From an optimization exercise on the open Yosys and OpenROAD flow, aimed at small area, a short achievable clock period and few clock cycles; shortcuts taken in it are not production practice. RTL that was checked went through simulation tests only; none was proved equivalent to the original. Not every run is shown, and edits may drop behaviour that the tests do not exercise. The RTL of runs 3 to 8 and 15 to 18 was laid out without a check of its function.

## flow/run.sh

```bash
#!/bin/bash
set -euo pipefail
bash standard.sh SETUP_SLACK_MARGIN=10 finish > standard_make.log 2>&1
```

## standard.sh

```bash
#!/bin/bash
# synth_recipe.tcl (not shown) runs the flow's synth.tcl, then flattens the netlist and writes it again
# the make line also repeats each setting of config.mk as NAME=value (left out here)
make -C /OpenROAD-flow-scripts/flow DESIGN_CONFIG=/design/flow/config.mk WORK_HOME=/design/flow/orfs CLKGATE_MAP_FILE= SYNTH_SCRIPT=/design/flow/synth_recipe.tcl "${@:-finish}"
```

## config.mk

```make
export PLATFORM = sky130hd
export DESIGN_NAME = M1
export DESIGN_NICKNAME = M1
export VERILOG_FILES = /design/flow/design.v
export SDC_FILE = /design/flow/constraint.sdc
export NUM_CORES = 4
export LEC_CHECK = 0
export ABC_CLOCK_PERIOD_IN_PS = 4000
export CAP_MARGIN = 20
export CORE_MARGIN = 2
export CORE_UTILIZATION = 55
export CTS_BUF_LIST = sky130_fd_sc_hd__clkbuf_4 sky130_fd_sc_hd__clkbuf_8
export SETUP_SLACK_MARGIN = 5
export SLEW_MARGIN = 20
export SYNTH_HIERARCHICAL = 1
```

## constraint.sdc

```tcl
create_clock -name core_clock -period 14.0 [get_ports {Clock}]
set_input_delay 2.8000 -clock core_clock [delete_from_list [all_inputs] [get_ports {Clock}]]
set_output_delay 2.8000 -clock core_clock [all_outputs]
set_load 0.01 [all_outputs]
```

## design.v

```verilog
`timescale 1ns/100ps
`default_nettype none
module M1 (
   input  logic         Clock,
   input  logic         Resetn,
   input  logic         start,
   output logic         done,
   input  logic  [15:0] SRAM_read_data,
   output logic  [17:0] SRAM_address,
   output logic  [15:0] SRAM_write_data,
   output logic         SRAM_we_n
);
localparam [17:0] BASE_U   = 18'd13824;
localparam [17:0] BASE_V   = 18'd20736;
localparam [17:0] BASE_RGB = 18'd220672;
localparam [1:0] S_IDLE = 2'd0, S_FILL = 2'd1, S_RUN = 2'd2;
logic [1:0]  state;
logic [2:0]  ph;         
logic [6:0]  mc;         
logic [13:0] YP;         
logic [12:0] CP;         
logic [15:0] WP;         
logic [7:0]  win [0:19];
logic [7:0]  UB;
logic [15:0] VB;
logic [15:0] Yr;
logic [7:0]  Vp, B0h;
logic [8:0]  ps0, ps1, ps2, ps3, ps4;
logic [9:0]  ps24;
logic [8:0]  fs0, fs1, fs3, fs4;
logic [9:0]  fs24;
logic [12:0] Flo;
logic [9:0]  FhA, FhB, FqA, FqB, Fs;
logic        Fq12;
logic [7:0]  Fc;
assign ps0 = {1'b0, win[1]} + {1'b0, win[19]};
assign ps1 = {1'b0, win[3]} + {1'b0, win[17]};
assign ps2 = {1'b0, win[5]} + {1'b0, win[15]};
assign ps3 = {1'b0, win[7]} + {1'b0, win[13]};
assign ps4 = {1'b0, win[9]} + {1'b0, win[11]};
assign ps24 = {1'b0, ps2} + {1'b0, ps4};
always_ff @(posedge Clock) begin
   fs0 <= ps0;
   fs1 <= ps1;
   fs3 <= ps3;
   fs4 <= ps4;
   fs24 <= ps24;
end
logic [8:0]  nfs0, nfs1, nfs3, nfs4;
logic [9:0]  nfs24;
assign nfs0 = ~fs0;
assign nfs1 = ~fs1;
assign nfs3 = ~fs3;
assign nfs4 = ~fs4;
assign nfs24 = ~fs24;
logic fl1, fl2, fl3, fl4, fl5, fl6, fl7, fl8, fl9, fl10, fl11, fl12, fl13, fl14, fl15, fl16;
logic fl17, fl18, fl19, fl20, fl21, fl22, fl23, fl24, fl25, fl26, fl27, fl28, fl29, fl30, fl31, fl32;
logic fl33, fl34, fl35, fl36, fl37, fl38, fl39, fl40, fl41, fl42, fl43, fl44, fl45, fl46, fl47, fl48;
logic fl49, fl50, fl51, fl52, fl53, fl54, fl55, fl56, fl57, fl58, fl59, fl60, fl61, fl62, fl63, fl64;
logic fl65, fl66, fl67, fl68, fl69, fl70, fl71, fl72, fl73, fl74, fl75, fl76, fl77, fl78, fl79, fl80;
logic fl81, fl82, fl83, fl84, fl85, fl86, fl87, fl88, fl89, fl90, fl91, fl92, fl93, fl94, fl95, fl96;
logic fl97, fl98, fl99, fl100, fl101, fl102, fl103, fl104, fl105, fl106, fl107, fl108, fl109, fl110, fl111, fl112;
logic fl113, fl114, fl115, fl116, fl117, fl118, fl119, fl120, fl121, fl122, fl123, fl124, fl125, fl126, fl127, fl128;
logic fl129, fl130, fl131, fl132, fl133, fl134, fl135, fl136, fl137, fl138, fl139, fl140, fl141, fl142, fl143, fl144;
logic fl145, fl146, fl147, fl148, fl149, fl150, fl151, fl152, fl153, fl154, fl155, fl156, fl157, fl158, fl159, fl160;
logic fl161, fl162, fl163, fl164, fl165, fl166, fl167, fl168, fl169, fl170, fl171, fl172, fl173, fl174, fl175, fl176;
logic fl177, fl178, fl179, fl180, fl181, fl182, fl183, fl184, fl185, fl186, fl187, fl188, fl189, fl190;
m1_ha u_fl1 (.a(fs0[4]), .b(fs0[1]), .s(fl1), .co(fl2));
m1_ha u_fl3 (.a(fs0[5]), .b(fs0[2]), .s(fl3), .co(fl4));
m1_fa u_fl5 (.a(fs0[6]), .b(fs0[3]), .c(nfs1[7]), .s(fl5), .co(fl6));
m1_ha u_fl7 (.a(nfs1[3]), .b(nfs1[2]), .s(fl7), .co(fl8));
m1_fa u_fl9 (.a(fs0[7]), .b(fs0[4]), .c(nfs1[8]), .s(fl9), .co(fl10));
m1_fa u_fl11 (.a(nfs1[4]), .b(nfs1[3]), .c(nfs24[9]), .s(fl11), .co(fl12));
m1_fa u_fl13 (.a(fs0[8]), .b(fs0[5]), .c(nfs1[5]), .s(fl13), .co(fl14));
m1_ha u_fl15 (.a(fs0[6]), .b(nfs1[6]), .s(fl15), .co(fl16));
m1_ha u_fl17 (.a(fs0[7]), .b(nfs1[7]), .s(fl17), .co(fl18));
m1_fa u_fl19 (.a(fs0[3]), .b(fs0[0]), .c(nfs1[4]), .s(fl19), .co(fl20));
m1_ha u_fl21 (.a(nfs1[0]), .b(nfs24[5]), .s(fl21), .co(fl22));
m1_fa u_fl23 (.a(fl1), .b(nfs1[5]), .c(nfs1[1]), .s(fl23), .co(fl24));
m1_fa u_fl25 (.a(nfs1[0]), .b(nfs24[6]), .c(nfs24[3]), .s(fl25), .co(fl26));
m1_ha u_fl27 (.a(fs24[1]), .b(fs3[2]), .s(fl27), .co(fl28));
m1_fa u_fl29 (.a(fl3), .b(nfs1[6]), .c(nfs1[2]), .s(fl29), .co(fl30));
m1_fa u_fl31 (.a(nfs1[1]), .b(nfs24[7]), .c(nfs24[4]), .s(fl31), .co(fl32));
m1_fa u_fl33 (.a(fs24[2]), .b(fs3[3]), .c(fl2), .s(fl33), .co(fl34));
m1_fa u_fl35 (.a(fl5), .b(fl7), .c(nfs24[8]), .s(fl35), .co(fl36));
m1_fa u_fl37 (.a(nfs24[5]), .b(fs24[3]), .c(nfs24[0]), .s(fl37), .co(fl38));
assign fl39 = ~(fs3[4] ^ fl4);
assign fl40 = fs3[4] | fl4;
m1_fa u_fl41 (.a(fl9), .b(fl11), .c(nfs24[6]), .s(fl41), .co(fl42));
m1_fa u_fl43 (.a(fs24[4]), .b(nfs24[1]), .c(fs3[5]), .s(fl43), .co(fl44));
m1_fa u_fl45 (.a(fs3[0]), .b(fl6), .c(fl8), .s(fl45), .co(fl46));
m1_fa u_fl47 (.a(fl13), .b(nfs1[4]), .c(nfs24[7]), .s(fl47), .co(fl48));
m1_fa u_fl49 (.a(fs24[5]), .b(nfs24[2]), .c(fs3[6]), .s(fl49), .co(fl50));
m1_fa u_fl51 (.a(fs3[1]), .b(fl10), .c(fl12), .s(fl51), .co(fl52));
m1_fa u_fl53 (.a(fl15), .b(nfs1[5]), .c(nfs24[8]), .s(fl53), .co(fl54));
m1_fa u_fl55 (.a(fs24[6]), .b(nfs24[3]), .c(fs3[7]), .s(fl55), .co(fl56));
m1_fa u_fl57 (.a(fs3[2]), .b(fs4[0]), .c(fl14), .s(fl57), .co(fl58));
m1_fa u_fl59 (.a(fl17), .b(nfs1[6]), .c(nfs24[9]), .s(fl59), .co(fl60));
m1_fa u_fl61 (.a(fs24[7]), .b(nfs24[4]), .c(fs3[8]), .s(fl61), .co(fl62));
m1_fa u_fl63 (.a(fs3[3]), .b(fs4[1]), .c(fl16), .s(fl63), .co(fl64));
m1_fa u_fl65 (.a(fs0[8]), .b(nfs1[8]), .c(nfs1[7]), .s(fl65), .co(fl66));
m1_fa u_fl67 (.a(fs24[8]), .b(nfs24[5]), .c(fs3[4]), .s(fl67), .co(fl68));
assign fl69 = ~(fs4[2] ^ fl18);
assign fl70 = fs4[2] | fl18;
m1_fa u_fl71 (.a(nfs1[8]), .b(fs24[9]), .c(nfs24[6]), .s(fl71), .co(fl72));
m1_ha u_fl73 (.a(fs0[1]), .b(nfs1[2]), .s(fl73), .co(fl74));
m1_fa u_fl75 (.a(fs0[2]), .b(nfs1[3]), .c(nfs24[4]), .s(fl75), .co(fl76));
m1_fa u_fl77 (.a(fl19), .b(fl21), .c(nfs24[2]), .s(fl77), .co(fl78));
m1_ha u_fl79 (.a(fs24[0]), .b(fs3[1]), .s(fl79), .co(fl80));
m1_fa u_fl81 (.a(fl23), .b(fl25), .c(fl27), .s(fl81), .co(fl82));
assign fl83 = ~(fl20 ^ fl22);
assign fl84 = fl20 | fl22;
m1_fa u_fl85 (.a(fl29), .b(fl31), .c(fl33), .s(fl85), .co(fl86));
m1_fa u_fl87 (.a(fl24), .b(fl26), .c(fl28), .s(fl87), .co(fl88));
m1_fa u_fl89 (.a(fl35), .b(fl37), .c(fl39), .s(fl89), .co(fl90));
m1_fa u_fl91 (.a(fl30), .b(fl32), .c(fl34), .s(fl91), .co(fl92));
m1_fa u_fl93 (.a(fl41), .b(fl43), .c(fl45), .s(fl93), .co(fl94));
m1_fa u_fl95 (.a(fl36), .b(fl38), .c(fl40), .s(fl95), .co(fl96));
m1_fa u_fl97 (.a(fl47), .b(fl49), .c(fl51), .s(fl97), .co(fl98));
m1_fa u_fl99 (.a(fl42), .b(fl44), .c(fl46), .s(fl99), .co(fl100));
m1_fa u_fl101 (.a(fl53), .b(fl55), .c(fl57), .s(fl101), .co(fl102));
m1_fa u_fl103 (.a(fl48), .b(fl50), .c(fl52), .s(fl103), .co(fl104));
m1_fa u_fl105 (.a(fl59), .b(fl61), .c(fl63), .s(fl105), .co(fl106));
m1_fa u_fl107 (.a(fl54), .b(fl56), .c(fl58), .s(fl107), .co(fl108));
m1_fa u_fl109 (.a(fl65), .b(fl67), .c(fl69), .s(fl109), .co(fl110));
m1_fa u_fl111 (.a(fl60), .b(fl62), .c(fl64), .s(fl111), .co(fl112));
m1_fa u_fl113 (.a(fl71), .b(fs3[5]), .c(fs4[3]), .s(fl113), .co(fl114));
m1_fa u_fl115 (.a(fl66), .b(fl68), .c(fl70), .s(fl115), .co(fl116));
m1_fa u_fl117 (.a(nfs24[7]), .b(fs3[6]), .c(fs4[4]), .s(fl117), .co(fl118));
m1_ha u_fl119 (.a(nfs24[8]), .b(fs3[7]), .s(fl119), .co(fl120));
m1_ha u_fl121 (.a(nfs24[9]), .b(fs3[8]), .s(fl121), .co(fl122));
m1_ha u_fl123 (.a(fl73), .b(nfs24[3]), .s(fl123), .co(fl124));
m1_fa u_fl125 (.a(fl75), .b(nfs24[1]), .c(fs3[0]), .s(fl125), .co(fl126));
m1_fa u_fl127 (.a(fl77), .b(fl79), .c(fl76), .s(fl127), .co(fl128));
m1_fa u_fl129 (.a(fl81), .b(fl83), .c(fl78), .s(fl129), .co(fl130));
m1_fa u_fl131 (.a(fl85), .b(fl87), .c(fl82), .s(fl131), .co(fl132));
m1_fa u_fl133 (.a(fl89), .b(fl91), .c(fl86), .s(fl133), .co(fl134));
m1_fa u_fl135 (.a(fl93), .b(fl95), .c(fl90), .s(fl135), .co(fl136));
m1_fa u_fl137 (.a(fl97), .b(fl99), .c(fl94), .s(fl137), .co(fl138));
m1_fa u_fl139 (.a(fl101), .b(fl103), .c(fl98), .s(fl139), .co(fl140));
m1_fa u_fl141 (.a(fl105), .b(fl107), .c(fl102), .s(fl141), .co(fl142));
m1_fa u_fl143 (.a(fl109), .b(fl111), .c(fl106), .s(fl143), .co(fl144));
m1_fa u_fl145 (.a(fl113), .b(fl115), .c(fl110), .s(fl145), .co(fl146));
m1_fa u_fl147 (.a(fl117), .b(fl72), .c(fl114), .s(fl147), .co(fl148));
m1_fa u_fl149 (.a(fl119), .b(fs4[5]), .c(fl118), .s(fl149), .co(fl150));
m1_fa u_fl151 (.a(fl121), .b(fs4[6]), .c(fl120), .s(fl151), .co(fl152));
m1_ha u_fl153 (.a(nfs1[0]), .b(nfs24[1]), .s(fl153), .co(fl154));
m1_fa u_fl155 (.a(fs0[0]), .b(nfs1[1]), .c(nfs24[2]), .s(fl155), .co(fl156));
assign fl157 = ~(fl123 ^ nfs24[0]);
assign fl158 = fl123 | nfs24[0];
m1_fa u_fl159 (.a(fl125), .b(fl74), .c(fl124), .s(fl159), .co(fl160));
assign fl161 = ~(fl127 ^ fl126);
assign fl162 = fl127 | fl126;
m1_fa u_fl163 (.a(fl129), .b(fl80), .c(fl128), .s(fl163), .co(fl164));
m1_fa u_fl165 (.a(fl131), .b(fl84), .c(fl130), .s(fl165), .co(fl166));
m1_fa u_fl167 (.a(fl133), .b(fl88), .c(fl132), .s(fl167), .co(fl168));
m1_fa u_fl169 (.a(fl135), .b(fl92), .c(fl134), .s(fl169), .co(fl170));
m1_fa u_fl171 (.a(fl137), .b(fl96), .c(fl136), .s(fl171), .co(fl172));
m1_fa u_fl173 (.a(fl139), .b(fl100), .c(fl138), .s(fl173), .co(fl174));
m1_fa u_fl175 (.a(fl141), .b(fl104), .c(fl140), .s(fl175), .co(fl176));
m1_fa u_fl177 (.a(fl143), .b(fl108), .c(fl142), .s(fl177), .co(fl178));
m1_fa u_fl179 (.a(fl145), .b(fl112), .c(fl144), .s(fl179), .co(fl180));
m1_fa u_fl181 (.a(fl147), .b(fl116), .c(fl146), .s(fl181), .co(fl182));
assign fl183 = ~(fl149 ^ fl148);
assign fl184 = fl149 | fl148;
assign fl185 = ~(fl151 ^ fl150);
assign fl186 = fl151 | fl150;
m1_fa u_fl187 (.a(fs4[7]), .b(fl122), .c(fl152), .s(fl187), .co(fl188));
assign fl189 = ~fs4[8];
assign fl190 = fs4[8];
assign Flo = {1'b0, {fl173, fl171, fl169, fl167, fl165, fl163, fl161, fl159, fl157, fl155, fl153, nfs24[0]}} + {1'b0, {fl172, fl170, fl168, fl166, fl164, fl162, fl160, fl158, fl156, fl154, 1'b1, 1'b1}};
assign FhA = {1'b1, 1'b1, fl189, fl187, fl185, fl183, fl181, fl179, fl177, fl175};
assign FhB = {1'b0, fl190, fl188, fl186, fl184, fl182, fl180, fl178, fl176, fl174};
always_ff @(posedge Clock) begin
   FqA <= FhA;
   FqB <= FhB;
   Fq12 <= Flo[12];
end
assign Fs = FqA + FqB + {9'd0, Fq12};
assign Fc = Fs[9] ? 8'h00 : Fs[8] ? 8'hFF : Fs[7:0];
logic        odd_sel;
logic [7:0]  Yi, Ui, Vi;
logic [15:0] Rlo, Glo, Blo;
logic [9:0]  RhA, RhB, GhA, GhB, RqA, RqB, GqA, GqB;
logic [10:0] BhA, BhB, BqA, BqB;
logic        Rq15, Gq15, Bq15;
logic [9:0]  Rr, Gr;
logic [10:0] Br;
logic [7:0]  Rc, Gc, Bc;
always_ff @(posedge Clock) begin
   Yi <= odd_sel ? Yr[7:0] : Yr[15:8];
   if (!odd_sel) Ui <= win[8];
   else if (up_ld) Ui <= Fc;        
   Vi <= odd_sel ? Vp : win[7];
end
logic [7:0]  nYi, nUi, nVi;
assign nYi = ~Yi;
assign nUi = ~Ui;
assign nVi = ~Vi;
logic px1, px2, px3, px4, px5, px6, px7, px8, px9, px10, px11, px12, px13, px14, px15, px16;
logic px17, px18, px19, px20, px21, px22, px23, px24, px25, px26, px27, px28, px29, px30, px31, px32;
logic px33, px34, px35, px36, px37, px38, px39, px40, px41, px42, px43, px44, px45, px46, px47, px48;
logic px49, px50, px51, px52, px53, px54, px55, px56, px57, px58, px59, px60, px61, px62, px63, px64;
logic px65, px66, px67, px68, px69, px70, px71, px72, px73, px74, px75, px76, px77, px78, px79, px80;
logic px81, px82, px83, px84, px85, px86, px87, px88, px89, px90, px91, px92, px93, px94, px95, px96;
logic px97, px98, px99, px100, px101, px102, px103, px104, px105, px106, px107, px108, px109, px110, px111, px112;
logic px113, px114, px115, px116, px117, px118, px119, px120, px121, px122, px123, px124, px125, px126, px127, px128;
logic px129, px130, px131, px132, px133, px134, px135, px136, px137, px138, px139, px140, px141, px142, px143, px144;
logic px145, px146, px147, px148, px149, px150, px151, px152, px153, px154, px155, px156, px157, px158, px159, px160;
logic px161, px162, px163, px164, px165, px166, px167, px168, px169, px170, px171, px172, px173, px174, px175, px176;
logic px177, px178, px179, px180, px181, px182, px183, px184, px185, px186, px187, px188, px189, px190, px191, px192;
logic px193, px194, px195, px196, px197, px198, px199, px200, px201, px202, px203, px204, px205, px206, px207, px208;
logic px209, px210, px211, px212, px213, px214, px215, px216, px217, px218, px219, px220, px221, px222, px223, px224;
logic px225, px226, px227, px228, px229, px230, px231, px232, px233, px234, px235, px236, px237, px238, px239, px240;
logic px241, px242, px243, px244, px245, px246, px247, px248, px249, px250, px251, px252, px253, px254, px255, px256;
logic px257, px258, px259, px260, px261, px262, px263, px264, px265, px266, px267, px268, px269, px270, px271, px272;
logic px273, px274, px275, px276, px277, px278, px279, px280, px281, px282, px283, px284, px285, px286, px287, px288;
logic px289, px290, px291, px292, px293, px294, px295, px296, px297, px298, px299, px300, px301, px302, px303, px304;
logic px305, px306, px307, px308, px309, px310, px311, px312, px313, px314, px315, px316, px317, px318, px319, px320;
logic px321, px322, px323, px324, px325, px326, px327, px328, px329, px330, px331, px332, px333, px334, px335, px336;
logic px337, px338, px339, px340, px341, px342, px343, px344, px345, px346, px347, px348, px349, px350, px351, px352;
logic px353, px354, px355, px356, px357, px358, px359, px360, px361, px362, px363, px364, px365, px366, px367, px368;
logic px369, px370, px371, px372, px373, px374, px375, px376, px377, px378, px379, px380, px381, px382, px383, px384;
logic px385, px386, px387, px388, px389, px390, px391, px392, px393, px394, px395, px396, px397, px398, px399, px400;
logic px401, px402, px403, px404, px405, px406, px407, px408, px409, px410, px411, px412, px413, px414, px415, px416;
logic px417, px418, px419, px420, px421, px422, px423, px424, px425, px426, px427, px428, px429, px430, px431, px432;
logic px433, px434, px435, px436, px437, px438, px439, px440, px441, px442, px443, px444, px445, px446, px447, px448;
logic px449, px450, px451, px452, px453, px454, px455, px456, px457, px458, px459, px460, px461, px462, px463, px464;
logic px465, px466, px467, px468, px469, px470, px471, px472, px473, px474, px475, px476, px477, px478, px479, px480;
logic px481, px482, px483, px484, px485, px486, px487, px488, px489, px490, px491, px492, px493, px494, px495, px496;
logic px497, px498, px499, px500, px501, px502, px503, px504, px505, px506, px507, px508, px509, px510, px511, px512;
logic px513, px514, px515, px516, px517, px518, px519, px520, px521, px522, px523, px524, px525, px526, px527, px528;
m1_ha u_px1 (.a(Yi[7]), .b(Yi[5]), .s(px1), .co(px2));
m1_ha u_px3 (.a(Yi[6]), .b(Yi[4]), .s(px3), .co(px4));
m1_ha u_px5 (.a(Yi[7]), .b(Yi[5]), .s(px5), .co(px6));
m1_ha u_px7 (.a(Yi[4]), .b(Yi[2]), .s(px7), .co(px8));
m1_fa u_px9 (.a(Yi[5]), .b(Yi[3]), .c(Yi[1]), .s(px9), .co(px10));
m1_fa u_px11 (.a(Yi[6]), .b(Yi[4]), .c(Yi[2]), .s(px11), .co(px12));
m1_fa u_px13 (.a(px1), .b(Yi[3]), .c(Yi[0]), .s(px13), .co(px14));
m1_fa u_px15 (.a(px3), .b(Yi[1]), .c(px2), .s(px15), .co(px16));
m1_fa u_px17 (.a(px5), .b(Yi[2]), .c(px4), .s(px17), .co(px18));
m1_fa u_px19 (.a(Yi[6]), .b(Yi[3]), .c(px6), .s(px19), .co(px20));
m1_ha u_px21 (.a(Yi[7]), .b(Yi[4]), .s(px21), .co(px22));
m1_ha u_px23 (.a(Yi[2]), .b(Yi[0]), .s(px23), .co(px24));
assign px25 = ~(Yi[3] ^ Yi[1]);
assign px26 = Yi[3] | Yi[1];
assign px27 = ~(px7 ^ Yi[0]);
assign px28 = px7 | Yi[0];
assign px29 = ~(px9 ^ px8);
assign px30 = px9 | px8;
assign px31 = ~(px11 ^ px10);
assign px32 = px11 | px10;
assign px33 = ~(px13 ^ px12);
assign px34 = px13 | px12;
assign px35 = ~(px15 ^ px14);
assign px36 = px15 | px14;
assign px37 = ~(px17 ^ px16);
assign px38 = px17 | px16;
assign px39 = ~(px19 ^ px18);
assign px40 = px19 | px18;
assign px41 = ~(px21 ^ px20);
assign px42 = px21 | px20;
assign px43 = ~(Yi[5] ^ px22);
assign px44 = Yi[5] | px22;
assign px45 = ~Yi[6];
assign px46 = Yi[6];
assign px47 = ~Yi[7];
assign px48 = Yi[7];
m1_ha u_px49 (.a(Yi[6]), .b(Yi[4]), .s(px49), .co(px50));
m1_fa u_px51 (.a(Yi[7]), .b(Yi[5]), .c(Yi[3]), .s(px51), .co(px52));
m1_fa u_px53 (.a(Yi[0]), .b(Vi[5]), .c(Vi[4]), .s(px53), .co(px54));
m1_fa u_px55 (.a(Yi[6]), .b(Yi[4]), .c(Yi[1]), .s(px55), .co(px56));
m1_ha u_px57 (.a(Vi[6]), .b(Vi[5]), .s(px57), .co(px58));
m1_fa u_px59 (.a(Yi[7]), .b(Yi[5]), .c(Yi[2]), .s(px59), .co(px60));
m1_ha u_px61 (.a(Vi[7]), .b(Vi[6]), .s(px61), .co(px62));
m1_ha u_px63 (.a(Yi[6]), .b(Yi[3]), .s(px63), .co(px64));
m1_fa u_px65 (.a(nYi[7]), .b(Yi[0]), .c(Vi[7]), .s(px65), .co(px66));
m1_ha u_px67 (.a(Yi[2]), .b(Yi[0]), .s(px67), .co(px68));
m1_fa u_px69 (.a(Yi[3]), .b(Yi[1]), .c(Vi[5]), .s(px69), .co(px70));
m1_ha u_px71 (.a(Vi[1]), .b(Vi[0]), .s(px71), .co(px72));
m1_fa u_px73 (.a(Yi[4]), .b(Yi[2]), .c(Yi[0]), .s(px73), .co(px74));
m1_fa u_px75 (.a(Vi[6]), .b(Vi[2]), .c(Vi[1]), .s(px75), .co(px76));
m1_fa u_px77 (.a(Yi[5]), .b(Yi[3]), .c(Yi[1]), .s(px77), .co(px78));
m1_fa u_px79 (.a(Vi[7]), .b(Vi[3]), .c(Vi[2]), .s(px79), .co(px80));
m1_fa u_px81 (.a(px49), .b(Yi[2]), .c(Vi[4]), .s(px81), .co(px82));
assign px83 = ~(Vi[3] ^ Vi[0]);
assign px84 = Vi[3] | Vi[0];
m1_fa u_px85 (.a(px51), .b(px53), .c(Vi[1]), .s(px85), .co(px86));
assign px87 = ~(Vi[0] ^ px50);
assign px88 = Vi[0] | px50;
m1_fa u_px89 (.a(px55), .b(px57), .c(Vi[2]), .s(px89), .co(px90));
m1_fa u_px91 (.a(Vi[1]), .b(px52), .c(px54), .s(px91), .co(px92));
m1_fa u_px93 (.a(px59), .b(px61), .c(Vi[3]), .s(px93), .co(px94));
m1_fa u_px95 (.a(Vi[2]), .b(px56), .c(px58), .s(px95), .co(px96));
m1_fa u_px97 (.a(px63), .b(Vi[7]), .c(Vi[4]), .s(px97), .co(px98));
m1_fa u_px99 (.a(Vi[3]), .b(px60), .c(px62), .s(px99), .co(px100));
m1_fa u_px101 (.a(Yi[7]), .b(Yi[4]), .c(Vi[5]), .s(px101), .co(px102));
m1_ha u_px103 (.a(Vi[4]), .b(px64), .s(px103), .co(px104));
m1_fa u_px105 (.a(Yi[5]), .b(Vi[6]), .c(Vi[5]), .s(px105), .co(px106));
m1_ha u_px107 (.a(nYi[4]), .b(Vi[4]), .s(px107), .co(px108));
m1_fa u_px109 (.a(nYi[5]), .b(Vi[5]), .c(Vi[3]), .s(px109), .co(px110));
m1_fa u_px111 (.a(nYi[6]), .b(Vi[6]), .c(Vi[4]), .s(px111), .co(px112));
m1_fa u_px113 (.a(px65), .b(Vi[5]), .c(Vi[2]), .s(px113), .co(px114));
m1_fa u_px115 (.a(Yi[1]), .b(Vi[6]), .c(Vi[3]), .s(px115), .co(px116));
m1_fa u_px117 (.a(px67), .b(Vi[7]), .c(Vi[4]), .s(px117), .co(px118));
m1_fa u_px119 (.a(px69), .b(px71), .c(px68), .s(px119), .co(px120));
m1_fa u_px121 (.a(px73), .b(px75), .c(px70), .s(px121), .co(px122));
m1_fa u_px123 (.a(px77), .b(px79), .c(px74), .s(px123), .co(px124));
m1_fa u_px125 (.a(px81), .b(px83), .c(px78), .s(px125), .co(px126));
m1_fa u_px127 (.a(px85), .b(px87), .c(px82), .s(px127), .co(px128));
m1_fa u_px129 (.a(px89), .b(px91), .c(px86), .s(px129), .co(px130));
m1_fa u_px131 (.a(px93), .b(px95), .c(px90), .s(px131), .co(px132));
m1_fa u_px133 (.a(px97), .b(px99), .c(px94), .s(px133), .co(px134));
m1_fa u_px135 (.a(px101), .b(px103), .c(px98), .s(px135), .co(px136));
m1_fa u_px137 (.a(px105), .b(px102), .c(px104), .s(px137), .co(px138));
m1_fa u_px139 (.a(Yi[6]), .b(Vi[7]), .c(Vi[6]), .s(px139), .co(px140));
m1_ha u_px141 (.a(nYi[0]), .b(Vi[0]), .s(px141), .co(px142));
m1_ha u_px143 (.a(nYi[1]), .b(Vi[1]), .s(px143), .co(px144));
m1_fa u_px145 (.a(nYi[2]), .b(Vi[2]), .c(Vi[0]), .s(px145), .co(px146));
m1_fa u_px147 (.a(nYi[3]), .b(Vi[3]), .c(Vi[1]), .s(px147), .co(px148));
assign px149 = ~(px107 ^ Vi[2]);
assign px150 = px107 | Vi[2];
m1_fa u_px151 (.a(px109), .b(Vi[0]), .c(px108), .s(px151), .co(px152));
m1_fa u_px153 (.a(px111), .b(Vi[1]), .c(px110), .s(px153), .co(px154));
assign px155 = ~(px113 ^ px112);
assign px156 = px113 | px112;
m1_fa u_px157 (.a(px115), .b(px66), .c(px114), .s(px157), .co(px158));
m1_fa u_px159 (.a(px117), .b(Vi[0]), .c(px116), .s(px159), .co(px160));
assign px161 = ~(px119 ^ px118);
assign px162 = px119 | px118;
m1_fa u_px163 (.a(px121), .b(px72), .c(px120), .s(px163), .co(px164));
m1_fa u_px165 (.a(px123), .b(px76), .c(px122), .s(px165), .co(px166));
m1_fa u_px167 (.a(px125), .b(px80), .c(px124), .s(px167), .co(px168));
m1_fa u_px169 (.a(px127), .b(px84), .c(px126), .s(px169), .co(px170));
m1_fa u_px171 (.a(px129), .b(px88), .c(px128), .s(px171), .co(px172));
m1_fa u_px173 (.a(px131), .b(px92), .c(px130), .s(px173), .co(px174));
m1_fa u_px175 (.a(px133), .b(px96), .c(px132), .s(px175), .co(px176));
m1_fa u_px177 (.a(px135), .b(px100), .c(px134), .s(px177), .co(px178));
assign px179 = ~(px137 ^ px136);
assign px180 = px137 | px136;
m1_fa u_px181 (.a(px139), .b(px106), .c(px138), .s(px181), .co(px182));
m1_fa u_px183 (.a(Yi[7]), .b(Vi[7]), .c(px140), .s(px183), .co(px184));
m1_ha u_px185 (.a(Yi[6]), .b(Yi[4]), .s(px185), .co(px186));
m1_fa u_px187 (.a(Yi[7]), .b(Yi[5]), .c(Yi[3]), .s(px187), .co(px188));
m1_ha u_px189 (.a(Yi[6]), .b(Yi[4]), .s(px189), .co(px190));
m1_ha u_px191 (.a(Yi[7]), .b(Yi[5]), .s(px191), .co(px192));
m1_ha u_px193 (.a(nYi[5]), .b(nUi[6]), .s(px193), .co(px194));
m1_fa u_px195 (.a(nYi[6]), .b(nUi[7]), .c(nUi[5]), .s(px195), .co(px196));
m1_fa u_px197 (.a(nYi[7]), .b(Yi[0]), .c(nUi[6]), .s(px197), .co(px198));
m1_ha u_px199 (.a(Yi[1]), .b(nUi[7]), .s(px199), .co(px200));
m1_ha u_px201 (.a(Yi[2]), .b(Yi[0]), .s(px201), .co(px202));
m1_fa u_px203 (.a(Yi[3]), .b(Yi[1]), .c(nUi[6]), .s(px203), .co(px204));
m1_fa u_px205 (.a(Yi[4]), .b(Yi[2]), .c(Yi[0]), .s(px205), .co(px206));
m1_fa u_px207 (.a(Yi[5]), .b(Yi[3]), .c(Yi[1]), .s(px207), .co(px208));
m1_fa u_px209 (.a(nUi[4]), .b(nUi[1]), .c(nUi[0]), .s(px209), .co(px210));
m1_fa u_px211 (.a(px185), .b(Yi[2]), .c(nUi[5]), .s(px211), .co(px212));
m1_fa u_px213 (.a(nUi[2]), .b(nUi[1]), .c(nVi[3]), .s(px213), .co(px214));
m1_ha u_px215 (.a(nVi[1]), .b(nVi[0]), .s(px215), .co(px216));
m1_fa u_px217 (.a(px187), .b(Yi[0]), .c(nUi[6]), .s(px217), .co(px218));
m1_fa u_px219 (.a(nUi[3]), .b(nUi[2]), .c(nVi[4]), .s(px219), .co(px220));
m1_fa u_px221 (.a(nVi[2]), .b(nVi[1]), .c(px186), .s(px221), .co(px222));
m1_fa u_px223 (.a(px189), .b(Yi[1]), .c(nUi[7]), .s(px223), .co(px224));
m1_fa u_px225 (.a(nUi[4]), .b(nUi[3]), .c(nVi[5]), .s(px225), .co(px226));
m1_fa u_px227 (.a(nVi[3]), .b(nVi[2]), .c(px188), .s(px227), .co(px228));
m1_fa u_px229 (.a(px191), .b(Yi[2]), .c(nUi[5]), .s(px229), .co(px230));
m1_fa u_px231 (.a(nUi[4]), .b(nVi[6]), .c(nVi[4]), .s(px231), .co(px232));
assign px233 = ~(nVi[3] ^ px190);
assign px234 = nVi[3] | px190;
m1_fa u_px235 (.a(Yi[6]), .b(Yi[3]), .c(nUi[6]), .s(px235), .co(px236));
m1_fa u_px237 (.a(nUi[5]), .b(nVi[7]), .c(nVi[5]), .s(px237), .co(px238));
m1_ha u_px239 (.a(nVi[4]), .b(px192), .s(px239), .co(px240));
m1_fa u_px241 (.a(Yi[7]), .b(Yi[4]), .c(nUi[7]), .s(px241), .co(px242));
m1_fa u_px243 (.a(nUi[6]), .b(nVi[6]), .c(nVi[5]), .s(px243), .co(px244));
m1_ha u_px245 (.a(nYi[2]), .b(nUi[3]), .s(px245), .co(px246));
m1_fa u_px247 (.a(nYi[3]), .b(nUi[4]), .c(nUi[2]), .s(px247), .co(px248));
m1_ha u_px249 (.a(nUi[1]), .b(nVi[0]), .s(px249), .co(px250));
m1_fa u_px251 (.a(nYi[4]), .b(nUi[5]), .c(nUi[3]), .s(px251), .co(px252));
m1_fa u_px253 (.a(nUi[2]), .b(nUi[0]), .c(nVi[1]), .s(px253), .co(px254));
m1_fa u_px255 (.a(px193), .b(nUi[4]), .c(nUi[3]), .s(px255), .co(px256));
assign px257 = ~(nUi[1] ^ nVi[2]);
assign px258 = nUi[1] | nVi[2];
m1_fa u_px259 (.a(px195), .b(nUi[4]), .c(nUi[2]), .s(px259), .co(px260));
assign px261 = ~(nVi[3] ^ px194);
assign px262 = nVi[3] | px194;
m1_fa u_px263 (.a(px197), .b(nUi[5]), .c(nUi[3]), .s(px263), .co(px264));
assign px265 = ~(nVi[4] ^ px196);
assign px266 = nVi[4] | px196;
m1_fa u_px267 (.a(px199), .b(nUi[6]), .c(nUi[4]), .s(px267), .co(px268));
m1_fa u_px269 (.a(nUi[0]), .b(nVi[5]), .c(px198), .s(px269), .co(px270));
m1_fa u_px271 (.a(px201), .b(nUi[7]), .c(nUi[5]), .s(px271), .co(px272));
m1_fa u_px273 (.a(nUi[1]), .b(nVi[6]), .c(px200), .s(px273), .co(px274));
m1_fa u_px275 (.a(px203), .b(nUi[2]), .c(nVi[7]), .s(px275), .co(px276));
assign px277 = ~(nVi[0] ^ px202);
assign px278 = nVi[0] | px202;
m1_fa u_px279 (.a(px205), .b(nUi[7]), .c(nUi[3]), .s(px279), .co(px280));
m1_fa u_px281 (.a(nUi[0]), .b(nVi[1]), .c(px204), .s(px281), .co(px282));
m1_fa u_px283 (.a(px207), .b(px209), .c(nVi[2]), .s(px283), .co(px284));
assign px285 = ~(nVi[0] ^ px206);
assign px286 = nVi[0] | px206;
m1_fa u_px287 (.a(px211), .b(px213), .c(px215), .s(px287), .co(px288));
assign px289 = ~(px208 ^ px210);
assign px290 = px208 | px210;
m1_fa u_px291 (.a(px217), .b(px219), .c(px221), .s(px291), .co(px292));
m1_fa u_px293 (.a(px212), .b(px214), .c(px216), .s(px293), .co(px294));
m1_fa u_px295 (.a(px223), .b(px225), .c(px227), .s(px295), .co(px296));
m1_fa u_px297 (.a(px218), .b(px220), .c(px222), .s(px297), .co(px298));
m1_fa u_px299 (.a(px229), .b(px231), .c(px233), .s(px299), .co(px300));
m1_fa u_px301 (.a(px224), .b(px226), .c(px228), .s(px301), .co(px302));
m1_fa u_px303 (.a(px235), .b(px237), .c(px239), .s(px303), .co(px304));
m1_fa u_px305 (.a(px230), .b(px232), .c(px234), .s(px305), .co(px306));
m1_fa u_px307 (.a(px241), .b(px243), .c(px236), .s(px307), .co(px308));
assign px309 = ~(px238 ^ px240);
assign px310 = px238 | px240;
m1_fa u_px311 (.a(Yi[5]), .b(nUi[7]), .c(nVi[7]), .s(px311), .co(px312));
m1_fa u_px313 (.a(nVi[6]), .b(px242), .c(px244), .s(px313), .co(px314));
m1_ha u_px315 (.a(Yi[6]), .b(nVi[7]), .s(px315), .co(px316));
m1_ha u_px317 (.a(nYi[1]), .b(nUi[2]), .s(px317), .co(px318));
m1_fa u_px319 (.a(px245), .b(nUi[1]), .c(nUi[0]), .s(px319), .co(px320));
m1_fa u_px321 (.a(px247), .b(px249), .c(px246), .s(px321), .co(px322));
m1_fa u_px323 (.a(px251), .b(px253), .c(px248), .s(px323), .co(px324));
m1_fa u_px325 (.a(px255), .b(px257), .c(px252), .s(px325), .co(px326));
m1_fa u_px327 (.a(px259), .b(px261), .c(px256), .s(px327), .co(px328));
m1_fa u_px329 (.a(px263), .b(px265), .c(px260), .s(px329), .co(px330));
m1_fa u_px331 (.a(px267), .b(px269), .c(px264), .s(px331), .co(px332));
m1_fa u_px333 (.a(px271), .b(px273), .c(px268), .s(px333), .co(px334));
m1_fa u_px335 (.a(px275), .b(px277), .c(px272), .s(px335), .co(px336));
m1_fa u_px337 (.a(px279), .b(px281), .c(px276), .s(px337), .co(px338));
m1_fa u_px339 (.a(px283), .b(px285), .c(px280), .s(px339), .co(px340));
m1_fa u_px341 (.a(px287), .b(px289), .c(px284), .s(px341), .co(px342));
m1_fa u_px343 (.a(px291), .b(px293), .c(px288), .s(px343), .co(px344));
m1_fa u_px345 (.a(px295), .b(px297), .c(px292), .s(px345), .co(px346));
m1_fa u_px347 (.a(px299), .b(px301), .c(px296), .s(px347), .co(px348));
m1_fa u_px349 (.a(px303), .b(px305), .c(px300), .s(px349), .co(px350));
m1_fa u_px351 (.a(px307), .b(px309), .c(px304), .s(px351), .co(px352));
m1_fa u_px353 (.a(px311), .b(px313), .c(px308), .s(px353), .co(px354));
m1_fa u_px355 (.a(px315), .b(px312), .c(px314), .s(px355), .co(px356));
m1_ha u_px357 (.a(nYi[0]), .b(nUi[1]), .s(px357), .co(px358));
assign px359 = ~(px317 ^ nUi[0]);
assign px360 = px317 | nUi[0];
assign px361 = ~(px319 ^ px318);
assign px362 = px319 | px318;
assign px363 = ~(px321 ^ px320);
assign px364 = px321 | px320;
m1_fa u_px365 (.a(px323), .b(px250), .c(px322), .s(px365), .co(px366));
m1_fa u_px367 (.a(px325), .b(px254), .c(px324), .s(px367), .co(px368));
m1_fa u_px369 (.a(px327), .b(px258), .c(px326), .s(px369), .co(px370));
m1_fa u_px371 (.a(px329), .b(px262), .c(px328), .s(px371), .co(px372));
m1_fa u_px373 (.a(px331), .b(px266), .c(px330), .s(px373), .co(px374));
m1_fa u_px375 (.a(px333), .b(px270), .c(px332), .s(px375), .co(px376));
m1_fa u_px377 (.a(px335), .b(px274), .c(px334), .s(px377), .co(px378));
m1_fa u_px379 (.a(px337), .b(px278), .c(px336), .s(px379), .co(px380));
m1_fa u_px381 (.a(px339), .b(px282), .c(px338), .s(px381), .co(px382));
m1_fa u_px383 (.a(px341), .b(px286), .c(px340), .s(px383), .co(px384));
m1_fa u_px385 (.a(px343), .b(px290), .c(px342), .s(px385), .co(px386));
m1_fa u_px387 (.a(px345), .b(px294), .c(px344), .s(px387), .co(px388));
m1_fa u_px389 (.a(px347), .b(px298), .c(px346), .s(px389), .co(px390));
m1_fa u_px391 (.a(px349), .b(px302), .c(px348), .s(px391), .co(px392));
m1_fa u_px393 (.a(px351), .b(px306), .c(px350), .s(px393), .co(px394));
m1_fa u_px395 (.a(px353), .b(px310), .c(px352), .s(px395), .co(px396));
assign px397 = ~(px355 ^ px354);
assign px398 = px355 | px354;
m1_fa u_px399 (.a(Yi[7]), .b(px316), .c(px356), .s(px399), .co(px400));
m1_fa u_px401 (.a(nYi[4]), .b(Ui[5]), .c(Ui[3]), .s(px401), .co(px402));
m1_fa u_px403 (.a(nYi[5]), .b(Ui[6]), .c(Ui[4]), .s(px403), .co(px404));
m1_fa u_px405 (.a(nYi[6]), .b(Ui[7]), .c(Ui[5]), .s(px405), .co(px406));
m1_ha u_px407 (.a(Ui[4]), .b(Ui[2]), .s(px407), .co(px408));
m1_fa u_px409 (.a(nYi[7]), .b(Yi[0]), .c(Ui[6]), .s(px409), .co(px410));
assign px411 = ~(Ui[5] ^ Ui[3]);
assign px412 = Ui[5] | Ui[3];
m1_fa u_px413 (.a(Yi[1]), .b(Ui[7]), .c(Ui[6]), .s(px413), .co(px414));
assign px415 = ~(Ui[4] ^ Ui[0]);
assign px416 = Ui[4] | Ui[0];
m1_fa u_px417 (.a(Yi[2]), .b(Yi[0]), .c(Ui[7]), .s(px417), .co(px418));
assign px419 = ~(Ui[5] ^ Ui[1]);
assign px420 = Ui[5] | Ui[1];
m1_fa u_px421 (.a(Yi[3]), .b(Yi[1]), .c(Ui[6]), .s(px421), .co(px422));
m1_fa u_px423 (.a(Yi[4]), .b(Yi[2]), .c(Yi[0]), .s(px423), .co(px424));
m1_ha u_px425 (.a(Ui[7]), .b(Ui[3]), .s(px425), .co(px426));
m1_fa u_px427 (.a(Yi[5]), .b(Yi[3]), .c(Yi[1]), .s(px427), .co(px428));
m1_fa u_px429 (.a(Yi[6]), .b(Yi[4]), .c(Yi[2]), .s(px429), .co(px430));
m1_fa u_px431 (.a(Yi[7]), .b(Yi[5]), .c(Yi[3]), .s(px431), .co(px432));
m1_ha u_px433 (.a(Yi[0]), .b(Ui[6]), .s(px433), .co(px434));
m1_fa u_px435 (.a(Yi[6]), .b(Yi[4]), .c(Yi[1]), .s(px435), .co(px436));
assign px437 = ~(Ui[7] ^ Ui[0]);
assign px438 = Ui[7] | Ui[0];
m1_fa u_px439 (.a(Yi[7]), .b(Yi[5]), .c(Yi[2]), .s(px439), .co(px440));
m1_ha u_px441 (.a(Yi[6]), .b(Yi[3]), .s(px441), .co(px442));
m1_ha u_px443 (.a(nYi[2]), .b(Ui[3]), .s(px443), .co(px444));
m1_fa u_px445 (.a(nYi[3]), .b(Ui[4]), .c(Ui[2]), .s(px445), .co(px446));
m1_fa u_px447 (.a(px401), .b(Ui[2]), .c(Ui[0]), .s(px447), .co(px448));
m1_fa u_px449 (.a(px403), .b(Ui[3]), .c(Ui[1]), .s(px449), .co(px450));
m1_fa u_px451 (.a(px405), .b(px407), .c(px404), .s(px451), .co(px452));
m1_fa u_px453 (.a(px409), .b(px411), .c(px406), .s(px453), .co(px454));
m1_fa u_px455 (.a(px413), .b(px415), .c(px410), .s(px455), .co(px456));
m1_fa u_px457 (.a(px417), .b(px419), .c(px414), .s(px457), .co(px458));
m1_fa u_px459 (.a(px421), .b(Ui[2]), .c(px418), .s(px459), .co(px460));
m1_fa u_px461 (.a(px423), .b(px425), .c(px422), .s(px461), .co(px462));
m1_fa u_px463 (.a(px427), .b(Ui[4]), .c(px424), .s(px463), .co(px464));
m1_fa u_px465 (.a(px429), .b(Ui[5]), .c(px428), .s(px465), .co(px466));
m1_fa u_px467 (.a(px431), .b(px433), .c(px430), .s(px467), .co(px468));
m1_fa u_px469 (.a(px435), .b(px437), .c(px432), .s(px469), .co(px470));
m1_fa u_px471 (.a(px439), .b(Ui[1]), .c(px436), .s(px471), .co(px472));
m1_fa u_px473 (.a(px441), .b(Ui[2]), .c(px440), .s(px473), .co(px474));
m1_fa u_px475 (.a(Yi[7]), .b(Yi[4]), .c(Ui[3]), .s(px475), .co(px476));
m1_ha u_px477 (.a(Yi[5]), .b(Ui[4]), .s(px477), .co(px478));
m1_ha u_px479 (.a(Yi[6]), .b(Ui[5]), .s(px479), .co(px480));
m1_ha u_px481 (.a(Yi[7]), .b(Ui[6]), .s(px481), .co(px482));
m1_ha u_px483 (.a(nYi[0]), .b(Ui[1]), .s(px483), .co(px484));
m1_fa u_px485 (.a(nYi[1]), .b(Ui[2]), .c(Ui[0]), .s(px485), .co(px486));
m1_fa u_px487 (.a(px443), .b(Ui[1]), .c(Ui[0]), .s(px487), .co(px488));
m1_fa u_px489 (.a(px445), .b(Ui[1]), .c(px444), .s(px489), .co(px490));
assign px491 = ~(px447 ^ px446);
assign px492 = px447 | px446;
m1_fa u_px493 (.a(px449), .b(px402), .c(px448), .s(px493), .co(px494));
assign px495 = ~(px451 ^ px450);
assign px496 = px451 | px450;
m1_fa u_px497 (.a(px453), .b(px408), .c(px452), .s(px497), .co(px498));
m1_fa u_px499 (.a(px455), .b(px412), .c(px454), .s(px499), .co(px500));
m1_fa u_px501 (.a(px457), .b(px416), .c(px456), .s(px501), .co(px502));
m1_fa u_px503 (.a(px459), .b(px420), .c(px458), .s(px503), .co(px504));
assign px505 = ~(px461 ^ px460);
assign px506 = px461 | px460;
m1_fa u_px507 (.a(px463), .b(px426), .c(px462), .s(px507), .co(px508));
assign px509 = ~(px465 ^ px464);
assign px510 = px465 | px464;
assign px511 = ~(px467 ^ px466);
assign px512 = px467 | px466;
m1_fa u_px513 (.a(px469), .b(px434), .c(px468), .s(px513), .co(px514));
m1_fa u_px515 (.a(px471), .b(px438), .c(px470), .s(px515), .co(px516));
assign px517 = ~(px473 ^ px472);
assign px518 = px473 | px472;
m1_fa u_px519 (.a(px475), .b(px442), .c(px474), .s(px519), .co(px520));
assign px521 = ~(px477 ^ px476);
assign px522 = px477 | px476;
assign px523 = ~(px479 ^ px478);
assign px524 = px479 | px478;
assign px525 = ~(px481 ^ px480);
assign px526 = px481 | px480;
m1_ha u_px527 (.a(Ui[7]), .b(px482), .s(px527), .co(px528));
assign Rlo = {1'b0, {px167, px165, px163, px161, px159, px157, px155, px153, px151, px149, px147, px145, px143, px141, 1'b0}} + {1'b0, {px166, px164, px162, px160, px158, px156, px154, px152, px150, px148, px146, px144, px142, 1'b1, 1'b0}};
assign RhA = {1'b1, 1'b1, px183, px181, px179, px177, px175, px173, px171, px169};
assign RhB = {1'b0, px184, px182, px180, px178, px176, px174, px172, px170, px168};
assign Glo = {1'b0, {px383, px381, px379, px377, px375, px373, px371, px369, px367, px365, px363, px361, px359, px357, nUi[0]}} + {1'b0, {px382, px380, px378, px376, px374, px372, px370, px368, px366, px364, px362, px360, px358, 1'b1, 1'b1}};
assign GhA = {1'b1, 1'b1, px399, px397, px395, px393, px391, px389, px387, px385};
assign GhB = {1'b0, px400, px398, px396, px394, px392, px390, px388, px386, px384};
assign Blo = {1'b0, {px509, px507, px505, px503, px501, px499, px497, px495, px493, px491, px489, px487, px485, px483, Ui[0]}} + {1'b0, {px508, px506, px504, px502, px500, px498, px496, px494, px492, px490, px488, px486, px484, 1'b1, 1'b0}};
assign BhA = {1'b1, 1'b1, px527, px525, px523, px521, px519, px517, px515, px513, px511};
assign BhB = {1'b0, px528, px526, px524, px522, px520, px518, px516, px514, px512, px510};
always_ff @(posedge Clock) begin
   RqA <= RhA; RqB <= RhB; Rq15 <= Rlo[15];
   GqA <= GhA; GqB <= GhB; Gq15 <= Glo[15];
   BqA <= BhA; BqB <= BhB; Bq15 <= Blo[15];
end
assign Rr = RqA + RqB + {9'd0, Rq15};
assign Gr = GqA + GqB + {9'd0, Gq15};
assign Br = BqA + BqB + {10'd0, Bq15};
assign Rc = Rr[9] ? 8'h00 : Rr[8] ? 8'hFF : Rr[7:0];
assign Gc = Gr[9] ? 8'h00 : Gr[8] ? 8'hFF : Gr[7:0];
assign Bc = Br[10] ? 8'h00 : (Br[9] | Br[8]) ? 8'hFF : Br[7:0];
logic run, fill;
logic last_row;
assign run   = (state == S_RUN);
assign fill  = (state == S_FILL);
assign last_row = CP[12] & CP[11] & CP[9] & CP[8];    
logic f_last, f_neg, f_odd, f_ubus, f_uub, f_vbh, f_vbl;
logic [6:0] mc_new, m_new;
logic upd_flags;
assign mc_new = (state == S_FILL) ? 7'd0 : mc + 7'd1;
assign m_new  = mc_new - 7'd1;
assign upd_flags = (state == S_FILL) || (state == S_RUN && ph == 3'd4);
always_ff @(posedge Clock) begin
   if (upd_flags) begin
      f_last <= (mc_new == 7'd96);
      f_neg  <= (mc_new == 7'd0);
      f_odd  <= ~mc_new[0];
      f_ubus <= mc_new[0] && mc_new != 7'd0 && m_new <= 7'd88;
      f_uub  <= ~mc_new[0] && (mc_new == 7'd0 || m_new <= 7'd89);
      f_vbh  <= ~mc_new[0] && (mc_new == 7'd0 || m_new <= 7'd87);
      f_vbl  <= mc_new[0] && mc_new != 7'd0 && m_new <= 7'd88;
   end
end
localparam [2:0] SH_NONE = 3'd0, SH_BUS = 3'd1, SH_VBH = 3'd2, SH_VBL = 3'd3,
                 SH_UB = 3'd4, SH_CLAMP = 3'd5;
logic [2:0] sh;
logic ub_ld, vb_ld, y_ld, up_ld, vp_ld;
always_comb begin
   sh = SH_NONE;
   ub_ld = 1'b0; vb_ld = 1'b0; y_ld = 1'b0; up_ld = 1'b0; vp_ld = 1'b0;
   odd_sel = 1'b1;
   if (run) begin
      case (ph)
         3'd0: up_ld = 1'b1;
         3'd1: ;
         3'd2: begin
            if (f_last) begin                    
               sh = SH_BUS; vb_ld = 1'b1;
            end else if (f_ubus) begin
               sh = SH_BUS; ub_ld = 1'b1;
            end else if (f_uub) begin
               sh = SH_UB;
            end else
               sh = SH_CLAMP;
            if (f_vbh) vb_ld = 1'b1;
         end
         3'd3: begin
            y_ld = 1'b1;
            if (f_last) begin                    
               sh = SH_BUS; ub_ld = 1'b1;
            end else if (f_vbh)
               sh = SH_VBH;
            else if (f_vbl)
               sh = SH_VBL;
            else
               sh = SH_CLAMP;
         end
         default: begin  
            vp_ld = 1'b1;
            odd_sel = 1'b0;
            if (f_last) sh = SH_CLAMP;           
         end
      endcase
   end else if (fill) begin
      case (mc[4:0])
         5'd2:  begin sh = SH_BUS; vb_ld = 1'b1; end    
         5'd3:  begin sh = SH_BUS; ub_ld = 1'b1; end    
         5'd12: sh = SH_VBL;                            
         5'd13: sh = SH_UB;                             
         5'd14: begin sh = SH_BUS; vb_ld = 1'b1; end    
         5'd15: begin sh = SH_BUS; ub_ld = 1'b1; end    
         5'd16: sh = SH_VBL;                            
         5'd17: sh = SH_UB;                             
         5'd18: begin sh = SH_BUS; vb_ld = 1'b1; end    
         5'd19: begin sh = SH_BUS; ub_ld = 1'b1; end    
         5'd20: sh = SH_VBL;                            
         default: if (mc >= 7'd4) sh = SH_CLAMP;
      endcase
   end
end
logic [7:0] sh_in;
always_comb begin
   case (sh)
      SH_BUS:  sh_in = SRAM_read_data[15:8];
      SH_VBH:  sh_in = VB[15:8];
      SH_VBL:  sh_in = VB[7:0];
      SH_UB:   sh_in = UB;
      default: sh_in = win[18];
   endcase
end
always_ff @(posedge Clock) begin
   if (sh != SH_NONE) begin
      for (int i = 0; i < 19; i++) win[i] <= win[i+1];
      win[19] <= sh_in;
   end
   if (ub_ld) UB <= SRAM_read_data[7:0];
   if (vb_ld) VB <= SRAM_read_data;
   if (y_ld)  Yr <= SRAM_read_data;
   if (vp_ld) Vp <= Fc;
   B0h <= Bc;
   case (ph)
      3'd1:    SRAM_write_data <= {Rc, Gc};
      3'd2:    SRAM_write_data <= {B0h, Rc};
      default: SRAM_write_data <= {Gc, Bc};
   endcase
end
always_ff @(posedge Clock or negedge Resetn) begin
   if (~Resetn) begin
      state <= S_IDLE;
      done <= 1'b0;
      SRAM_we_n <= 1'b1;
   end else begin
      SRAM_we_n <= 1'b1;
      case (state)
         S_IDLE: if (start) begin
            done <= 1'b0;
            state <= S_FILL;
         end
         S_FILL: if (mc == 7'd20) state <= S_RUN;
         default: begin  
            if ((ph == 3'd1 || ph == 3'd2 || ph == 3'd3) && !f_neg) SRAM_we_n <= 1'b0;
            if (ph == 3'd4 && f_last) begin
               if (last_row) begin
                  state <= S_IDLE;
                  done <= 1'b1;
               end else
                  state <= S_FILL;
            end
         end
      endcase
   end
end
always_ff @(posedge Clock) begin
   SRAM_address <= {2'b11, WP};        
   case (state)
      S_IDLE: begin
         if (start) begin
            mc <= 7'd0;
            YP <= 14'd0;
            CP <= 13'd0;
            WP <= BASE_RGB[15:0];
            SRAM_address <= BASE_V;               
         end
      end
      S_FILL: begin
         mc <= (mc == 7'd20) ? 7'd0 : mc + 7'd1;
         case (mc[4:0])
            5'd0:  begin SRAM_address <= BASE_U + CP; CP <= CP + 13'd1; end
            5'd11: SRAM_address <= BASE_V + CP;
            5'd12: begin SRAM_address <= BASE_U + CP; CP <= CP + 13'd1; end
            5'd15: SRAM_address <= BASE_V + CP;
            5'd16: begin SRAM_address <= BASE_U + CP; CP <= CP + 13'd1; end
            5'd20: SRAM_address <= BASE_V + CP;   
            default: ;
         endcase
         ph <= 3'd0;
      end
      default: begin  
         ph <= (ph == 3'd4) ? 3'd0 : ph + 3'd1;
         case (ph)
            3'd0: begin
               if (!f_last) begin
                  SRAM_address <= {4'd0, YP};
                  YP <= YP + 14'd1;
               end else if (!last_row) begin
                  SRAM_address <= BASE_U + CP;
                  CP <= CP + 13'd1;
               end
            end
            3'd1, 3'd2, 3'd3: begin
               if (!f_neg) begin
                  SRAM_address <= {2'b11, WP};
                  WP <= WP + 16'd1;
               end
            end
            default: begin  
               if (f_last) begin
                  mc <= 7'd5;
               end else begin
                  mc <= mc + 7'd1;
                  if (mc == 7'd95) begin
                     if (!last_row) SRAM_address <= BASE_V + CP;    
                  end else if (mc[0] && mc <= 7'd87) begin
                     SRAM_address <= BASE_V + CP;                   
                  end else if (!mc[0] && mc <= 7'd88) begin
                     SRAM_address <= BASE_U + CP;                   
                     CP <= CP + 13'd1;
                  end
               end
            end
         endcase
      end
   endcase
end
endmodule
module m1_fa (input logic a, input logic b, input logic c, output logic s, output logic co);
assign s = a ^ b ^ c;
assign co = (a & b) | (c & (a ^ b));
endmodule
module m1_ha (input logic a, input logic b, output logic s, output logic co);
assign s = a ^ b;
assign co = a & b;
endmodule
```

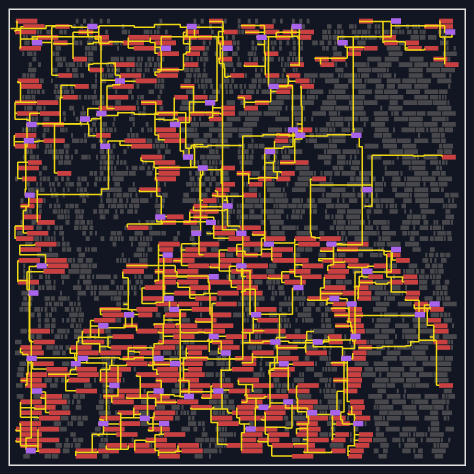
Figure 1: run 1, clock network drawn from the DEF.
Scale: 2 px per um.
- red: flip-flops (count 447)
- purple: cells driving clock nets (count 78)
- yellow: clock wires (length 6200 um)
- flops lie: all over the die
Max Clock Skew: 24.6 ps
clock latency (worst-skew pair): 650 ps

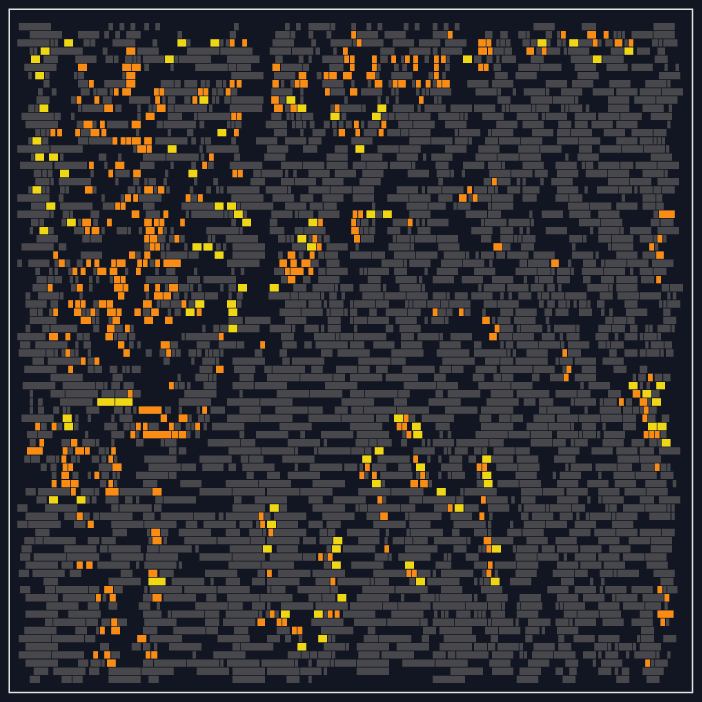
Figure 2: run 1, logic cells by family.
Scale: 3 px per um.
- yellow: XOR/XNOR gates (cells 91; most used xnor2_1; where all over the die)
- orange: inverting AOI/OAI gates (cells 349; most used o21ai_0; where all over the die)

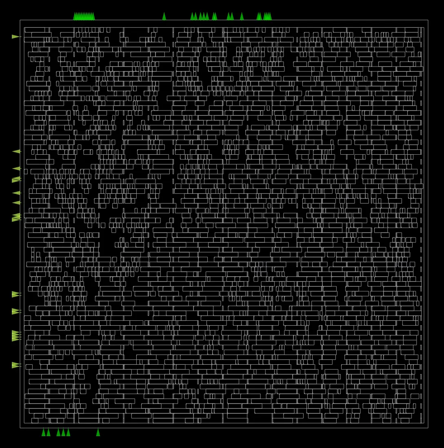
Figure 3: run 1, cell placement.
CORE AREA: 49100 um^2
final core occ: 0.621

==> impl_metrics.csv, run 1 <==
group,metric,value,unit
die,initial_utilization,0.559,
critical_path,reg2reg_to,"Gq15$_DFF_P_",
placed_design,gp_routability_congestion,0.908,
critical_path,slowest_stage,"dfstp_2",
die,io_pins,55,
placed_design,hpwl,46.6,mm
cts,cts-root-buf,"clkbuf_8",
synth,synth_seq_area_share,0.424,
synth,synthCells,2292,
critical_path,reg2reg_slack,10040,ps
critical_path,crit_buf_inv,1,
run_status,outcome,"finished clean",
drt,drc,0,
synth,async_reset_ff_frac,0.00895,
hold_path,min_path_type,"reg -> reg",
layout,design_area,30400,um^2
critical_path,r2r-start,"Yi[6]$_DFF_P_",
synth,synth_top_area_cell,"edfxtp_1",
die,rows,81,
die,dieArea,51600,um^2
synth,synth_cell_type_count,85,
layout,area_growth,11.1,%
critical_path,cp.depth,1,
synth,ys.flop_type,"edfxtp_1",
critical_path,end_kind,"output port",
timing,rsz0062_at_grt,"true",
global_routing,grt_antenna_before_repair,1,
drt,ant_nets,0,
cts,htree_levels,3,
critical_path,crit_path_cell_trace,"buf_6",
global_routing,grt_first_pass_wirelength,99.3,mm
critical_path,startpoint,"SRAM_we_n$_DFF_PN1_",
placed_design,place_ws,9230,ps
timing,period_share,0.290,
global_routing,grt_pass1_vias,18115,
synth,synth_edf_count,266,
die,die_width,227,um
cts,cts.path.max_buffers,3,
placed_design,io_buffer_count,54,
critical_path,worst_setup_path_start_kind,"flop",
run,maxCapViolCount,0,
drt,routed_wl,62.8,mm
Testbench counts for the RTL of run 1, summed over its fixed seeds: cycles 432,900.
==> run 1: sequential cells by signal (all words and copies together), names as in the netlist, 10 cells and up <==
name and flops:
Yr 16, SRAM_address 17, WP 16, BqB 10
win 152, fs24 10, SRAM_write_data 16, CP 13
YP 14, VB 16
==> run 1: per-module statistics from Yosys, one instance, submodules excluded <==
module  times used  flops+latches  cells
M1               1            447   1996
m1_ha           46              0      1
m1_fa          250              0      1
==> run 1: layout by cell type (no fill, tap or decap), types with 17 or more instances in the layout <==
master / instances
inv_1: 285
fa_1: 271
edfxtp_1: 266
ha_1: 221
dfxtp_1: 169
nor2_1: 125
nand2_1: 110
o21ai_0: 102
a21oi_1: 97
clkbuf_8: 87
xnor2_1: 49
nand3_1: 47
a21o_1: 41
xor2_1: 39
buf_2: 35
clkbuf_4: 33
buf_4: 32
mux2_2: 29
o21a_1: 24
nor3_1: 24
nor2b_1: 21
a221oi_1: 21
clkdlybuf4s50_1: 18
nand2b_1: 17
==> run 1: stage by stage <==
step / hold WS (ps) / std cells / util
4_1_cts: 362 / 3129 / 0.619
2_1_floorplan: 331 / 2292 / -
6_report: 362 / 3134 / 0.621
3_5_place_dp: 361 / 2973 / 0.585
5_1_grt: 373 / 3132 / 0.621
3_3_place_gp: 342 / 2973 / 0.585
==> run 1: layer usage <==
metal	global-route usage	vias up	part of all wire
li1	-	8173	-
met1	0.376	8764	0.48
met2	0.391	475	0.45
met3	0.0404	113	0.050
met4	0.0668	2	0.023
met5	0	-	0.00019
==> run 1: cell type report <==
type / count / area, um^2
Clock inverter: 25 / 265
Sequential cell: 447 / 11600
Timing Repair Buffer: 90 / 669
Tap cell: 664 / 831
Fill cell: 4008 / 18600
Inverter: 297 / 1130
Clock buffer: 119 / 1440
Antenna cell: 2 / 5.00
Multi-Input combinational cell: 1490 / 14500
==> run 1: repair_timing <==
action | in CTS | in global routing
gates resized for setup | 169 | 9
cloned | 1 | 0
setup buffers | 11 | 2
endpoints found under the setup margin | 139 | 101
pin swaps | 3 | 5
hold buffers | 0 | 0
==> run 1: cells by family after synthesis <==
group           after synthesis  share of synthesized area
xor+xnor                     91                     0.0299
simple gates                424                     0.0740
compound gates              441                      0.106
flops                       447                      0.424
buf+inv                     356                     0.0505
mux                          37                     0.0148
fa+ha+maj                   496                      0.300
==> run 1: how the worst min path moves through the flow <==
| stage | slack (ps) | from | end |
|---|---|---|---|
| 2_1_floorplan | 330 | fs4[8]$_DFF_P_ | FqB[8]$_DFF_P_ |
| 6_report | 360 | fs4[8]$_DFF_P_ | FqB[8]$_DFF_P_ |
| 4_1_cts | 360 | fs4[8]$_DFF_P_ | FqB[8]$_DFF_P_ |
| 3_3_place_gp | 340 | fs4[8]$_DFF_P_ | FqB[8]$_DFF_P_ |
| 3_5_place_dp | 360 | fs4[8]$_DFF_P_ | FqB[8]$_DFF_P_ |
| 5_1_grt | 370 | fs4[8]$_DFF_P_ | FqB[8]$_DFF_P_ |
--- run 2 (diff from run 1) ---
--- a/config.mk
+++ b/config.mk
@@ -9,7 +9,6 @@
 export CAP_MARGIN = 20
 export CORE_MARGIN = 2
 export CORE_UTILIZATION = 55
-export CTS_BUF_LIST = sky130_fd_sc_hd__clkbuf_4 sky130_fd_sc_hd__clkbuf_8
 export SETUP_SLACK_MARGIN = 5
 export SLEW_MARGIN = 20
 export SYNTH_HIERARCHICAL = 1
==> run 2 against run 1 <==
Effect of this change:
- flip-flop and latch count is the same
- fmax grew 0.87%
- cell area grew 0.74%
- highest routed layer is now met4
- register-to-register slack lost 20 ps
==> impl_metrics.csv, run 2 <==
group,metric,value,unit
run,maxCapViolCount,0,
layout,area_growth,11.9,%
die,io_pins,55,
cts,cts_buffers,49,
synth,synth_cell_type_count,85,
cts,cts_tree,"built",
critical_path,worst_setup_path_start_kind,"flop",
synth,syn_area_per_cell,12.0,um^2
cts,cts-root-buf,"clkbuf_16",
layout,top_register,"win",
die,dieArea,51600,um^2
placed_design,gp_routability_congestion,0.908,
synth,yosysWarnings,8,
timing,period_share,0.287,
critical_path,crit_buf_inv,1,
cts,hold_buffers,0,
timing,clock_skew,31.3,ps
layout,drive_above_1_share,0.0966,
layout,largestRegisters,"win (152), SRAM_address (17)",
timing,rsz0062_at_grt,"true",
global_routing,grt_busiest_layer,"met2",
global_routing,grt_first_pass_wirelength,98.2,mm
synth,synth_top_area_cell,"edfxtp_1",
die,initial_utilization,0.559,
cts,worstSkewPairLatency,610,ps
drt,drc,0,
drt,vias,17354,
critical_path,crit_path_cell_trace,"buf_6",
synth,synth_edf_count,266,
global_routing,use_met2,0.385,
layout,final_cell_mix,"inv_1 (285), fa_1 (271), edfxtp_1 (266)",
placed_design,hpwl,46.6,mm
layout,multi_input_area,14500,um^2
critical_path,cp.depth,1,
global_routing,grt_pass1_vias,17732,
critical_path,critPathKind,"reg -> out",
global_routing,globalRouteMet1Util,0.375,
critical_path,end_kind,"output port",
global_routing,grt_max_degree,87,
placed_design,io_buffer_count,54,
layout,fillers,3937,
layout,largest_reg_flops,152,
hold_path,min_path_type,"reg -> reg",
global_routing,track_usage,0.250,
global_routing,grt_antenna_before_repair,0,
run_status,outcome,"finished clean",
critical_path,slowest_stage,"dfstp_2",
global_routing,met3_usage,0.0382,
die,core-area,49100,um^2
synth,synthCells,2292,
cts,htree_levels,2,
synth,async_reset_ff_frac,0.00895,
synth,ys.flop_type,"edfxtp_1",
drt,ant_nets,0,
cts,cts.path.max_buffers,3,
layout,register_area,11600,um^2
drt,routed_wl,62.1,mm
## run 2: per-module statistics from Yosys, one instance, submodules excluded
module,cells,copies in the design
M1,1996,1
m1_fa,1,250
m1_ha,1,46
## run 2: layer usage
layer,vias to the layer above,wire [um]
li1,8131,-
met1,8676,29600
met2,465,28000
met3,82,3240
met4,0,1270
met5,-,0
## run 2: cell families after synthesis
family,Yosys count,synth area share
adders and majority gates,496,0.300
DFF,447,0.424
AOI/OAI and AO/OA,441,0.106
and+or+nand+nor,424,0.0740
buffers and inverters,356,0.0505
xor gates and xnor gates,91,0.0299
muxes,37,0.0148
## run 2: path summary, 6_finish.rpt
check                                         start                   end  slack [ps]
worst max-delay path            SRAM_we_n$_DFF_PN1_             SRAM_we_n        9980
worst min-delay path                 fs4[8]$_DFF_P_        FqB[8]$_DFF_P_         370
worst max register to register       fs1[7]$_DFF_P_          Fq12$_DFF_P_       10020
worst min register to register       fs4[8]$_DFF_P_        FqB[8]$_DFF_P_         370
max in group asynchronous                    Resetn   SRAM_we_n$_DFF_PN1_       11380
min in group asynchronous                    Resetn  state[1]$_DFFE_PN0P_        2390
## run 2: area by class of cell
cell class                      instances  area share
Tap cell                              664      0.0271
Sequential cell                       447       0.380
Antenna cell                            1   0.0000816
Clock inverter                         23      0.0112
Timing Repair Buffer                  102      0.0285
Multi-Input combinational cell       1490       0.472
Inverter                              297      0.0372
Clock buffer                           64      0.0441
## run 2: repair_timing
| action | in CTS | in global routing |
|---|---|---|
| gates resized for setup | 108 | 26 |
| buffers inserted | 12 | 13 |
| setup endpoints to repair | 154 | 43 |
| pin swaps | 4 | 3 |
| cloned | 1 | 0 |
## run 2: per-stage QoR
| step | worst slack (ps) | hold WS (ps) | std cells | instance area [um^2] |
|---|---|---|---|---|
| global placement | 9280 | 342 | 2973 | 28700 |
| detailed placement | 9230 | 361 | 2973 | 28700 |
| finish | 9980 | 366 | 3088 | 30700 |
| CTS | 9940 | 369 | 3073 | 30500 |
| floorplan | 9980 | 331 | 2292 | 27400 |
| global route | 9920 | 374 | 3087 | 30700 |
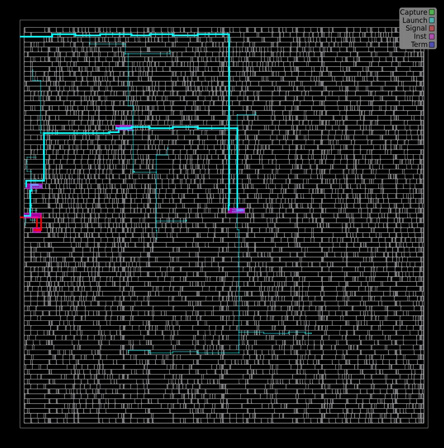
Figure 4: run 2, critical path on the layout.
final core occ: 0.625
setup TNS: 0 ps
Min Clock Period, post-route: 4020 ps

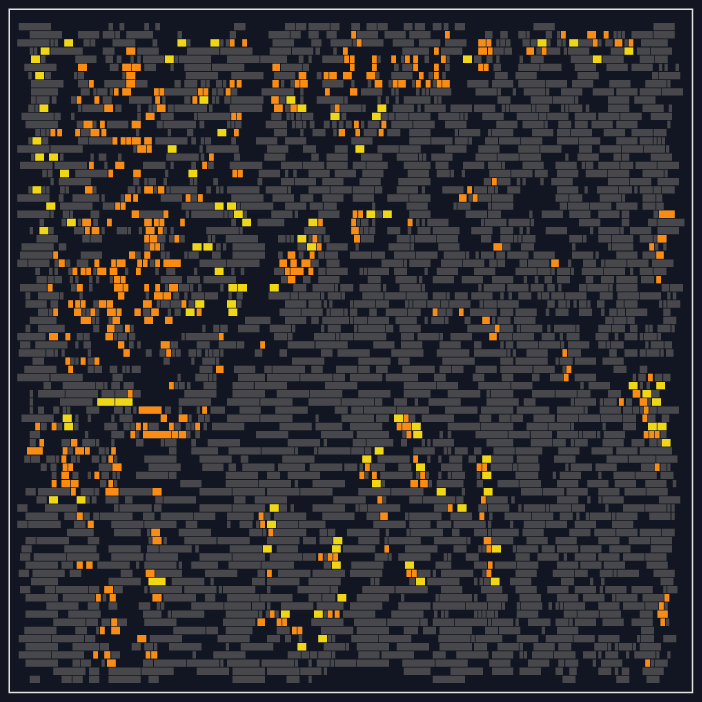
Figure 5: run 2, logic cells by family.
Scale: 3 px per um.
- yellow: XOR/XNOR gates (cells 91; most used xnor2_1; where all over the die)
- orange: inverting AOI/OAI gates (cells 349; most used o21ai_0; where all over the die)
final non-filler cell total: 3088
commonest non-fill, non-tap cell in the layout: inv_1

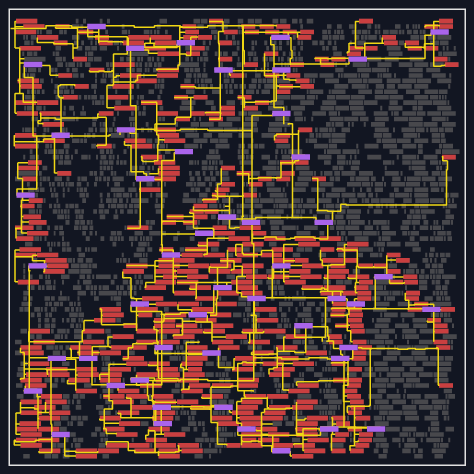
Figure 6: run 2, clock network drawn from the DEF.
Scale: 2 px per um.
- yellow: clock wires (length 5750 um)
- purple: cells driving clock nets (count 49)
- red: flip-flops (count 447)
- flops lie: all over the die

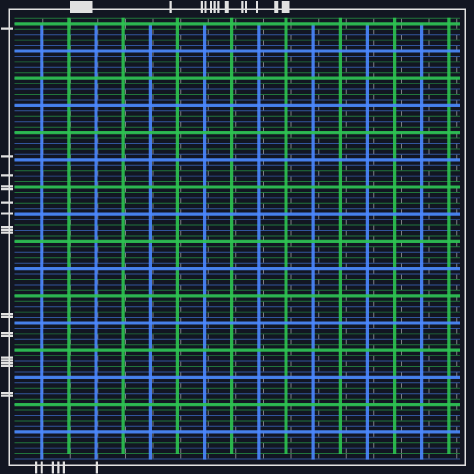
Figure 7: run 2, floorplan with the power grid.
Scale: 2 px per um. Pins as bars on the die edge. Tap cells in grey.
- blue: VSS
- green: VDD
- met4 straps: 16
- met5 straps: 16
- tap cells: 664
- met1 rails: 82
die height: 227 um
chip width: 227 um

Figure 8. Cell placement (run 2).
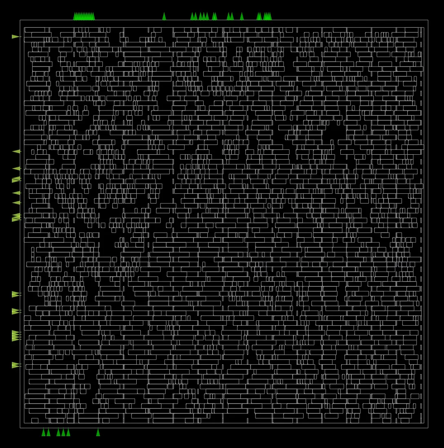

--- run 3 (diff from run 2) ---
--- a/design.v
+++ b/design.v
@@ -662,13 +662,15 @@
       default: SRAM_write_data <= {Gc, Bc};
    endcase
 end
+logic we_q;
+assign SRAM_we_n = ~we_q;
 always_ff @(posedge Clock or negedge Resetn) begin
    if (~Resetn) begin
       state <= S_IDLE;
       done <= 1'b0;
-      SRAM_we_n <= 1'b1;
+      we_q <= 1'b0;
    end else begin
-      SRAM_we_n <= 1'b1;
+      we_q <= 1'b0;
       case (state)
          S_IDLE: if (start) begin
             done <= 1'b0;
@@ -676,7 +678,7 @@
          end
          S_FILL: if (mc == 7'd20) state <= S_RUN;
          default: begin  
-            if ((ph == 3'd1 || ph == 3'd2 || ph == 3'd3) && !f_neg) SRAM_we_n <= 1'b0;
+            if ((ph == 3'd1 || ph == 3'd2 || ph == 3'd3) && !f_neg) we_q <= 1'b1;
             if (ph == 3'd4 && f_last) begin
                if (last_row) begin
                   state <= S_IDLE;
--- a/config.mk
+++ b/config.mk
@@ -9,6 +9,7 @@
 export CAP_MARGIN = 20
 export CORE_MARGIN = 2
 export CORE_UTILIZATION = 55
+export CTS_BUF_LIST = sky130_fd_sc_hd__clkbuf_4 sky130_fd_sc_hd__clkbuf_8
 export SETUP_SLACK_MARGIN = 5
 export SLEW_MARGIN = 20
 export SYNTH_HIERARCHICAL = 1
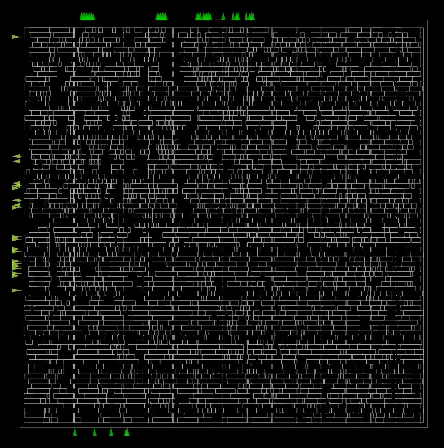
Figure 9: run 3, cell placement.
row count: 81
fraction of area in registers: 0.382
filler cell count: 4010
final core occ: 0.621
Tapcells: 664

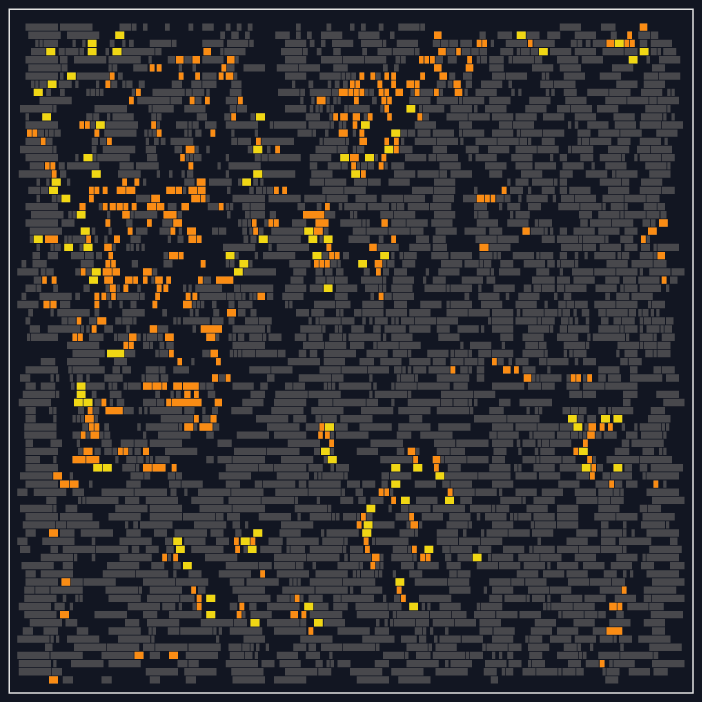
Figure 10: run 3, logic cells by family.
Scale: 3 px per um.
- yellow: XOR/XNOR gates (cells 90; most used xnor2_1; where all over the die)
- orange: inverting AOI/OAI gates (cells 332; most used a21oi_1; where all over the die)
multi-input combinational area share: 0.478
final non-filler cell total: 3139

==> run 3 against run 2 <==
Effect of this change:
- highest routed layer unchanged
- register-to-register slack better by 110 ps
- final cell count is 1.7% higher
- fmax is 1.1% lower
- flip-flop and latch count stayed put
- worst hold slack better by 4.9 ps
- via count is 0.82% higher
==> impl_metrics.csv, run 3 <==
group,metric,value,unit
synth,synthCells,2296,
timing,period_minus_slack,4060,ps
hold_path,hold_end,"FqB[8]$_DFF_P_",
critical_path,reg2reg_to,"Fq12$_DFF_P_",
cts,htree_levels,3,
synth,syn_area_per_cell,12.0,um^2
placed_design,gp_routability_congestion,0.903,
layout,largest_reg_flops,152,
run_status,outcome,"finished clean",
critical_path,critPathKind,"reg -> out",
layout,final_common_cell,"inv_1",
synth,yosysWarnings,8,
global_routing,grt_pass1_vias,18005,
synth,async_reset_ff_frac,0.00895,
global_routing,grt_antenna_before_repair,2,
critical_path,worst_setup_path_start_kind,"flop",
critical_path,crit_path_cell_trace,"buf_2",
critical_path,end_kind,"output port",
layout,drive_above_1_share,0.114,
layout,final_cell_mix,"inv_1 (276), fa_1 (270), edfxtp_1 (266)",
drt,drc,0,
global_routing,use_met2,0.389,
timing,period_share,0.290,
timing,rsz0062_at_grt,"true",
hold_path,hp-start,"fs4[8]$_DFF_P_",
cts,cts_buffers,77,
placed_design,io_buffer_count,54,
layout,top_register,"win",
layout,largestRegisters,"win (152), SRAM_address (17)",
cts,cts-root-buf,"clkbuf_8",
drt,routed_wl,63.7,mm
global_routing,met3_usage,0.0510,
placed_design,place_ws,9290,ps
cts,worstSkewPairLatency,680,ps
placed_design,placed_cells,2969,
die,initial_utilization,0.560,
hold_path,min_path_type,"reg -> reg",
critical_path,reg2reg_slack,10130,ps
timing,setup_ws,9940,ps
run,maxCapViolCount,0,
cts,cts.path.max_buffers,3,
layout,area_growth,11.0,%
synth,ys.flop_type,"edfxtp_1",
die,core-area,49100,um^2
global_routing,grt_max_degree,85,
drt,ant_nets,0,
global_routing,track_usage,0.257,
critical_path,slowest_stage,"dfrtp_1",
die,io_pins,55,
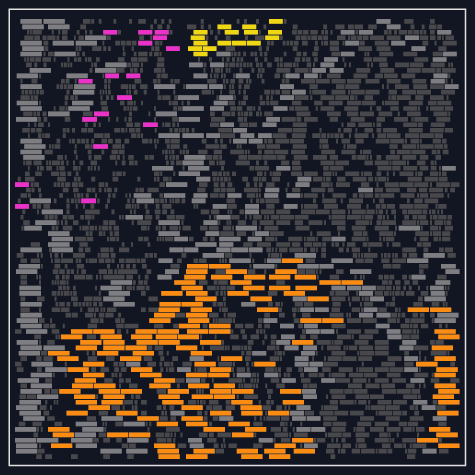
Figure 11: run 3, sequential cells grouped by signal name.
Scale: 2 px per um.
- magenta: SRAM_address (placed flops 17; where north-west)
- yellow: SRAM_write_data (placed flops 16; where north)
- orange: win (placed flops 152)
Storage cell area: 11600 um^2

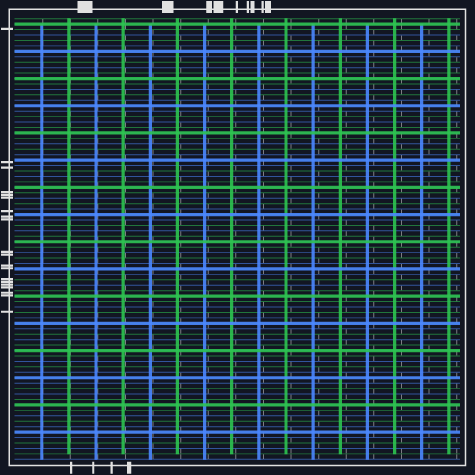
Figure 12: run 3, floorplan with the power grid.
Scale: 2 px per um. Pins as bars on the die edge. Tap cells in grey.
- blue: VSS
- green: VDD
- met4 straps: 16
- signal pins: 55
- rows: 81
chip width: 227 um
die height: 227 um

==> run 3: logic make-up (layout without fill, tap and decap cells) <==
group,count (synthesis),in the layout,share of synthesized area
adder cells (fa/ha/maj),495,495,0.300
AND/OR/NAND/NOR,452,452,0.0792
flip-flops,447,447,0.424
AO/OA/AOI/OAI,442,442,0.109
buffers and inverters,342,520,0.0484
XOR/XNOR,90,90,0.0290
multiplexers,28,28,0.0107
other,0,1,0
==> run 3: what timing repair did <==
item                                   in CTS  in global routing
resized for setup                         160                 15
endpoints found under the hold margin       0                  0
buffers inserted                            6                 23
setup endpoints to repair                 121                107
pin swaps                                   0                  2
hold buffers                                0                  0
cloned                                      0                  0
==> run 3: worst max-delay path by stage <==
| stage | startpoint | end | slack [ps] | cells after the start |
|---|---|---|---|---|
| 2_1_floorplan | ph[2]$_SDFFCE_PP0N_ | win[10][0]$_DFFE_PP_ | 10030 | 10 |
| 3_3_place_gp | start | YP[0]$_SDFFCE_PP0P_ | 9330 | 3 |
| 3_5_place_dp | start | YP[3]$_SDFFCE_PP0P_ | 9290 | 3 |
| 4_1_cts | done$_DFFE_PN0P_ | done | 9890 | 1 |
| 5_1_grt | done$_DFFE_PN0P_ | done | 9890 | 1 |
| 6_report | done$_DFFE_PN0P_ | done | 9940 | 1 |
==> run 3: layout make-up <==
cell class	instances	area, um^2	area share
inverter	283	1080	0.0355
timing repair buffer	97	726	0.0238
tap	664	831	0.0273
multi-input combinational	1507	14600	0.478
antenna	1	2.50	0.0000822
clock buffer	121	1460	0.0479
sequential	447	11600	0.382
clock inverter	19	160	0.00526
==> run 3: per-stage QoR <==
step	util	area, um^2
floorplan	-	27500
global placement	0.585	28700
detailed placement	0.585	28700
CTS	0.616	30200
global route	0.621	30500
finish	0.621	30500
==> run 3: routing by layer <==
layer / vias to the layer above / routed length [um]
li1: 8186 / -
met1: 8685 / 30000
met2: 509 / 28200
met3: 117 / 3830
met4: 0 / 1690
met5: - / 0
==> run 3: per-module statistics from Yosys, one instance, submodules excluded <==
module | flops+latches | copies in the design | cells | area, um^2
M1 | 447 | 1 | 2000 | 21900
m1_fa | 0 | 250 | 1 | 20.0
m1_ha | 0 | 46 | 1 | 12.5
--- run 4 (diff from run 3) ---
--- a/config.mk
+++ b/config.mk
@@ -8,7 +8,7 @@
 export ABC_CLOCK_PERIOD_IN_PS = 4000
 export CAP_MARGIN = 20
 export CORE_MARGIN = 2
-export CORE_UTILIZATION = 55
+export CORE_UTILIZATION = 65
 export CTS_BUF_LIST = sky130_fd_sc_hd__clkbuf_4 sky130_fd_sc_hd__clkbuf_8
 export SETUP_SLACK_MARGIN = 5
 export SLEW_MARGIN = 20
==> run 4 against run 3 <==
Effect of this change:
- still clean on timing, DRC and antenna
- non-clock buffer count shrank 17
- final cell count decreased by 4.6%
- die area shrank 15%
- register-to-register slack worse by 80 ps
- cell area shrank 0.81%
- first-iteration DRC count is 2.3% higher
- via count rose by 0.56%
==> impl_metrics.csv, run 4 <==
group,metric,value,unit
run_status,outcome,"finished clean",
global_routing,track_usage,0.295,
timing,period_share,0.285,
timing,rsz0062_at_grt,"true",
layout,final_common_cell,"inv_1",
global_routing,grt_antenna_before_repair,1,
layout,area_growth,10.1,%
critical_path,reg2reg_slack,10050,ps
die,die_width,209,um
cts,cts.path.max_buffers,3,
cts,cts-root-buf,"clkbuf_8",
global_routing,grt_pass1_vias,18402,
drt,drc,0,
global_routing,grt_max_degree,91,
layout,largestRegisters,"win (152), SRAM_address (17)",
die,initial_utilization,0.656,
synth,ys.flop_type,"edfxtp_1",
die,io_pins,55,
layout,final_cell_mix,"inv_1 (277), fa_1 (271), edfxtp_1 (266)",
layout,drive_above_1_share,0.105,
critical_path,reg2reg_to,"Gq15$_DFF_P_",
placed_design,gp_routability_congestion,0.929,
hold_path,hold_end,"FqB[8]$_DFF_P_",
hold_path,min_path_type,"reg -> reg",
die,die_height,209,um
cts,htree_levels,3,
critical_path,worst_setup_path_start_kind,"flop",
die,core-area,41900,um^2
synth,async_reset_ff_frac,0.00895,
layout,top_register,"win",
critical_path,end_kind,"output port",
cts,hold_buffers,0,
layout,largest_reg_flops,152,
hold_path,hp-start,"fs4[8]$_DFF_P_",
critical_path,startpoint,"we_q$_DFF_PN0_",
run 4: cell types whose count changed in the layout (fill, tap and decap cells not counted), moves of 2 or more:
cell / change
buf_4: -15
bufinv_16: +5
inv_8: -2
clkbuf_8: -6
a21oi_1: +2
inv_6: +3
a21oi_2: -2
clkbuf_4: -2
run 4: per-module statistics from Yosys, one instance, submodules excluded:
module	cells	cell area, um^2	copies in the design	flops+latches
M1	2000	21900	1	447
m1_fa	1	20.0	250	0
m1_ha	1	12.5	46	0
run 4: timing repair:
| action | 4_1_cts | 5_1_grt |
|---|---|---|
| endpoints found under the setup margin | 37 | 102 |
| setup buffers | 5 | 6 |
| gates resized for setup | 158 | 8 |
run 4: worst max-delay path by stage:
stage	cells past startpoint	end	slack, ps
after floorplan	10	win[10][0]$_DFFE_PP_	10030
after global placement	3	YP[0]$_SDFFCE_PP0P_	9380
after detailed placement	3	YP[0]$_SDFFCE_PP0P_	9350
after CTS	2	SRAM_we_n	9950
after global routing	11	Gq15$_DFF_P_	9880
final	2	SRAM_we_n	10010
run 4: cells by family (layout without fill, tap and decap cells):
logic type | count (synthesis) | count (layout) | synth area share
flops | 447 | 447 | 0.424
other cells | 0 | 1 | 0
mux | 28 | 28 | 0.0107
buf+inv | 342 | 502 | 0.0484
simple gates | 452 | 452 | 0.0792
xor+xnor | 90 | 90 | 0.0290
fa+ha+maj | 495 | 495 | 0.300
compound gates | 442 | 442 | 0.109
run 4: critical path, stage by stage, from the launching register on:
cell	delay [ps]
dfrtp_1	370
inv_1	50
buf_2	110
run 4: layout make-up:
cell class                      count  area [um^2]
Multi-Input combinational cell   1507        14500
Sequential cell                   447        11600
Fill cell                        2936        11600
Clock buffer                      113         1360
Inverter                          283         1080
Tap cell                          539          674
Timing Repair Buffer               80          572
Clock inverter                     26          329
Antenna cell                        1         2.50
run 4: per-layer routing:
metal  share of wire  vias to the layer above  track usage  wire length [um]
met5               0                        -            0                 0
met4           0.021                        0       0.0912              1290
met3           0.067                       92       0.0558              4170
met2            0.45                      542        0.457             27900
met1            0.46                     8797        0.428             28500
li1                -                     8164            -                 -
run 4: per-stage QoR:
stage	hold slack [ps]	cell area, um^2	setup WS (ps)	util	instances
2_1_floorplan	331	27500	10030	-	2296
3_3_place_gp	338	28500	9380	0.682	2845
3_5_place_dp	354	28500	9350	0.682	2845
4_1_cts	358	30100	9950	0.720	2989
5_1_grt	386	30200	9880	0.722	2996
6_report	360	30200	10010	0.722	2996
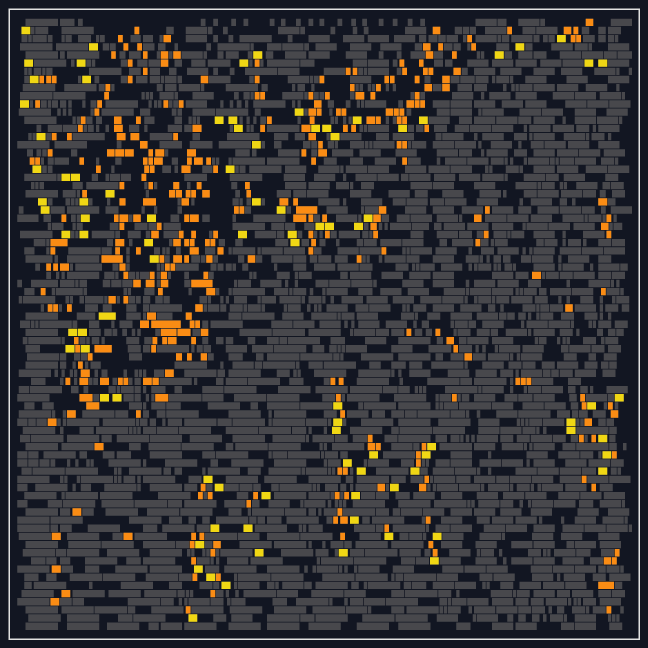
Figure 13: run 4, logic cells by family.
Scale: 3 px per um.
- yellow: XOR/XNOR gates (cells 90; most used xnor2_1; where all over the die)
- orange: inverting AOI/OAI gates (cells 332; most used a21oi_1; where all over the die)
final non-filler cell total: 2996
multi-input combinational area share: 0.482

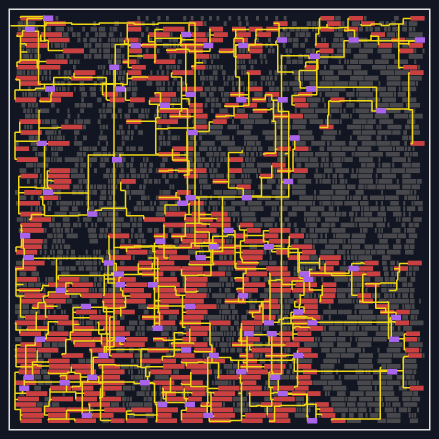
Figure 14: run 4, clock network drawn from the DEF.
Scale: 2 px per um.
- purple: cells driving clock nets (count 75)
- yellow: clock wires (length 6180 um)
- red: flip-flops (count 447)
- routed clock nets: 76
Max Clock Skew: 29.3 ps
clock latency (worst-skew pair): 670 ps

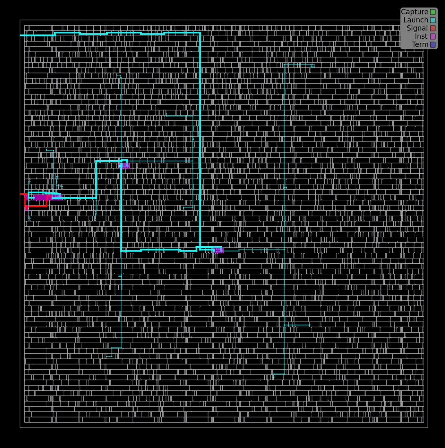
Figure 15: run 4, critical path on the layout.
fin worst setup slack: 10010 ps
final core occ: 0.722
Min Clock Period, post-route: 3990 ps

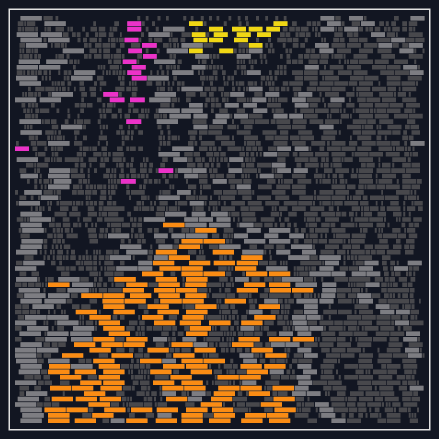
Figure 16: run 4, sequential cells grouped by signal name.
Scale: 2 px per um.
- orange: win (placed flops 152)
- yellow: SRAM_write_data (placed flops 16; where north)
- magenta: SRAM_address (placed flops 17)
- not coloured: 262
fraction of area in registers: 0.385

--- run 5 (diff from run 4) ---
--- a/config.mk
+++ b/config.mk
@@ -5,6 +5,7 @@
 export SDC_FILE = /design/flow/constraint.sdc
 export NUM_CORES = 4
 export LEC_CHECK = 0
+export ABC_AREA = 1
 export ABC_CLOCK_PERIOD_IN_PS = 4000
 export CAP_MARGIN = 20
 export CORE_MARGIN = 2
==> run 5 against run 4 <==
Effect of this change:
- still clean
- synthesized area shrank 0.25%
- first-iteration DRC count shrank 1.0%
- critical path depth grew 7
- synthesized cell count grew 11%
- die area shrank 0.24%
- final cell count grew 9.5%
- clock-buffer cell count grew 8
- via count grew 5.9%
- utilization grew 0.19 points
- critical path type is now in -> reg
- critical endpoint is now SRAM_address[11]$_DFF_P_
==> impl_metrics.csv, run 5 <==
group,metric,value,unit
global_routing,met3_usage,0.0518,
global_routing,grt_max_degree,77,
timing,rsz0062_at_grt,"true",
global_routing,grt_pass1_vias,18701,
layout,largest_reg_flops,152,
timing,fmax,251,MHz
layout,largestRegisters,"win (152), SRAM_address (17)",
layout,fillers,3017,
layout,final_common_cell,"inv_1",
critical_path,end_kind,"flop",
die,io_pins,55,
layout,register_area,11600,um^2
die,core-area,41800,um^2
cts,cts-root-buf,"clkbuf_8",
global_routing,track_usage,0.297,
critical_path,path_max_fanout,11,
synth,async_reset_ff_frac,0.00895,
hold_path,holdPathStages,0,
critical_path,reg2reg_slack,10130,ps
timing,period_share,0.284,
hold_path,min_path_type,"reg -> reg",
global_routing,grt_busiest_layer,"met2",
global_routing,grt_antenna_before_repair,3,
layout,final_cell_mix,"inv_1 (412), nand2_1 (363), edfxtp_1 (266), fa_1 (266), ha_1 (222)",
run_status,outcome,"finished clean",
timing,period_minus_slack,3980,ps
critical_path,worst_setup_path_start_kind,"primary input",
layout,multi_input_area,14000,um^2
die,die_width,209,um
placed_design,hpwl,48.2,mm
global_routing,use_met2,0.458,
critical_path,critPathKind,"in -> reg",
layout,top_register,"win",
placed_design,gp_routability_congestion,0.936,
synth,synthCells,2551,
global_routing,globalRouteMet1Util,0.436,
cts,htree_levels,3,
drt,drc,0,
die,initial_utilization,0.656,
layout,drive_above_1_share,0.103,
[run 5: cell count changes in the layout (fill, tap and decap cells not counted), moves of 32 or more]
cell,previous run,this run
nand3_1,41,161
a21oi_1,103,161
xnor2_1,52,20
a21o_1,41,5
inv_1,277,412
nand2_1,139,363
[run 5: cell families (layout without fill, tap and decap cells)]
kind of cell    after synthesis  after routing  synth area share
xor+xnor                     64             64            0.0205
buf+inv                     477            666            0.0672
simple gates                722            723             0.115
other cells                   0              2                 0
flops                       447            447             0.425
compound gates              348            348            0.0723
fa+ha+maj                   493            493             0.300
[run 5: worst max-delay path, cell delays in order]
cell	delay, ps
clkdlybuf4s50_1	450
nor2_2	220
inv_1	70
o21ai_1	200
o21ai_2	280
inv_1	210
nand2_1	60
and3_1	180
a21oi_1	110
[run 5: modules after synthesis, one instance, submodules excluded]
module  times used  cells inside  cell area, um^2
M1               1          2255            21800
m1_fa          250             1             20.0
m1_ha           46             1             12.5
[run 5: through the flow]
| stage | setup slack, ps | cells | hold WS, ps | cell area (um^2) |
|---|---|---|---|---|
| after floorplan | 10040 | 2551 | 331 | 27400 |
| after global placement | 9200 | 3117 | 359 | 28500 |
| after detailed placement | 9150 | 3117 | 368 | 28500 |
| after CTS | 9860 | 3260 | 376 | 30000 |
| after global routing | 9880 | 3282 | 378 | 30200 |
| final | 10020 | 3282 | 368 | 30200 |
[run 5: layout make-up]
class / count / share of cell area
diodes: 2 / 0.000166
clock buffers: 121 / 0.0479
clock inverters: 16 / 0.00426
inverters: 435 / 0.0545
multi-input cells: 1628 / 0.463
flip-flops and latches: 447 / 0.385
well taps: 539 / 0.0223
repair buffers: 94 / 0.0225
[run 5: metal layers]
| layer | share of wire | wire length, um | vias up |
|---|---|---|---|
| met5 | 0 | 0 | - |
| met3 | 0.076 | 4830 | 105 |
| li1 | - | - | 8719 |
| met1 | 0.44 | 28200 | 9114 |
| met4 | 0.022 | 1370 | 0 |
| met2 | 0.46 | 29000 | 702 |
[run 5: worst paths after layout]
check	startpoint	end
worst max-delay path	start	SRAM_address[11]$_DFF_P_
worst min-delay path	fs4[8]$_DFF_P_	FqB[8]$_DFF_P_
worst max register to register	Ui[1]$_DFFE_PP_	Gq15$_DFF_P_
worst min register to register	fs4[8]$_DFF_P_	FqB[8]$_DFF_P_
max in group asynchronous	Resetn	done$_DFFE_PN0P_
min in group asynchronous	Resetn	state[0]$_DFFE_PN0P_
[run 5: repair_timing]
item / in CTS / in global routing
hold buffers: 0 / 0
setup endpoints to repair: 193 / 189
setup buffers: 5 / 20
cloned: 1 / 0
gates resized for setup: 151 / 23
pin swaps: 1 / 12
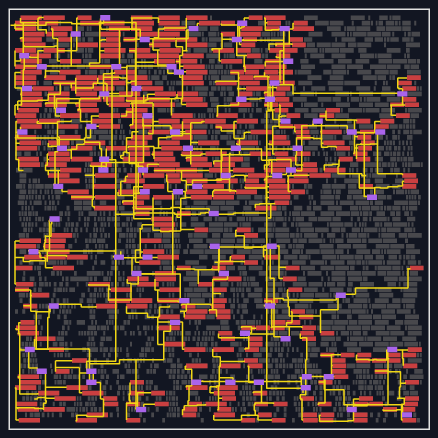
Figure 17: run 5, clock network drawn from the DEF.
Scale: 2 px per um.
- red: flip-flops (count 447)
- yellow: clock wires (length 5780 um)
- purple: cells driving clock nets (count 74)
- flops lie: all over the die
- routed clock nets: 75
clock latency (worst-skew pair): 680 ps
Max Clock Skew: 33.0 ps

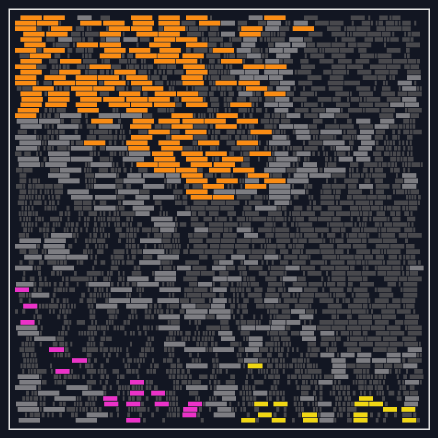
Figure 18: run 5, sequential cells grouped by signal name.
Scale: 2 px per um.
- magenta: SRAM_address (placed flops 17)
- orange: win (placed flops 152)
- yellow: SRAM_write_data (placed flops 16; where south-east)

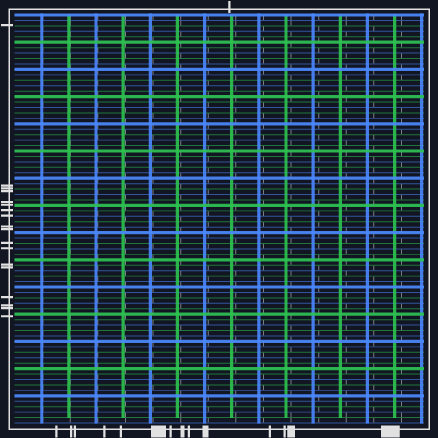
Figure 19: run 5, floorplan with the power grid.
Scale: 2 px per um. Pins as bars on the die edge. Tap cells in grey.
- green: VDD
- blue: VSS
- signal pins: 55
- met4 straps: 15
- met1 rails: 76
die height: 209 um

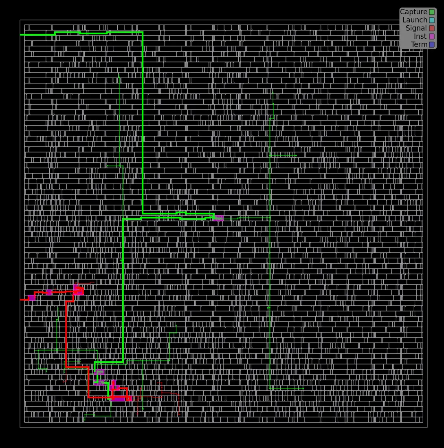
Figure 20: run 5, critical path on the layout.
fin worst setup slack: 10020 ps
final core occ: 0.724

Figure 21. Cell placement (run 5).
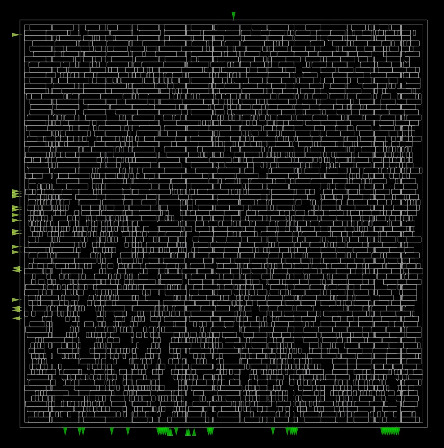

--- run 6 (diff from run 5) ---
--- a/config.mk
+++ b/config.mk
@@ -5,8 +5,7 @@
 export SDC_FILE = /design/flow/constraint.sdc
 export NUM_CORES = 4
 export LEC_CHECK = 0
-export ABC_AREA = 1
-export ABC_CLOCK_PERIOD_IN_PS = 4000
+export ABC_CLOCK_PERIOD_IN_PS = 7000
 export CAP_MARGIN = 20
 export CORE_MARGIN = 2
 export CORE_UTILIZATION = 65
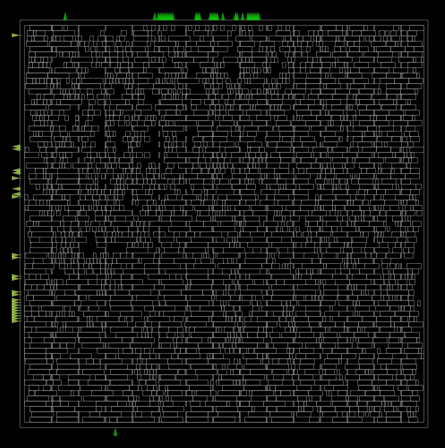
Figure 22: run 6, cell placement.
CORE AREA: 41900 um^2
filler cell count: 2936

==> run 6 against run 5 <==
Effect of this change:
- sequential share of layout area hardly changed
- worst hold slack worse by 7.6 ps
- highest routed layer unchanged
- largest cell class unchanged
- cell area hardly changed
- wire length is 2.4% lower
- fmax decreased by 0.27%
- final cell count down 8.7%
- clock skew down 3.8 ps
- critical path depth down 7
- flip-flop and latch count stayed put
==> impl_metrics.csv, run 6 <==
group,metric,value,unit
cts,hold_buffers,0,
layout,largest_reg_flops,152,
critical_path,worst_setup_path_start_kind,"flop",
hold_path,holdPathStages,0,
synth,synth.mux.area_fraction,0.0107,
critical_path,end_kind,"output port",
critical_path,r2r-start,"Yi[4]$_DFF_P_",
drt,drc,0,
layout,largestRegisters,"win (152), SRAM_address (17)",
critical_path,worstSetupEndpoint,"SRAM_we_n",
timing,period_minus_slack,3990,ps
layout,drive_above_1_share,0.105,
timing,period_share,0.285,
critical_path,reg2reg_slack,10050,ps
run_status,outcome,"finished clean",
die,io_pins,55,
synth,synth_compound_area_frac,0.109,
timing,clock_skew,29.3,ps
die,initial_utilization,0.656,
critical_path,crit_path_cell_trace,"inv_1 -> buf_2",
critical_path,path_max_fanout,1,
critical_path,cp.depth,2,
layout,top_register,"win",
global_routing,track_usage,0.295,
critical_path,reg2reg_to,"Gq15$_DFF_P_",
layout,layout.cells.non_filler,2996,
critical_path,crit_buf_inv,2,
cts,cts-root-buf,"clkbuf_8",
placed_design,hpwl,46.0,mm
synth,synth_top_family_by_area,"adder cells",
die,die_height,209,um
global_routing,grt_max_degree,91,
timing,fmax,251,MHz
critical_path,critPathKind,"reg -> out",
timing,rsz0062_at_grt,"true",
critical_path,startpoint,"we_q$_DFF_PN0_",
synth,synthCells,2296,
global_routing,grt_antenna_before_repair,1,
placed_design,gp_routability_congestion,0.929,
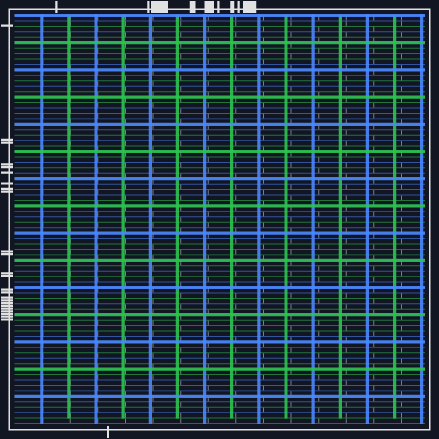
Figure 23: run 6, floorplan with the power grid.
Scale: 2 px per um. Pins as bars on the die edge. Tap cells in grey.
- blue: VSS
- green: VDD
- met1 rails: 76
- rows: 75
- signal pins: 55

-- run 6: timing repair --
action | CTS | global route
setup endpoints to repair | 37 | 102
gates resized for setup | 158 | 8
setup buffers | 5 | 6
-- run 6: how the worst min path moves through the flow --
stage	slack (ps)	end
2_1_floorplan	330	FqB[8]$_DFF_P_
3_3_place_gp	340	FqB[8]$_DFF_P_
3_5_place_dp	350	FqB[8]$_DFF_P_
4_1_cts	360	FqB[8]$_DFF_P_
5_1_grt	390	FqB[8]$_DFF_P_
6_report	360	FqB[8]$_DFF_P_
-- run 6: stage by stage --
step                      cell area (um^2)  worst slack, ps  hold WS [ps]
after floorplan                      27500            10030           331
after global placement               28500             9380           338
after detailed placement             28500             9350           354
after CTS                            30100             9950           358
after global routing                 30200             9880           386
final                                30200            10010           360
-- run 6: metal layers --
metal,wire length (um),GRT usage,part of all wire
met4,1290,0.0912,0.021
met2,27900,0.457,0.45
met5,0,0,0
met3,4170,0.0558,0.067
met1,28500,0.428,0.46
-- run 6: cell type report --
type / count / area (um^2) / area share
timing repair buffer: 80 / 572 / 0.0189
tap: 539 / 674 / 0.0223
sequential: 447 / 11600 / 0.385
multi-input combinational: 1507 / 14500 / 0.482
clock inverter: 26 / 329 / 0.0109
inverter: 283 / 1080 / 0.0357
clock buffer: 113 / 1360 / 0.0451
antenna: 1 / 2.50 / 0.0000828
-- run 6: kinds of logic (layout without fill, tap and decap cells) --
family          Yosys count  after routing
compound gates          442            442
xor+xnor                 90             90
fa+ha+maj               495            495
buf+inv                 342            502
flops                   447            447
mux                      28             28
other cells               0              1
simple gates            452            452
-- run 6: per-module statistics from Yosys (local to each module, per instance) --
module / cell area (um^2) / copies in the design
M1: 21900 / 1
m1_fa: 20.0 / 250
m1_ha: 12.5 / 46
--- run 7 (diff from run 6) ---
--- a/design.v
+++ b/design.v
@@ -33,11 +33,11 @@
 logic [9:0]  FhA, FhB, FqA, FqB, Fs;
 logic        Fq12;
 logic [7:0]  Fc;
-assign ps0 = {1'b0, win[1]} + {1'b0, win[19]};
-assign ps1 = {1'b0, win[3]} + {1'b0, win[17]};
+m1_rca #(8) u_ps0 (.a(win[1]), .b(win[19]), .ci(1'b0), .s(ps0[7:0]), .co(ps0[8]));
+m1_rca #(8) u_ps1 (.a(win[3]), .b(win[17]), .ci(1'b0), .s(ps1[7:0]), .co(ps1[8]));
 assign ps2 = {1'b0, win[5]} + {1'b0, win[15]};
-assign ps3 = {1'b0, win[7]} + {1'b0, win[13]};
-assign ps4 = {1'b0, win[9]} + {1'b0, win[11]};
+m1_rca #(8) u_ps3 (.a(win[7]), .b(win[13]), .ci(1'b0), .s(ps3[7:0]), .co(ps3[8]));
+m1_rca #(8) u_ps4 (.a(win[9]), .b(win[11]), .ci(1'b0), .s(ps4[7:0]), .co(ps4[8]));
 assign ps24 = {1'b0, ps2} + {1'b0, ps4};
 always_ff @(posedge Clock) begin
    fs0 <= ps0;
@@ -753,6 +753,20 @@
    endcase
 end
 endmodule
+module m1_rca #(parameter int N = 8) (
+   input  logic [N-1:0] a,
+   input  logic [N-1:0] b,
+   input  logic         ci,
+   output logic [N-1:0] s,
+   output logic         co
+);
+logic [N:0] c;
+assign c[0] = ci;
+for (genvar i = 0; i < N; i++) begin : g_bit
+   m1_fa u_fa (.a(a[i]), .b(b[i]), .c(c[i]), .s(s[i]), .co(c[i+1]));
+end
+assign co = c[N];
+endmodule
 module m1_fa (input logic a, input logic b, input logic c, output logic s, output logic co);
 assign s = a ^ b ^ c;
 assign co = (a & b) | (c & (a ^ b));
--- a/config.mk
+++ b/config.mk
@@ -5,7 +5,7 @@
 export SDC_FILE = /design/flow/constraint.sdc
 export NUM_CORES = 4
 export LEC_CHECK = 0
-export ABC_CLOCK_PERIOD_IN_PS = 7000
+export ABC_CLOCK_PERIOD_IN_PS = 4000
 export CAP_MARGIN = 20
 export CORE_MARGIN = 2
 export CORE_UTILIZATION = 65
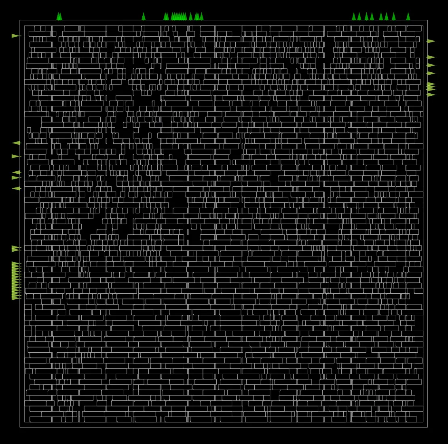
Figure 24: run 7, cell placement.
Tapcells: 532
filler cell count: 2762
fraction of area in registers: 0.390
CORE AREA: 40700 um^2
num sequential: 447

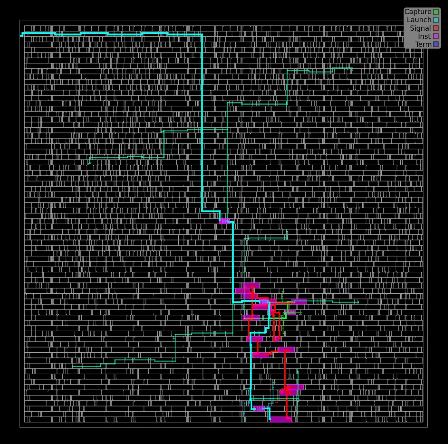
Figure 25: run 7, critical path on the layout.
Min Clock Period, post-route: 4690 ps
final core occ: 0.734
fin worst setup slack: 9310 ps
final non-filler cell total: 2856

==> run 7 against run 6 <==
Effect of this change:
- fmax fell by 15%
- non-clock buffer count rose by 37
- flip-flop and latch count unchanged
- final cell count down 4.7%
- via count shrank 3.3%
- critical path type is now reg -> reg
- register-to-register slack got worse by 740 ps
- sequential share of layout area is 0.42 points higher
==> impl_metrics.csv, run 7 <==
group,metric,value,unit
run_status,outcome,"finished clean",
run,maxCapViolCount,0,
drt,first_pass_iters,5,
layout,drive_above_1_share,0.139,
layout,final_cell_mix,"fa_1 (289), edfxtp_1 (266), inv_1 (215)",
hold_path,hold_end,"win[3][1]$_DFFE_PP_",
timing,period_share,0.335,
timing,slew_viol_final,0,
global_routing,grt_first_pass_wirelength,95.0,mm
layout,final_common_cell,"fa_1",
global_routing,grt_max_degree,153,
global_routing,met3_usage,0.0755,
timing,relSlewSlack,0.261,
hold_path,hp-start,"win[4][1]$_DFFE_PP_",
timing,fmax,213,MHz
layout,top_register,"win",
die,dieArea,42800,um^2
placed_design,hpwl,45.6,mm
cts,cts_sinks,447,
global_routing,use_met2,0.458,
synth,synthCells,2130,
cts,cts_tree,"built",
critical_path,r2r-start,"win[11][0]$_DFFE_PP_",
drt,drt_iter0_drc,1401,
die,rows,74,
critical_path,critPathKind,"reg -> reg",
critical_path,reg2reg_to,"fs24[8]$_DFF_P_",
die,initial_utilization,0.657,
global_routing,track_usage,0.298,
critical_path,worst_setup_path_start_kind,"flop",
drt,routed_wl,60.9,mm
critical_path,reg2reg_slack,9310,ps
timing,setup_viol,0,
synth,yosys-top-cells-area,"edfxtp_1 (30%), fa_1 (22%), dfxtp_1 (13%), ha_1 (8.9%), inv_1 (3.2%)",
global_routing,grt_pass1_vias,17399,
synth,synth_most_common_cell,"fa_1",
global_routing,grt_antenna_before_repair,0,
layout,largestRegisters,"win (152), SRAM_address (17)",
global_routing,globalRouteMet1Util,0.425,
critical_path,path_max_fanout,4,
critical_path,end_kind,"flop",
critical_path,startpoint,"win[11][0]$_DFFE_PP_",
timing,tightest_slew,1110,ps
hold_path,holdPathStages,0,
layout,n_antenna_cell,0,
placed_design,gp_routability_congestion,0.941,
layout,largest_reg_flops,152,
timing,whs,405,ps
placed_design,place_ws,9000,ps
timing,rsz0062_at_grt,"true",
cts,cts-root-buf,"clkbuf_8",
drt,drc,0,
global_routing,grt_busiest_layer,"met2",
die,io_pins,55,
synth,synth_top_area_cell,"edfxtp_1",
hold_path,min_path_type,"reg -> reg",
timing,clock_skew,63.7,ps
synth,synth_edf_count,266,
cts,clkTransAtPathRegs,60,ps
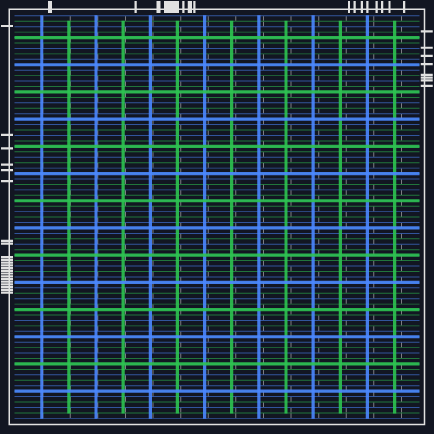
Figure 26: run 7, floorplan with the power grid.
Scale: 2 px per um. Pins as bars on the die edge. Tap cells in grey.
- blue: VSS
- green: VDD
- signal pins: 55
- tap cells: 532
- met5 straps: 14
- met1 rails: 75
- rows: 74
die height: 207 um
chip width: 207 um

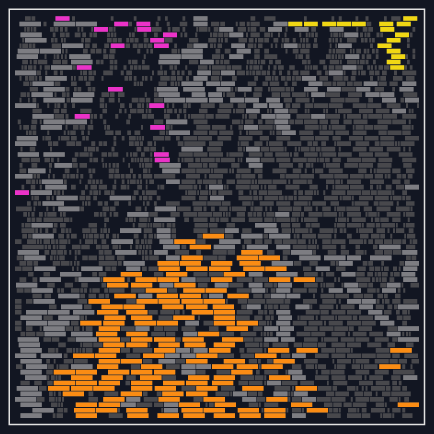
Figure 27: run 7, sequential cells grouped by signal name.
Scale: 2 px per um.
- magenta: SRAM_address (placed flops 17)
- yellow: SRAM_write_data (placed flops 16; where north-east)
- orange: win (placed flops 152)
- not coloured: 262

==> run 7: cell count changes after synthesis, sizes merged, moves of 11 or more <==
cell   before  now
mux2       10   31
a21oi     103   92
fa        271  299
nand2     141   92
ha        222  190
o21ai     113   86
xnor2      53   35
inv       281  225
nor2      126  137
==> run 7: cells by family after synthesis <==
family / share of synthesized area
mux: 0.0183
compound gates: 0.0999
other cells: 0.000140
xor+xnor: 0.0224
simple gates: 0.0698
fa+ha+maj: 0.313
flops: 0.435
buf+inv: 0.0423
==> run 7: through the flow <==
stage	cells	instance area, um^2
2_1_floorplan	2133	26800
3_3_place_gp	2680	27900
3_5_place_dp	2680	27900
4_1_cts	2823	29600
5_1_grt	2856	29900
6_report	2856	29900
==> run 7: worst max path at each step <==
stage,to
6_report,fs24[8]$_DFF_P_
5_1_grt,fs24[8]$_DFF_P_
4_1_cts,fs24[8]$_DFF_P_
3_5_place_dp,SRAM_address[10]$_DFF_P_
3_3_place_gp,SRAM_address[10]$_DFF_P_
2_1_floorplan,fs24[8]$_DFF_P_
==> run 7: critical path, cell delays in order, from the launching register on <==
cell,delay [ps]
edfxtp_1,430
fa_2,380
fa_2,360
fa_2,350
fa_2,350
fa_2,350
fa_2,360
fa_2,340
fa_1,470
fa_1,550
ha_4,220
a21oi_1,160
o21ai_1,100
xor2_1,150
==> run 7: layer usage <==
layer	routed length, um	up-vias
met5	0	-
met4	1350	0
met3	4400	94
met2	28100	564
met1	27000	8644
li1	-	7709
==> run 7: area by class of cell <==
| class | count | area, um^2 | area share |
|---|---|---|---|
| Inverter | 226 | 867 | 0.0290 |
| Clock buffer | 111 | 1390 | 0.0465 |
| Timing Repair Buffer | 117 | 887 | 0.0297 |
| Multi-Input combinational cell | 1399 | 14100 | 0.473 |
| Tap cell | 532 | 666 | 0.0223 |
| Sequential cell | 447 | 11700 | 0.390 |
| Clock inverter | 24 | 297 | 0.00992 |
==> run 7: Yosys stat by module (local to each module, per instance), a selection <==
module | cell area [um^2] | cells | copies in the design | flops+latches
m1_ha | 12.5 | 1 | 46 | 0
m1_fa | 20.0 | 1 | 282 | 0
M1 | 20500 | 1802 | 1 | 447
==> run 7: repair_timing <==
item / 4_1_cts / 5_1_grt
pin swaps: 3 / 5
hold buffers: 0 / 0
buffers inserted: 8 / 32
gates resized for setup: 170 / 23
gates cloned: 0 / 0
endpoints found under the setup margin: 73 / 89
--- run 8 (diff from run 7) ---
--- a/design.v
+++ b/design.v
@@ -176,7 +176,8 @@
    FqB <= FhB;
    Fq12 <= Flo[12];
 end
-assign Fs = FqA + FqB + {9'd0, Fq12};
+logic Fs_co;
+m1_rca #(10) u_fs (.a(FqA), .b(FqB), .ci(Fq12), .s(Fs), .co(Fs_co));
 assign Fc = Fs[9] ? 8'h00 : Fs[8] ? 8'hFF : Fs[7:0];
 logic        odd_sel;
 logic [7:0]  Yi, Ui, Vi;
@@ -551,9 +552,10 @@
    GqA <= GhA; GqB <= GhB; Gq15 <= Glo[15];
    BqA <= BhA; BqB <= BhB; Bq15 <= Blo[15];
 end
-assign Rr = RqA + RqB + {9'd0, Rq15};
-assign Gr = GqA + GqB + {9'd0, Gq15};
-assign Br = BqA + BqB + {10'd0, Bq15};
+logic Rr_co, Gr_co, Br_co;
+m1_rca #(10) u_rr (.a(RqA), .b(RqB), .ci(Rq15), .s(Rr), .co(Rr_co));
+m1_rca #(10) u_gr (.a(GqA), .b(GqB), .ci(Gq15), .s(Gr), .co(Gr_co));
+m1_rca #(11) u_br (.a(BqA), .b(BqB), .ci(Bq15), .s(Br), .co(Br_co));
 assign Rc = Rr[9] ? 8'h00 : Rr[8] ? 8'hFF : Rr[7:0];
 assign Gc = Gr[9] ? 8'h00 : Gr[8] ? 8'hFF : Gr[7:0];
 assign Bc = Br[10] ? 8'h00 : (Br[9] | Br[8]) ? 8'hFF : Br[7:0];
==> run 8 against run 7 <==
Effect of this change:
- still clean on timing, DRC and antenna
- via count down 7.3%
- non-clock buffer count up 10
- clock skew down 18 ps
- critical endpoint is now SRAM_write_data[0]$_DFF_P_
==> impl_metrics.csv, run 8 <==
group,metric,value,unit
run_status,outcome,"finished clean",
timing,setup_viol,0,
die,die_width,204,um
die,initial_utilization,0.657,
global_routing,grt_pass1_vias,16630,
critical_path,worst_setup_path_start_kind,"flop",
critical_path,critPathKind,"reg -> reg",
critical_path,end_kind,"flop",
cts,hold_buffers,0,
placed_design,placed_area,27300,um^2
layout,drive_above_1_share,0.194,
die,dieArea,41600,um^2
timing,relSlewSlack,0.241,
timing,whs,364,ps
cts,clkTransAtPathRegs,60,ps
placed_design,gp_routability_congestion,0.895,
placed_design,placed_cells,2505,
timing,setup_ws,9130,ps
hold_path,min_path_type,"reg -> reg",
layout,multi_input_area,13900,um^2
timing,period_share,0.348,
global_routing,track_usage,0.296,
synth,synthCells,1953,
synth,synth_compound_area_frac,0.0796,
layout,design_area,29700,um^2
die,rows,73,
cts,cts-root-buf,"clkbuf_8",
timing,clock_skew,45.8,ps
synth,synth.mux.area_fraction,0.0178,
layout,largest_reg_flops,152,
layout,n_antenna_cell,0,
drt,drc,0,
timing,fmax,205,MHz
cts,cts_tree,"built",
timing,rsz0062_at_grt,"true",
[run 8: cell types whose count changed in the layout (fill, tap and decap cells not counted), moves of 20 or more]
cell and change:
fa_2 +38, nand2_1 -31, inv_1 -20, a221oi_1 +21, o21ai_0 -27, o21a_1 -23, ha_1 -31
[run 8: modules after synthesis, one instance, submodules excluded, a selection]
| module | area [um^2] | flops+latches | cells |
|---|---|---|---|
| M1 | 18900 | 447 | 1584 |
| m1_ha | 12.5 | 0 | 1 |
| m1_fa | 20.0 | 0 | 1 |
[run 8: logic make-up after synthesis]
| logic type | Yosys count |
|---|---|
| buf+inv | 268 |
| xor+xnor | 53 |
| mux | 42 |
| flops | 447 |
| other cells | 2 |
| compound gates | 305 |
| simple gates | 343 |
| fa+ha+maj | 493 |
[run 8: path summary, 6_finish.rpt]
path | cells after the start | slack, ps | endpoint | startpoint
worst min register to register | 0 | 360 | FqB[8]$_DFF_P_ | fs4[8]$_DFF_P_
min in group asynchronous | 1 | 2340 | done$_DFFE_PN0P_ | Resetn
worst min-delay path | 0 | 360 | FqB[8]$_DFF_P_ | fs4[8]$_DFF_P_
max in group asynchronous | 1 | 11470 | state[1]$_DFFE_PN0P_ | Resetn
worst max-delay path | 15 | 9130 | SRAM_write_data[0]$_DFF_P_ | BqA[0]$_DFF_P_
worst max register to register | 15 | 9130 | SRAM_write_data[0]$_DFF_P_ | BqA[0]$_DFF_P_
[run 8: cell type report]
class	instances	area share
clock inverter	22	0.00973
inverter	208	0.0274
multi-input combinational	1253	0.468
clock buffer	115	0.0472
tap	525	0.0221
timing repair buffer	127	0.0335
sequential	447	0.392
[run 8: metal layers]
metal,global-route usage,up-vias,part of all wire
li1,-,7070,-
met1,0.411,8034,0.42
met5,0,-,0.00012
met4,0.0975,2,0.028
met3,0.0576,126,0.072
met2,0.474,541,0.48
[run 8: what timing repair did]
action / 4_1_cts / 5_1_grt
gates resized for setup: 232 / 32
cloned: 1 / 0
endpoints found under the hold margin: 0 / 0
endpoints found under the setup margin: 223 / 137
setup buffers: 28 / 25
pin swaps: 55 / 14
[run 8: worst max-delay path, stage by stage (launching register included)]
cell	delay [ps]
dfxtp_2	320
fa_2	380
fa_2	340
fa_2	350
fa_2	350
fa_2	340
fa_2	340
fa_2	350
fa_2	340
fa_2	350
fa_2	350
fa_2	550
buf_12	130
nor2_2	50
nand2_2	70
o221ai_2	90
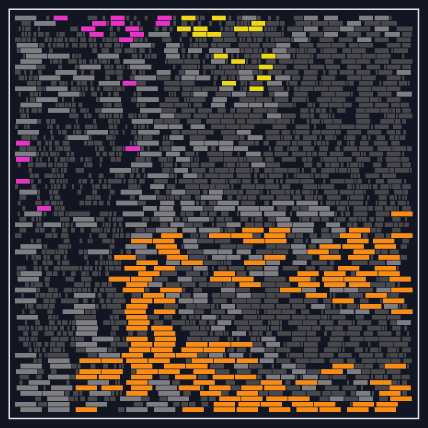
Figure 28: run 8, sequential cells grouped by signal name.
Scale: 2 px per um.
- orange: win (placed flops 152)
- yellow: SRAM_write_data (placed flops 16; where north)
- magenta: SRAM_address (placed flops 17)
- not coloured: 262

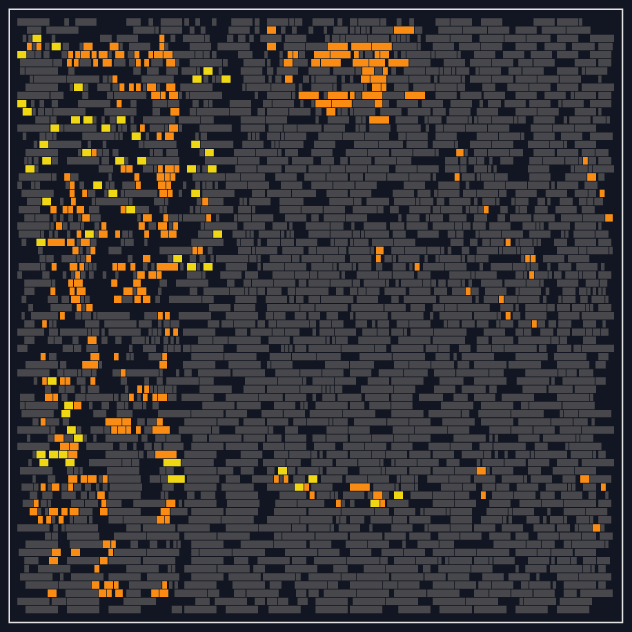
Figure 29: run 8, logic cells by family.
Scale: 3 px per um.
- orange: inverting AOI/OAI gates (cells 262; most used a21oi_1)
- yellow: XOR/XNOR gates (cells 53; most used xnor2_1)
multi-input combinational area share: 0.468
commonest non-fill, non-tap cell in the layout: fa_1

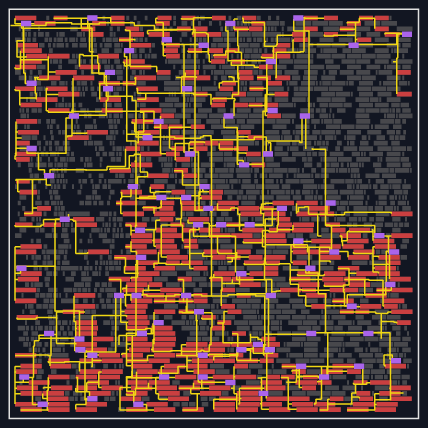
Figure 30: run 8, clock network drawn from the DEF.
Scale: 2 px per um.
- yellow: clock wires (length 6280 um)
- purple: cells driving clock nets (count 76)
- red: flip-flops (count 447)
- flops lie: all over the die
- routed clock nets: 77

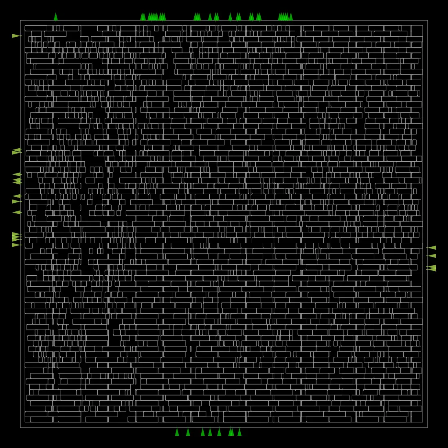
Figure 31: run 8, cell placement.
Tapcells: 525
final core occ: 0.751
filler cell count: 2560

--- run 9 (diff from run 8) ---
--- a/design.v
+++ b/design.v
@@ -22,8 +22,8 @@
 logic [15:0] WP;         
 logic [7:0]  win [0:19];
 logic [7:0]  UB;
-logic [15:0] VB;
-logic [15:0] Yr;
+logic [7:0]  VBh, VBl;    
+logic [7:0]  Yrh, Yrl;    
 logic [7:0]  Vp, B0h;
 logic [8:0]  ps0, ps1, ps2, ps3, ps4;
 logic [9:0]  ps24;
@@ -37,7 +37,7 @@
 m1_rca #(8) u_ps1 (.a(win[3]), .b(win[17]), .ci(1'b0), .s(ps1[7:0]), .co(ps1[8]));
 assign ps2 = {1'b0, win[5]} + {1'b0, win[15]};
 m1_rca #(8) u_ps3 (.a(win[7]), .b(win[13]), .ci(1'b0), .s(ps3[7:0]), .co(ps3[8]));
-m1_rca #(8) u_ps4 (.a(win[9]), .b(win[11]), .ci(1'b0), .s(ps4[7:0]), .co(ps4[8]));
+assign ps4 = {1'b0, win[9]} + {1'b0, win[11]};
 assign ps24 = {1'b0, ps2} + {1'b0, ps4};
 always_ff @(posedge Clock) begin
    fs0 <= ps0;
@@ -176,8 +176,7 @@
    FqB <= FhB;
    Fq12 <= Flo[12];
 end
-logic Fs_co;
-m1_rca #(10) u_fs (.a(FqA), .b(FqB), .ci(Fq12), .s(Fs), .co(Fs_co));
+assign Fs = FqA + FqB + {9'd0, Fq12};
 assign Fc = Fs[9] ? 8'h00 : Fs[8] ? 8'hFF : Fs[7:0];
 logic        odd_sel;
 logic [7:0]  Yi, Ui, Vi;
@@ -189,7 +188,7 @@
 logic [10:0] Br;
 logic [7:0]  Rc, Gc, Bc;
 always_ff @(posedge Clock) begin
-   Yi <= odd_sel ? Yr[7:0] : Yr[15:8];
+   Yi <= odd_sel ? Yrl : Yrh;
    if (!odd_sel) Ui <= win[8];
    else if (up_ld) Ui <= Fc;        
    Vi <= odd_sel ? Vp : win[7];
@@ -552,10 +551,9 @@
    GqA <= GhA; GqB <= GhB; Gq15 <= Glo[15];
    BqA <= BhA; BqB <= BhB; Bq15 <= Blo[15];
 end
-logic Rr_co, Gr_co, Br_co;
-m1_rca #(10) u_rr (.a(RqA), .b(RqB), .ci(Rq15), .s(Rr), .co(Rr_co));
-m1_rca #(10) u_gr (.a(GqA), .b(GqB), .ci(Gq15), .s(Gr), .co(Gr_co));
-m1_rca #(11) u_br (.a(BqA), .b(BqB), .ci(Bq15), .s(Br), .co(Br_co));
+assign Rr = RqA + RqB + {9'd0, Rq15};
+assign Gr = GqA + GqB + {9'd0, Gq15};
+assign Br = BqA + BqB + {10'd0, Bq15};
 assign Rc = Rr[9] ? 8'h00 : Rr[8] ? 8'hFF : Rr[7:0];
 assign Gc = Gr[9] ? 8'h00 : Gr[8] ? 8'hFF : Gr[7:0];
 assign Bc = Br[10] ? 8'h00 : (Br[9] | Br[8]) ? 8'hFF : Br[7:0];
@@ -642,8 +640,8 @@
 always_comb begin
    case (sh)
       SH_BUS:  sh_in = SRAM_read_data[15:8];
-      SH_VBH:  sh_in = VB[15:8];
-      SH_VBL:  sh_in = VB[7:0];
+      SH_VBH:  sh_in = VBh;
+      SH_VBL:  sh_in = VBl;
       SH_UB:   sh_in = UB;
       default: sh_in = win[18];
    endcase
@@ -654,8 +652,10 @@
       win[19] <= sh_in;
    end
    if (ub_ld) UB <= SRAM_read_data[7:0];
-   if (vb_ld) VB <= SRAM_read_data;
-   if (y_ld)  Yr <= SRAM_read_data;
+   VBh <= SRAM_read_data[15:8];
+   Yrh <= SRAM_read_data[15:8];
+   if (vb_ld) VBl <= SRAM_read_data[7:0];
+   if (y_ld)  Yrl <= SRAM_read_data[7:0];
    if (vp_ld) Vp <= Fc;
    B0h <= Bc;
    case (ph)
--- a/config.mk
+++ b/config.mk
@@ -8,7 +8,7 @@
 export ABC_CLOCK_PERIOD_IN_PS = 4000
 export CAP_MARGIN = 20
 export CORE_MARGIN = 2
-export CORE_UTILIZATION = 65
+export CORE_UTILIZATION = 75
 export CTS_BUF_LIST = sky130_fd_sc_hd__clkbuf_4 sky130_fd_sc_hd__clkbuf_8
 export SETUP_SLACK_MARGIN = 5
 export SLEW_MARGIN = 20
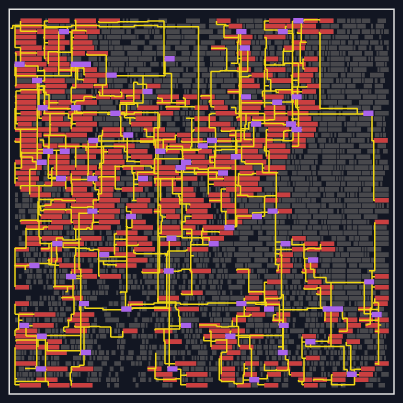
Figure 32: run 9, clock network drawn from the DEF.
Scale: 2 px per um.
- purple: cells driving clock nets (count 71)
- red: flip-flops (count 439)
- yellow: clock wires (length 5910 um)
- routed clock nets: 72
- flops lie: all over the die
clock latency (worst-skew pair): 650 ps
Max Clock Skew: 34.9 ps

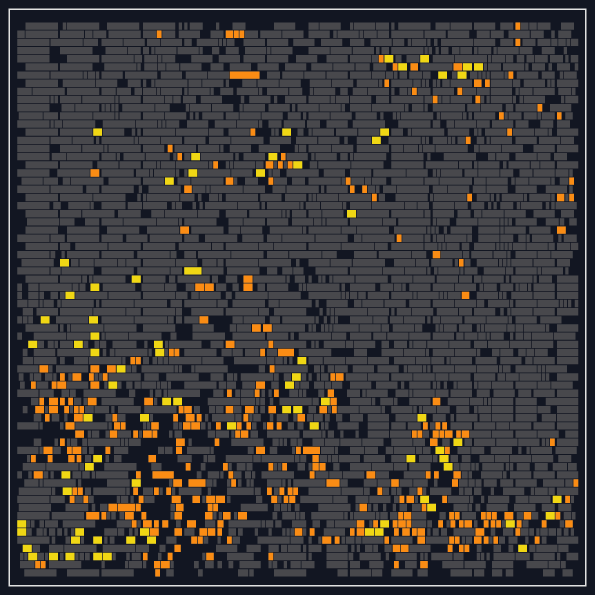
Figure 33: run 9, logic cells by family.
Scale: 3 px per um.
- orange: inverting AOI/OAI gates (cells 299; most used o21ai_0; where all over the die)
- yellow: XOR/XNOR gates (cells 79; most used xnor2_1; where all over the die)

==> run 9 against run 8 <==
Effect of this change:
- critical path type unchanged
- synthesized area increased by 1.7%
- setup slack improved by 840 ps
- highest routed layer is now met4
- worst hold slack improved by 0.67 ps
==> impl_metrics.csv, run 9 <==
group,metric,value,unit
timing,fmax,249,MHz
timing,period_share,0.287,
synth,ys.flop_type,"edfxtp_1",
synth,synth_compound_area_frac,0.101,
critical_path,crit_path_cell_trace,"clkinvlp_4 -> fa_1 -> fa_1 -> fa_1 -> fa_1 -> ha_1 -> a21o_1 -> a221oi_1 -> o211ai_1",
critical_path,cp_slowest_stage_delay,560,ps
layout,final_common_cell,"fa_1",
synth,async_reset_ff_frac,0.00911,
hold_path,min_path_type,"reg -> reg",
die,dieArea,36700,um^2
run_status,outcome,"finished clean",
critical_path,critPathKind,"reg -> reg",
critical_path,crit_family,"adder cells",
synth,yosys-top-cells-area,"edfxtp_1 (28%), fa_1 (22%), dfxtp_1 (14%), ha_1 (9.3%), inv_1 (3.6%)",
timing,whs,365,ps
critical_path,slowest_stage,"edfxtp_1",
timing,setup_viol,0,
drt,drc,0,
cts,htree_levels,3,
timing,relSlewSlack,0.326,
timing,slew_viol_final,0,
critical_path,end_kind,"flop",
synth,synthCells,2151,
synth,synth.mux.area_fraction,0.00800,
critical_path,crit_top_cell,"fa_1",
global_routing,track_usage,0.384,
critical_path,worst_setup_path_start_kind,"flop",
timing,period_minus_slack,4020,ps
synth,synth_top_family_by_area,"adder cells",
cts,clkTransAtPathRegs,80,ps
die,initial_utilization,0.763,
synth,synth_top_area_cell,"edfxtp_1",
die,die_width,192,um
run,maxCapViolCount,0,
layout,drive_above_1_share,0.120,
critical_path,crit_buf_inv,1,
placed_design,gp_routability_congestion,1.02,
cts,cts-root-buf,"clkbuf_8",
timing,rsz0062_at_grt,"true",
synth,synth_cell_type_count,85,
global_routing,grt_pass1_vias,18795,
placed_design,hpwl,47.3,mm
layout,largest_reg_flops,152,
cts,cts_tree,"built",
synth,synth_common_cells,"fa_1 (292), inv_1 (254), edfxtp_1 (250)",
placed_design,placed_cells,2627,
Testbench counts for the RTL of run 9, summed over its fixed seeds: cycles 432,900.
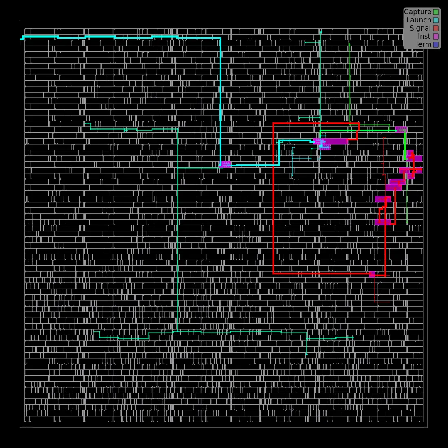
Figure 34: run 9, critical path on the layout.
fin worst setup slack: 9980 ps
final core occ: 0.847
final non-filler cell total: 2789

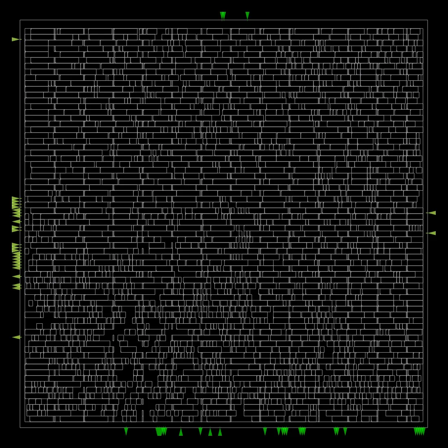
Figure 35: run 9, cell placement.
row count: 68
fraction of area in registers: 0.387
num sequential: 439

-- run 9: cell types whose count changed in the layout (fill, tap and decap cells not counted), moves of 16 or more --
| cell | change |
|---|---|
| o21a_1 | +24 |
| buf_2 | -16 |
| o21ai_0 | +39 |
| edfxtp_1 | -16 |
| mux2_2 | -25 |
| buf_4 | -18 |
| inv_1 | +48 |
| ha_1 | +41 |
| xnor2_1 | +16 |
| nand2_1 | +67 |
| a221oi_1 | -17 |
| fa_2 | -41 |
-- run 9: final timing paths --
check	startpoint	to	slack (ps)	depth (start not counted)
min in group asynchronous	Resetn	state[1]$_DFFE_PN0P_	2350	1
max in group asynchronous	Resetn	done$_DFFE_PN0P_	11460	1
setup / recovery	Ui[6]$_DFFE_PP_	Gq15$_DFF_P_	9980	9
hold / removal	fs4[8]$_DFF_P_	FqB[8]$_DFF_P_	360	0
setup reg to reg	Ui[6]$_DFFE_PP_	Gq15$_DFF_P_	9980	9
hold reg to reg	fs4[8]$_DFF_P_	FqB[8]$_DFF_P_	360	0
-- run 9: layout make-up --
| type | count | area (um^2) |
|---|---|---|
| Tap cell | 455 | 569 |
| Inverter | 259 | 995 |
| Clock buffer | 102 | 1270 |
| Clock inverter | 28 | 335 |
| Multi-Input combinational cell | 1405 | 14000 |
| Fill cell | 1699 | 5310 |
| Antenna cell | 2 | 5.00 |
| Sequential cell | 439 | 11300 |
| Timing Repair Buffer | 99 | 774 |
-- run 9: what timing repair did --
action / in CTS / in global routing
cloned: 2 / 0
resized for setup: 149 / 25
hold buffers: 0 / 0
buffers inserted: 9 / 19
pin swaps: 5 / 5
endpoints found under the setup margin: 224 / 107
-- run 9: through the flow --
stage	setup WS (ps)	instance area (um^2)
6_report	9980	29300
3_3_place_gp	9050	27400
5_1_grt	9820	29300
4_1_cts	9990	29100
3_5_place_dp	9000	27400
2_1_floorplan	10040	26400
-- run 9: cells by family after synthesis --
family / after synthesis
AO/OA/AOI/OAI: 396
XOR/XNOR: 79
adder cells (fa/ha/maj): 490
buffers and inverters: 311
flip-flops: 439
multiplexers: 20
other: 1
AND/OR/NAND/NOR: 415
-- run 9: per-layer routing --
metal / global-route usage / routed length [um] / vias up
met5: 0 / 0 / -
met4: 0.215 / 4460 / 0
met3: 0.0919 / 6130 / 306
met2: 0.618 / 32600 / 1030
met1: 0.481 / 25100 / 8996
li1: - / - / 7703
-- run 9: Yosys stat by module (local to each module, per instance), a selection --
module,flops+latches,copies in the design,area [um^2],cells
M1,439,1,20400,1831
m1_fa,0,274,20.0,1
m1_ha,0,46,12.5,1
--- run 10 (diff from run 9) ---
--- a/config.mk
+++ b/config.mk
@@ -8,7 +8,7 @@
 export ABC_CLOCK_PERIOD_IN_PS = 4000
 export CAP_MARGIN = 20
 export CORE_MARGIN = 2
-export CORE_UTILIZATION = 75
+export CORE_UTILIZATION = 65
 export CTS_BUF_LIST = sky130_fd_sc_hd__clkbuf_4 sky130_fd_sc_hd__clkbuf_8
 export SETUP_SLACK_MARGIN = 5
 export SLEW_MARGIN = 20
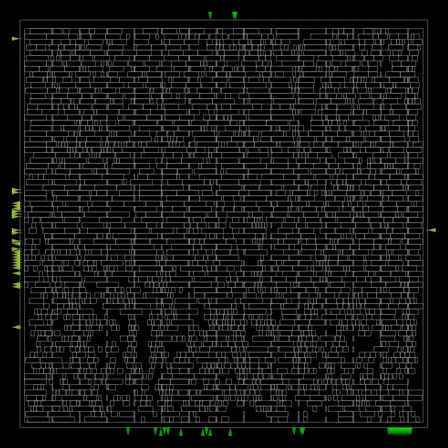
Figure 36: run 10, cell placement.
final core occ: 0.735
final non-filler cell total: 2859
row count: 73
fraction of area in registers: 0.386
filler cell count: 2682

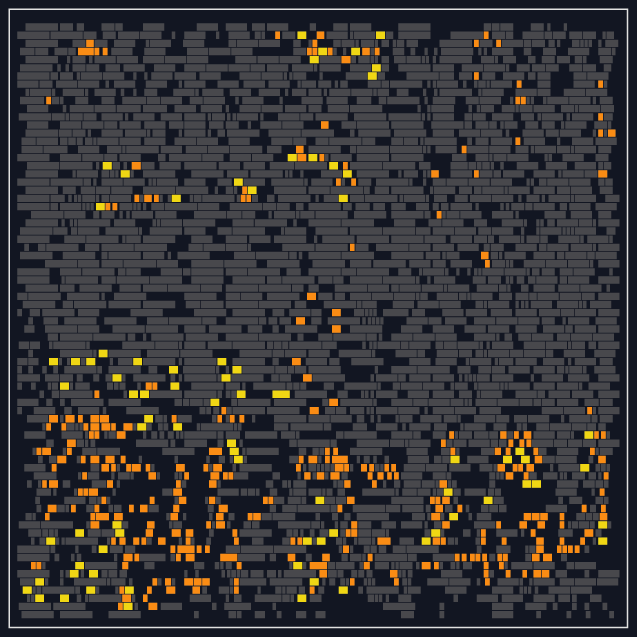
Figure 37: run 10, logic cells by family.
Scale: 3 px per um.
- yellow: XOR/XNOR gates (cells 79; most used xnor2_1; where all over the die)
- orange: inverting AOI/OAI gates (cells 299; most used o21ai_0; where all over the die)

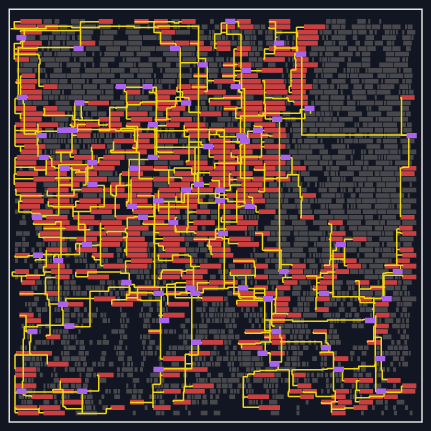
Figure 38: run 10, clock network drawn from the DEF.
Scale: 2 px per um.
- purple: cells driving clock nets (count 73)
- red: flip-flops (count 439)
- yellow: clock wires (length 5630 um)
- routed clock nets: 74
- flops lie: all over the die

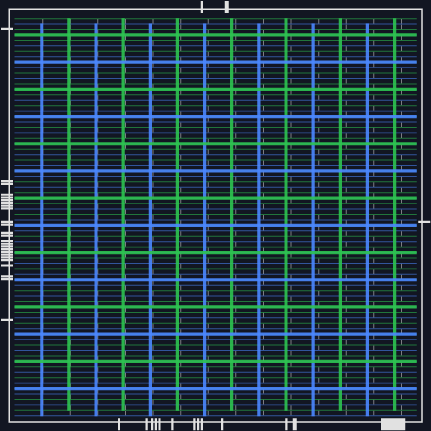
Figure 39: run 10, floorplan with the power grid.
Scale: 2 px per um. Pins as bars on the die edge. Tap cells in grey.
- green: VDD
- blue: VSS
- rows: 73
- met4 straps: 14
- met1 rails: 74
chip width: 206 um
die height: 206 um

==> run 10 against run 9 <==
Effect of this change:
- critical endpoint is now SRAM_we_n
- setup slack better by 63 ps
- final cell count up 2.5%
- wire length fell by 8.8%
- highest routed layer unchanged
- clock-buffer cell count increased by 5
- still clean
==> impl_metrics.csv, run 10 <==
group,metric,value,unit
run_status,outcome,"finished clean",
cts,worstSkewPairLatency,650,ps
critical_path,end_kind,"output port",
synth,yosys-top-cells-area,"edfxtp_1 (28%), fa_1 (22%), dfxtp_1 (14%), ha_1 (9.3%), inv_1 (3.6%)",
synth,ys.flop_type,"edfxtp_1",
hold_path,holdPathStages,0,
layout,final_common_cell,"fa_1",
drt,route.met2.wl,30.5,mm
synth,synthCells,2151,
critical_path,reg2reg_slack,10050,ps
critical_path,cp.depth,2,
critical_path,critPathKind,"reg -> out",
timing,rsz0062_at_grt,"true",
timing,setup_viol,0,
run,maxCapViolCount,0,
placed_design,placed_area,27500,um^2
timing,period_minus_slack,3960,ps
critical_path,crit_family,"flip-flops",
hold_path,min_path_type,"reg -> reg",
cts,hold_buffers,0,
global_routing,grt_pass1_vias,17557,
drt,dr_wl_met3,4.39,mm
placed_design,gp_routability_congestion,0.907,
timing,slew_viol_final,0,
critical_path,r2r_cells,8,
critical_path,r2r-start,"win[7][0]$_DFFE_PP_",
cts,cts_tree,"built",
critical_path,crit_buf_inv,2,
synth,synth_common_cells,"fa_1 (292), inv_1 (254), edfxtp_1 (250)",
global_routing,track_usage,0.310,
die,dieArea,42300,um^2
placed_design,hpwl,46.7,mm
critical_path,worstSetupEndpoint,"SRAM_we_n",
drt,top_layer_used,"met4",
critical_path,reg2reg_to,"fs3[7]$_DFF_P_",
die,initial_utilization,0.662,
layout,design_area,29300,um^2
synth,synth_top_area_cell,"edfxtp_1",
timing,relSlewSlack,0.283,
cts,htree_levels,3,
cts,cts-root-buf,"clkbuf_8",
critical_path,slowest_stage,"dfrtp_1",
drt,wl_met1,25.6,mm
critical_path,startpoint,"we_q$_DFF_PN0_",
layout,drive_above_1_share,0.124,
layout,largest_reg_flops,152,
critical_path,worst_setup_path_start_kind,"flop",
[run 10: routing by layer]
metal	vias up	track usage
met1	8519	0.411
li1	7714	-
met2	645	0.516
met4	0	0.102
met5	-	0
met3	121	0.0627
[run 10: logic make-up after synthesis]
group                    after synthesis  synth area share
XOR/XNOR                              79            0.0265
AO/OA/AOI/OAI                        396             0.101
buffers and inverters                311            0.0459
flip-flops                           439             0.428
adder cells (fa/ha/maj)              490             0.315
other                                  1          0.000142
AND/OR/NAND/NOR                      415            0.0753
multiplexers                          20           0.00800
[run 10: cell type report]
type	instances	area, um^2
inverters	259	998
repair buffers	99	729
clock inverters	25	267
fillers	2682	10600
well taps	525	657
clock buffers	107	1350
flip-flops and latches	439	11300
multi-input cells	1405	14000
[run 10: Yosys stat by module, one instance, submodules excluded, a selection]
| module | flops+latches | copies in the design | area (um^2) | cells inside |
|---|---|---|---|---|
| m1_ha | 0 | 46 | 12.5 | 1 |
| m1_fa | 0 | 274 | 20.0 | 1 |
| M1 | 439 | 1 | 20400 | 1831 |
[run 10: through the flow]
| stage | instances | hold slack, ps | setup slack [ps] | utilization |
|---|---|---|---|---|
| after floorplan | 2153 | 331 | 10040 | - |
| after global placement | 2693 | 333 | 8940 | 0.689 |
| after detailed placement | 2693 | 336 | 9190 | 0.689 |
| after CTS | 2835 | 349 | 9980 | 0.730 |
| after global routing | 2859 | 352 | 9970 | 0.735 |
| final | 2859 | 349 | 10040 | 0.735 |
[run 10: what timing repair did]
item	4_1_cts	5_1_grt
buffers inserted	9	23
endpoints found under the setup margin	141	110
pin swaps	0	5
resized for setup	163	24
gates cloned	1	1
[run 10: worst min path at each step]
stage | endpoint | from
after floorplan | FqB[8]$_DFF_P_ | fs4[8]$_DFF_P_
after global routing | FqB[8]$_DFF_P_ | fs4[8]$_DFF_P_
final | FqB[8]$_DFF_P_ | fs4[8]$_DFF_P_
after global placement | FqB[8]$_DFF_P_ | fs4[8]$_DFF_P_
after detailed placement | FqB[8]$_DFF_P_ | fs4[8]$_DFF_P_
after CTS | FqB[8]$_DFF_P_ | fs4[8]$_DFF_P_
[run 10: worst register-to-register path, cell delays in order (launching register included)]
cell,delay [ps]
edfxtp_1,540
fa_2,450
fa_1,420
fa_2,400
fa_1,410
fa_1,420
fa_2,370
fa_1,380
fa_1,440
--- run 11 (diff from run 10) ---
--- a/design.v
+++ b/design.v
@@ -589,8 +589,11 @@
    odd_sel = 1'b1;
    if (run) begin
       case (ph)
-         3'd0: up_ld = 1'b1;
-         3'd1: ;
+         3'd0: begin
+            up_ld = 1'b1;
+            if (f_neg) begin sh = SH_BUS; ub_ld = 1'b1; end    
+         end
+         3'd1: if (f_neg) sh = SH_VBL;                       
          3'd2: begin
             if (f_last) begin                    
                sh = SH_BUS; vb_ld = 1'b1;
@@ -630,8 +633,6 @@
          5'd16: sh = SH_VBL;                            
          5'd17: sh = SH_UB;                             
          5'd18: begin sh = SH_BUS; vb_ld = 1'b1; end    
-         5'd19: begin sh = SH_BUS; ub_ld = 1'b1; end    
-         5'd20: sh = SH_VBL;                            
          default: if (mc >= 7'd4) sh = SH_CLAMP;
       endcase
    end
@@ -678,7 +679,7 @@
             done <= 1'b0;
             state <= S_FILL;
          end
-         S_FILL: if (mc == 7'd20) state <= S_RUN;
+         S_FILL: if (mc == 7'd18) state <= S_RUN;
          default: begin  
             if ((ph == 3'd1 || ph == 3'd2 || ph == 3'd3) && !f_neg) we_q <= 1'b1;
             if (ph == 3'd4 && f_last) begin
@@ -705,14 +706,14 @@
          end
       end
       S_FILL: begin
-         mc <= (mc == 7'd20) ? 7'd0 : mc + 7'd1;
+         mc <= (mc == 7'd18) ? 7'd0 : mc + 7'd1;
          case (mc[4:0])
             5'd0:  begin SRAM_address <= BASE_U + CP; CP <= CP + 13'd1; end
             5'd11: SRAM_address <= BASE_V + CP;
             5'd12: begin SRAM_address <= BASE_U + CP; CP <= CP + 13'd1; end
             5'd15: SRAM_address <= BASE_V + CP;
             5'd16: begin SRAM_address <= BASE_U + CP; CP <= CP + 13'd1; end
-            5'd20: SRAM_address <= BASE_V + CP;   
+            5'd18: SRAM_address <= BASE_V + CP;   
             default: ;
          endcase
          ph <= 3'd0;
--- a/config.mk
+++ b/config.mk
@@ -9,7 +9,8 @@
 export CAP_MARGIN = 20
 export CORE_MARGIN = 2
 export CORE_UTILIZATION = 65
-export CTS_BUF_LIST = sky130_fd_sc_hd__clkbuf_4 sky130_fd_sc_hd__clkbuf_8
+export CTS_CLUSTER_DIAMETER = 60
+export CTS_CLUSTER_SIZE = 25
 export SETUP_SLACK_MARGIN = 5
 export SLEW_MARGIN = 20
 export SYNTH_HIERARCHICAL = 1
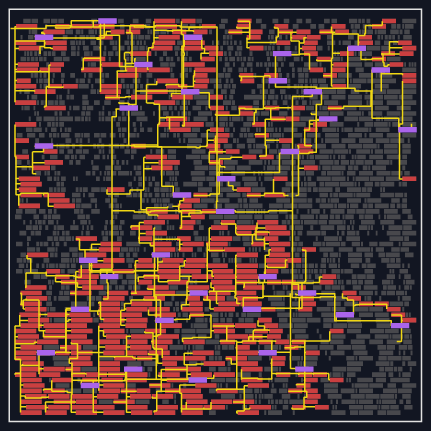
Figure 40: run 11, clock network drawn from the DEF.
Scale: 2 px per um.
- yellow: clock wires (length 5010 um)
- red: flip-flops (count 439)
- purple: cells driving clock nets (count 35)
- routed clock nets: 36
clock latency (worst-skew pair): 580 ps
Max Clock Skew: 45.6 ps

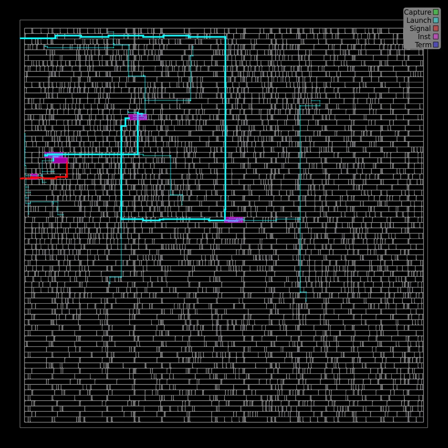
Figure 41: run 11, critical path on the layout.
Min Clock Period, post-route: 3970 ps
final non-filler cell total: 2790
fin worst setup slack: 10030 ps

==> run 11 against run 10 <==
Effect of this change:
- cell area is 0.94% lower
- register-to-register slack about the same
- setup slack worse by 7.7 ps
- still clean
- via count fell by 1.6%
- die area down 0.19%
- sequential share of layout area increased by 0.38 points
- utilization decreased by 0.69 points
- highest routed layer is now met5
- flip-flop and latch count unchanged
==> impl_metrics.csv, run 11 <==
group,metric,value,unit
hold_path,hp-start,"fs4[8]$_DFF_P_",
layout,final_common_cell,"fa_1",
critical_path,cp.depth,1,
critical_path,slowest_stage,"dfxtp_1",
critical_path,crit_buf_inv,1,
run,maxCapViolCount,0,
cts,cts-root-buf,"clkbuf_16",
cts,cts_tree,"built",
critical_path,r2r-start,"win[3][0]$_DFFE_PP_",
hold_path,min_path_type,"reg -> reg",
critical_path,critPathKind,"reg -> out",
placed_design,gp_routability_congestion,0.947,
placed_design,hpwl,46.1,mm
cts,htree_levels,2,
critical_path,reg2reg_to,"fs1[7]$_DFF_P_",
die,initial_utilization,0.661,
critical_path,reg2reg_slack,10060,ps
critical_path,r2r_cells,8,
layout,largest_reg_flops,152,
timing,rsz0062_at_grt,"false",
critical_path,crit_family,"flip-flops",
layout,fillers,2779,
synth,ys.flop_type,"edfxtp_1",
placed_design,place_ws,8950,ps
run_status,outcome,"finished clean",
die,die_height,205,um
Testbench counts for the RTL of run 11, summed over its fixed seeds: cycles 431,172.
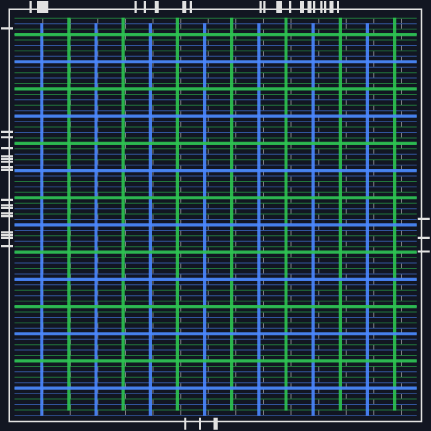
Figure 42: run 11, floorplan with the power grid.
Scale: 2 px per um. Pins as bars on the die edge. Tap cells in grey.
- green: VDD
- blue: VSS
- tap cells: 525
- met1 rails: 74
- met5 straps: 14
- rows: 73
- met4 straps: 14

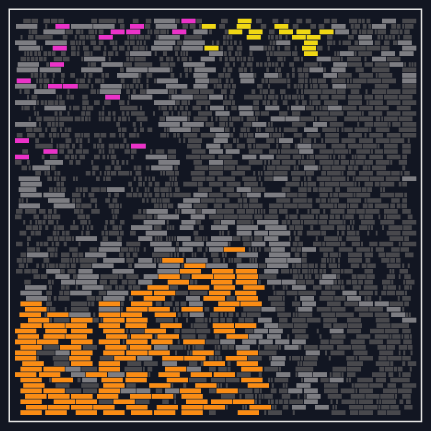
Figure 43: run 11, sequential cells grouped by signal name.
Scale: 2 px per um.
- magenta: SRAM_address (placed flops 17; where north-west)
- orange: win (placed flops 152)
- yellow: SRAM_write_data (placed flops 16)
- not coloured: 254
final core occ: 0.728
fraction of area in registers: 0.390
Storage cell area: 11300 um^2

[run 11: what timing repair did]
item,4_1_cts,5_1_grt
pin swaps,4,5
setup buffers,9,21
resized for setup,75,31
hold buffers,0,0
cloned,3,0
endpoints found under the setup margin,236,116
[run 11: area by class of cell]
cell class	instances	area [um^2]	share of cell area
multi-input cells	1389	14000	0.480
flip-flops and latches	439	11300	0.390
inverters	275	1060	0.0363
clock buffers	38	908	0.0313
repair buffers	97	856	0.0294
well taps	525	657	0.0226
clock inverters	26	294	0.0101
diodes	1	2.50	0.0000861
[run 11: Yosys stat by module, one instance, submodules excluded, excerpt]
module  times used  flip-flops and latches  cell area, um^2
M1               1                     439            20300
m1_fa          274                       0             20.0
m1_ha           46                       0             12.5
[run 11: how the worst max path moves through the flow]
stage,endpoint,start,slack [ps]
2_1_floorplan,win[10][0]$_DFFE_PP_,mc[0]$_DFFE_PP_,10010
3_3_place_gp,YP[3]$_SDFFCE_PP0P_,start,9170
3_5_place_dp,win[6][6]$_DFFE_PP_,ph[0]$_SDFFCE_PP0N_,8950
4_1_cts,f_ubus$_DFFE_PP_,state[0]$_DFFE_PN0P_,9960
5_1_grt,fs1[7]$_DFF_P_,win[3][0]$_DFFE_PP_,9970
6_report,SRAM_address[8],SRAM_address[8]$_DFF_P_,10030
[run 11: per-layer routing]
layer,GRT usage,share of wire,vias up
li1,-,-,7558
met1,0.431,0.43,8441
met2,0.474,0.46,639
met3,0.0724,0.093,89
met4,0.0737,0.020,2
met5,0,0.00011,-
[run 11: kinds of logic (layout without fill, tap and decap cells)]
logic type | Yosys count | count (layout) | share of synthesized area
muxes | 24 | 24 | 0.00992
buffers and inverters | 323 | 436 | 0.0477
and+or+nand+nor | 394 | 396 | 0.0708
adders and majority gates | 490 | 490 | 0.316
xor gates and xnor gates | 81 | 81 | 0.0275
AOI/OAI and AO/OA | 394 | 395 | 0.0993
other | 1 | 4 | 0.000142
DFF | 439 | 439 | 0.429
[run 11: stage by stage]
step                std cells  area (um^2)  hold WS, ps
floorplan                2148        26400          331
global placement         2692        27500          342
detailed placement       2692        27500          353
CTS                      2768        28800          381
global route             2789        29100          398
finish                   2790        29100          382
--- run 12 (diff from run 11) ---
--- a/config.mk
+++ b/config.mk
@@ -9,8 +9,8 @@
 export CAP_MARGIN = 20
 export CORE_MARGIN = 2
 export CORE_UTILIZATION = 65
-export CTS_CLUSTER_DIAMETER = 60
-export CTS_CLUSTER_SIZE = 25
+export CTS_CLUSTER_DIAMETER = 45
+export CTS_CLUSTER_SIZE = 18
 export SETUP_SLACK_MARGIN = 5
 export SLEW_MARGIN = 20
 export SYNTH_HIERARCHICAL = 1
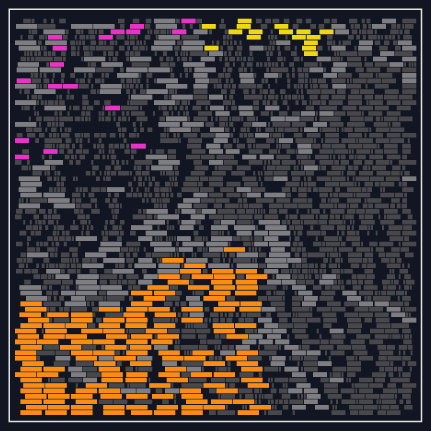
Figure 44: run 12, sequential cells grouped by signal name.
Scale: 2 px per um.
- yellow: SRAM_write_data (placed flops 16)
- orange: win (placed flops 152)
- magenta: SRAM_address (placed flops 17; where north-west)
fraction of area in registers: 0.384
final core occ: 0.740
Storage cell area: 11300 um^2

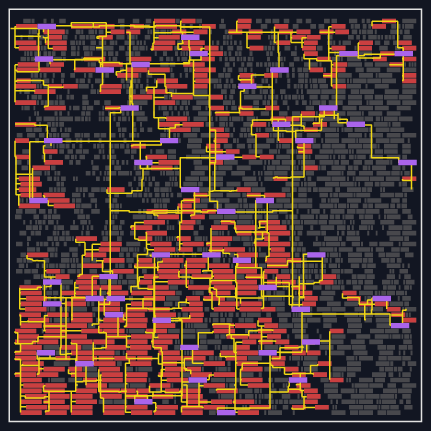
Figure 45: run 12, clock network drawn from the DEF.
Scale: 2 px per um.
- red: flip-flops (count 439)
- purple: cells driving clock nets (count 48)
- yellow: clock wires (length 5080 um)
- routed clock nets: 49

==> run 12 against run 11 <==
Effect of this change:
- clock-buffer cell count increased by 21
- wire length grew 0.98%
- die area unchanged
- fmax is essentially flat
- critical endpoint is now SRAM_address[9]
==> impl_metrics.csv, run 12 <==
group,metric,value,unit
run_status,outcome,"finished clean",
timing,rsz0062_at_grt,"false",
cts,cts-root-buf,"clkbuf_16",
critical_path,slowest_stage,"dfxtp_2",
placed_design,gp_routability_congestion,0.947,
timing,clock_skew,25.5,ps
layout,final_common_cell,"fa_1",
placed_design,hpwl,46.1,mm
critical_path,crit_family,"flip-flops",
critical_path,r2r_cells,8,
cts,htree_levels,2,
placed_design,placed_area,27500,um^2
critical_path,crit_buf_inv,1,
timing,tns,0,ps
layout,largest_reg_flops,152,
run,maxCapViolCount,0,
die,die_height,205,um
timing,whs,375,ps
timing,period_share,0.283,
critical_path,critPathKind,"reg -> out",
synth,ys.flop_type,"edfxtp_1",
hold_path,min_path_type,"reg -> reg",
cts,worstSkewPairLatency,590,ps
cts,cts_tree,"built",
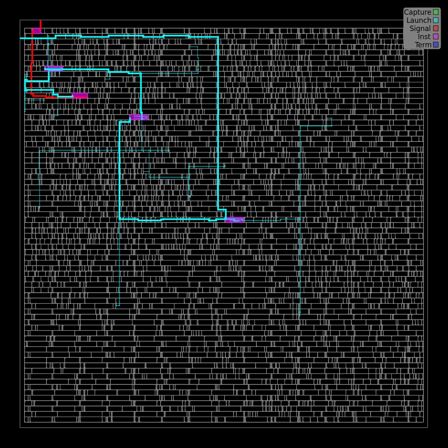
Figure 46: run 12, critical path on the layout.
fin worst setup slack: 10030 ps
final non-filler cell total: 2822
Min Clock Period, post-route: 3970 ps

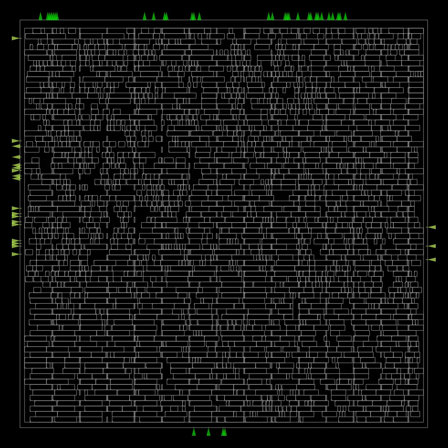
Figure 47: run 12, cell placement.
filler cell count: 2723
CORE AREA: 39900 um^2

[run 12: path summary, 6_finish.rpt]
kind	from	to	slack, ps
max reg2reg	win[3][0]$_DFFE_PP_	fs1[7]$_DFF_P_	10060
min reg2reg	fs4[8]$_DFF_P_	FqB[8]$_DFF_P_	380
max	SRAM_address[9]$_DFF_P_	SRAM_address[9]	10030
min	fs4[8]$_DFF_P_	FqB[8]$_DFF_P_	380
max in group asynchronous	Resetn	state[0]$_DFFE_PN0P_	11310
min in group asynchronous	Resetn	we_q$_DFF_PN0_	2450
[run 12: cells by family after synthesis]
logic type               count (synthesis)  share of synthesized area
AO/OA/AOI/OAI                          394                     0.0993
XOR/XNOR                                81                     0.0275
adder cells (fa/ha/maj)                490                      0.316
buffers and inverters                  323                     0.0477
flip-flops                             439                      0.429
multiplexers                            24                    0.00992
other                                    1                   0.000142
AND/OR/NAND/NOR                        394                     0.0708
[run 12: metal layers]
metal  wire (um)  vias up  track usage
met1       27200     8624        0.446
li1            -     7623            -
met3        5020       92       0.0607
met5           0        -            0
met2       28200      652        0.481
met4        1240        0       0.0761
[run 12: repair_timing]
action	4_1_cts	5_1_grt
gates cloned	3	0
gates resized for setup	84	39
buffers inserted	11	25
endpoints found under the setup margin	236	127
hold endpoints to repair	0	0
pin swaps	4	7
hold buffers	0	0
[run 12: metrics by stage]
stage	setup WS, ps	std cells
after detailed placement	8950	2692
final	10030	2822
after global placement	9170	2692
after CTS	10000	2796
after global routing	9990	2821
after floorplan	10010	2148
[run 12: cell type report]
class / instances / area [um^2]
Timing Repair Buffer: 103 / 863
Antenna cell: 1 / 2.50
Tap cell: 525 / 657
Sequential cell: 439 / 11300
Clock inverter: 31 / 362
Inverter: 275 / 1060
Clock buffer: 59 / 1320
Fill cell: 2723 / 10400
Multi-Input combinational cell: 1389 / 13900
[run 12: per-module statistics from Yosys (local to each module, per instance), a selection]
module,cells inside,area [um^2],flip-flops and latches
m1_fa,1,20.0,0
M1,1826,20300,439
m1_ha,1,12.5,0
--- run 13 (diff from run 12) ---
--- a/config.mk
+++ b/config.mk
@@ -9,8 +9,8 @@
 export CAP_MARGIN = 20
 export CORE_MARGIN = 2
 export CORE_UTILIZATION = 65
-export CTS_CLUSTER_DIAMETER = 45
-export CTS_CLUSTER_SIZE = 18
+export CTS_CLUSTER_DIAMETER = 70
+export CTS_CLUSTER_SIZE = 32
 export SETUP_SLACK_MARGIN = 5
 export SLEW_MARGIN = 20
 export SYNTH_HIERARCHICAL = 1
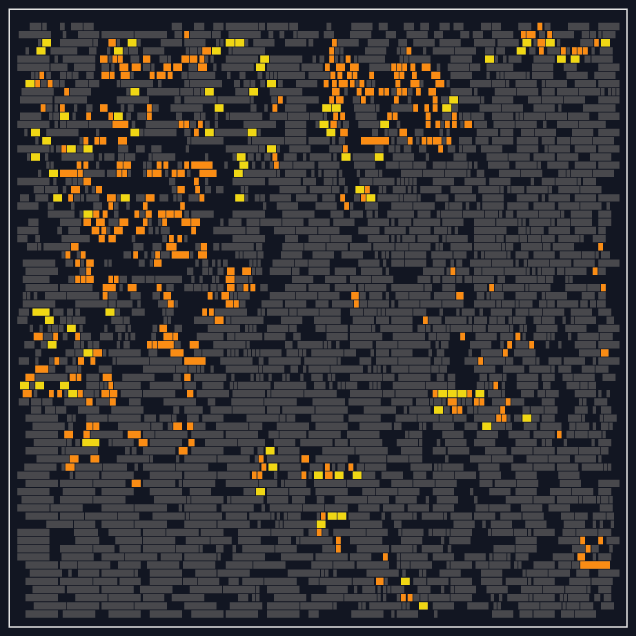
Figure 48: run 13, logic cells by family.
Scale: 3 px per um.
- orange: inverting AOI/OAI gates (cells 317; most used a21oi_1)
- yellow: XOR/XNOR gates (cells 81; most used xnor2_1; where all over the die)

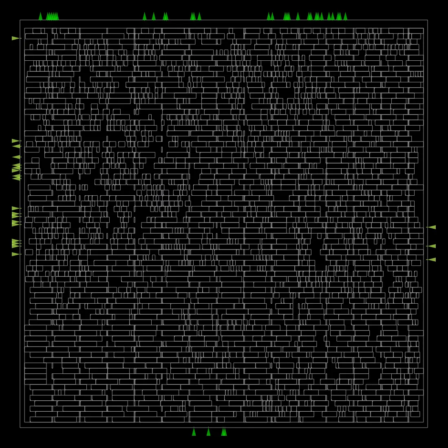
Figure 49: run 13, cell placement.
fraction of area in registers: 0.394
final core occ: 0.721
final non-filler cell total: 2771
filler cell count: 2812

==> run 13 against run 12 <==
Effect of this change:
- worst hold slack improved by 5.5 ps
- clock-buffer cell count fell by 34
- critical path depth did not move
- sequential share of layout area rose by 1.0 points
- fmax fell by 0.21%
- non-clock buffer count fell by 5
- synthesized cell count did not move
- synthesized area did not move
- highest routed layer is now met5
- global-route usage fell by 0.85 points
==> impl_metrics.csv, run 13 <==
group,metric,value,unit
hold_path,min_path_type,"reg -> reg",
global_routing,grt_first_pass_wirelength,94.8,mm
critical_path,crit_buf_inv,1,
synth,syn_area_per_cell,12.3,um^2
layout,register_area,11300,um^2
critical_path,path_max_fanout,1,
layout,multi_input_area,13900,um^2
cts,cts-root-buf,"clkbuf_16",
cts,htree_levels,1,
synth,synthCells,2146,
die,core-area,39900,um^2
synth,synth_edf_count,250,
timing,setup_viol,0,
layout,top_register,"win",
placed_design,hpwl,46.1,mm
run_status,outcome,"finished clean",
critical_path,worst_setup_path_start_kind,"flop",
placed_design,gp_routability_congestion,0.947,
hold_path,hp-start,"fs4[8]$_DFF_P_",
placed_design,placed_cells,2692,
die,initial_utilization,0.661,
die,die_height,205,um
layout,n_antenna_cell,0,
synth,ys.flop_type,"edfxtp_1",
cts,cts_buffers,25,
timing,period_share,0.284,
global_routing,overflow,0,
layout,final_common_cell,"fa_1",
synth,syn_area,26400,um^2
timing,tns,0,ps
cts,worstSkewPairLatency,590,ps
drt,routed_wl,60.4,mm
cts,cts_tree,"built",
global_routing,grt_pass1_vias,17089,
run,maxCapViolCount,0,
cts,cts_sinks,439,
timing,clock_skew,33.9,ps
layout,largest_reg_flops,152,
layout,area_growth,9.19,%
drt,first_pass_iters,7,
synth,yosysWarnings,9,
critical_path,crit_family,"flip-flops",
critical_path,slowest_stage,"dfxtp_1",
drt,ant_nets,0,
timing,rsz0062_at_grt,"false",
timing,relSlewSlack,0.288,
timing,whs,381,ps
critical_path,r2r-start,"win[19][0]$_DFFE_PP_",
cts,cts.path.max_buffers,3,
timing,hold_viol,0,
critical_path,required,11200,ps
critical_path,startpoint,"SRAM_address[2]$_DFF_P_",
cts,clkTransAtPathRegs,110,ps
die,die_width,205,um
critical_path,critPathKind,"reg -> out",
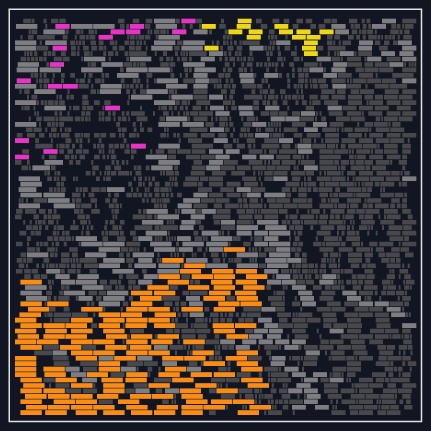
Figure 50: run 13, sequential cells grouped by signal name.
Scale: 2 px per um.
- magenta: SRAM_address (placed flops 17; where north-west)
- orange: win (placed flops 152)
- yellow: SRAM_write_data (placed flops 16)

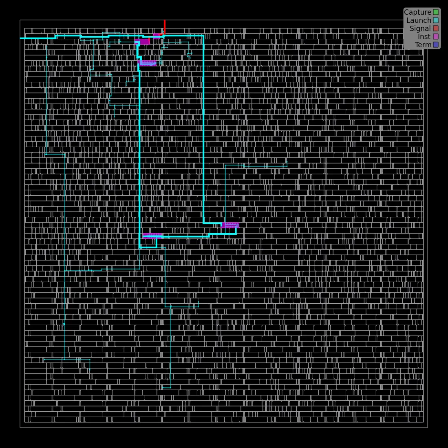
Figure 51: run 13, critical path on the layout.
Min Clock Period, post-route: 3970 ps
fin worst setup slack: 10030 ps

run 13: path summary, 6_finish.rpt:
kind,endpoint,slack [ps],cells past startpoint
worst min-delay path,FqB[8]$_DFF_P_,380,0
worst max-delay path,SRAM_address[2],10030,1
worst min register to register,FqB[8]$_DFF_P_,380,0
max in group asynchronous,state[0]$_DFFE_PN0P_,11320,1
min in group asynchronous,state[1]$_DFFE_PN0P_,2440,1
worst max register to register,fs0[7]$_DFF_P_,10110,8
run 13: worst reg2reg max path, delay by kind of cell (launching register included):
kind	cells	cell delay, ps
fa+ha+maj	8	3330
flops	1	440
run 13: what timing repair did:
item | 4_1_cts | 5_1_grt
endpoints found under the setup margin | 234 | 128
gates cloned | 3 | 0
hold buffers | 0 | 0
setup buffers | 11 | 20
pin swaps | 3 | 7
gates resized for setup | 85 | 39
run 13: cell type report:
cell class | count | share of cell area
clock buffer | 25 | 0.0217
clock inverter | 20 | 0.0110
inverter | 275 | 0.0367
multi-input combinational | 1389 | 0.484
sequential | 439 | 0.394
tap | 525 | 0.0228
timing repair buffer | 98 | 0.0296
run 13: modules after synthesis (local to each module, per instance), a selection:
module	area (um^2)	flip-flops and latches
M1	20300	439
m1_fa	20.0	0
m1_ha	12.5	0
run 13: routing by layer:
metal	vias to the layer above	GRT usage	wire (um)
li1	7545	-	-
met2	622	0.473	27600
met4	2	0.0624	1210
met5	-	0	7
met1	8429	0.424	26300
met3	76	0.0716	5300
run 13: cells by family (layout without fill, tap and decap cells):
family | after synthesis | in the layout | synth area share
fa+ha+maj | 490 | 490 | 0.316
flops | 439 | 439 | 0.429
compound gates | 394 | 395 | 0.0993
simple gates | 394 | 396 | 0.0708
buf+inv | 323 | 418 | 0.0477
xor+xnor | 81 | 81 | 0.0275
mux | 24 | 24 | 0.00992
other cells | 1 | 3 | 0.000142
run 13: per-stage QoR:
| step | area, um^2 | setup slack [ps] | utilization |
|---|---|---|---|
| 5_1_grt | 28800 | 9990 | 0.721 |
| 6_report | 28800 | 10030 | 0.721 |
| 3_5_place_dp | 27500 | 8950 | 0.688 |
| 2_1_floorplan | 26400 | 10010 | - |
| 3_3_place_gp | 27500 | 9170 | 0.688 |
| 4_1_cts | 28600 | 10000 | 0.716 |
Figure 52. Clock network drawn from the DEF (run 13).
Scale: 2 px per um.
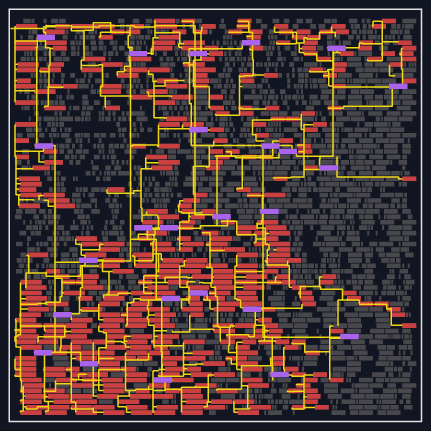

--- run 14 (diff from run 13) ---
--- a/config.mk
+++ b/config.mk
@@ -9,8 +9,7 @@
 export CAP_MARGIN = 20
 export CORE_MARGIN = 2
 export CORE_UTILIZATION = 65
-export CTS_CLUSTER_DIAMETER = 70
-export CTS_CLUSTER_SIZE = 32
+export CTS_BUF_LIST = sky130_fd_sc_hd__clkbuf_4 sky130_fd_sc_hd__clkbuf_8
 export SETUP_SLACK_MARGIN = 5
 export SLEW_MARGIN = 20
 export SYNTH_HIERARCHICAL = 1
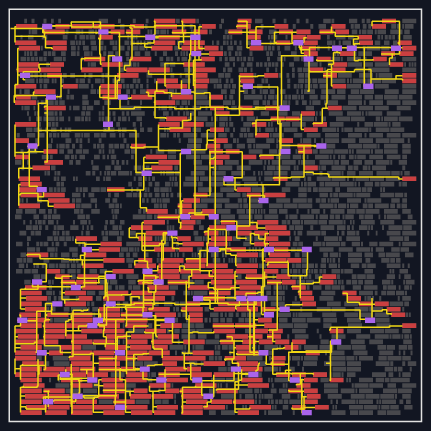
Figure 53: run 14, clock network drawn from the DEF.
Scale: 2 px per um.
- purple: cells driving clock nets (count 72)
- yellow: clock wires (length 5830 um)
- red: flip-flops (count 439)
- flops lie: all over the die
- routed clock nets: 73

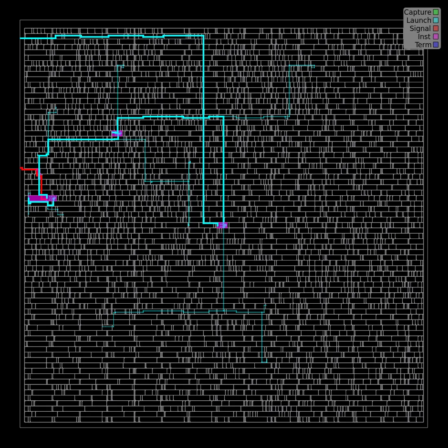
Figure 54: run 14, critical path on the layout.
fin worst setup slack: 10020 ps
final non-filler cell total: 2862

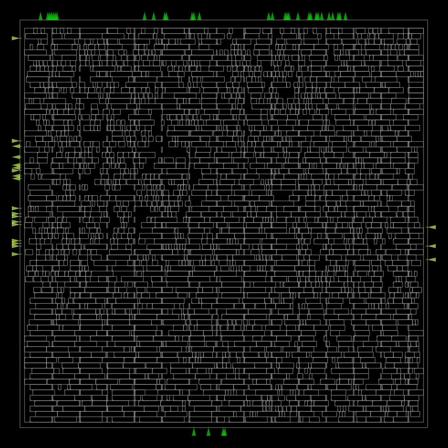
Figure 55: run 14, cell placement.
fraction of area in registers: 0.387
final core occ: 0.734

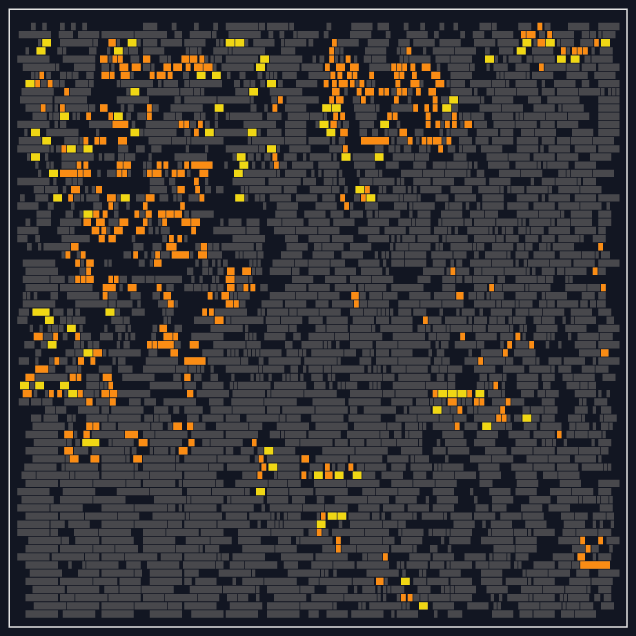
Figure 56: run 14, logic cells by family.
Scale: 3 px per um.
- yellow: XOR/XNOR gates (cells 81; most used xnor2_1; where all over the die)
- orange: inverting AOI/OAI gates (cells 317; most used a21oi_1)

==> run 14 against run 13 <==
Effect of this change:
- clock skew rose by 3.6 ps
- still clean
- worst hold slack lost 19 ps
- critical endpoint is now SRAM_we_n
- synthesized cell count is the same
==> impl_metrics.csv, run 14 <==
group,metric,value,unit
die,initial_utilization,0.661,
layout,fillers,2779,
cts,cts.path.max_buffers,3,
global_routing,grt_first_pass_wirelength,96.1,mm
drt,ant_nets,0,
timing,hold_viol,0,
layout,largest_reg_flops,152,
drt,route.met2.wl,27.7,mm
timing,tns,0,ps
timing,rsz0062_at_grt,"true",
placed_design,placed_cells,2692,
cts,htree_levels,3,
critical_path,required,11200,ps
critical_path,path_max_fanout,1,
placed_design,place_ws,8950,ps
critical_path,worst_setup_path_start_kind,"flop",
layout,area_growth,11.1,%
synth,syn_area,26400,um^2
cts,cts_tree,"built",
synth,ys.flop_type,"edfxtp_1",
global_routing,overflow,0,
timing,whs,362,ps
drt,routed_wl,61.4,mm
timing,period_share,0.284,
run,maxCapViolCount,0,
layout,final_common_cell,"fa_1",
critical_path,critPathKind,"reg -> out",
cts,cts_sinks,439,
cts,hold_buffers,0,
critical_path,crit_buf_inv,2,
cts,worstSkewPairLatency,660,ps
global_routing,grt_pass1_vias,17548,
critical_path,crit_family,"flip-flops",
cts,cts_buffers,72,
synth,yosysWarnings,9,
placed_design,gp_routability_congestion,0.947,
timing,clock_skew,37.4,ps
run_status,outcome,"finished clean",
die,die_height,205,um
die,core-area,39900,um^2
drt,wl_met1,26.7,mm
synth,synth_edf_count,250,
synth,syn_area_per_cell,12.3,um^2
critical_path,slowest_stage,"dfrtp_1",
layout,top_register,"win",
drt,first_pass_iters,5,
drt,dr_wl_met3,5.64,mm
die,die_width,205,um
placed_design,hpwl,46.1,mm
[run 14: per-stage QoR]
step	util	area, um^2
after floorplan	-	26400
after global placement	0.688	27500
after global routing	0.734	29300
final	0.734	29300
after CTS	0.729	29100
after detailed placement	0.688	27500
[run 14: timing repair]
item	CTS	global route
endpoints found under the setup margin	206	126
gates resized for setup	147	36
pin swaps	3	6
gates cloned	3	0
buffers inserted	9	23
[run 14: worst paths after layout]
check                                         start              endpoint  slack, ps  depth (start not counted)
worst min-delay path                 fs4[8]$_DFF_P_        FqB[8]$_DFF_P_        360                          0
worst max register to register  win[1][0]$_DFFE_PP_        fs0[7]$_DFF_P_      10080                          8
worst min register to register       fs4[8]$_DFF_P_        FqB[8]$_DFF_P_        360                          0
worst max-delay path                 we_q$_DFF_PN0_             SRAM_we_n      10020                          2
min in group asynchronous                    Resetn  state[0]$_DFFE_PN0P_       2370                          1
max in group asynchronous                    Resetn  state[0]$_DFFE_PN0P_      11410                          1
[run 14: worst reg2reg max path, stage by stage, from the launching register on]
cell and delay, ps:
edfxtp_1 410, fa_2 420, fa_2 370, fa_1 420
fa_1 410, fa_2 380, fa_1 400, fa_2 360
fa_2 660
[run 14: kinds of logic (layout without fill, tap and decap cells)]
family                   count (synthesis)  after routing  synth area share
flip-flops                             439            439             0.429
adder cells (fa/ha/maj)                490            490             0.316
multiplexers                            24             24           0.00992
XOR/XNOR                                81             81            0.0275
other                                    1              4          0.000142
AO/OA/AOI/OAI                          394            395            0.0993
buffers and inverters                  323            508            0.0477
AND/OR/NAND/NOR                        394            396            0.0708
[run 14: per-module statistics from Yosys, one instance, submodules excluded, excerpt]
| module | times used | area (um^2) |
|---|---|---|
| m1_fa | 274 | 20.0 |
| M1 | 1 | 20300 |
| m1_ha | 46 | 12.5 |
[run 14: layout make-up]
type	count	area (um^2)	share of cell area
repair buffers	99	748	0.0255
clock buffers	108	1310	0.0447
clock inverters	26	249	0.00850
flip-flops and latches	439	11300	0.387
well taps	525	657	0.0224
diodes	1	2.50	0.0000854
inverters	275	1060	0.0360
multi-input cells	1389	13900	0.476
[run 14: metal layers]
metal | track usage | up-vias
met2 | 0.472 | 664
met4 | 0.0797 | 2
met5 | 0 | -
met3 | 0.0876 | 111
met1 | 0.429 | 8507
li1 | - | 7666
--- run 15 (diff from run 14) ---
--- a/design.v
+++ b/design.v
@@ -22,21 +22,19 @@
 logic [15:0] WP;         
 logic [7:0]  win [0:19];
 logic [7:0]  UB;
-logic [7:0]  VBh, VBl;    
-logic [7:0]  Yrh, Yrl;    
-logic [7:0]  Vp, B0h;
+logic [15:0] VB;
+logic [15:0] Yr;
+logic [7:0]  Up, Vp, B0h;
 logic [8:0]  ps0, ps1, ps2, ps3, ps4;
 logic [9:0]  ps24;
 logic [8:0]  fs0, fs1, fs3, fs4;
 logic [9:0]  fs24;
-logic [12:0] Flo;
-logic [9:0]  FhA, FhB, FqA, FqB, Fs;
-logic        Fq12;
+logic [21:0] Fs, FrowA, FrowB, FrA, FrB;
 logic [7:0]  Fc;
-m1_rca #(8) u_ps0 (.a(win[1]), .b(win[19]), .ci(1'b0), .s(ps0[7:0]), .co(ps0[8]));
-m1_rca #(8) u_ps1 (.a(win[3]), .b(win[17]), .ci(1'b0), .s(ps1[7:0]), .co(ps1[8]));
+assign ps0 = {1'b0, win[1]} + {1'b0, win[19]};
+assign ps1 = {1'b0, win[3]} + {1'b0, win[17]};
 assign ps2 = {1'b0, win[5]} + {1'b0, win[15]};
-m1_rca #(8) u_ps3 (.a(win[7]), .b(win[13]), .ci(1'b0), .s(ps3[7:0]), .co(ps3[8]));
+assign ps3 = {1'b0, win[7]} + {1'b0, win[13]};
 assign ps4 = {1'b0, win[9]} + {1'b0, win[11]};
 assign ps24 = {1'b0, ps2} + {1'b0, ps4};
 always_ff @(posedge Clock) begin
@@ -168,30 +166,24 @@
 m1_fa u_fl187 (.a(fs4[7]), .b(fl122), .c(fl152), .s(fl187), .co(fl188));
 assign fl189 = ~fs4[8];
 assign fl190 = fs4[8];
-assign Flo = {1'b0, {fl173, fl171, fl169, fl167, fl165, fl163, fl161, fl159, fl157, fl155, fl153, nfs24[0]}} + {1'b0, {fl172, fl170, fl168, fl166, fl164, fl162, fl160, fl158, fl156, fl154, 1'b1, 1'b1}};
-assign FhA = {1'b1, 1'b1, fl189, fl187, fl185, fl183, fl181, fl179, fl177, fl175};
-assign FhB = {1'b0, fl190, fl188, fl186, fl184, fl182, fl180, fl178, fl176, fl174};
+assign FrowA = {1'b1, 1'b1, fl189, fl187, fl185, fl183, fl181, fl179, fl177, fl175, fl173, fl171, fl169, fl167, fl165, fl163, fl161, fl159, fl157, fl155, fl153, nfs24[0]};
+assign FrowB = {1'b0, fl190, fl188, fl186, fl184, fl182, fl180, fl178, fl176, fl174, fl172, fl170, fl168, fl166, fl164, fl162, fl160, fl158, fl156, fl154, 1'b1, 1'b1};
 always_ff @(posedge Clock) begin
-   FqA <= FhA;
-   FqB <= FhB;
-   Fq12 <= Flo[12];
-end
-assign Fs = FqA + FqB + {9'd0, Fq12};
-assign Fc = Fs[9] ? 8'h00 : Fs[8] ? 8'hFF : Fs[7:0];
-logic        odd_sel;
+   FrA <= FrowA;
+   FrB <= FrowB;
+end
+assign Fs = FrA + FrB;
+assign Fc = Fs[21] ? 8'h00 : Fs[20] ? 8'hFF : Fs[19:12];
 logic [7:0]  Yi, Ui, Vi;
-logic [15:0] Rlo, Glo, Blo;
-logic [9:0]  RhA, RhB, GhA, GhB, RqA, RqB, GqA, GqB;
-logic [10:0] BhA, BhB, BqA, BqB;
-logic        Rq15, Gq15, Bq15;
+logic [24:0] Rs, Gs;
+logic [25:0] Bs;
 logic [9:0]  Rr, Gr;
 logic [10:0] Br;
 logic [7:0]  Rc, Gc, Bc;
 always_ff @(posedge Clock) begin
-   Yi <= odd_sel ? Yrl : Yrh;
-   if (!odd_sel) Ui <= win[8];
-   else if (up_ld) Ui <= Fc;        
-   Vi <= odd_sel ? Vp : win[7];
+   Yi <= odd_sel_q ? Yr[7:0] : Yr[15:8];
+   Ui <= odd_sel_q ? Up : win[8];
+   Vi <= odd_sel_q ? Vp : win[7];
 end
 logic [7:0]  nYi, nUi, nVi;
 assign nYi = ~Yi;
@@ -537,81 +529,94 @@
 assign px525 = ~(px481 ^ px480);
 assign px526 = px481 | px480;
 m1_ha u_px527 (.a(Ui[7]), .b(px482), .s(px527), .co(px528));
-assign Rlo = {1'b0, {px167, px165, px163, px161, px159, px157, px155, px153, px151, px149, px147, px145, px143, px141, 1'b0}} + {1'b0, {px166, px164, px162, px160, px158, px156, px154, px152, px150, px148, px146, px144, px142, 1'b1, 1'b0}};
-assign RhA = {1'b1, 1'b1, px183, px181, px179, px177, px175, px173, px171, px169};
-assign RhB = {1'b0, px184, px182, px180, px178, px176, px174, px172, px170, px168};
-assign Glo = {1'b0, {px383, px381, px379, px377, px375, px373, px371, px369, px367, px365, px363, px361, px359, px357, nUi[0]}} + {1'b0, {px382, px380, px378, px376, px374, px372, px370, px368, px366, px364, px362, px360, px358, 1'b1, 1'b1}};
-assign GhA = {1'b1, 1'b1, px399, px397, px395, px393, px391, px389, px387, px385};
-assign GhB = {1'b0, px400, px398, px396, px394, px392, px390, px388, px386, px384};
-assign Blo = {1'b0, {px509, px507, px505, px503, px501, px499, px497, px495, px493, px491, px489, px487, px485, px483, Ui[0]}} + {1'b0, {px508, px506, px504, px502, px500, px498, px496, px494, px492, px490, px488, px486, px484, 1'b1, 1'b0}};
-assign BhA = {1'b1, 1'b1, px527, px525, px523, px521, px519, px517, px515, px513, px511};
-assign BhB = {1'b0, px528, px526, px524, px522, px520, px518, px516, px514, px512, px510};
+assign Rs = {1'b1, 1'b1, px183, px181, px179, px177, px175, px173, px171, px169, px167, px165, px163, px161, px159, px157, px155, px153, px151, px149, px147, px145, px143, px141, 1'b0} + {1'b0, px184, px182, px180, px178, px176, px174, px172, px170, px168, px166, px164, px162, px160, px158, px156, px154, px152, px150, px148, px146, px144, px142, 1'b1, 1'b0};
+assign Gs = {1'b1, 1'b1, px399, px397, px395, px393, px391, px389, px387, px385, px383, px381, px379, px377, px375, px373, px371, px369, px367, px365, px363, px361, px359, px357, nUi[0]} + {1'b0, px400, px398, px396, px394, px392, px390, px388, px386, px384, px382, px380, px378, px376, px374, px372, px370, px368, px366, px364, px362, px360, px358, 1'b1, 1'b1};
+assign Bs = {1'b1, 1'b1, px527, px525, px523, px521, px519, px517, px515, px513, px511, px509, px507, px505, px503, px501, px499, px497, px495, px493, px491, px489, px487, px485, px483, Ui[0]} + {1'b0, px528, px526, px524, px522, px520, px518, px516, px514, px512, px510, px508, px506, px504, px502, px500, px498, px496, px494, px492, px490, px488, px486, px484, 1'b1, 1'b0};
 always_ff @(posedge Clock) begin
-   RqA <= RhA; RqB <= RhB; Rq15 <= Rlo[15];
-   GqA <= GhA; GqB <= GhB; Gq15 <= Glo[15];
-   BqA <= BhA; BqB <= BhB; Bq15 <= Blo[15];
-end
-assign Rr = RqA + RqB + {9'd0, Rq15};
-assign Gr = GqA + GqB + {9'd0, Gq15};
-assign Br = BqA + BqB + {10'd0, Bq15};
+   Rr <= Rs[24:15];
+   Gr <= Gs[24:15];
+   Br <= Bs[25:15];
+end
 assign Rc = Rr[9] ? 8'h00 : Rr[8] ? 8'hFF : Rr[7:0];
 assign Gc = Gr[9] ? 8'h00 : Gr[8] ? 8'hFF : Gr[7:0];
 assign Bc = Br[10] ? 8'h00 : (Br[9] | Br[8]) ? 8'hFF : Br[7:0];
 logic run, fill;
+logic m_neg;           
+logic m_odd;           
+logic [6:0] m;         
 logic last_row;
 assign run   = (state == S_RUN);
 assign fill  = (state == S_FILL);
+assign m_neg = (mc == 7'd0);
+assign m     = mc - 7'd1;
+assign m_odd = ~mc[0];
 assign last_row = CP[12] & CP[11] & CP[9] & CP[8];    
-logic f_last, f_neg, f_odd, f_ubus, f_uub, f_vbh, f_vbl;
-logic [6:0] mc_new, m_new;
-logic upd_flags;
-assign mc_new = (state == S_FILL) ? 7'd0 : mc + 7'd1;
-assign m_new  = mc_new - 7'd1;
-assign upd_flags = (state == S_FILL) || (state == S_RUN && ph == 3'd4);
-always_ff @(posedge Clock) begin
-   if (upd_flags) begin
-      f_last <= (mc_new == 7'd96);
-      f_neg  <= (mc_new == 7'd0);
-      f_odd  <= ~mc_new[0];
-      f_ubus <= mc_new[0] && mc_new != 7'd0 && m_new <= 7'd88;
-      f_uub  <= ~mc_new[0] && (mc_new == 7'd0 || m_new <= 7'd89);
-      f_vbh  <= ~mc_new[0] && (mc_new == 7'd0 || m_new <= 7'd87);
-      f_vbl  <= mc_new[0] && mc_new != 7'd0 && m_new <= 7'd88;
-   end
+logic [1:0] state_n;
+logic [2:0] ph_n;
+logic [6:0] mc_n;
+always_comb begin
+   state_n = state; ph_n = ph; mc_n = mc;
+   case (state)
+      S_IDLE: if (start) begin
+         state_n = S_FILL; mc_n = 7'd0;
+      end
+      S_FILL: begin
+         ph_n = 3'd0;
+         if (mc == 7'd20) begin
+            state_n = S_RUN; mc_n = 7'd0;
+         end else
+            mc_n = mc + 7'd1;
+      end
+      default: begin  
+         ph_n = (ph == 3'd4) ? 3'd0 : ph + 3'd1;
+         if (ph == 3'd4) begin
+            if (mc == 7'd96) begin
+               state_n = last_row ? S_IDLE : S_FILL;
+               mc_n = 7'd5;
+            end else
+               mc_n = mc + 7'd1;
+         end
+      end
+   endcase
 end
 localparam [2:0] SH_NONE = 3'd0, SH_BUS = 3'd1, SH_VBH = 3'd2, SH_VBL = 3'd3,
                  SH_UB = 3'd4, SH_CLAMP = 3'd5;
-logic [2:0] sh;
-logic ub_ld, vb_ld, y_ld, up_ld, vp_ld;
+logic [2:0] sh, sh_q;
+logic ub_ld, vb_ld, y_ld, up_ld, vp_ld, odd_sel;
+logic ub_ld_q, vb_ld_q, y_ld_q, up_ld_q, vp_ld_q, odd_sel_q, shift_q;
+logic n_run, n_fill, n_neg, n_odd;
+logic [6:0] n_m;
+assign n_run = (state_n == S_RUN);
+assign n_fill = (state_n == S_FILL);
+assign n_neg = (mc_n == 7'd0);
+assign n_m   = mc_n - 7'd1;
+assign n_odd = ~mc_n[0];
 always_comb begin
    sh = SH_NONE;
    ub_ld = 1'b0; vb_ld = 1'b0; y_ld = 1'b0; up_ld = 1'b0; vp_ld = 1'b0;
    odd_sel = 1'b1;
-   if (run) begin
-      case (ph)
-         3'd0: begin
-            up_ld = 1'b1;
-            if (f_neg) begin sh = SH_BUS; ub_ld = 1'b1; end    
-         end
-         3'd1: if (f_neg) sh = SH_VBL;                       
+   if (n_run) begin
+      case (ph_n)
+         3'd0: up_ld = 1'b1;
+         3'd1: ;
          3'd2: begin
-            if (f_last) begin                    
+            if (mc_n == 7'd96) begin               
                sh = SH_BUS; vb_ld = 1'b1;
-            end else if (f_ubus) begin
+            end else if (!n_odd && n_m <= 7'd88 && !n_neg) begin
                sh = SH_BUS; ub_ld = 1'b1;
-            end else if (f_uub) begin
+            end else if (n_odd && (n_neg || n_m <= 7'd89)) begin
                sh = SH_UB;
             end else
                sh = SH_CLAMP;
-            if (f_vbh) vb_ld = 1'b1;
+            if (n_odd && (n_neg || n_m <= 7'd87)) vb_ld = 1'b1;
          end
          3'd3: begin
             y_ld = 1'b1;
-            if (f_last) begin                    
+            if (mc_n == 7'd96) begin               
                sh = SH_BUS; ub_ld = 1'b1;
-            end else if (f_vbh)
+            end else if (n_odd && (n_neg || n_m <= 7'd87))
                sh = SH_VBH;
-            else if (f_vbl)
+            else if (!n_odd && n_m <= 7'd88)
                sh = SH_VBL;
             else
                sh = SH_CLAMP;
@@ -619,11 +624,11 @@
          default: begin  
             vp_ld = 1'b1;
             odd_sel = 1'b0;
-            if (f_last) sh = SH_CLAMP;           
+            if (mc_n == 7'd96) sh = SH_CLAMP;      
          end
       endcase
-   end else if (fill) begin
-      case (mc[4:0])
+   end else if (n_fill) begin
+      case (mc_n[4:0])
          5'd2:  begin sh = SH_BUS; vb_ld = 1'b1; end    
          5'd3:  begin sh = SH_BUS; ub_ld = 1'b1; end    
          5'd12: sh = SH_VBL;                            
@@ -633,31 +638,38 @@
          5'd16: sh = SH_VBL;                            
          5'd17: sh = SH_UB;                             
          5'd18: begin sh = SH_BUS; vb_ld = 1'b1; end    
-         default: if (mc >= 7'd4) sh = SH_CLAMP;
+         5'd19: begin sh = SH_BUS; ub_ld = 1'b1; end    
+         5'd20: sh = SH_VBL;                            
+         default: if (mc_n >= 7'd4) sh = SH_CLAMP;
       endcase
    end
 end
+always_ff @(posedge Clock) begin
+   sh_q <= sh;
+   shift_q <= (sh != SH_NONE);
+   ub_ld_q <= ub_ld; vb_ld_q <= vb_ld; y_ld_q <= y_ld;
+   up_ld_q <= up_ld; vp_ld_q <= vp_ld; odd_sel_q <= odd_sel;
+end
 logic [7:0] sh_in;
 always_comb begin
-   case (sh)
+   case (sh_q)
       SH_BUS:  sh_in = SRAM_read_data[15:8];
-      SH_VBH:  sh_in = VBh;
-      SH_VBL:  sh_in = VBl;
+      SH_VBH:  sh_in = VB[15:8];
+      SH_VBL:  sh_in = VB[7:0];
       SH_UB:   sh_in = UB;
       default: sh_in = win[18];
    endcase
 end
 always_ff @(posedge Clock) begin
-   if (sh != SH_NONE) begin
+   if (shift_q) begin
       for (int i = 0; i < 19; i++) win[i] <= win[i+1];
       win[19] <= sh_in;
    end
-   if (ub_ld) UB <= SRAM_read_data[7:0];
-   VBh <= SRAM_read_data[15:8];
-   Yrh <= SRAM_read_data[15:8];
-   if (vb_ld) VBl <= SRAM_read_data[7:0];
-   if (y_ld)  Yrl <= SRAM_read_data[7:0];
-   if (vp_ld) Vp <= Fc;
+   if (ub_ld_q) UB <= SRAM_read_data[7:0];
+   if (vb_ld_q) VB <= SRAM_read_data;
+   if (y_ld_q)  Yr <= SRAM_read_data;
+   if (up_ld_q) Up <= Fc;
+   if (vp_ld_q) Vp <= Fc;
    B0h <= Bc;
    case (ph)
       3'd1:    SRAM_write_data <= {Rc, Gc};
@@ -665,40 +677,31 @@
       default: SRAM_write_data <= {Gc, Bc};
    endcase
 end
-logic we_q;
-assign SRAM_we_n = ~we_q;
 always_ff @(posedge Clock or negedge Resetn) begin
    if (~Resetn) begin
       state <= S_IDLE;
       done <= 1'b0;
-      we_q <= 1'b0;
+      SRAM_we_n <= 1'b1;
    end else begin
-      we_q <= 1'b0;
+      SRAM_we_n <= 1'b1;
       case (state)
-         S_IDLE: if (start) begin
-            done <= 1'b0;
-            state <= S_FILL;
-         end
-         S_FILL: if (mc == 7'd18) state <= S_RUN;
+         S_IDLE: if (start) done <= 1'b0;
+         S_FILL: ;
          default: begin  
-            if ((ph == 3'd1 || ph == 3'd2 || ph == 3'd3) && !f_neg) we_q <= 1'b1;
-            if (ph == 3'd4 && f_last) begin
-               if (last_row) begin
-                  state <= S_IDLE;
-                  done <= 1'b1;
-               end else
-                  state <= S_FILL;
-            end
+            if ((ph == 3'd1 || ph == 3'd2 || ph == 3'd3) && !m_neg) SRAM_we_n <= 1'b0;
+            if (ph == 3'd4 && mc == 7'd96 && last_row) done <= 1'b1;
          end
       endcase
+      state <= state_n;
    end
 end
 always_ff @(posedge Clock) begin
    SRAM_address <= {2'b11, WP};        
+   ph <= ph_n;
+   mc <= mc_n;
    case (state)
       S_IDLE: begin
          if (start) begin
-            mc <= 7'd0;
             YP <= 14'd0;
             CP <= 13'd0;
             WP <= BASE_RGB[15:0];
@@ -706,23 +709,20 @@
          end
       end
       S_FILL: begin
-         mc <= (mc == 7'd18) ? 7'd0 : mc + 7'd1;
          case (mc[4:0])
             5'd0:  begin SRAM_address <= BASE_U + CP; CP <= CP + 13'd1; end
             5'd11: SRAM_address <= BASE_V + CP;
             5'd12: begin SRAM_address <= BASE_U + CP; CP <= CP + 13'd1; end
             5'd15: SRAM_address <= BASE_V + CP;
             5'd16: begin SRAM_address <= BASE_U + CP; CP <= CP + 13'd1; end
-            5'd18: SRAM_address <= BASE_V + CP;   
+            5'd20: SRAM_address <= BASE_V + CP;   
             default: ;
          endcase
-         ph <= 3'd0;
       end
       default: begin  
-         ph <= (ph == 3'd4) ? 3'd0 : ph + 3'd1;
          case (ph)
             3'd0: begin
-               if (!f_last) begin
+               if (mc != 7'd96) begin
                   SRAM_address <= {4'd0, YP};
                   YP <= YP + 14'd1;
                end else if (!last_row) begin
@@ -731,16 +731,13 @@
                end
             end
             3'd1, 3'd2, 3'd3: begin
-               if (!f_neg) begin
+               if (!m_neg) begin
                   SRAM_address <= {2'b11, WP};
                   WP <= WP + 16'd1;
                end
             end
             default: begin  
-               if (f_last) begin
-                  mc <= 7'd5;
-               end else begin
-                  mc <= mc + 7'd1;
+               if (mc != 7'd96) begin
                   if (mc == 7'd95) begin
                      if (!last_row) SRAM_address <= BASE_V + CP;    
                   end else if (mc[0] && mc <= 7'd87) begin
@@ -756,20 +753,6 @@
    endcase
 end
 endmodule
-module m1_rca #(parameter int N = 8) (
-   input  logic [N-1:0] a,
-   input  logic [N-1:0] b,
-   input  logic         ci,
-   output logic [N-1:0] s,
-   output logic         co
-);
-logic [N:0] c;
-assign c[0] = ci;
-for (genvar i = 0; i < N; i++) begin : g_bit
-   m1_fa u_fa (.a(a[i]), .b(b[i]), .c(c[i]), .s(s[i]), .co(c[i+1]));
-end
-assign co = c[N];
-endmodule
 module m1_fa (input logic a, input logic b, input logic c, output logic s, output logic co);
 assign s = a ^ b ^ c;
 assign co = (a & b) | (c & (a ^ b));
==> flow/run.sh (replaced) <==
#!/bin/bash
set -euo pipefail
bash standard.sh SETUP_SLACK_MARGIN=9 finish > standard_make.log 2>&1
--- a/config.mk
+++ b/config.mk
@@ -8,8 +8,7 @@
 export ABC_CLOCK_PERIOD_IN_PS = 4000
 export CAP_MARGIN = 20
 export CORE_MARGIN = 2
-export CORE_UTILIZATION = 65
-export CTS_BUF_LIST = sky130_fd_sc_hd__clkbuf_4 sky130_fd_sc_hd__clkbuf_8
+export CORE_UTILIZATION = 55
 export SETUP_SLACK_MARGIN = 5
 export SLEW_MARGIN = 20
 export SYNTH_HIERARCHICAL = 1
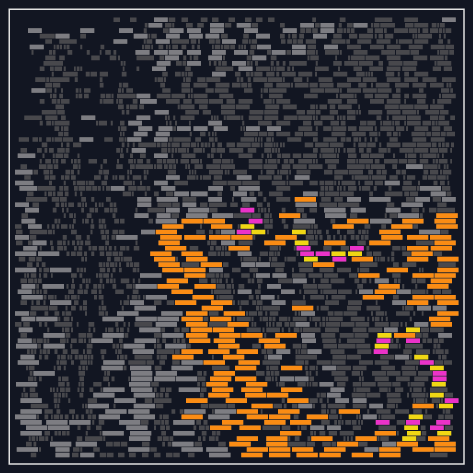
Figure 57: run 15, sequential cells grouped by signal name.
Scale: 2 px per um.
- yellow: FrA (placed flops 20)
- orange: win (placed flops 152)
- magenta: FrB (placed flops 19)
- not coloured: 265
final core occ: 0.625
fraction of area in registers: 0.382
Storage cell area: 11700 um^2

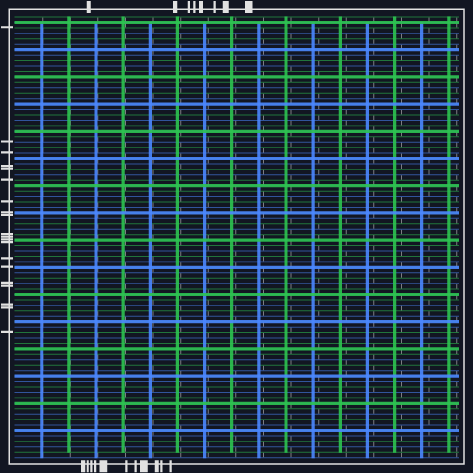
Figure 58: run 15, floorplan with the power grid.
Scale: 2 px per um. Pins as bars on the die edge. Tap cells in grey.
- green: VDD
- blue: VSS
- signal pins: 55
- tap cells: 664
- met4 straps: 16
- met1 rails: 82
- rows: 81

==> run 15 against run 14 <==
Effect of this change:
- wire length is 1.3% lower
- flip-flop and latch count is 17 higher
- still clean
- global-route usage is 5.6 points lower
- setup slack worse by 1100 ps
- critical path depth is 12 higher
- fmax is 22% lower
- synthesized cell count is 6.1% higher
- final cell count is 7.2% higher
==> impl_metrics.csv, run 15 <==
group,metric,value,unit
placed_design,place_ws,7250,ps
critical_path,crit_family,"compound AO/OA/AOI/OAI gates",
timing,whs,356,ps
timing,period_share,0.365,
critical_path,r2r-start,"Yi[5]$_DFF_P_",
synth,synth_compound_area_frac,0.105,
synth,synth_top_family_by_area,"adder cells",
critical_path,r2r_cells,14,
critical_path,path_max_fanout,4,
timing,hold_viol,0,
critical_path,required,14470,ps
critical_path,worst_setup_path_start_kind,"primary input",
drt,routed_wl,60.6,mm
hold_path,holdPathStages,0,
cts,cts_buffers,49,
die,die_height,227,um
global_routing,grt_pass1_vias,17966,
hold_path,hold_end,"FrB[20]$_DFF_P_",
synth,synthAdderAreaFrac,0.296,
placed_design,placed_area,28500,um^2
hold_path,hp-start,"fs4[8]$_DFF_P_",
synth,ys.flop_type,"edfxtp_1",
critical_path,crit_path_cell_trace,"buf_8 -> or3_4 -> and3_4 -> a32o_2 -> buf_6 -> ha_4 -> buf_4 -> buf_4 -> xnor2_4 -> and3_1 -> nand4_1 -> a311oi_2 -> o21ai_2 -> a2111o_1",
synth,synth_edf_count,251,
layout,final_common_cell,"fa_1",
cts,cts_sinks,456,
global_routing,grt_first_pass_wirelength,97.9,mm
layout,design_area,30600,um^2
global_routing,overflow,0,
cts,cts_tree,"built",
timing,rsz0062_at_grt,"true",
critical_path,crit_buf_inv,4,
layout,n_antenna_cell,0,
cts,htree_levels,2,
cts,hold_buffers,0,
drt,first_pass_iters,5,
timing,clock_skew,24.4,ps
layout,largest_reg_flops,152,
run,maxCapViolCount,0,
die,core-area,49000,um^2
synth,yosysWarnings,8,
synth,synth.mux.area_fraction,0.0144,
synth,syn_area,27200,um^2
run_status,outcome,"finished clean",
die,die_width,227,um
critical_path,critPathKind,"in -> reg",
placed_design,hpwl,45.6,mm
critical_path,slowest_stage,"a2111o_1",
synth,synthXorXnorAreaFrac,0.0293,
critical_path,reg2reg_to,"Gr[8]$_DFF_P_",
synth,syn_area_per_cell,12.0,um^2
critical_path,reg2reg_slack,9220,ps
cts,cts.path.max_buffers,3,
die,initial_utilization,0.557,
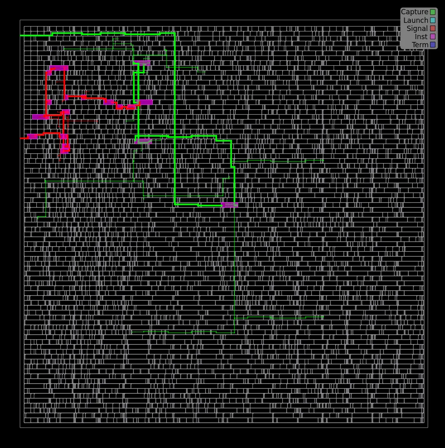
Figure 59: run 15, critical path on the layout.
Min Clock Period, post-route: 5110 ps
final non-filler cell total: 3068
fin worst setup slack: 8890 ps

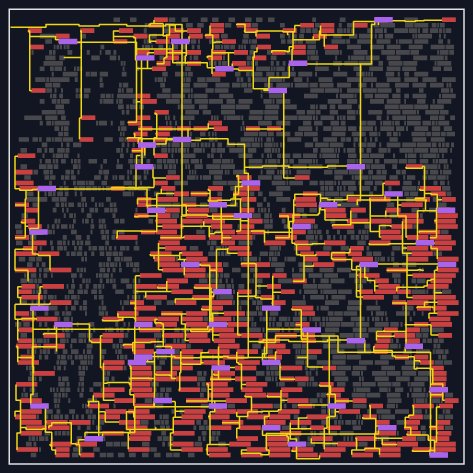
Figure 60: run 15, clock network drawn from the DEF.
Scale: 2 px per um.
- yellow: clock wires (length 5800 um)
- purple: cells driving clock nets (count 49)
- red: flip-flops (count 456)
- flops lie: all over the die
- routed clock nets: 50

## run 15: cell count changes after synthesis, moves of 9 or more
cell / change
nor2_1: +10
buf_2: -9
o22ai_1: -10
clkbuf_1: +22
ha_1: +26
o21bai_1: +30
nand2_1: +12
fa_1: -29
a211oi_1: +13
a31oi_1: +14
dfxtp_1: +16
o21ai_0: -9
mux2_2: +17
## run 15: how the worst max path moves through the flow
stage	start	end	depth (start not counted)
final	start	shift_q$_DFF_P_	14
after CTS	start	shift_q$_DFF_P_	13
after detailed placement	start	shift_q$_DFF_P_	12
after global routing	start	shift_q$_DFF_P_	14
after global placement	start	shift_q$_DFF_P_	12
after floorplan	start	shift_q$_DFF_P_	12
## run 15: kinds of logic after synthesis
family                   count (synthesis)
adder cells (fa/ha/maj)                487
XOR/XNOR                                91
buffers and inverters                  335
AO/OA/AOI/OAI                          427
AND/OR/NAND/NOR                        446
multiplexers                            35
flip-flops                             456
## run 15: area by class of cell
class / instances / area, um^2
inverters: 269 / 1040
well taps: 664 / 831
repair buffers: 101 / 956
fillers: 3935 / 18400
multi-input cells: 1486 / 14500
clock inverters: 19 / 189
flip-flops and latches: 456 / 11700
clock buffers: 73 / 1410
## run 15: metal layers
layer  up-vias  global-route usage  share of wire
met5         -                   0              0
met4         0              0.0647          0.022
met3        93              0.0394          0.042
met2       351               0.421           0.49
met1      8435               0.337           0.45
li1       8082                   -              -
## run 15: timing repair
action,CTS,global route
resized for setup,37,34
pin swaps,6,6
buffers inserted,22,7
gates cloned,0,0
endpoints found under the setup margin,14,14
## run 15: worst register-to-register path, cell delays in order (launching register included)
cell,delay [ps]
dfxtp_1,360
buf_12,200
fa_1,480
fa_1,520
fa_1,530
fa_1,520
fa_1,490
ha_1,330
a21boi_0,140
o21ai_1,160
a21oi_2,100
o31ai_4,240
a21oi_2,130
a311oi_2,330
xor2_1,170
## run 15: stage by stage
stage / instances
6_report: 3068
5_1_grt: 3068
4_1_cts: 3061
3_5_place_dp: 2947
3_3_place_gp: 2947
2_1_floorplan: 2277
## run 15: per-module statistics from Yosys, one instance, submodules excluded
module / area, um^2 / flops+latches
m1_ha: 12.5 / 0
M1: 21700 / 456
m1_fa: 20.0 / 0
Figure 61. Cell placement (run 15).
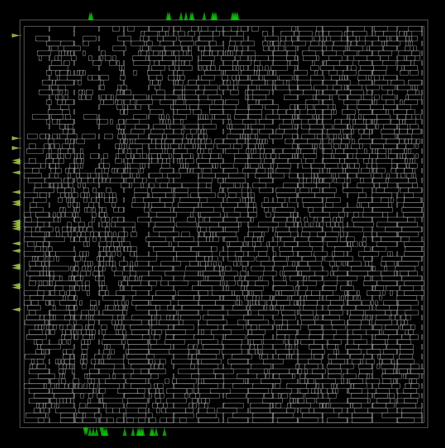

--- run 16 (diff from run 15) ---
==> flow/run.sh (replaced) <==
#!/bin/bash
set -euo pipefail
bash standard.sh SETUP_SLACK_MARGIN=10 finish > standard_make.log 2>&1
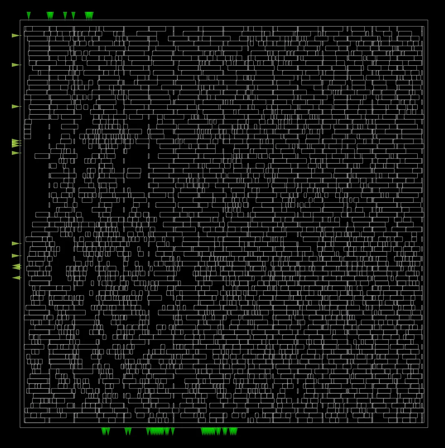
Figure 62: run 16, cell placement.
num sequential: 456
final non-filler cell total: 3137
filler cell count: 3734
CORE AREA: 49000 um^2

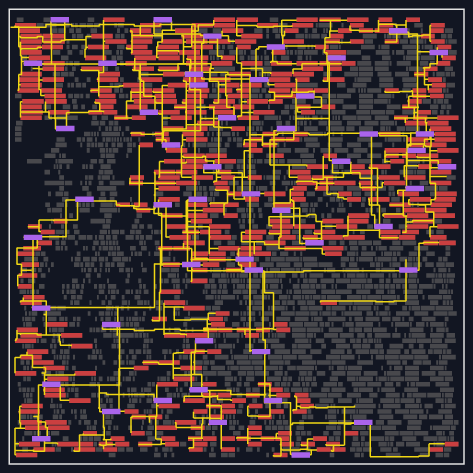
Figure 63: run 16, clock network drawn from the DEF.
Scale: 2 px per um.
- yellow: clock wires (length 5990 um)
- red: flip-flops (count 456)
- purple: cells driving clock nets (count 50)
- flops lie: all over the die
- routed clock nets: 51

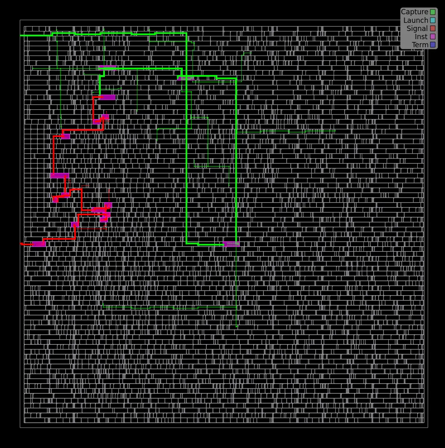
Figure 64: run 16, critical path on the layout.
final core occ: 0.649
fin worst setup slack: 8810 ps
Min Clock Period, post-route: 5190 ps

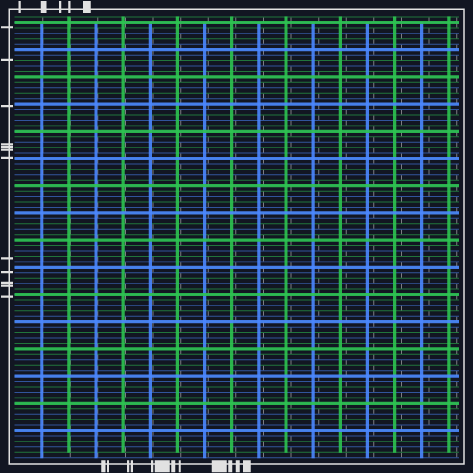
Figure 65: run 16, floorplan with the power grid.
Scale: 2 px per um. Pins as bars on the die edge. Tap cells in grey.
- green: VDD
- blue: VSS
- rows: 81
- tap cells: 664
die height: 227 um
chip width: 227 um

==> run 16 against run 15 <==
Effect of this change:
- non-clock buffer count increased by 66
- wire length rose by 5.1%
- setup slack got worse by 79 ps
- synthesized cell count unchanged
- largest cell class unchanged
==> impl_metrics.csv, run 16 <==
group,metric,value,unit
synth,synth.mux.area_fraction,0.0144,
drt,first_pass_iters,5,
hold_path,hp-start,"fs4[8]$_DFF_P_",
timing,hold_viol,0,
synth,syn_area_per_cell,12.0,um^2
critical_path,path_max_fanout,6,
synth,synth_top_family_by_area,"adder cells",
synth,ys_ff_latch,456,
layout,multi_input_area,14800,um^2
cts,htree_levels,2,
die,rows,81,
die,initial_utilization,0.557,
cts,cts_tree,"built",
synth,ys.flop_type,"edfxtp_1",
synth,synthXorXnorAreaFrac,0.0293,
global_routing,overflow,0,
placed_design,placed_area,28600,um^2
critical_path,critPathKind,"in -> reg",
placed_design,hpwl,45.7,mm
critical_path,r2r-start,"Yi[5]$_DFF_P_",
layout,design_area,31800,um^2
cts,cts_sinks,456,
timing,period_share,0.371,
critical_path,end_kind,"flop",
run,maxCapViolCount,0,
synth,synth_edf_count,251,
global_routing,grt_max_degree,78,
cts,cts_buffers,50,
global_routing,grt_pass1_vias,18063,
synth,yosysWarnings,8,
drt,routed_wl,63.6,mm
run_status,outcome,"finished clean",
critical_path,required,14480,ps
timing,rsz0062_at_grt,"true",
critical_path,startpoint,"start",
synth,synthAdderAreaFrac,0.296,
timing,clock_skew,12.7,ps
synth,synth_compound_area_frac,0.105,
## run 16: cell types whose count changed in the layout (fill, tap and decap cells not counted), sizes merged
cell / change
bufinv: +4
clkdlybuf4s15: +23
diode: +1
buf: +73
clkbuf: +3
clkinvlp: +2
inv: -1
clkdlybuf4s50: -36
## run 16: final cells by class
| cell class | instances | area share |
|---|---|---|
| inverter | 269 | 0.0328 |
| tap | 664 | 0.0261 |
| clock inverter | 24 | 0.0109 |
| antenna | 1 | 0.0000788 |
| sequential | 456 | 0.370 |
| clock buffer | 70 | 0.0474 |
| multi-input combinational | 1486 | 0.467 |
| timing repair buffer | 167 | 0.0456 |
## run 16: final timing paths
kind                                       end  slack (ps)  cells after the start
max in group asynchronous  SRAM_we_n$_DFF_PN1_       11380                      1
min in group asynchronous     done$_DFFE_PN0P_        2390                      1
min                            FrB[20]$_DFF_P_         350                      0
min reg2reg                    FrB[20]$_DFF_P_         350                      0
max reg2reg                      Gr[7]$_DFF_P_        9450                     15
max                            shift_q$_DFF_P_        8810                     12
## run 16: Yosys stat by module (local to each module, per instance)
| module | times used | flops+latches |
|---|---|---|
| M1 | 1 | 456 |
| m1_fa | 250 | 0 |
| m1_ha | 46 | 0 |
## run 16: timing repair
action                     CTS  global route
setup endpoints to repair  121            45
resized for setup          188            58
setup buffers               77            28
cloned                       0             0
pin swaps                   71            60
## run 16: routing by layer
metal,part of all wire,GRT usage,up-vias
met2,0.46,0.401,458
met3,0.055,0.0490,134
met1,0.46,0.363,8727
met5,0,0,-
met4,0.031,0.0866,0
li1,-,-,8228
## run 16: kinds of logic after synthesis
logic type	Yosys count
flip-flops	456
multiplexers	35
adder cells (fa/ha/maj)	487
buffers and inverters	335
AND/OR/NAND/NOR	446
XOR/XNOR	91
AO/OA/AOI/OAI	427
## run 16: metrics by stage
| stage | setup WS, ps | utilization |
|---|---|---|
| 2_1_floorplan | 8550 | - |
| 5_1_grt | 8730 | 0.649 |
| 4_1_cts | 8790 | 0.641 |
| 6_report | 8810 | 0.649 |
| 3_5_place_dp | 7140 | 0.583 |
| 3_3_place_gp | 7130 | 0.583 |
## run 16: critical path, cell delays in order
cell and delay, ps:
buf_12 100, or3_4 380, and3_4 180, a32o_2 230, buf_6 130, nand4_4 130, nand4_1 110, or4_4 450
a2111oi_4 390, a211oi_2 110, a221o_1 360, a2111o_1 290
Figure 66. Sequential cells grouped by signal name (run 16).
Scale: 2 px per um.
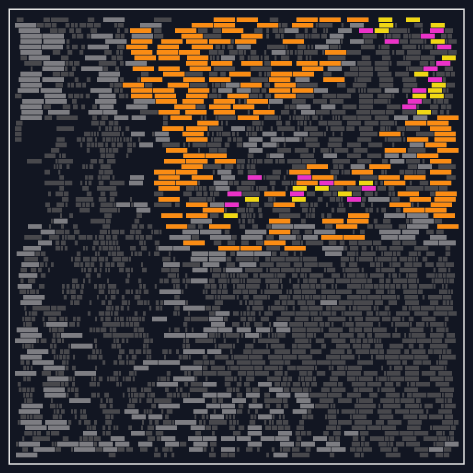

## Run 17: files that changed since run 16, shown whole
removed: flow/run.sh
removed: standard.sh
==> design.v <==
`timescale 1ns/100ps
`default_nettype none
module M1 (
   input  logic         Clock,
   input  logic         Resetn,
   input  logic         start,
   output logic         done,
   input  logic  [15:0] SRAM_read_data,
   output logic  [17:0] SRAM_address,
   output logic  [15:0] SRAM_write_data,
   output logic         SRAM_we_n
);
localparam [17:0] BASE_U   = 18'd13824;
localparam [17:0] BASE_V   = 18'd20736;
localparam [17:0] BASE_RGB = 18'd220672;
localparam [1:0] S_IDLE = 2'd0, S_FILL = 2'd1, S_RUN = 2'd2;
logic [1:0]  state;
logic [2:0]  ph;         
logic [6:0]  mc;         
logic [4:0]  fo;         
logic [13:0] YP;         
logic [12:0] CP;         
logic [17:0] WP;         
logic [7:0]  win [0:19];
logic [15:0] UB;
logic [7:0]  VB;
logic [15:0] Yr;
logic [7:0]  Up, Vp, B0h;
logic [8:0]  s0, s1, s2, s3, s4;
logic signed [22:0] F;
logic [7:0]  Fc;
assign s0 = {1'b0, win[0]} + {1'b0, win[18]};
assign s1 = {1'b0, win[2]} + {1'b0, win[16]};
assign s2 = {1'b0, win[4]} + {1'b0, win[14]};
assign s3 = {1'b0, win[6]} + {1'b0, win[12]};
assign s4 = {1'b0, win[8]} + {1'b0, win[10]};
assign F = 23'sd36 * $signed({14'd0, s0}) - 23'sd98 * $signed({14'd0, s1})
         - 23'sd233 * $signed({14'd0, s2}) + 23'sd528 * $signed({14'd0, s3})
         + 23'sd1815 * $signed({14'd0, s4}) + 23'sd2048;
assign Fc = F[22] ? 8'h00 : (|F[21:20]) ? 8'hFF : F[19:12];
logic        odd_sel;
logic [7:0]  Yi, Ui, Vi;
logic signed [26:0] R, G, B;
logic [7:0]  Rc, Gc, Bc;
assign Yi = odd_sel ? Yr[7:0] : Yr[15:8];
assign Ui = odd_sel ? Up : win[7];
assign Vi = odd_sel ? Vp : win[8];
assign R = 27'sd38142 * $signed({19'd0, Yi}) + 27'sd52298 * $signed({19'd0, Vi})
         + (27'sd16384 - 27'sd610272 - 27'sd6694144);
assign G = 27'sd38142 * $signed({19'd0, Yi}) - 27'sd12845 * $signed({19'd0, Ui})
         - 27'sd26640 * $signed({19'd0, Vi})
         + (27'sd16384 - 27'sd610272 + 27'sd1644160 + 27'sd3409920);
assign B = 27'sd38142 * $signed({19'd0, Yi}) + 27'sd66093 * $signed({19'd0, Ui})
         + (27'sd16384 - 27'sd610272 - 27'sd8459904);
assign Rc = R[26] ? 8'h00 : (|R[25:23]) ? 8'hFF : R[22:15];
assign Gc = G[26] ? 8'h00 : (|G[25:23]) ? 8'hFF : G[22:15];
assign Bc = B[26] ? 8'h00 : (|B[25:23]) ? 8'hFF : B[22:15];
logic run, fill;
logic m_neg;           
logic m_odd;           
logic [6:0] m;         
logic last_row;
assign run   = (state == S_RUN);
assign fill  = (state == S_FILL);
assign m_neg = (mc == 7'd0);
assign m     = mc - 7'd1;
assign m_odd = ~mc[0];
assign last_row = CP[12] & CP[11] & CP[9] & CP[8];    
localparam [2:0] SH_NONE = 3'd0, SH_BUS = 3'd1, SH_UBH = 3'd2, SH_UBL = 3'd3,
                 SH_VB = 3'd4, SH_CLAMP = 3'd5;
logic [2:0] sh;
logic ub_ld, vb_ld, y_ld, up_ld, vp_ld;
always_comb begin
   sh = SH_NONE;
   ub_ld = 1'b0; vb_ld = 1'b0; y_ld = 1'b0; up_ld = 1'b0; vp_ld = 1'b0;
   odd_sel = 1'b1;
   if (run) begin
      case (ph)
         3'd1: odd_sel = 1'b0;
         3'd2: begin
            if (mc == 7'd96) begin               
               sh = SH_BUS; ub_ld = 1'b1;
            end else if (!m_odd && m <= 7'd88 && !m_neg) begin
               sh = SH_BUS; vb_ld = 1'b1;
            end else if (m_odd && (m_neg || m <= 7'd89)) begin
               sh = SH_VB;
            end else
               sh = SH_CLAMP;
            if (m_odd && (m_neg || m <= 7'd87)) ub_ld = 1'b1;
         end
         3'd3: begin
            y_ld = 1'b1; up_ld = 1'b1;
            if (mc == 7'd96) begin               
               sh = SH_BUS; vb_ld = 1'b1;
            end else if (m_odd && (m_neg || m <= 7'd87))
               sh = SH_UBH;
            else if (!m_odd && m <= 7'd88)
               sh = SH_UBL;
            else
               sh = SH_CLAMP;
         end
         3'd4: begin
            vp_ld = 1'b1;
            if (mc == 7'd96) sh = SH_CLAMP;      
         end
         default: ;
      endcase
   end else if (fill) begin
      case (fo)
         5'd2:  begin sh = SH_BUS; ub_ld = 1'b1; end    
         5'd3:  begin sh = SH_BUS; vb_ld = 1'b1; end    
         5'd12: sh = SH_UBL;                            
         5'd13: sh = SH_VB;                             
         5'd14: begin sh = SH_BUS; ub_ld = 1'b1; end    
         5'd15: begin sh = SH_BUS; vb_ld = 1'b1; end    
         5'd16: sh = SH_UBL;                            
         5'd17: sh = SH_VB;                             
         5'd18: begin sh = SH_BUS; ub_ld = 1'b1; end    
         5'd19: begin sh = SH_BUS; vb_ld = 1'b1; end    
         5'd20: sh = SH_UBL;                            
         default: if (fo >= 5'd4) sh = SH_CLAMP;
      endcase
   end
end
logic [7:0] sh_in;
always_comb begin
   case (sh)
      SH_BUS:  sh_in = SRAM_read_data[15:8];
      SH_UBH:  sh_in = UB[15:8];
      SH_UBL:  sh_in = UB[7:0];
      SH_VB:   sh_in = VB;
      default: sh_in = win[18];
   endcase
end
always_ff @(posedge Clock) begin
   if (sh != SH_NONE) begin
      for (int i = 0; i < 19; i++) win[i] <= win[i+1];
      win[19] <= sh_in;
   end
   if (ub_ld) UB <= SRAM_read_data;
   if (vb_ld) VB <= SRAM_read_data[7:0];
   if (y_ld)  Yr <= SRAM_read_data;
   if (up_ld) Up <= Fc;
   if (vp_ld) Vp <= Fc;
   if (run && ph == 3'd1) B0h <= Bc;
   if (run) begin
      case (ph)
         3'd1: SRAM_write_data <= {Rc, Gc};
         3'd2: SRAM_write_data <= {B0h, Rc};
         3'd3: SRAM_write_data <= {Gc, Bc};
         default: ;
      endcase
   end
end
always_ff @(posedge Clock or negedge Resetn) begin
   if (~Resetn) begin
      state <= S_IDLE;
      done <= 1'b0;
      SRAM_we_n <= 1'b1;
      SRAM_address <= 18'd0;
      ph <= 3'd0;
      mc <= 7'd0;
      fo <= 5'd0;
      YP <= 14'd0;
      CP <= 13'd0;
      WP <= BASE_RGB;
   end else begin
      SRAM_we_n <= 1'b1;
      case (state)
         S_IDLE: begin
            if (start) begin
               done <= 1'b0;
               state <= S_FILL;
               fo <= 5'd0;
               YP <= 14'd0;
               CP <= 13'd0;
               WP <= BASE_RGB;
               SRAM_address <= BASE_U;               
            end
         end
         S_FILL: begin
            fo <= fo + 5'd1;
            case (fo)
               5'd0:  begin SRAM_address <= BASE_V + CP; CP <= CP + 13'd1; end
               5'd11: SRAM_address <= BASE_U + CP;
               5'd12: begin SRAM_address <= BASE_V + CP; CP <= CP + 13'd1; end
               5'd15: SRAM_address <= BASE_U + CP;
               5'd16: begin SRAM_address <= BASE_V + CP; CP <= CP + 13'd1; end
               5'd20: SRAM_address <= BASE_U + CP;   
               default: ;
            endcase
            if (fo == 5'd20) begin
               state <= S_RUN;
               ph <= 3'd0;
               mc <= 7'd0;
            end
         end
         default: begin  
            ph <= (ph == 3'd4) ? 3'd0 : ph + 3'd1;
            case (ph)
               3'd0: begin
                  if (mc != 7'd96) begin
                     SRAM_address <= {4'd0, YP};
                     YP <= YP + 14'd1;
                  end else if (!last_row) begin
                     SRAM_address <= BASE_V + CP;
                     CP <= CP + 13'd1;
                  end
               end
               3'd1, 3'd2, 3'd3: begin
                  if (!m_neg) begin
                     SRAM_address <= WP;
                     SRAM_we_n <= 1'b0;
                     WP <= WP + 18'd1;
                  end
               end
               default: begin  
                  if (mc == 7'd96) begin
                     if (last_row) begin
                        state <= S_IDLE;
                        done <= 1'b1;
                     end else begin
                        state <= S_FILL;
                        fo <= 5'd5;
                     end
                  end else begin
                     mc <= mc + 7'd1;
                     if (mc == 7'd95) begin
                        if (!last_row) SRAM_address <= BASE_U + CP;    
                     end else if (mc[0] && mc <= 7'd87) begin
                        SRAM_address <= BASE_U + CP;                   
                     end else if (!mc[0] && mc <= 7'd88) begin
                        SRAM_address <= BASE_V + CP;                   
                        CP <= CP + 13'd1;
                     end
                  end
               end
            endcase
         end
      endcase
   end
end
endmodule
==> run.sh <==
#!/bin/bash
# synth_recipe.tcl (not shown) runs the flow's synth.tcl, then flattens the netlist and writes it again
# the make line also repeats each setting of config.mk as NAME=value (left out here)
make -C /OpenROAD-flow-scripts/flow DESIGN_CONFIG=/design/flow/config.mk WORK_HOME=/design/flow/orfs CLKGATE_MAP_FILE= SYNTH_SCRIPT=/design/flow/synth_recipe.tcl finish
==> config.mk <==
export PLATFORM = sky130hd
export DESIGN_NAME = M1
export DESIGN_NICKNAME = M1
export VERILOG_FILES = /design/flow/design.v
export SDC_FILE = /design/flow/constraint.sdc
export NUM_CORES = 4
export LEC_CHECK = 0
export CAP_MARGIN = 20
export CORE_MARGIN = 2
export CORE_UTILIZATION = 40
export SLEW_MARGIN = 20
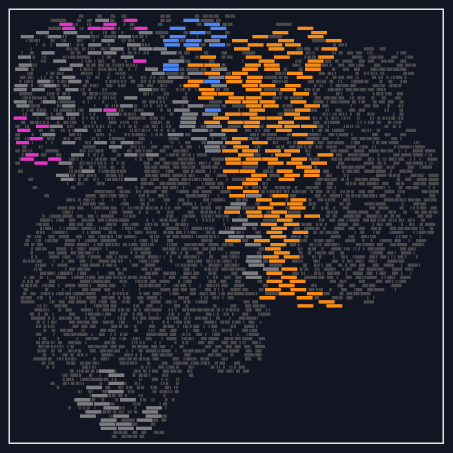
Figure 67: run 17, sequential cells grouped by signal name.
Scale: 1.5 px per um.
- blue: UB (placed flops 16; where north)
- orange: win (placed flops 160)
- magenta: SRAM_address (placed flops 18; where north-west)
- not coloured: 128

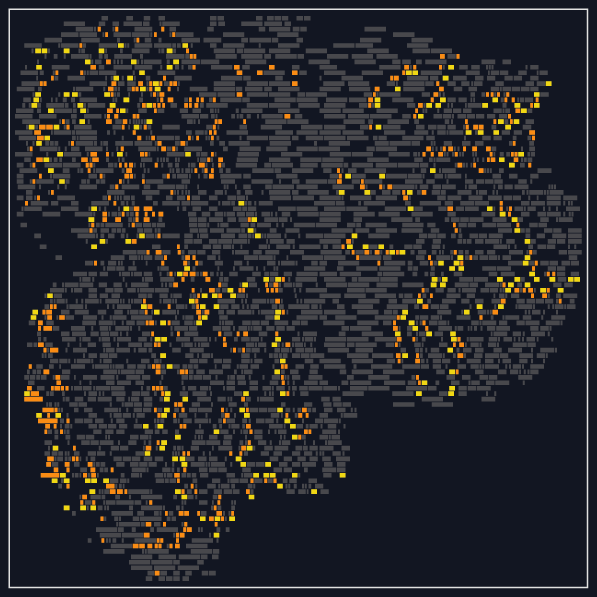
Figure 68: run 17, logic cells by family.
Scale: 2 px per um.
- yellow: XOR/XNOR gates (cells 228; most used xnor2_1; where all over the die)
- orange: inverting AOI/OAI gates (cells 480; most used a21oi_1; where all over the die)
commonest non-fill, non-tap cell in the layout: ha_1
final non-filler cell total: 4277
multi-input combinational area share: 0.599

==> run 17 against run 16 <==
Effect of this change:
- wire length increased by 13%
- still clean on timing, DRC and antenna
- highest routed layer unchanged
- global-route usage decreased by 8.2 points
- setup slack got worse by 5400 ps
==> impl_metrics.csv, run 17 <==
group,metric,value,unit
run_status,outcome,"finished clean",
cts,post-cts-setup-buffer-count,0,
die,initial_utilization,0.403,
synth,synth_edf_count,240,
placed_design,hpwl,59.2,mm
critical_path,r2r-start,"state[0]$_DFFE_PN0P_",
critical_path,crit_top_cell,"ha_1",
synth,ys_ff_latch,322,
critical_path,reg2reg_to,"SRAM_write_data[4]$_DFFE_PP_",
critical_path,r2r_cells,34,
cts,cts_sinks,322,
critical_path,critPathKind,"reg -> reg",
die,die_height,288,um
synth,syn_area_per_cell,10.3,um^2
cts,cts_tree,"built",
critical_path,end_kind,"flop",
global_routing,grt_max_degree,95,
die,rows,104,
die,die_width,288,um
layout,n_antenna_cell,0,
placed_design,place_ws,3400,ps
cts,cts.repair.resized,0,
die,core-area,80300,um^2
global_routing,overflow,0,
synth,yosysWarnings,2,
critical_path,reg2reg_slack,3400,ps
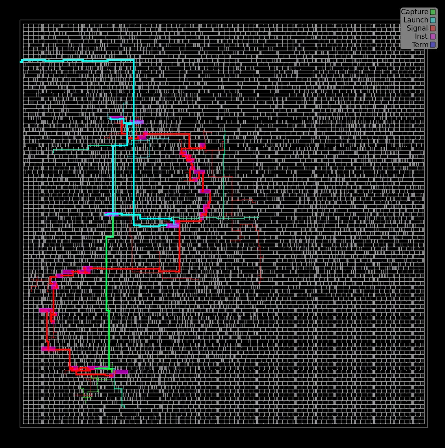
Figure 69: run 17, critical path on the layout.
final core occ: 0.440
fin worst setup slack: 3400 ps
Min Clock Period, post-route: 10600 ps

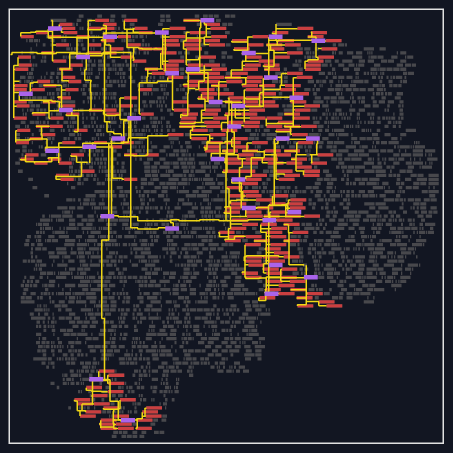
Figure 70: run 17, clock network drawn from the DEF.
Scale: 1.5 px per um.
- purple: cells driving clock nets (count 35)
- yellow: clock wires (length 4380 um)
- red: flip-flops (count 322)
- routed clock nets: 36

-- run 17: changes by cell type in the layout (fill, tap and decap cells not counted), sizes merged, moves of 55 or more --
cell,change
a21oi,+61
o21ai,+63
dfrtp,+71
buf,-106
xor2,+55
fa,-75
xnor2,+82
inv,+182
dfxtp,-201
ha,+398
-- run 17: through the flow --
stage / instance area (um^2) / hold WS [ps] / utilization / cells
final: 35400 / 414 / 0.440 / 4277
after global routing: 35400 / 419 / 0.440 / 4277
after CTS: 35300 / 414 / 0.440 / 4276
after detailed placement: 34100 / 405 / 0.425 / 4212
after global placement: 34100 / 401 / 0.425 / 4211
after floorplan: 32400 / 400 / - / 3137
-- run 17: worst max-delay path by stage --
stage / to / cells after the start / slack [ps] / from
floorplan: SRAM_write_data[4]$_DFFE_PP_ / 38 / 4430 / ph[1]$_DFFE_PN0P_
global placement: SRAM_write_data[7]$_DFFE_PP_ / 34 / 3640 / state[0]$_DFFE_PN0P_
detailed placement: SRAM_write_data[4]$_DFFE_PP_ / 34 / 3400 / state[0]$_DFFE_PN0P_
CTS: SRAM_write_data[4]$_DFFE_PP_ / 34 / 3350 / state[0]$_DFFE_PN0P_
global route: SRAM_write_data[4]$_DFFE_PP_ / 37 / 2660 / state[0]$_DFFE_PN0P_
finish: SRAM_write_data[4]$_DFFE_PP_ / 34 / 3400 / state[0]$_DFFE_PN0P_
-- run 17: kinds of logic after synthesis --
kind of cell,synth area share
flops,0.287
simple gates,0.0903
buf+inv,0.0587
fa+ha+maj,0.357
mux,0.0139
xor+xnor,0.0617
compound gates,0.132
-- run 17: area by class of cell --
class	instances	area (um^2)
Fill cell	7568	44900
Multi-Input combinational cell	2319	21200
Sequential cell	322	9270
Inverter	443	1660
Tap cell	1060	1330
Clock buffer	39	891
Timing Repair Buffer	69	653
Clock inverter	25	360
-- run 17: metal layers --
metal	track usage	wire [um]	vias to the layer above
met5	0	0	-
met4	0.0398	1480	0
met3	0.0144	2260	62
met2	0.293	33800	341
met1	0.247	34400	10607
li1	-	-	11130
-- run 17: critical path: cells and delay by family (launching register included) --
kind / cells / cell delay [ps]
xor gates and xnor gates: 3 / 1080
AOI/OAI and AO/OA: 9 / 1960
muxes: 2 / 890
and+or+nand+nor: 6 / 1840
DFF: 1 / 630
buffers and inverters: 5 / 700
adders and majority gates: 9 / 3230
Figure 71. Floorplan with the power grid (run 17).
Scale: 1.5 px per um. Pins as bars on the die edge. Tap cells in grey.
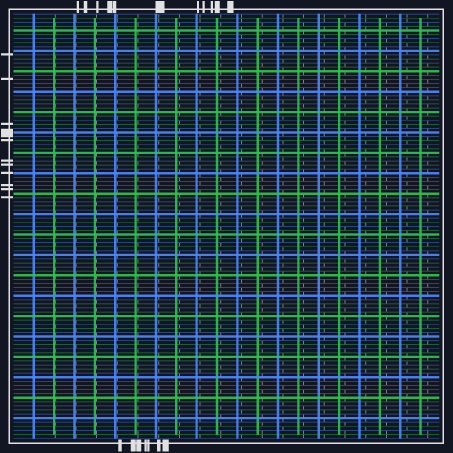

==> run 18: too many edits to list; what changed since run 17 <==
design.v: 243 -> 387 lines; modules unchanged: 0
  M1: edited, 241 -> 385 lines
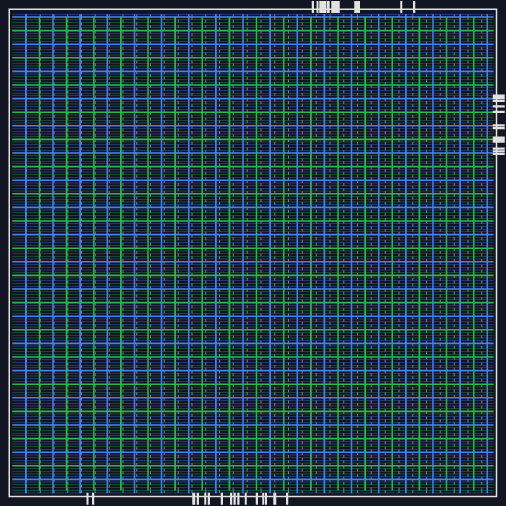
Figure 72: run 18, floorplan with the power grid.
Scale: 1 px per um. Pins as bars on the die edge. Tap cells in grey.
- blue: VSS
- green: VDD
- met5 straps: 35
- met1 rails: 177
- met4 straps: 35
- signal pins: 55

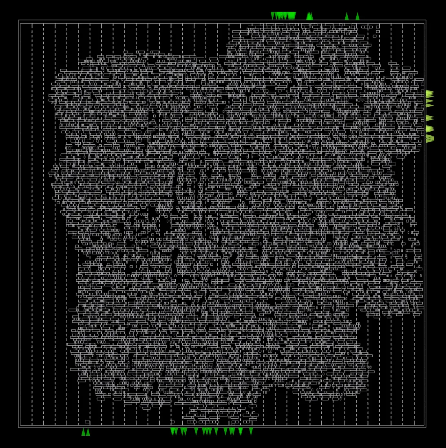
Figure 73: run 18, cell placement.
num sequential: 689
filler cell count: 22322

==> run 18 against run 17 <==
Effect of this change:
- wire length grew to 4.2 times the previous value
- critical path depth is 14 higher
- register-to-register slack got worse by 2300 ps
- clock skew up 70 ps
- non-clock buffer count increased by 136
- worst hold slack improved by 50 ps
- first-iteration DRC count rose to 4.2 times the previous value
==> impl_metrics.csv, run 18 <==
group,metric,value,unit
run_status,outcome,"finished clean",
critical_path,critPathKind,"reg -> reg",
layout,register_area,17200,um^2
die,initial_utilization,0.403,
die,die_width,486,um
die,core-area,230000,um^2
placed_design,placed_cells,12892,
placed_design,placed_area,97300,um^2
synth,yosysWarnings,1,
cts,cts_sinks,689,
synth,synth_edf_count,0,
die,die_height,486,um
cts,post-cts-setup-buffer-count,0,
synth,ys_ff_latch,689,
global_routing,grt_max_degree,188,
layout,design_area,100000,um^2
layout,multi_input_area,67700,um^2
cts,cts.repair.resized,0,
placed_design,hpwl,249,mm
global_routing,overflow,0,
layout,final_common_cell,"inv_1",
critical_path,crit_top_cell,"inv_1",
synth,syn_area_per_cell,9.29,um^2
die,rows,176,
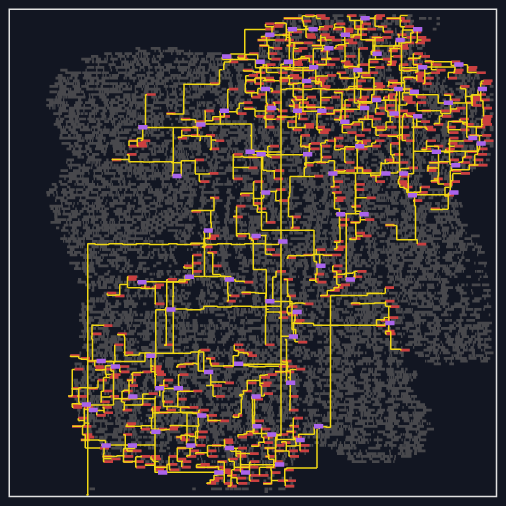
Figure 74: run 18, clock network drawn from the DEF.
Scale: 1 px per um.
- yellow: clock wires (length 12900 um)
- purple: cells driving clock nets (count 89)
- red: flip-flops (count 689)
- routed clock nets: 90

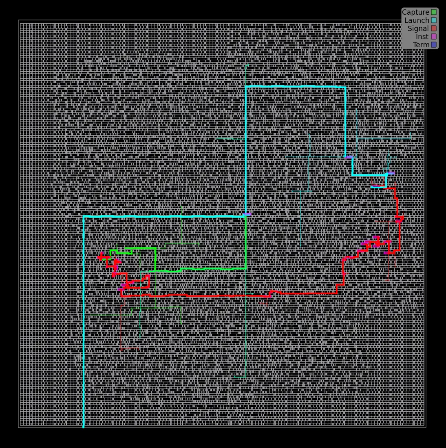
Figure 75: run 18, critical path on the layout.
final non-filler cell total: 13062
final core occ: 0.436
Min Clock Period, post-route: 12920 ps
fin worst setup slack: 1080 ps

-- run 18: final cells by class --
class,instances,share of cell area
diodes,7,0.000175
clock buffers,129,0.0257
clock inverters,32,0.00419
inverters,1827,0.0683
multi-input cells,7147,0.674
flip-flops and latches,689,0.172
well taps,3026,0.0377
repair buffers,205,0.0176
-- run 18: per-layer routing --
layer	wire, um	share of wire	global-route usage
met2	139000	0.46	0.413
met4	14500	0.048	0.110
met1	126000	0.42	0.339
met5	41	0.00014	0
met3	20200	0.067	0.0419
-- run 18: kinds of logic (layout without fill, tap and decap cells) --
logic type      count (synthesis)  count (layout)  synth area share
flops                         689             689             0.186
other cells                     1               8         0.0000404
compound gates               1957            1957             0.134
mux                           110             110            0.0122
buf+inv                      2156            2193            0.0875
xor+xnor                      542             542            0.0516
simple gates                 2110            2110             0.105
fa+ha+maj                    2427            2427             0.424
-- run 18: worst max-delay path, delay by kind of cell, from the launching register on --
family,cells,cell delay [ps]
AND/OR/NAND/NOR,5,930
XOR/XNOR,4,620
buffers and inverters,12,1050
flip-flops,1,830
adder cells (fa/ha/maj),14,6070
AO/OA/AOI/OAI,13,3230
-- run 18: through the flow --
step	setup WS, ps	hold slack (ps)
6_report	1080	465
5_1_grt	323	500
4_1_cts	1120	471
3_5_place_dp	1160	459
3_3_place_gp	1160	454
2_1_floorplan	2740	433
-- run 18: final timing paths --
check | startpoint | endpoint | slack (ps) | depth (start not counted)
worst min register to register | Ge[22]$_DFFE_PN0P_ | Ge[22]$_DFFE_PN0P_ | 460 | 2
worst min-delay path | Ge[22]$_DFFE_PN0P_ | Ge[22]$_DFFE_PN0P_ | 460 | 2
worst max register to register | M1_op_2[30]$_DFFE_PN0P_ | accV_prime[31]$_DFFE_PN0P_ | 1080 | 48
worst max-delay path | M1_op_2[30]$_DFFE_PN0P_ | accV_prime[31]$_DFFE_PN0P_ | 1080 | 48
max in group asynchronous | Resetn | U7_p[4]$_DFFE_PN0P_ | 9610 | 4
min in group asynchronous | Resetn | Go[30]$_DFFE_PN0P_ | 2090 | 1
Figure 76. Logic cells by family (run 18).
Scale: 1.5 px per um.
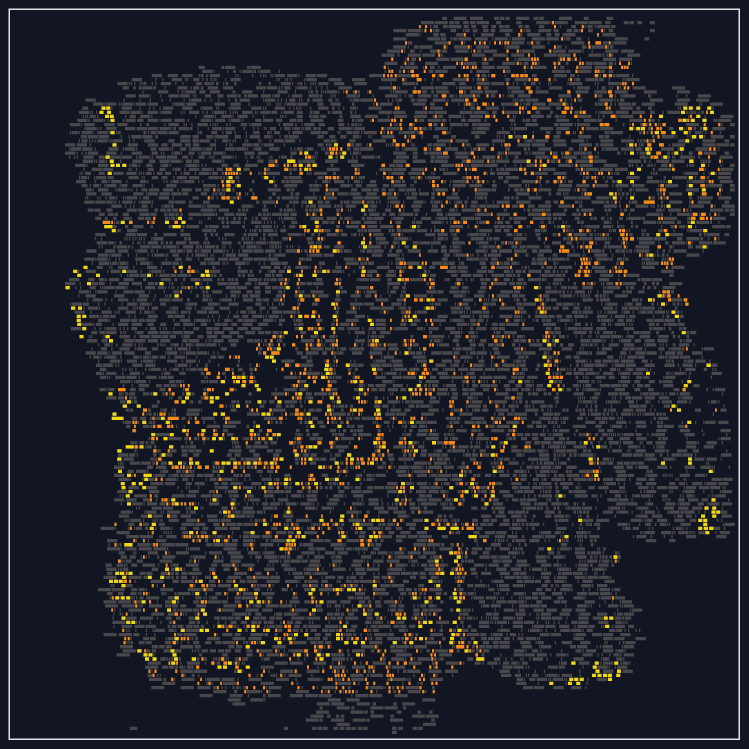

==> run 19: too many edits to list; what changed since run 18 <==
design.v: 387 -> 718 lines; modules unchanged: 0
  M1: edited, 385 -> 694 lines
  m1_rca: new, 14 lines
  m1_fa: new, 4 lines
  m1_ha: new, 4 lines
==> module m1_fa as of run 19 <==
module m1_fa (input logic a, input logic b, input logic c, output logic s, output logic co);
assign s = a ^ b ^ c;
assign co = (a & b) | (c & (a ^ b));
endmodule
==> module m1_ha as of run 19 <==
module m1_ha (input logic a, input logic b, output logic s, output logic co);
assign s = a ^ b;
assign co = a & b;
endmodule
==> module m1_rca as of run 19 <==
module m1_rca #(parameter int N = 8) (
   input  logic [N-1:0] a,
   input  logic [N-1:0] b,
   input  logic         ci,
   output logic [N-1:0] s,
   output logic         co
);
logic [N:0] c;
assign c[0] = ci;
for (genvar i = 0; i < N; i++) begin : g_bit
   m1_fa u_fa (.a(a[i]), .b(b[i]), .c(c[i]), .s(s[i]), .co(c[i+1]));
end
assign co = c[N];
endmodule
==> flow/run.sh (new file) <==
#!/bin/bash
set -euo pipefail
bash standard.sh SETUP_SLACK_MARGIN=10 finish > standard_make.log 2>&1
==> standard.sh (new file) <==
#!/bin/bash
# synth_recipe.tcl (not shown) runs the flow's synth.tcl, then flattens the netlist and writes it again
# the make line also repeats each setting of config.mk as NAME=value (left out here)
make -C /OpenROAD-flow-scripts/flow DESIGN_CONFIG=/design/flow/config.mk WORK_HOME=/design/flow/orfs CLKGATE_MAP_FILE= SYNTH_SCRIPT=/design/flow/synth_recipe.tcl "${@:-finish}"
--- a/config.mk
+++ b/config.mk
@@ -6,6 +6,11 @@
 export NUM_CORES = 4
 export LEC_CHECK = 0
+export ABC_CLOCK_PERIOD_IN_PS = 4000
 export CAP_MARGIN = 20
 export CORE_MARGIN = 2
-export CORE_UTILIZATION = 40
+export CORE_UTILIZATION = 65
+export CTS_CLUSTER_DIAMETER = 65
+export CTS_CLUSTER_SIZE = 30
+export SETUP_SLACK_MARGIN = 5
 export SLEW_MARGIN = 20
+export SYNTH_HIERARCHICAL = 1
removed: run.sh
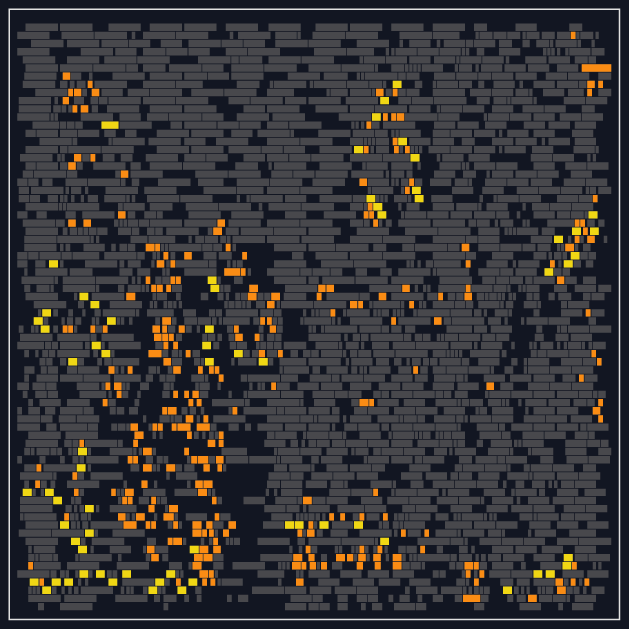
Figure 77: run 19, logic cells by family.
Scale: 3 px per um.
- orange: inverting AOI/OAI gates (cells 257; most used o21ai_0; where all over the die)
- yellow: XOR/XNOR gates (cells 70; most used xnor2_1; where all over the die)

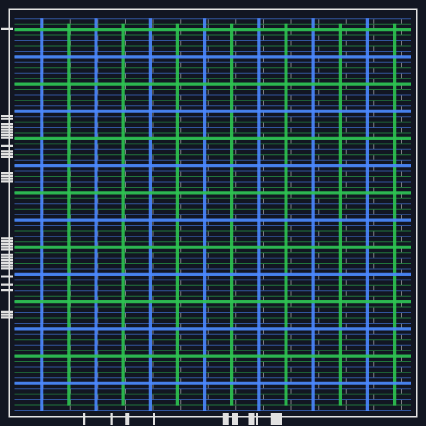
Figure 78: run 19, floorplan with the power grid.
Scale: 2 px per um. Pins as bars on the die edge. Tap cells in grey.
- blue: VSS
- green: VDD
- signal pins: 55
- met5 straps: 14
- met4 straps: 14
CORE AREA: 38800 um^2
die height: 203 um
chip width: 203 um

==> run 19 against run 18 <==
Effect of this change:
- setup slack better by 9000 ps
- largest cell class unchanged
- still clean
- flip-flop and latch count down 259
- worst hold slack got worse by 90 ps
- first-iteration DRC count fell by 75%
- register-to-register slack gained 9000 ps
- synthesized cell count down 79%
- die area fell by 83%
- clock-buffer cell count shrank 99
- critical endpoint is now SRAM_address[1]
- sequential share of layout area is 23 points higher
- utilization is 29 points higher
==> impl_metrics.csv, run 19 <==
group,metric,value,unit
layout,final_cell_mix,"fa_1 (287), edfxtp_1 (266), inv_1 (202)",
cts,cts.path.max_buffers,3,
critical_path,r2r_cells,11,
cts,htree_levels,1,
hold_path,holdPathStages,0,
synth,yosysWarnings,9,
global_routing,grt_antenna_before_repair,0,
die,rows,72,
layout,largestRegisters,"win (152), SRAM_address (17)",
layout,n_antenna_cell,0,
global_routing,grt_max_degree,77,
cts,cts_sinks,430,
placed_design,placed_cells,2599,
timing,period_share,0.284,
run_status,outcome,"finished clean",
critical_path,critPathKind,"reg -> out",
layout,top_register,"win",
synth,synth_common_cells,"fa_1 (289), edfxtp_1 (266), inv_1 (213)",
timing,period_minus_slack,3970,ps
layout,final_common_cell,"fa_1",
placed_design,place_ws,8950,ps
timing,whs,375,ps
timing,slew_viol_final,0,
layout,design_area,28300,um^2
timing,rsz0062_at_grt,"true",
synth,ys_ff_latch,430,
synth,synth_top_area_frac,0.310,
global_routing,overflow,0,
synth,synth_seq_area_share,0.439,
critical_path,cp.depth,1,
critical_path,crit_buf_inv,1,
layout,fillers,2581,
critical_path,crit_family,"flip-flops",
critical_path,path_max_fanout,1,
placed_design,placed_area,26700,um^2
layout,post-route-util,0.730,
synth,syn_area_per_cell,12.4,um^2
timing,setup_ws,10030,ps
die,initial_utilization,0.663,
drt,wire_per_inst,21.9,um
layout,layout.cells.non_filler,2701,
placed_design,hpwl,44.5,mm
critical_path,crit_path_cell_trace,"clkdlybuf4s15_2",
synth,yosys-top-cells-area,"edfxtp_1 (31%), fa_1 (22%), dfxtp_1 (12%), ha_1 (7.7%), inv_1 (3.1%)",
synth,synth_edf_count,266,
hold_path,min_path_type,"reg -> reg",
drt,vias,16236,
critical_path,cp_slowest_stage_delay,340,ps
critical_path,cp.arrival,1170,ps
timing,setup_viol,0,
Testbench counts for the RTL of run 19, summed over its fixed seeds: cycles 431,172.
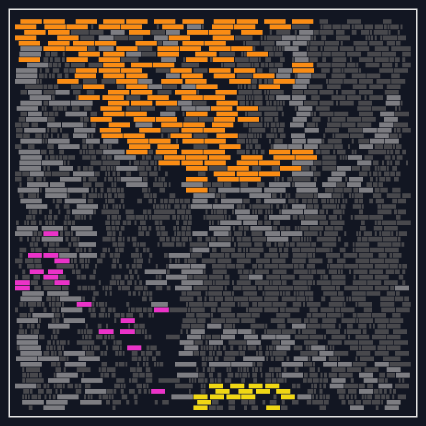
Figure 79: run 19, sequential cells grouped by signal name.
Scale: 2 px per um.
- orange: win (placed flops 152)
- magenta: SRAM_address (placed flops 17)
- yellow: SRAM_write_data (placed flops 16; where south)
- not coloured: 245

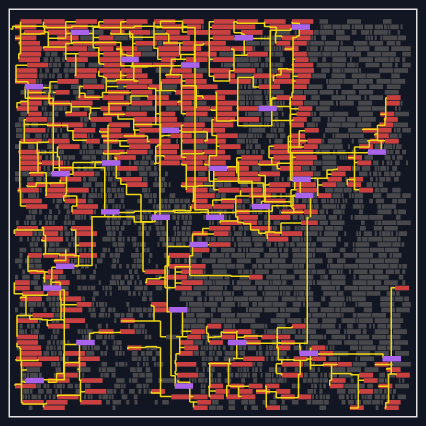
Figure 80: run 19, clock network drawn from the DEF.
Scale: 2 px per um.
- red: flip-flops (count 430)
- yellow: clock wires (length 4560 um)
- purple: cells driving clock nets (count 28)
- routed clock nets: 29
- flops lie: all over the die
Max Clock Skew: 43.7 ps
clock latency (worst-skew pair): 640 ps

-- run 19: cell types whose count changed in the layout (fill, tap and decap cells not counted), sizes merged, moves of 160 or more --
cell,delta
edfxtp,+266
ha,-1068
o21ai,-582
a21oi,-380
nand2,-831
fa,-905
and2,-309
dfrtp,-682
dfxtp,+160
xnor2,-298
xor2,-173
nor2,-208
inv,-1610
-- run 19: path summary, 6_finish.rpt --
| path | start | slack [ps] | endpoint |
|---|---|---|---|
| min in group asynchronous | Resetn | 2390 | we_q$_DFF_PN0_ |
| min | fs4[8]$_DFF_P_ | 380 | FqB[8]$_DFF_P_ |
| max reg2reg | selB$_DFF_P_ | 10060 | RBq15$_DFF_P_ |
| max in group asynchronous | Resetn | 11430 | state[0]$_DFFE_PN0P_ |
| max | SRAM_address[1]$_DFF_P_ | 10030 | SRAM_address[1] |
| min reg2reg | fs4[8]$_DFF_P_ | 380 | FqB[8]$_DFF_P_ |
-- run 19: cell type report --
cell class / count / area (um^2) / area share
inverters: 219 / 850 / 0.0300
repair buffers: 113 / 922 / 0.0325
well taps: 518 / 648 / 0.0229
multi-input cells: 1369 / 13500 / 0.475
clock inverters: 22 / 412 / 0.0145
flip-flops and latches: 430 / 11300 / 0.400
clock buffers: 30 / 708 / 0.0250
-- run 19: repair_timing --
item                       4_1_cts  5_1_grt
cloned                           2        1
hold buffers                     0        0
gates resized for setup        135       41
setup endpoints to repair      215      189
pin swaps                        3        4
setup buffers                    3       44
-- run 19: Yosys stat by module (local to each module, per instance), a selection --
| module | area, um^2 | copies in the design | cells inside | flops+latches |
|---|---|---|---|---|
| M1 | 19800 | 1 | 1762 | 430 |
| m1_fa | 20.0 | 273 | 1 | 0 |
| m1_ha | 12.5 | 40 | 1 | 0 |
-- run 19: cells by family after synthesis --
kind of cell / share of synthesized area
XOR/XNOR: 0.0241
AND/OR/NAND/NOR: 0.0896
multiplexers: 0.0105
adder cells (fa/ha/maj): 0.302
flip-flops: 0.439
other: 0.000146
buffers and inverters: 0.0432
AO/OA/AOI/OAI: 0.0919
-- run 19: metal layers --
layer | global-route usage | vias up | wire (um) | share of wire
li1 | - | 7356 | - | -
met1 | 0.418 | 8198 | 25800 | 0.44
met2 | 0.465 | 583 | 27800 | 0.47
met3 | 0.0494 | 99 | 4030 | 0.068
met4 | 0.0772 | 0 | 1580 | 0.027
met5 | 0 | - | 0 | 0

==> screenshots <==
Critical path on the layout.
Plate I
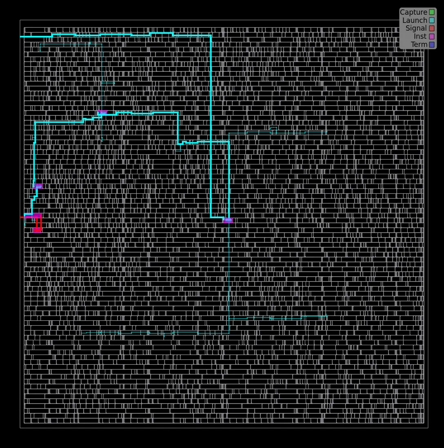
Plate II
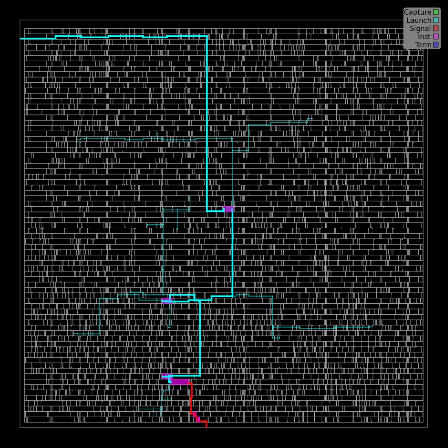
run 1 -> Plate I
run 10 -> Plate II


==> gallery <==
Logic cells by family.
Scale: 3 px per um.
(a)
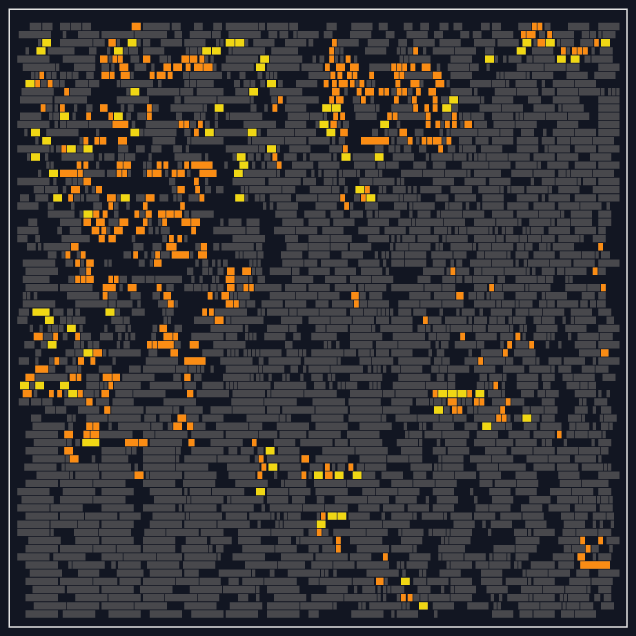
(b)
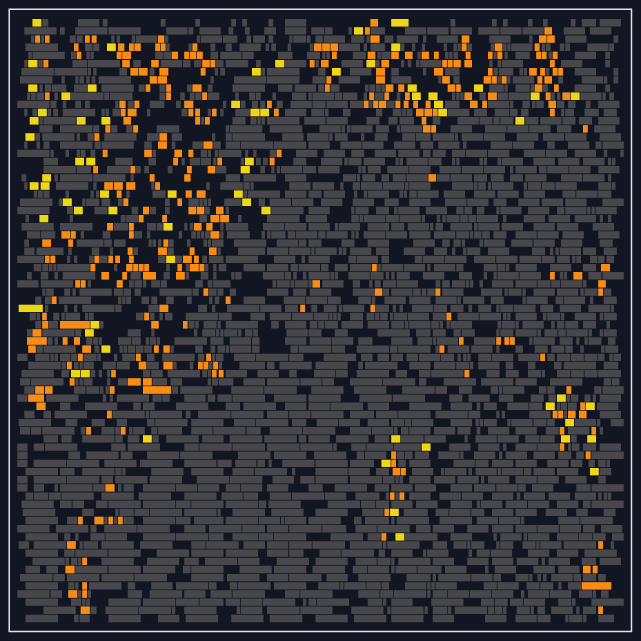
(c)
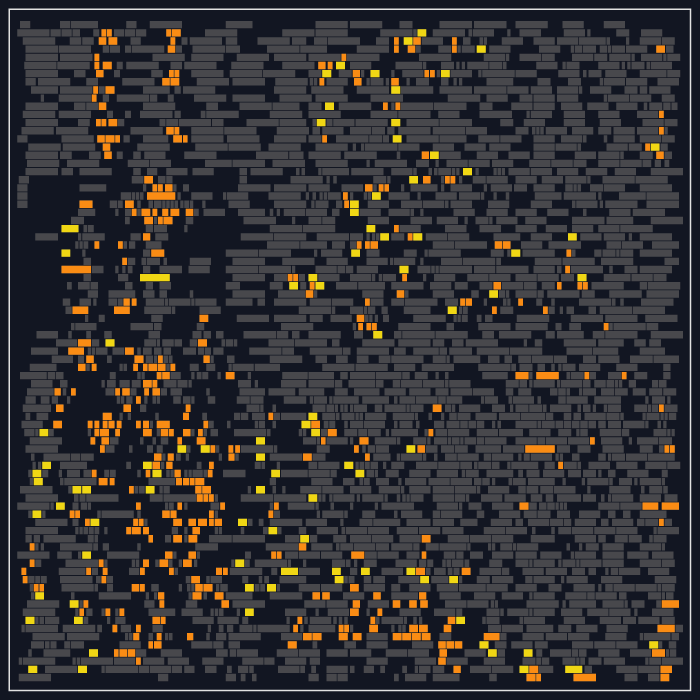
(d)
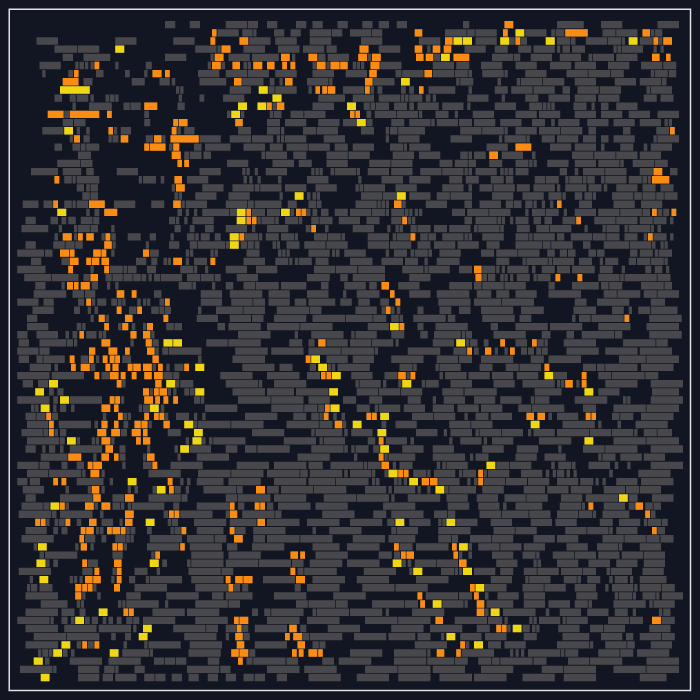
(e)
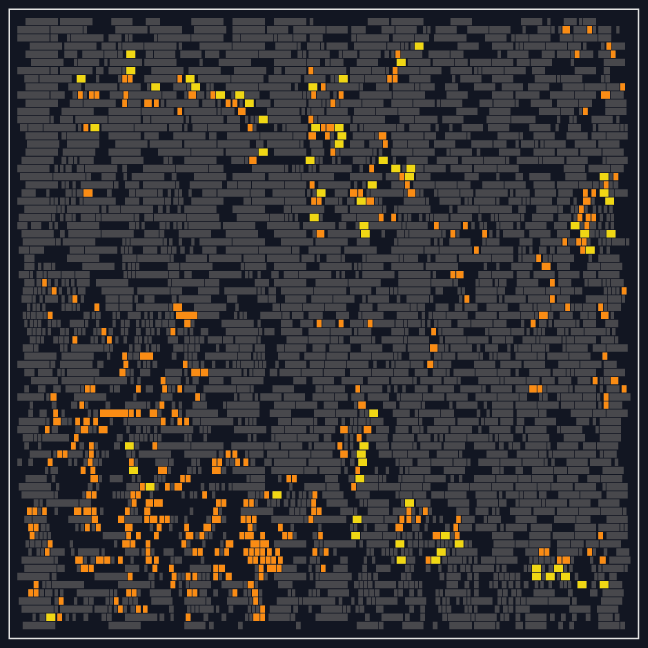
(c) is run 16.
(b) is run 7.
(e) is run 5.
(a) is run 11.
(d) is run 15.

Key to (b):
- orange: inverting AOI/OAI gates (cells 301; most used a21oi_1; where all over the die)
- yellow: XOR/XNOR gates (cells 67; most used xnor2_1; where all over the die)

[afterwards: timing with drivers on the ports]
Ports are ideal in the flow. The routed layouts listed here were re-timed in OpenROAD.
Step 1 assumes that a clkbuf_16 drives the clock port and a buf_2 every other input.
Step 2 adds t to the input delays and takes it off the output delays; t is the mean of the earliest and latest rising clock arrival at the registers after step 1. Input paths then give back, and output paths get back, about the clock's delay inside the block.
a / b / c = ideal ports / drivers / drivers and shift; a / b = the first two.
run	t (ns)	slack for setup (ns)	hold WS [ns]
run 1	0.695	9.946 / 9.892 / 9.462	0.362 / 0.362 / 0.362
run 2	0.651	9.981 / 9.922 / 9.541	0.366 / 0.366 / 0.366
run 3	0.714	9.936 / 9.880 / 9.401	0.371 / 0.371 / 0.371
run 4	0.706	10.012 / 9.958 / 9.448	0.360 / 0.360 / 0.360
run 5	0.712	10.023 / 9.977 / 9.342	0.368 / 0.368 / 0.368
run 6	0.706	10.012 / 9.958 / 9.448	0.360 / 0.360 / 0.360
run 7	0.714	9.310 / 9.310 / 9.310	0.405 / 0.405 / 0.405
run 8	0.689	9.134 / 9.134 / 9.134	0.364 / 0.364 / 0.364
run 9	0.675	9.978 / 9.978 / 9.458	0.365 / 0.365 / 0.365
run 10	0.678	10.042 / 9.989 / 9.395	0.349 / 0.349 / 0.349
run 11	0.616	10.034 / 9.974 / 9.489	0.382 / 0.382 / 0.382
run 12	0.643	10.035 / 9.977 / 9.493	0.375 / 0.375 / 0.375
run 13	0.629	10.026 / 9.970 / 9.506	0.381 / 0.381 / 0.381
run 14	0.692	10.023 / 9.970 / 9.422	0.362 / 0.362 / 0.362
run 15	0.644	8.885 / 8.905 / 8.261	0.356 / 0.356 / 0.356
run 16	0.662	8.806 / 8.819 / 8.157	0.349 / 0.349 / 0.349
run 17	0.603	3.398 / 3.398 / 3.398	0.414 / 0.414 / 0.414
run 18	0.832	1.075 / 1.075 / 1.075	0.465 / 0.465 / 0.465
run 19	0.667	10.026 / 9.971 / 9.696	0.375 / 0.375 / 0.375
After both steps every run listed still meets setup and hold. For run 5, which loses most, drivers alone change the setup slack by -0.046 ns; drivers and shift together by -0.681 ns.
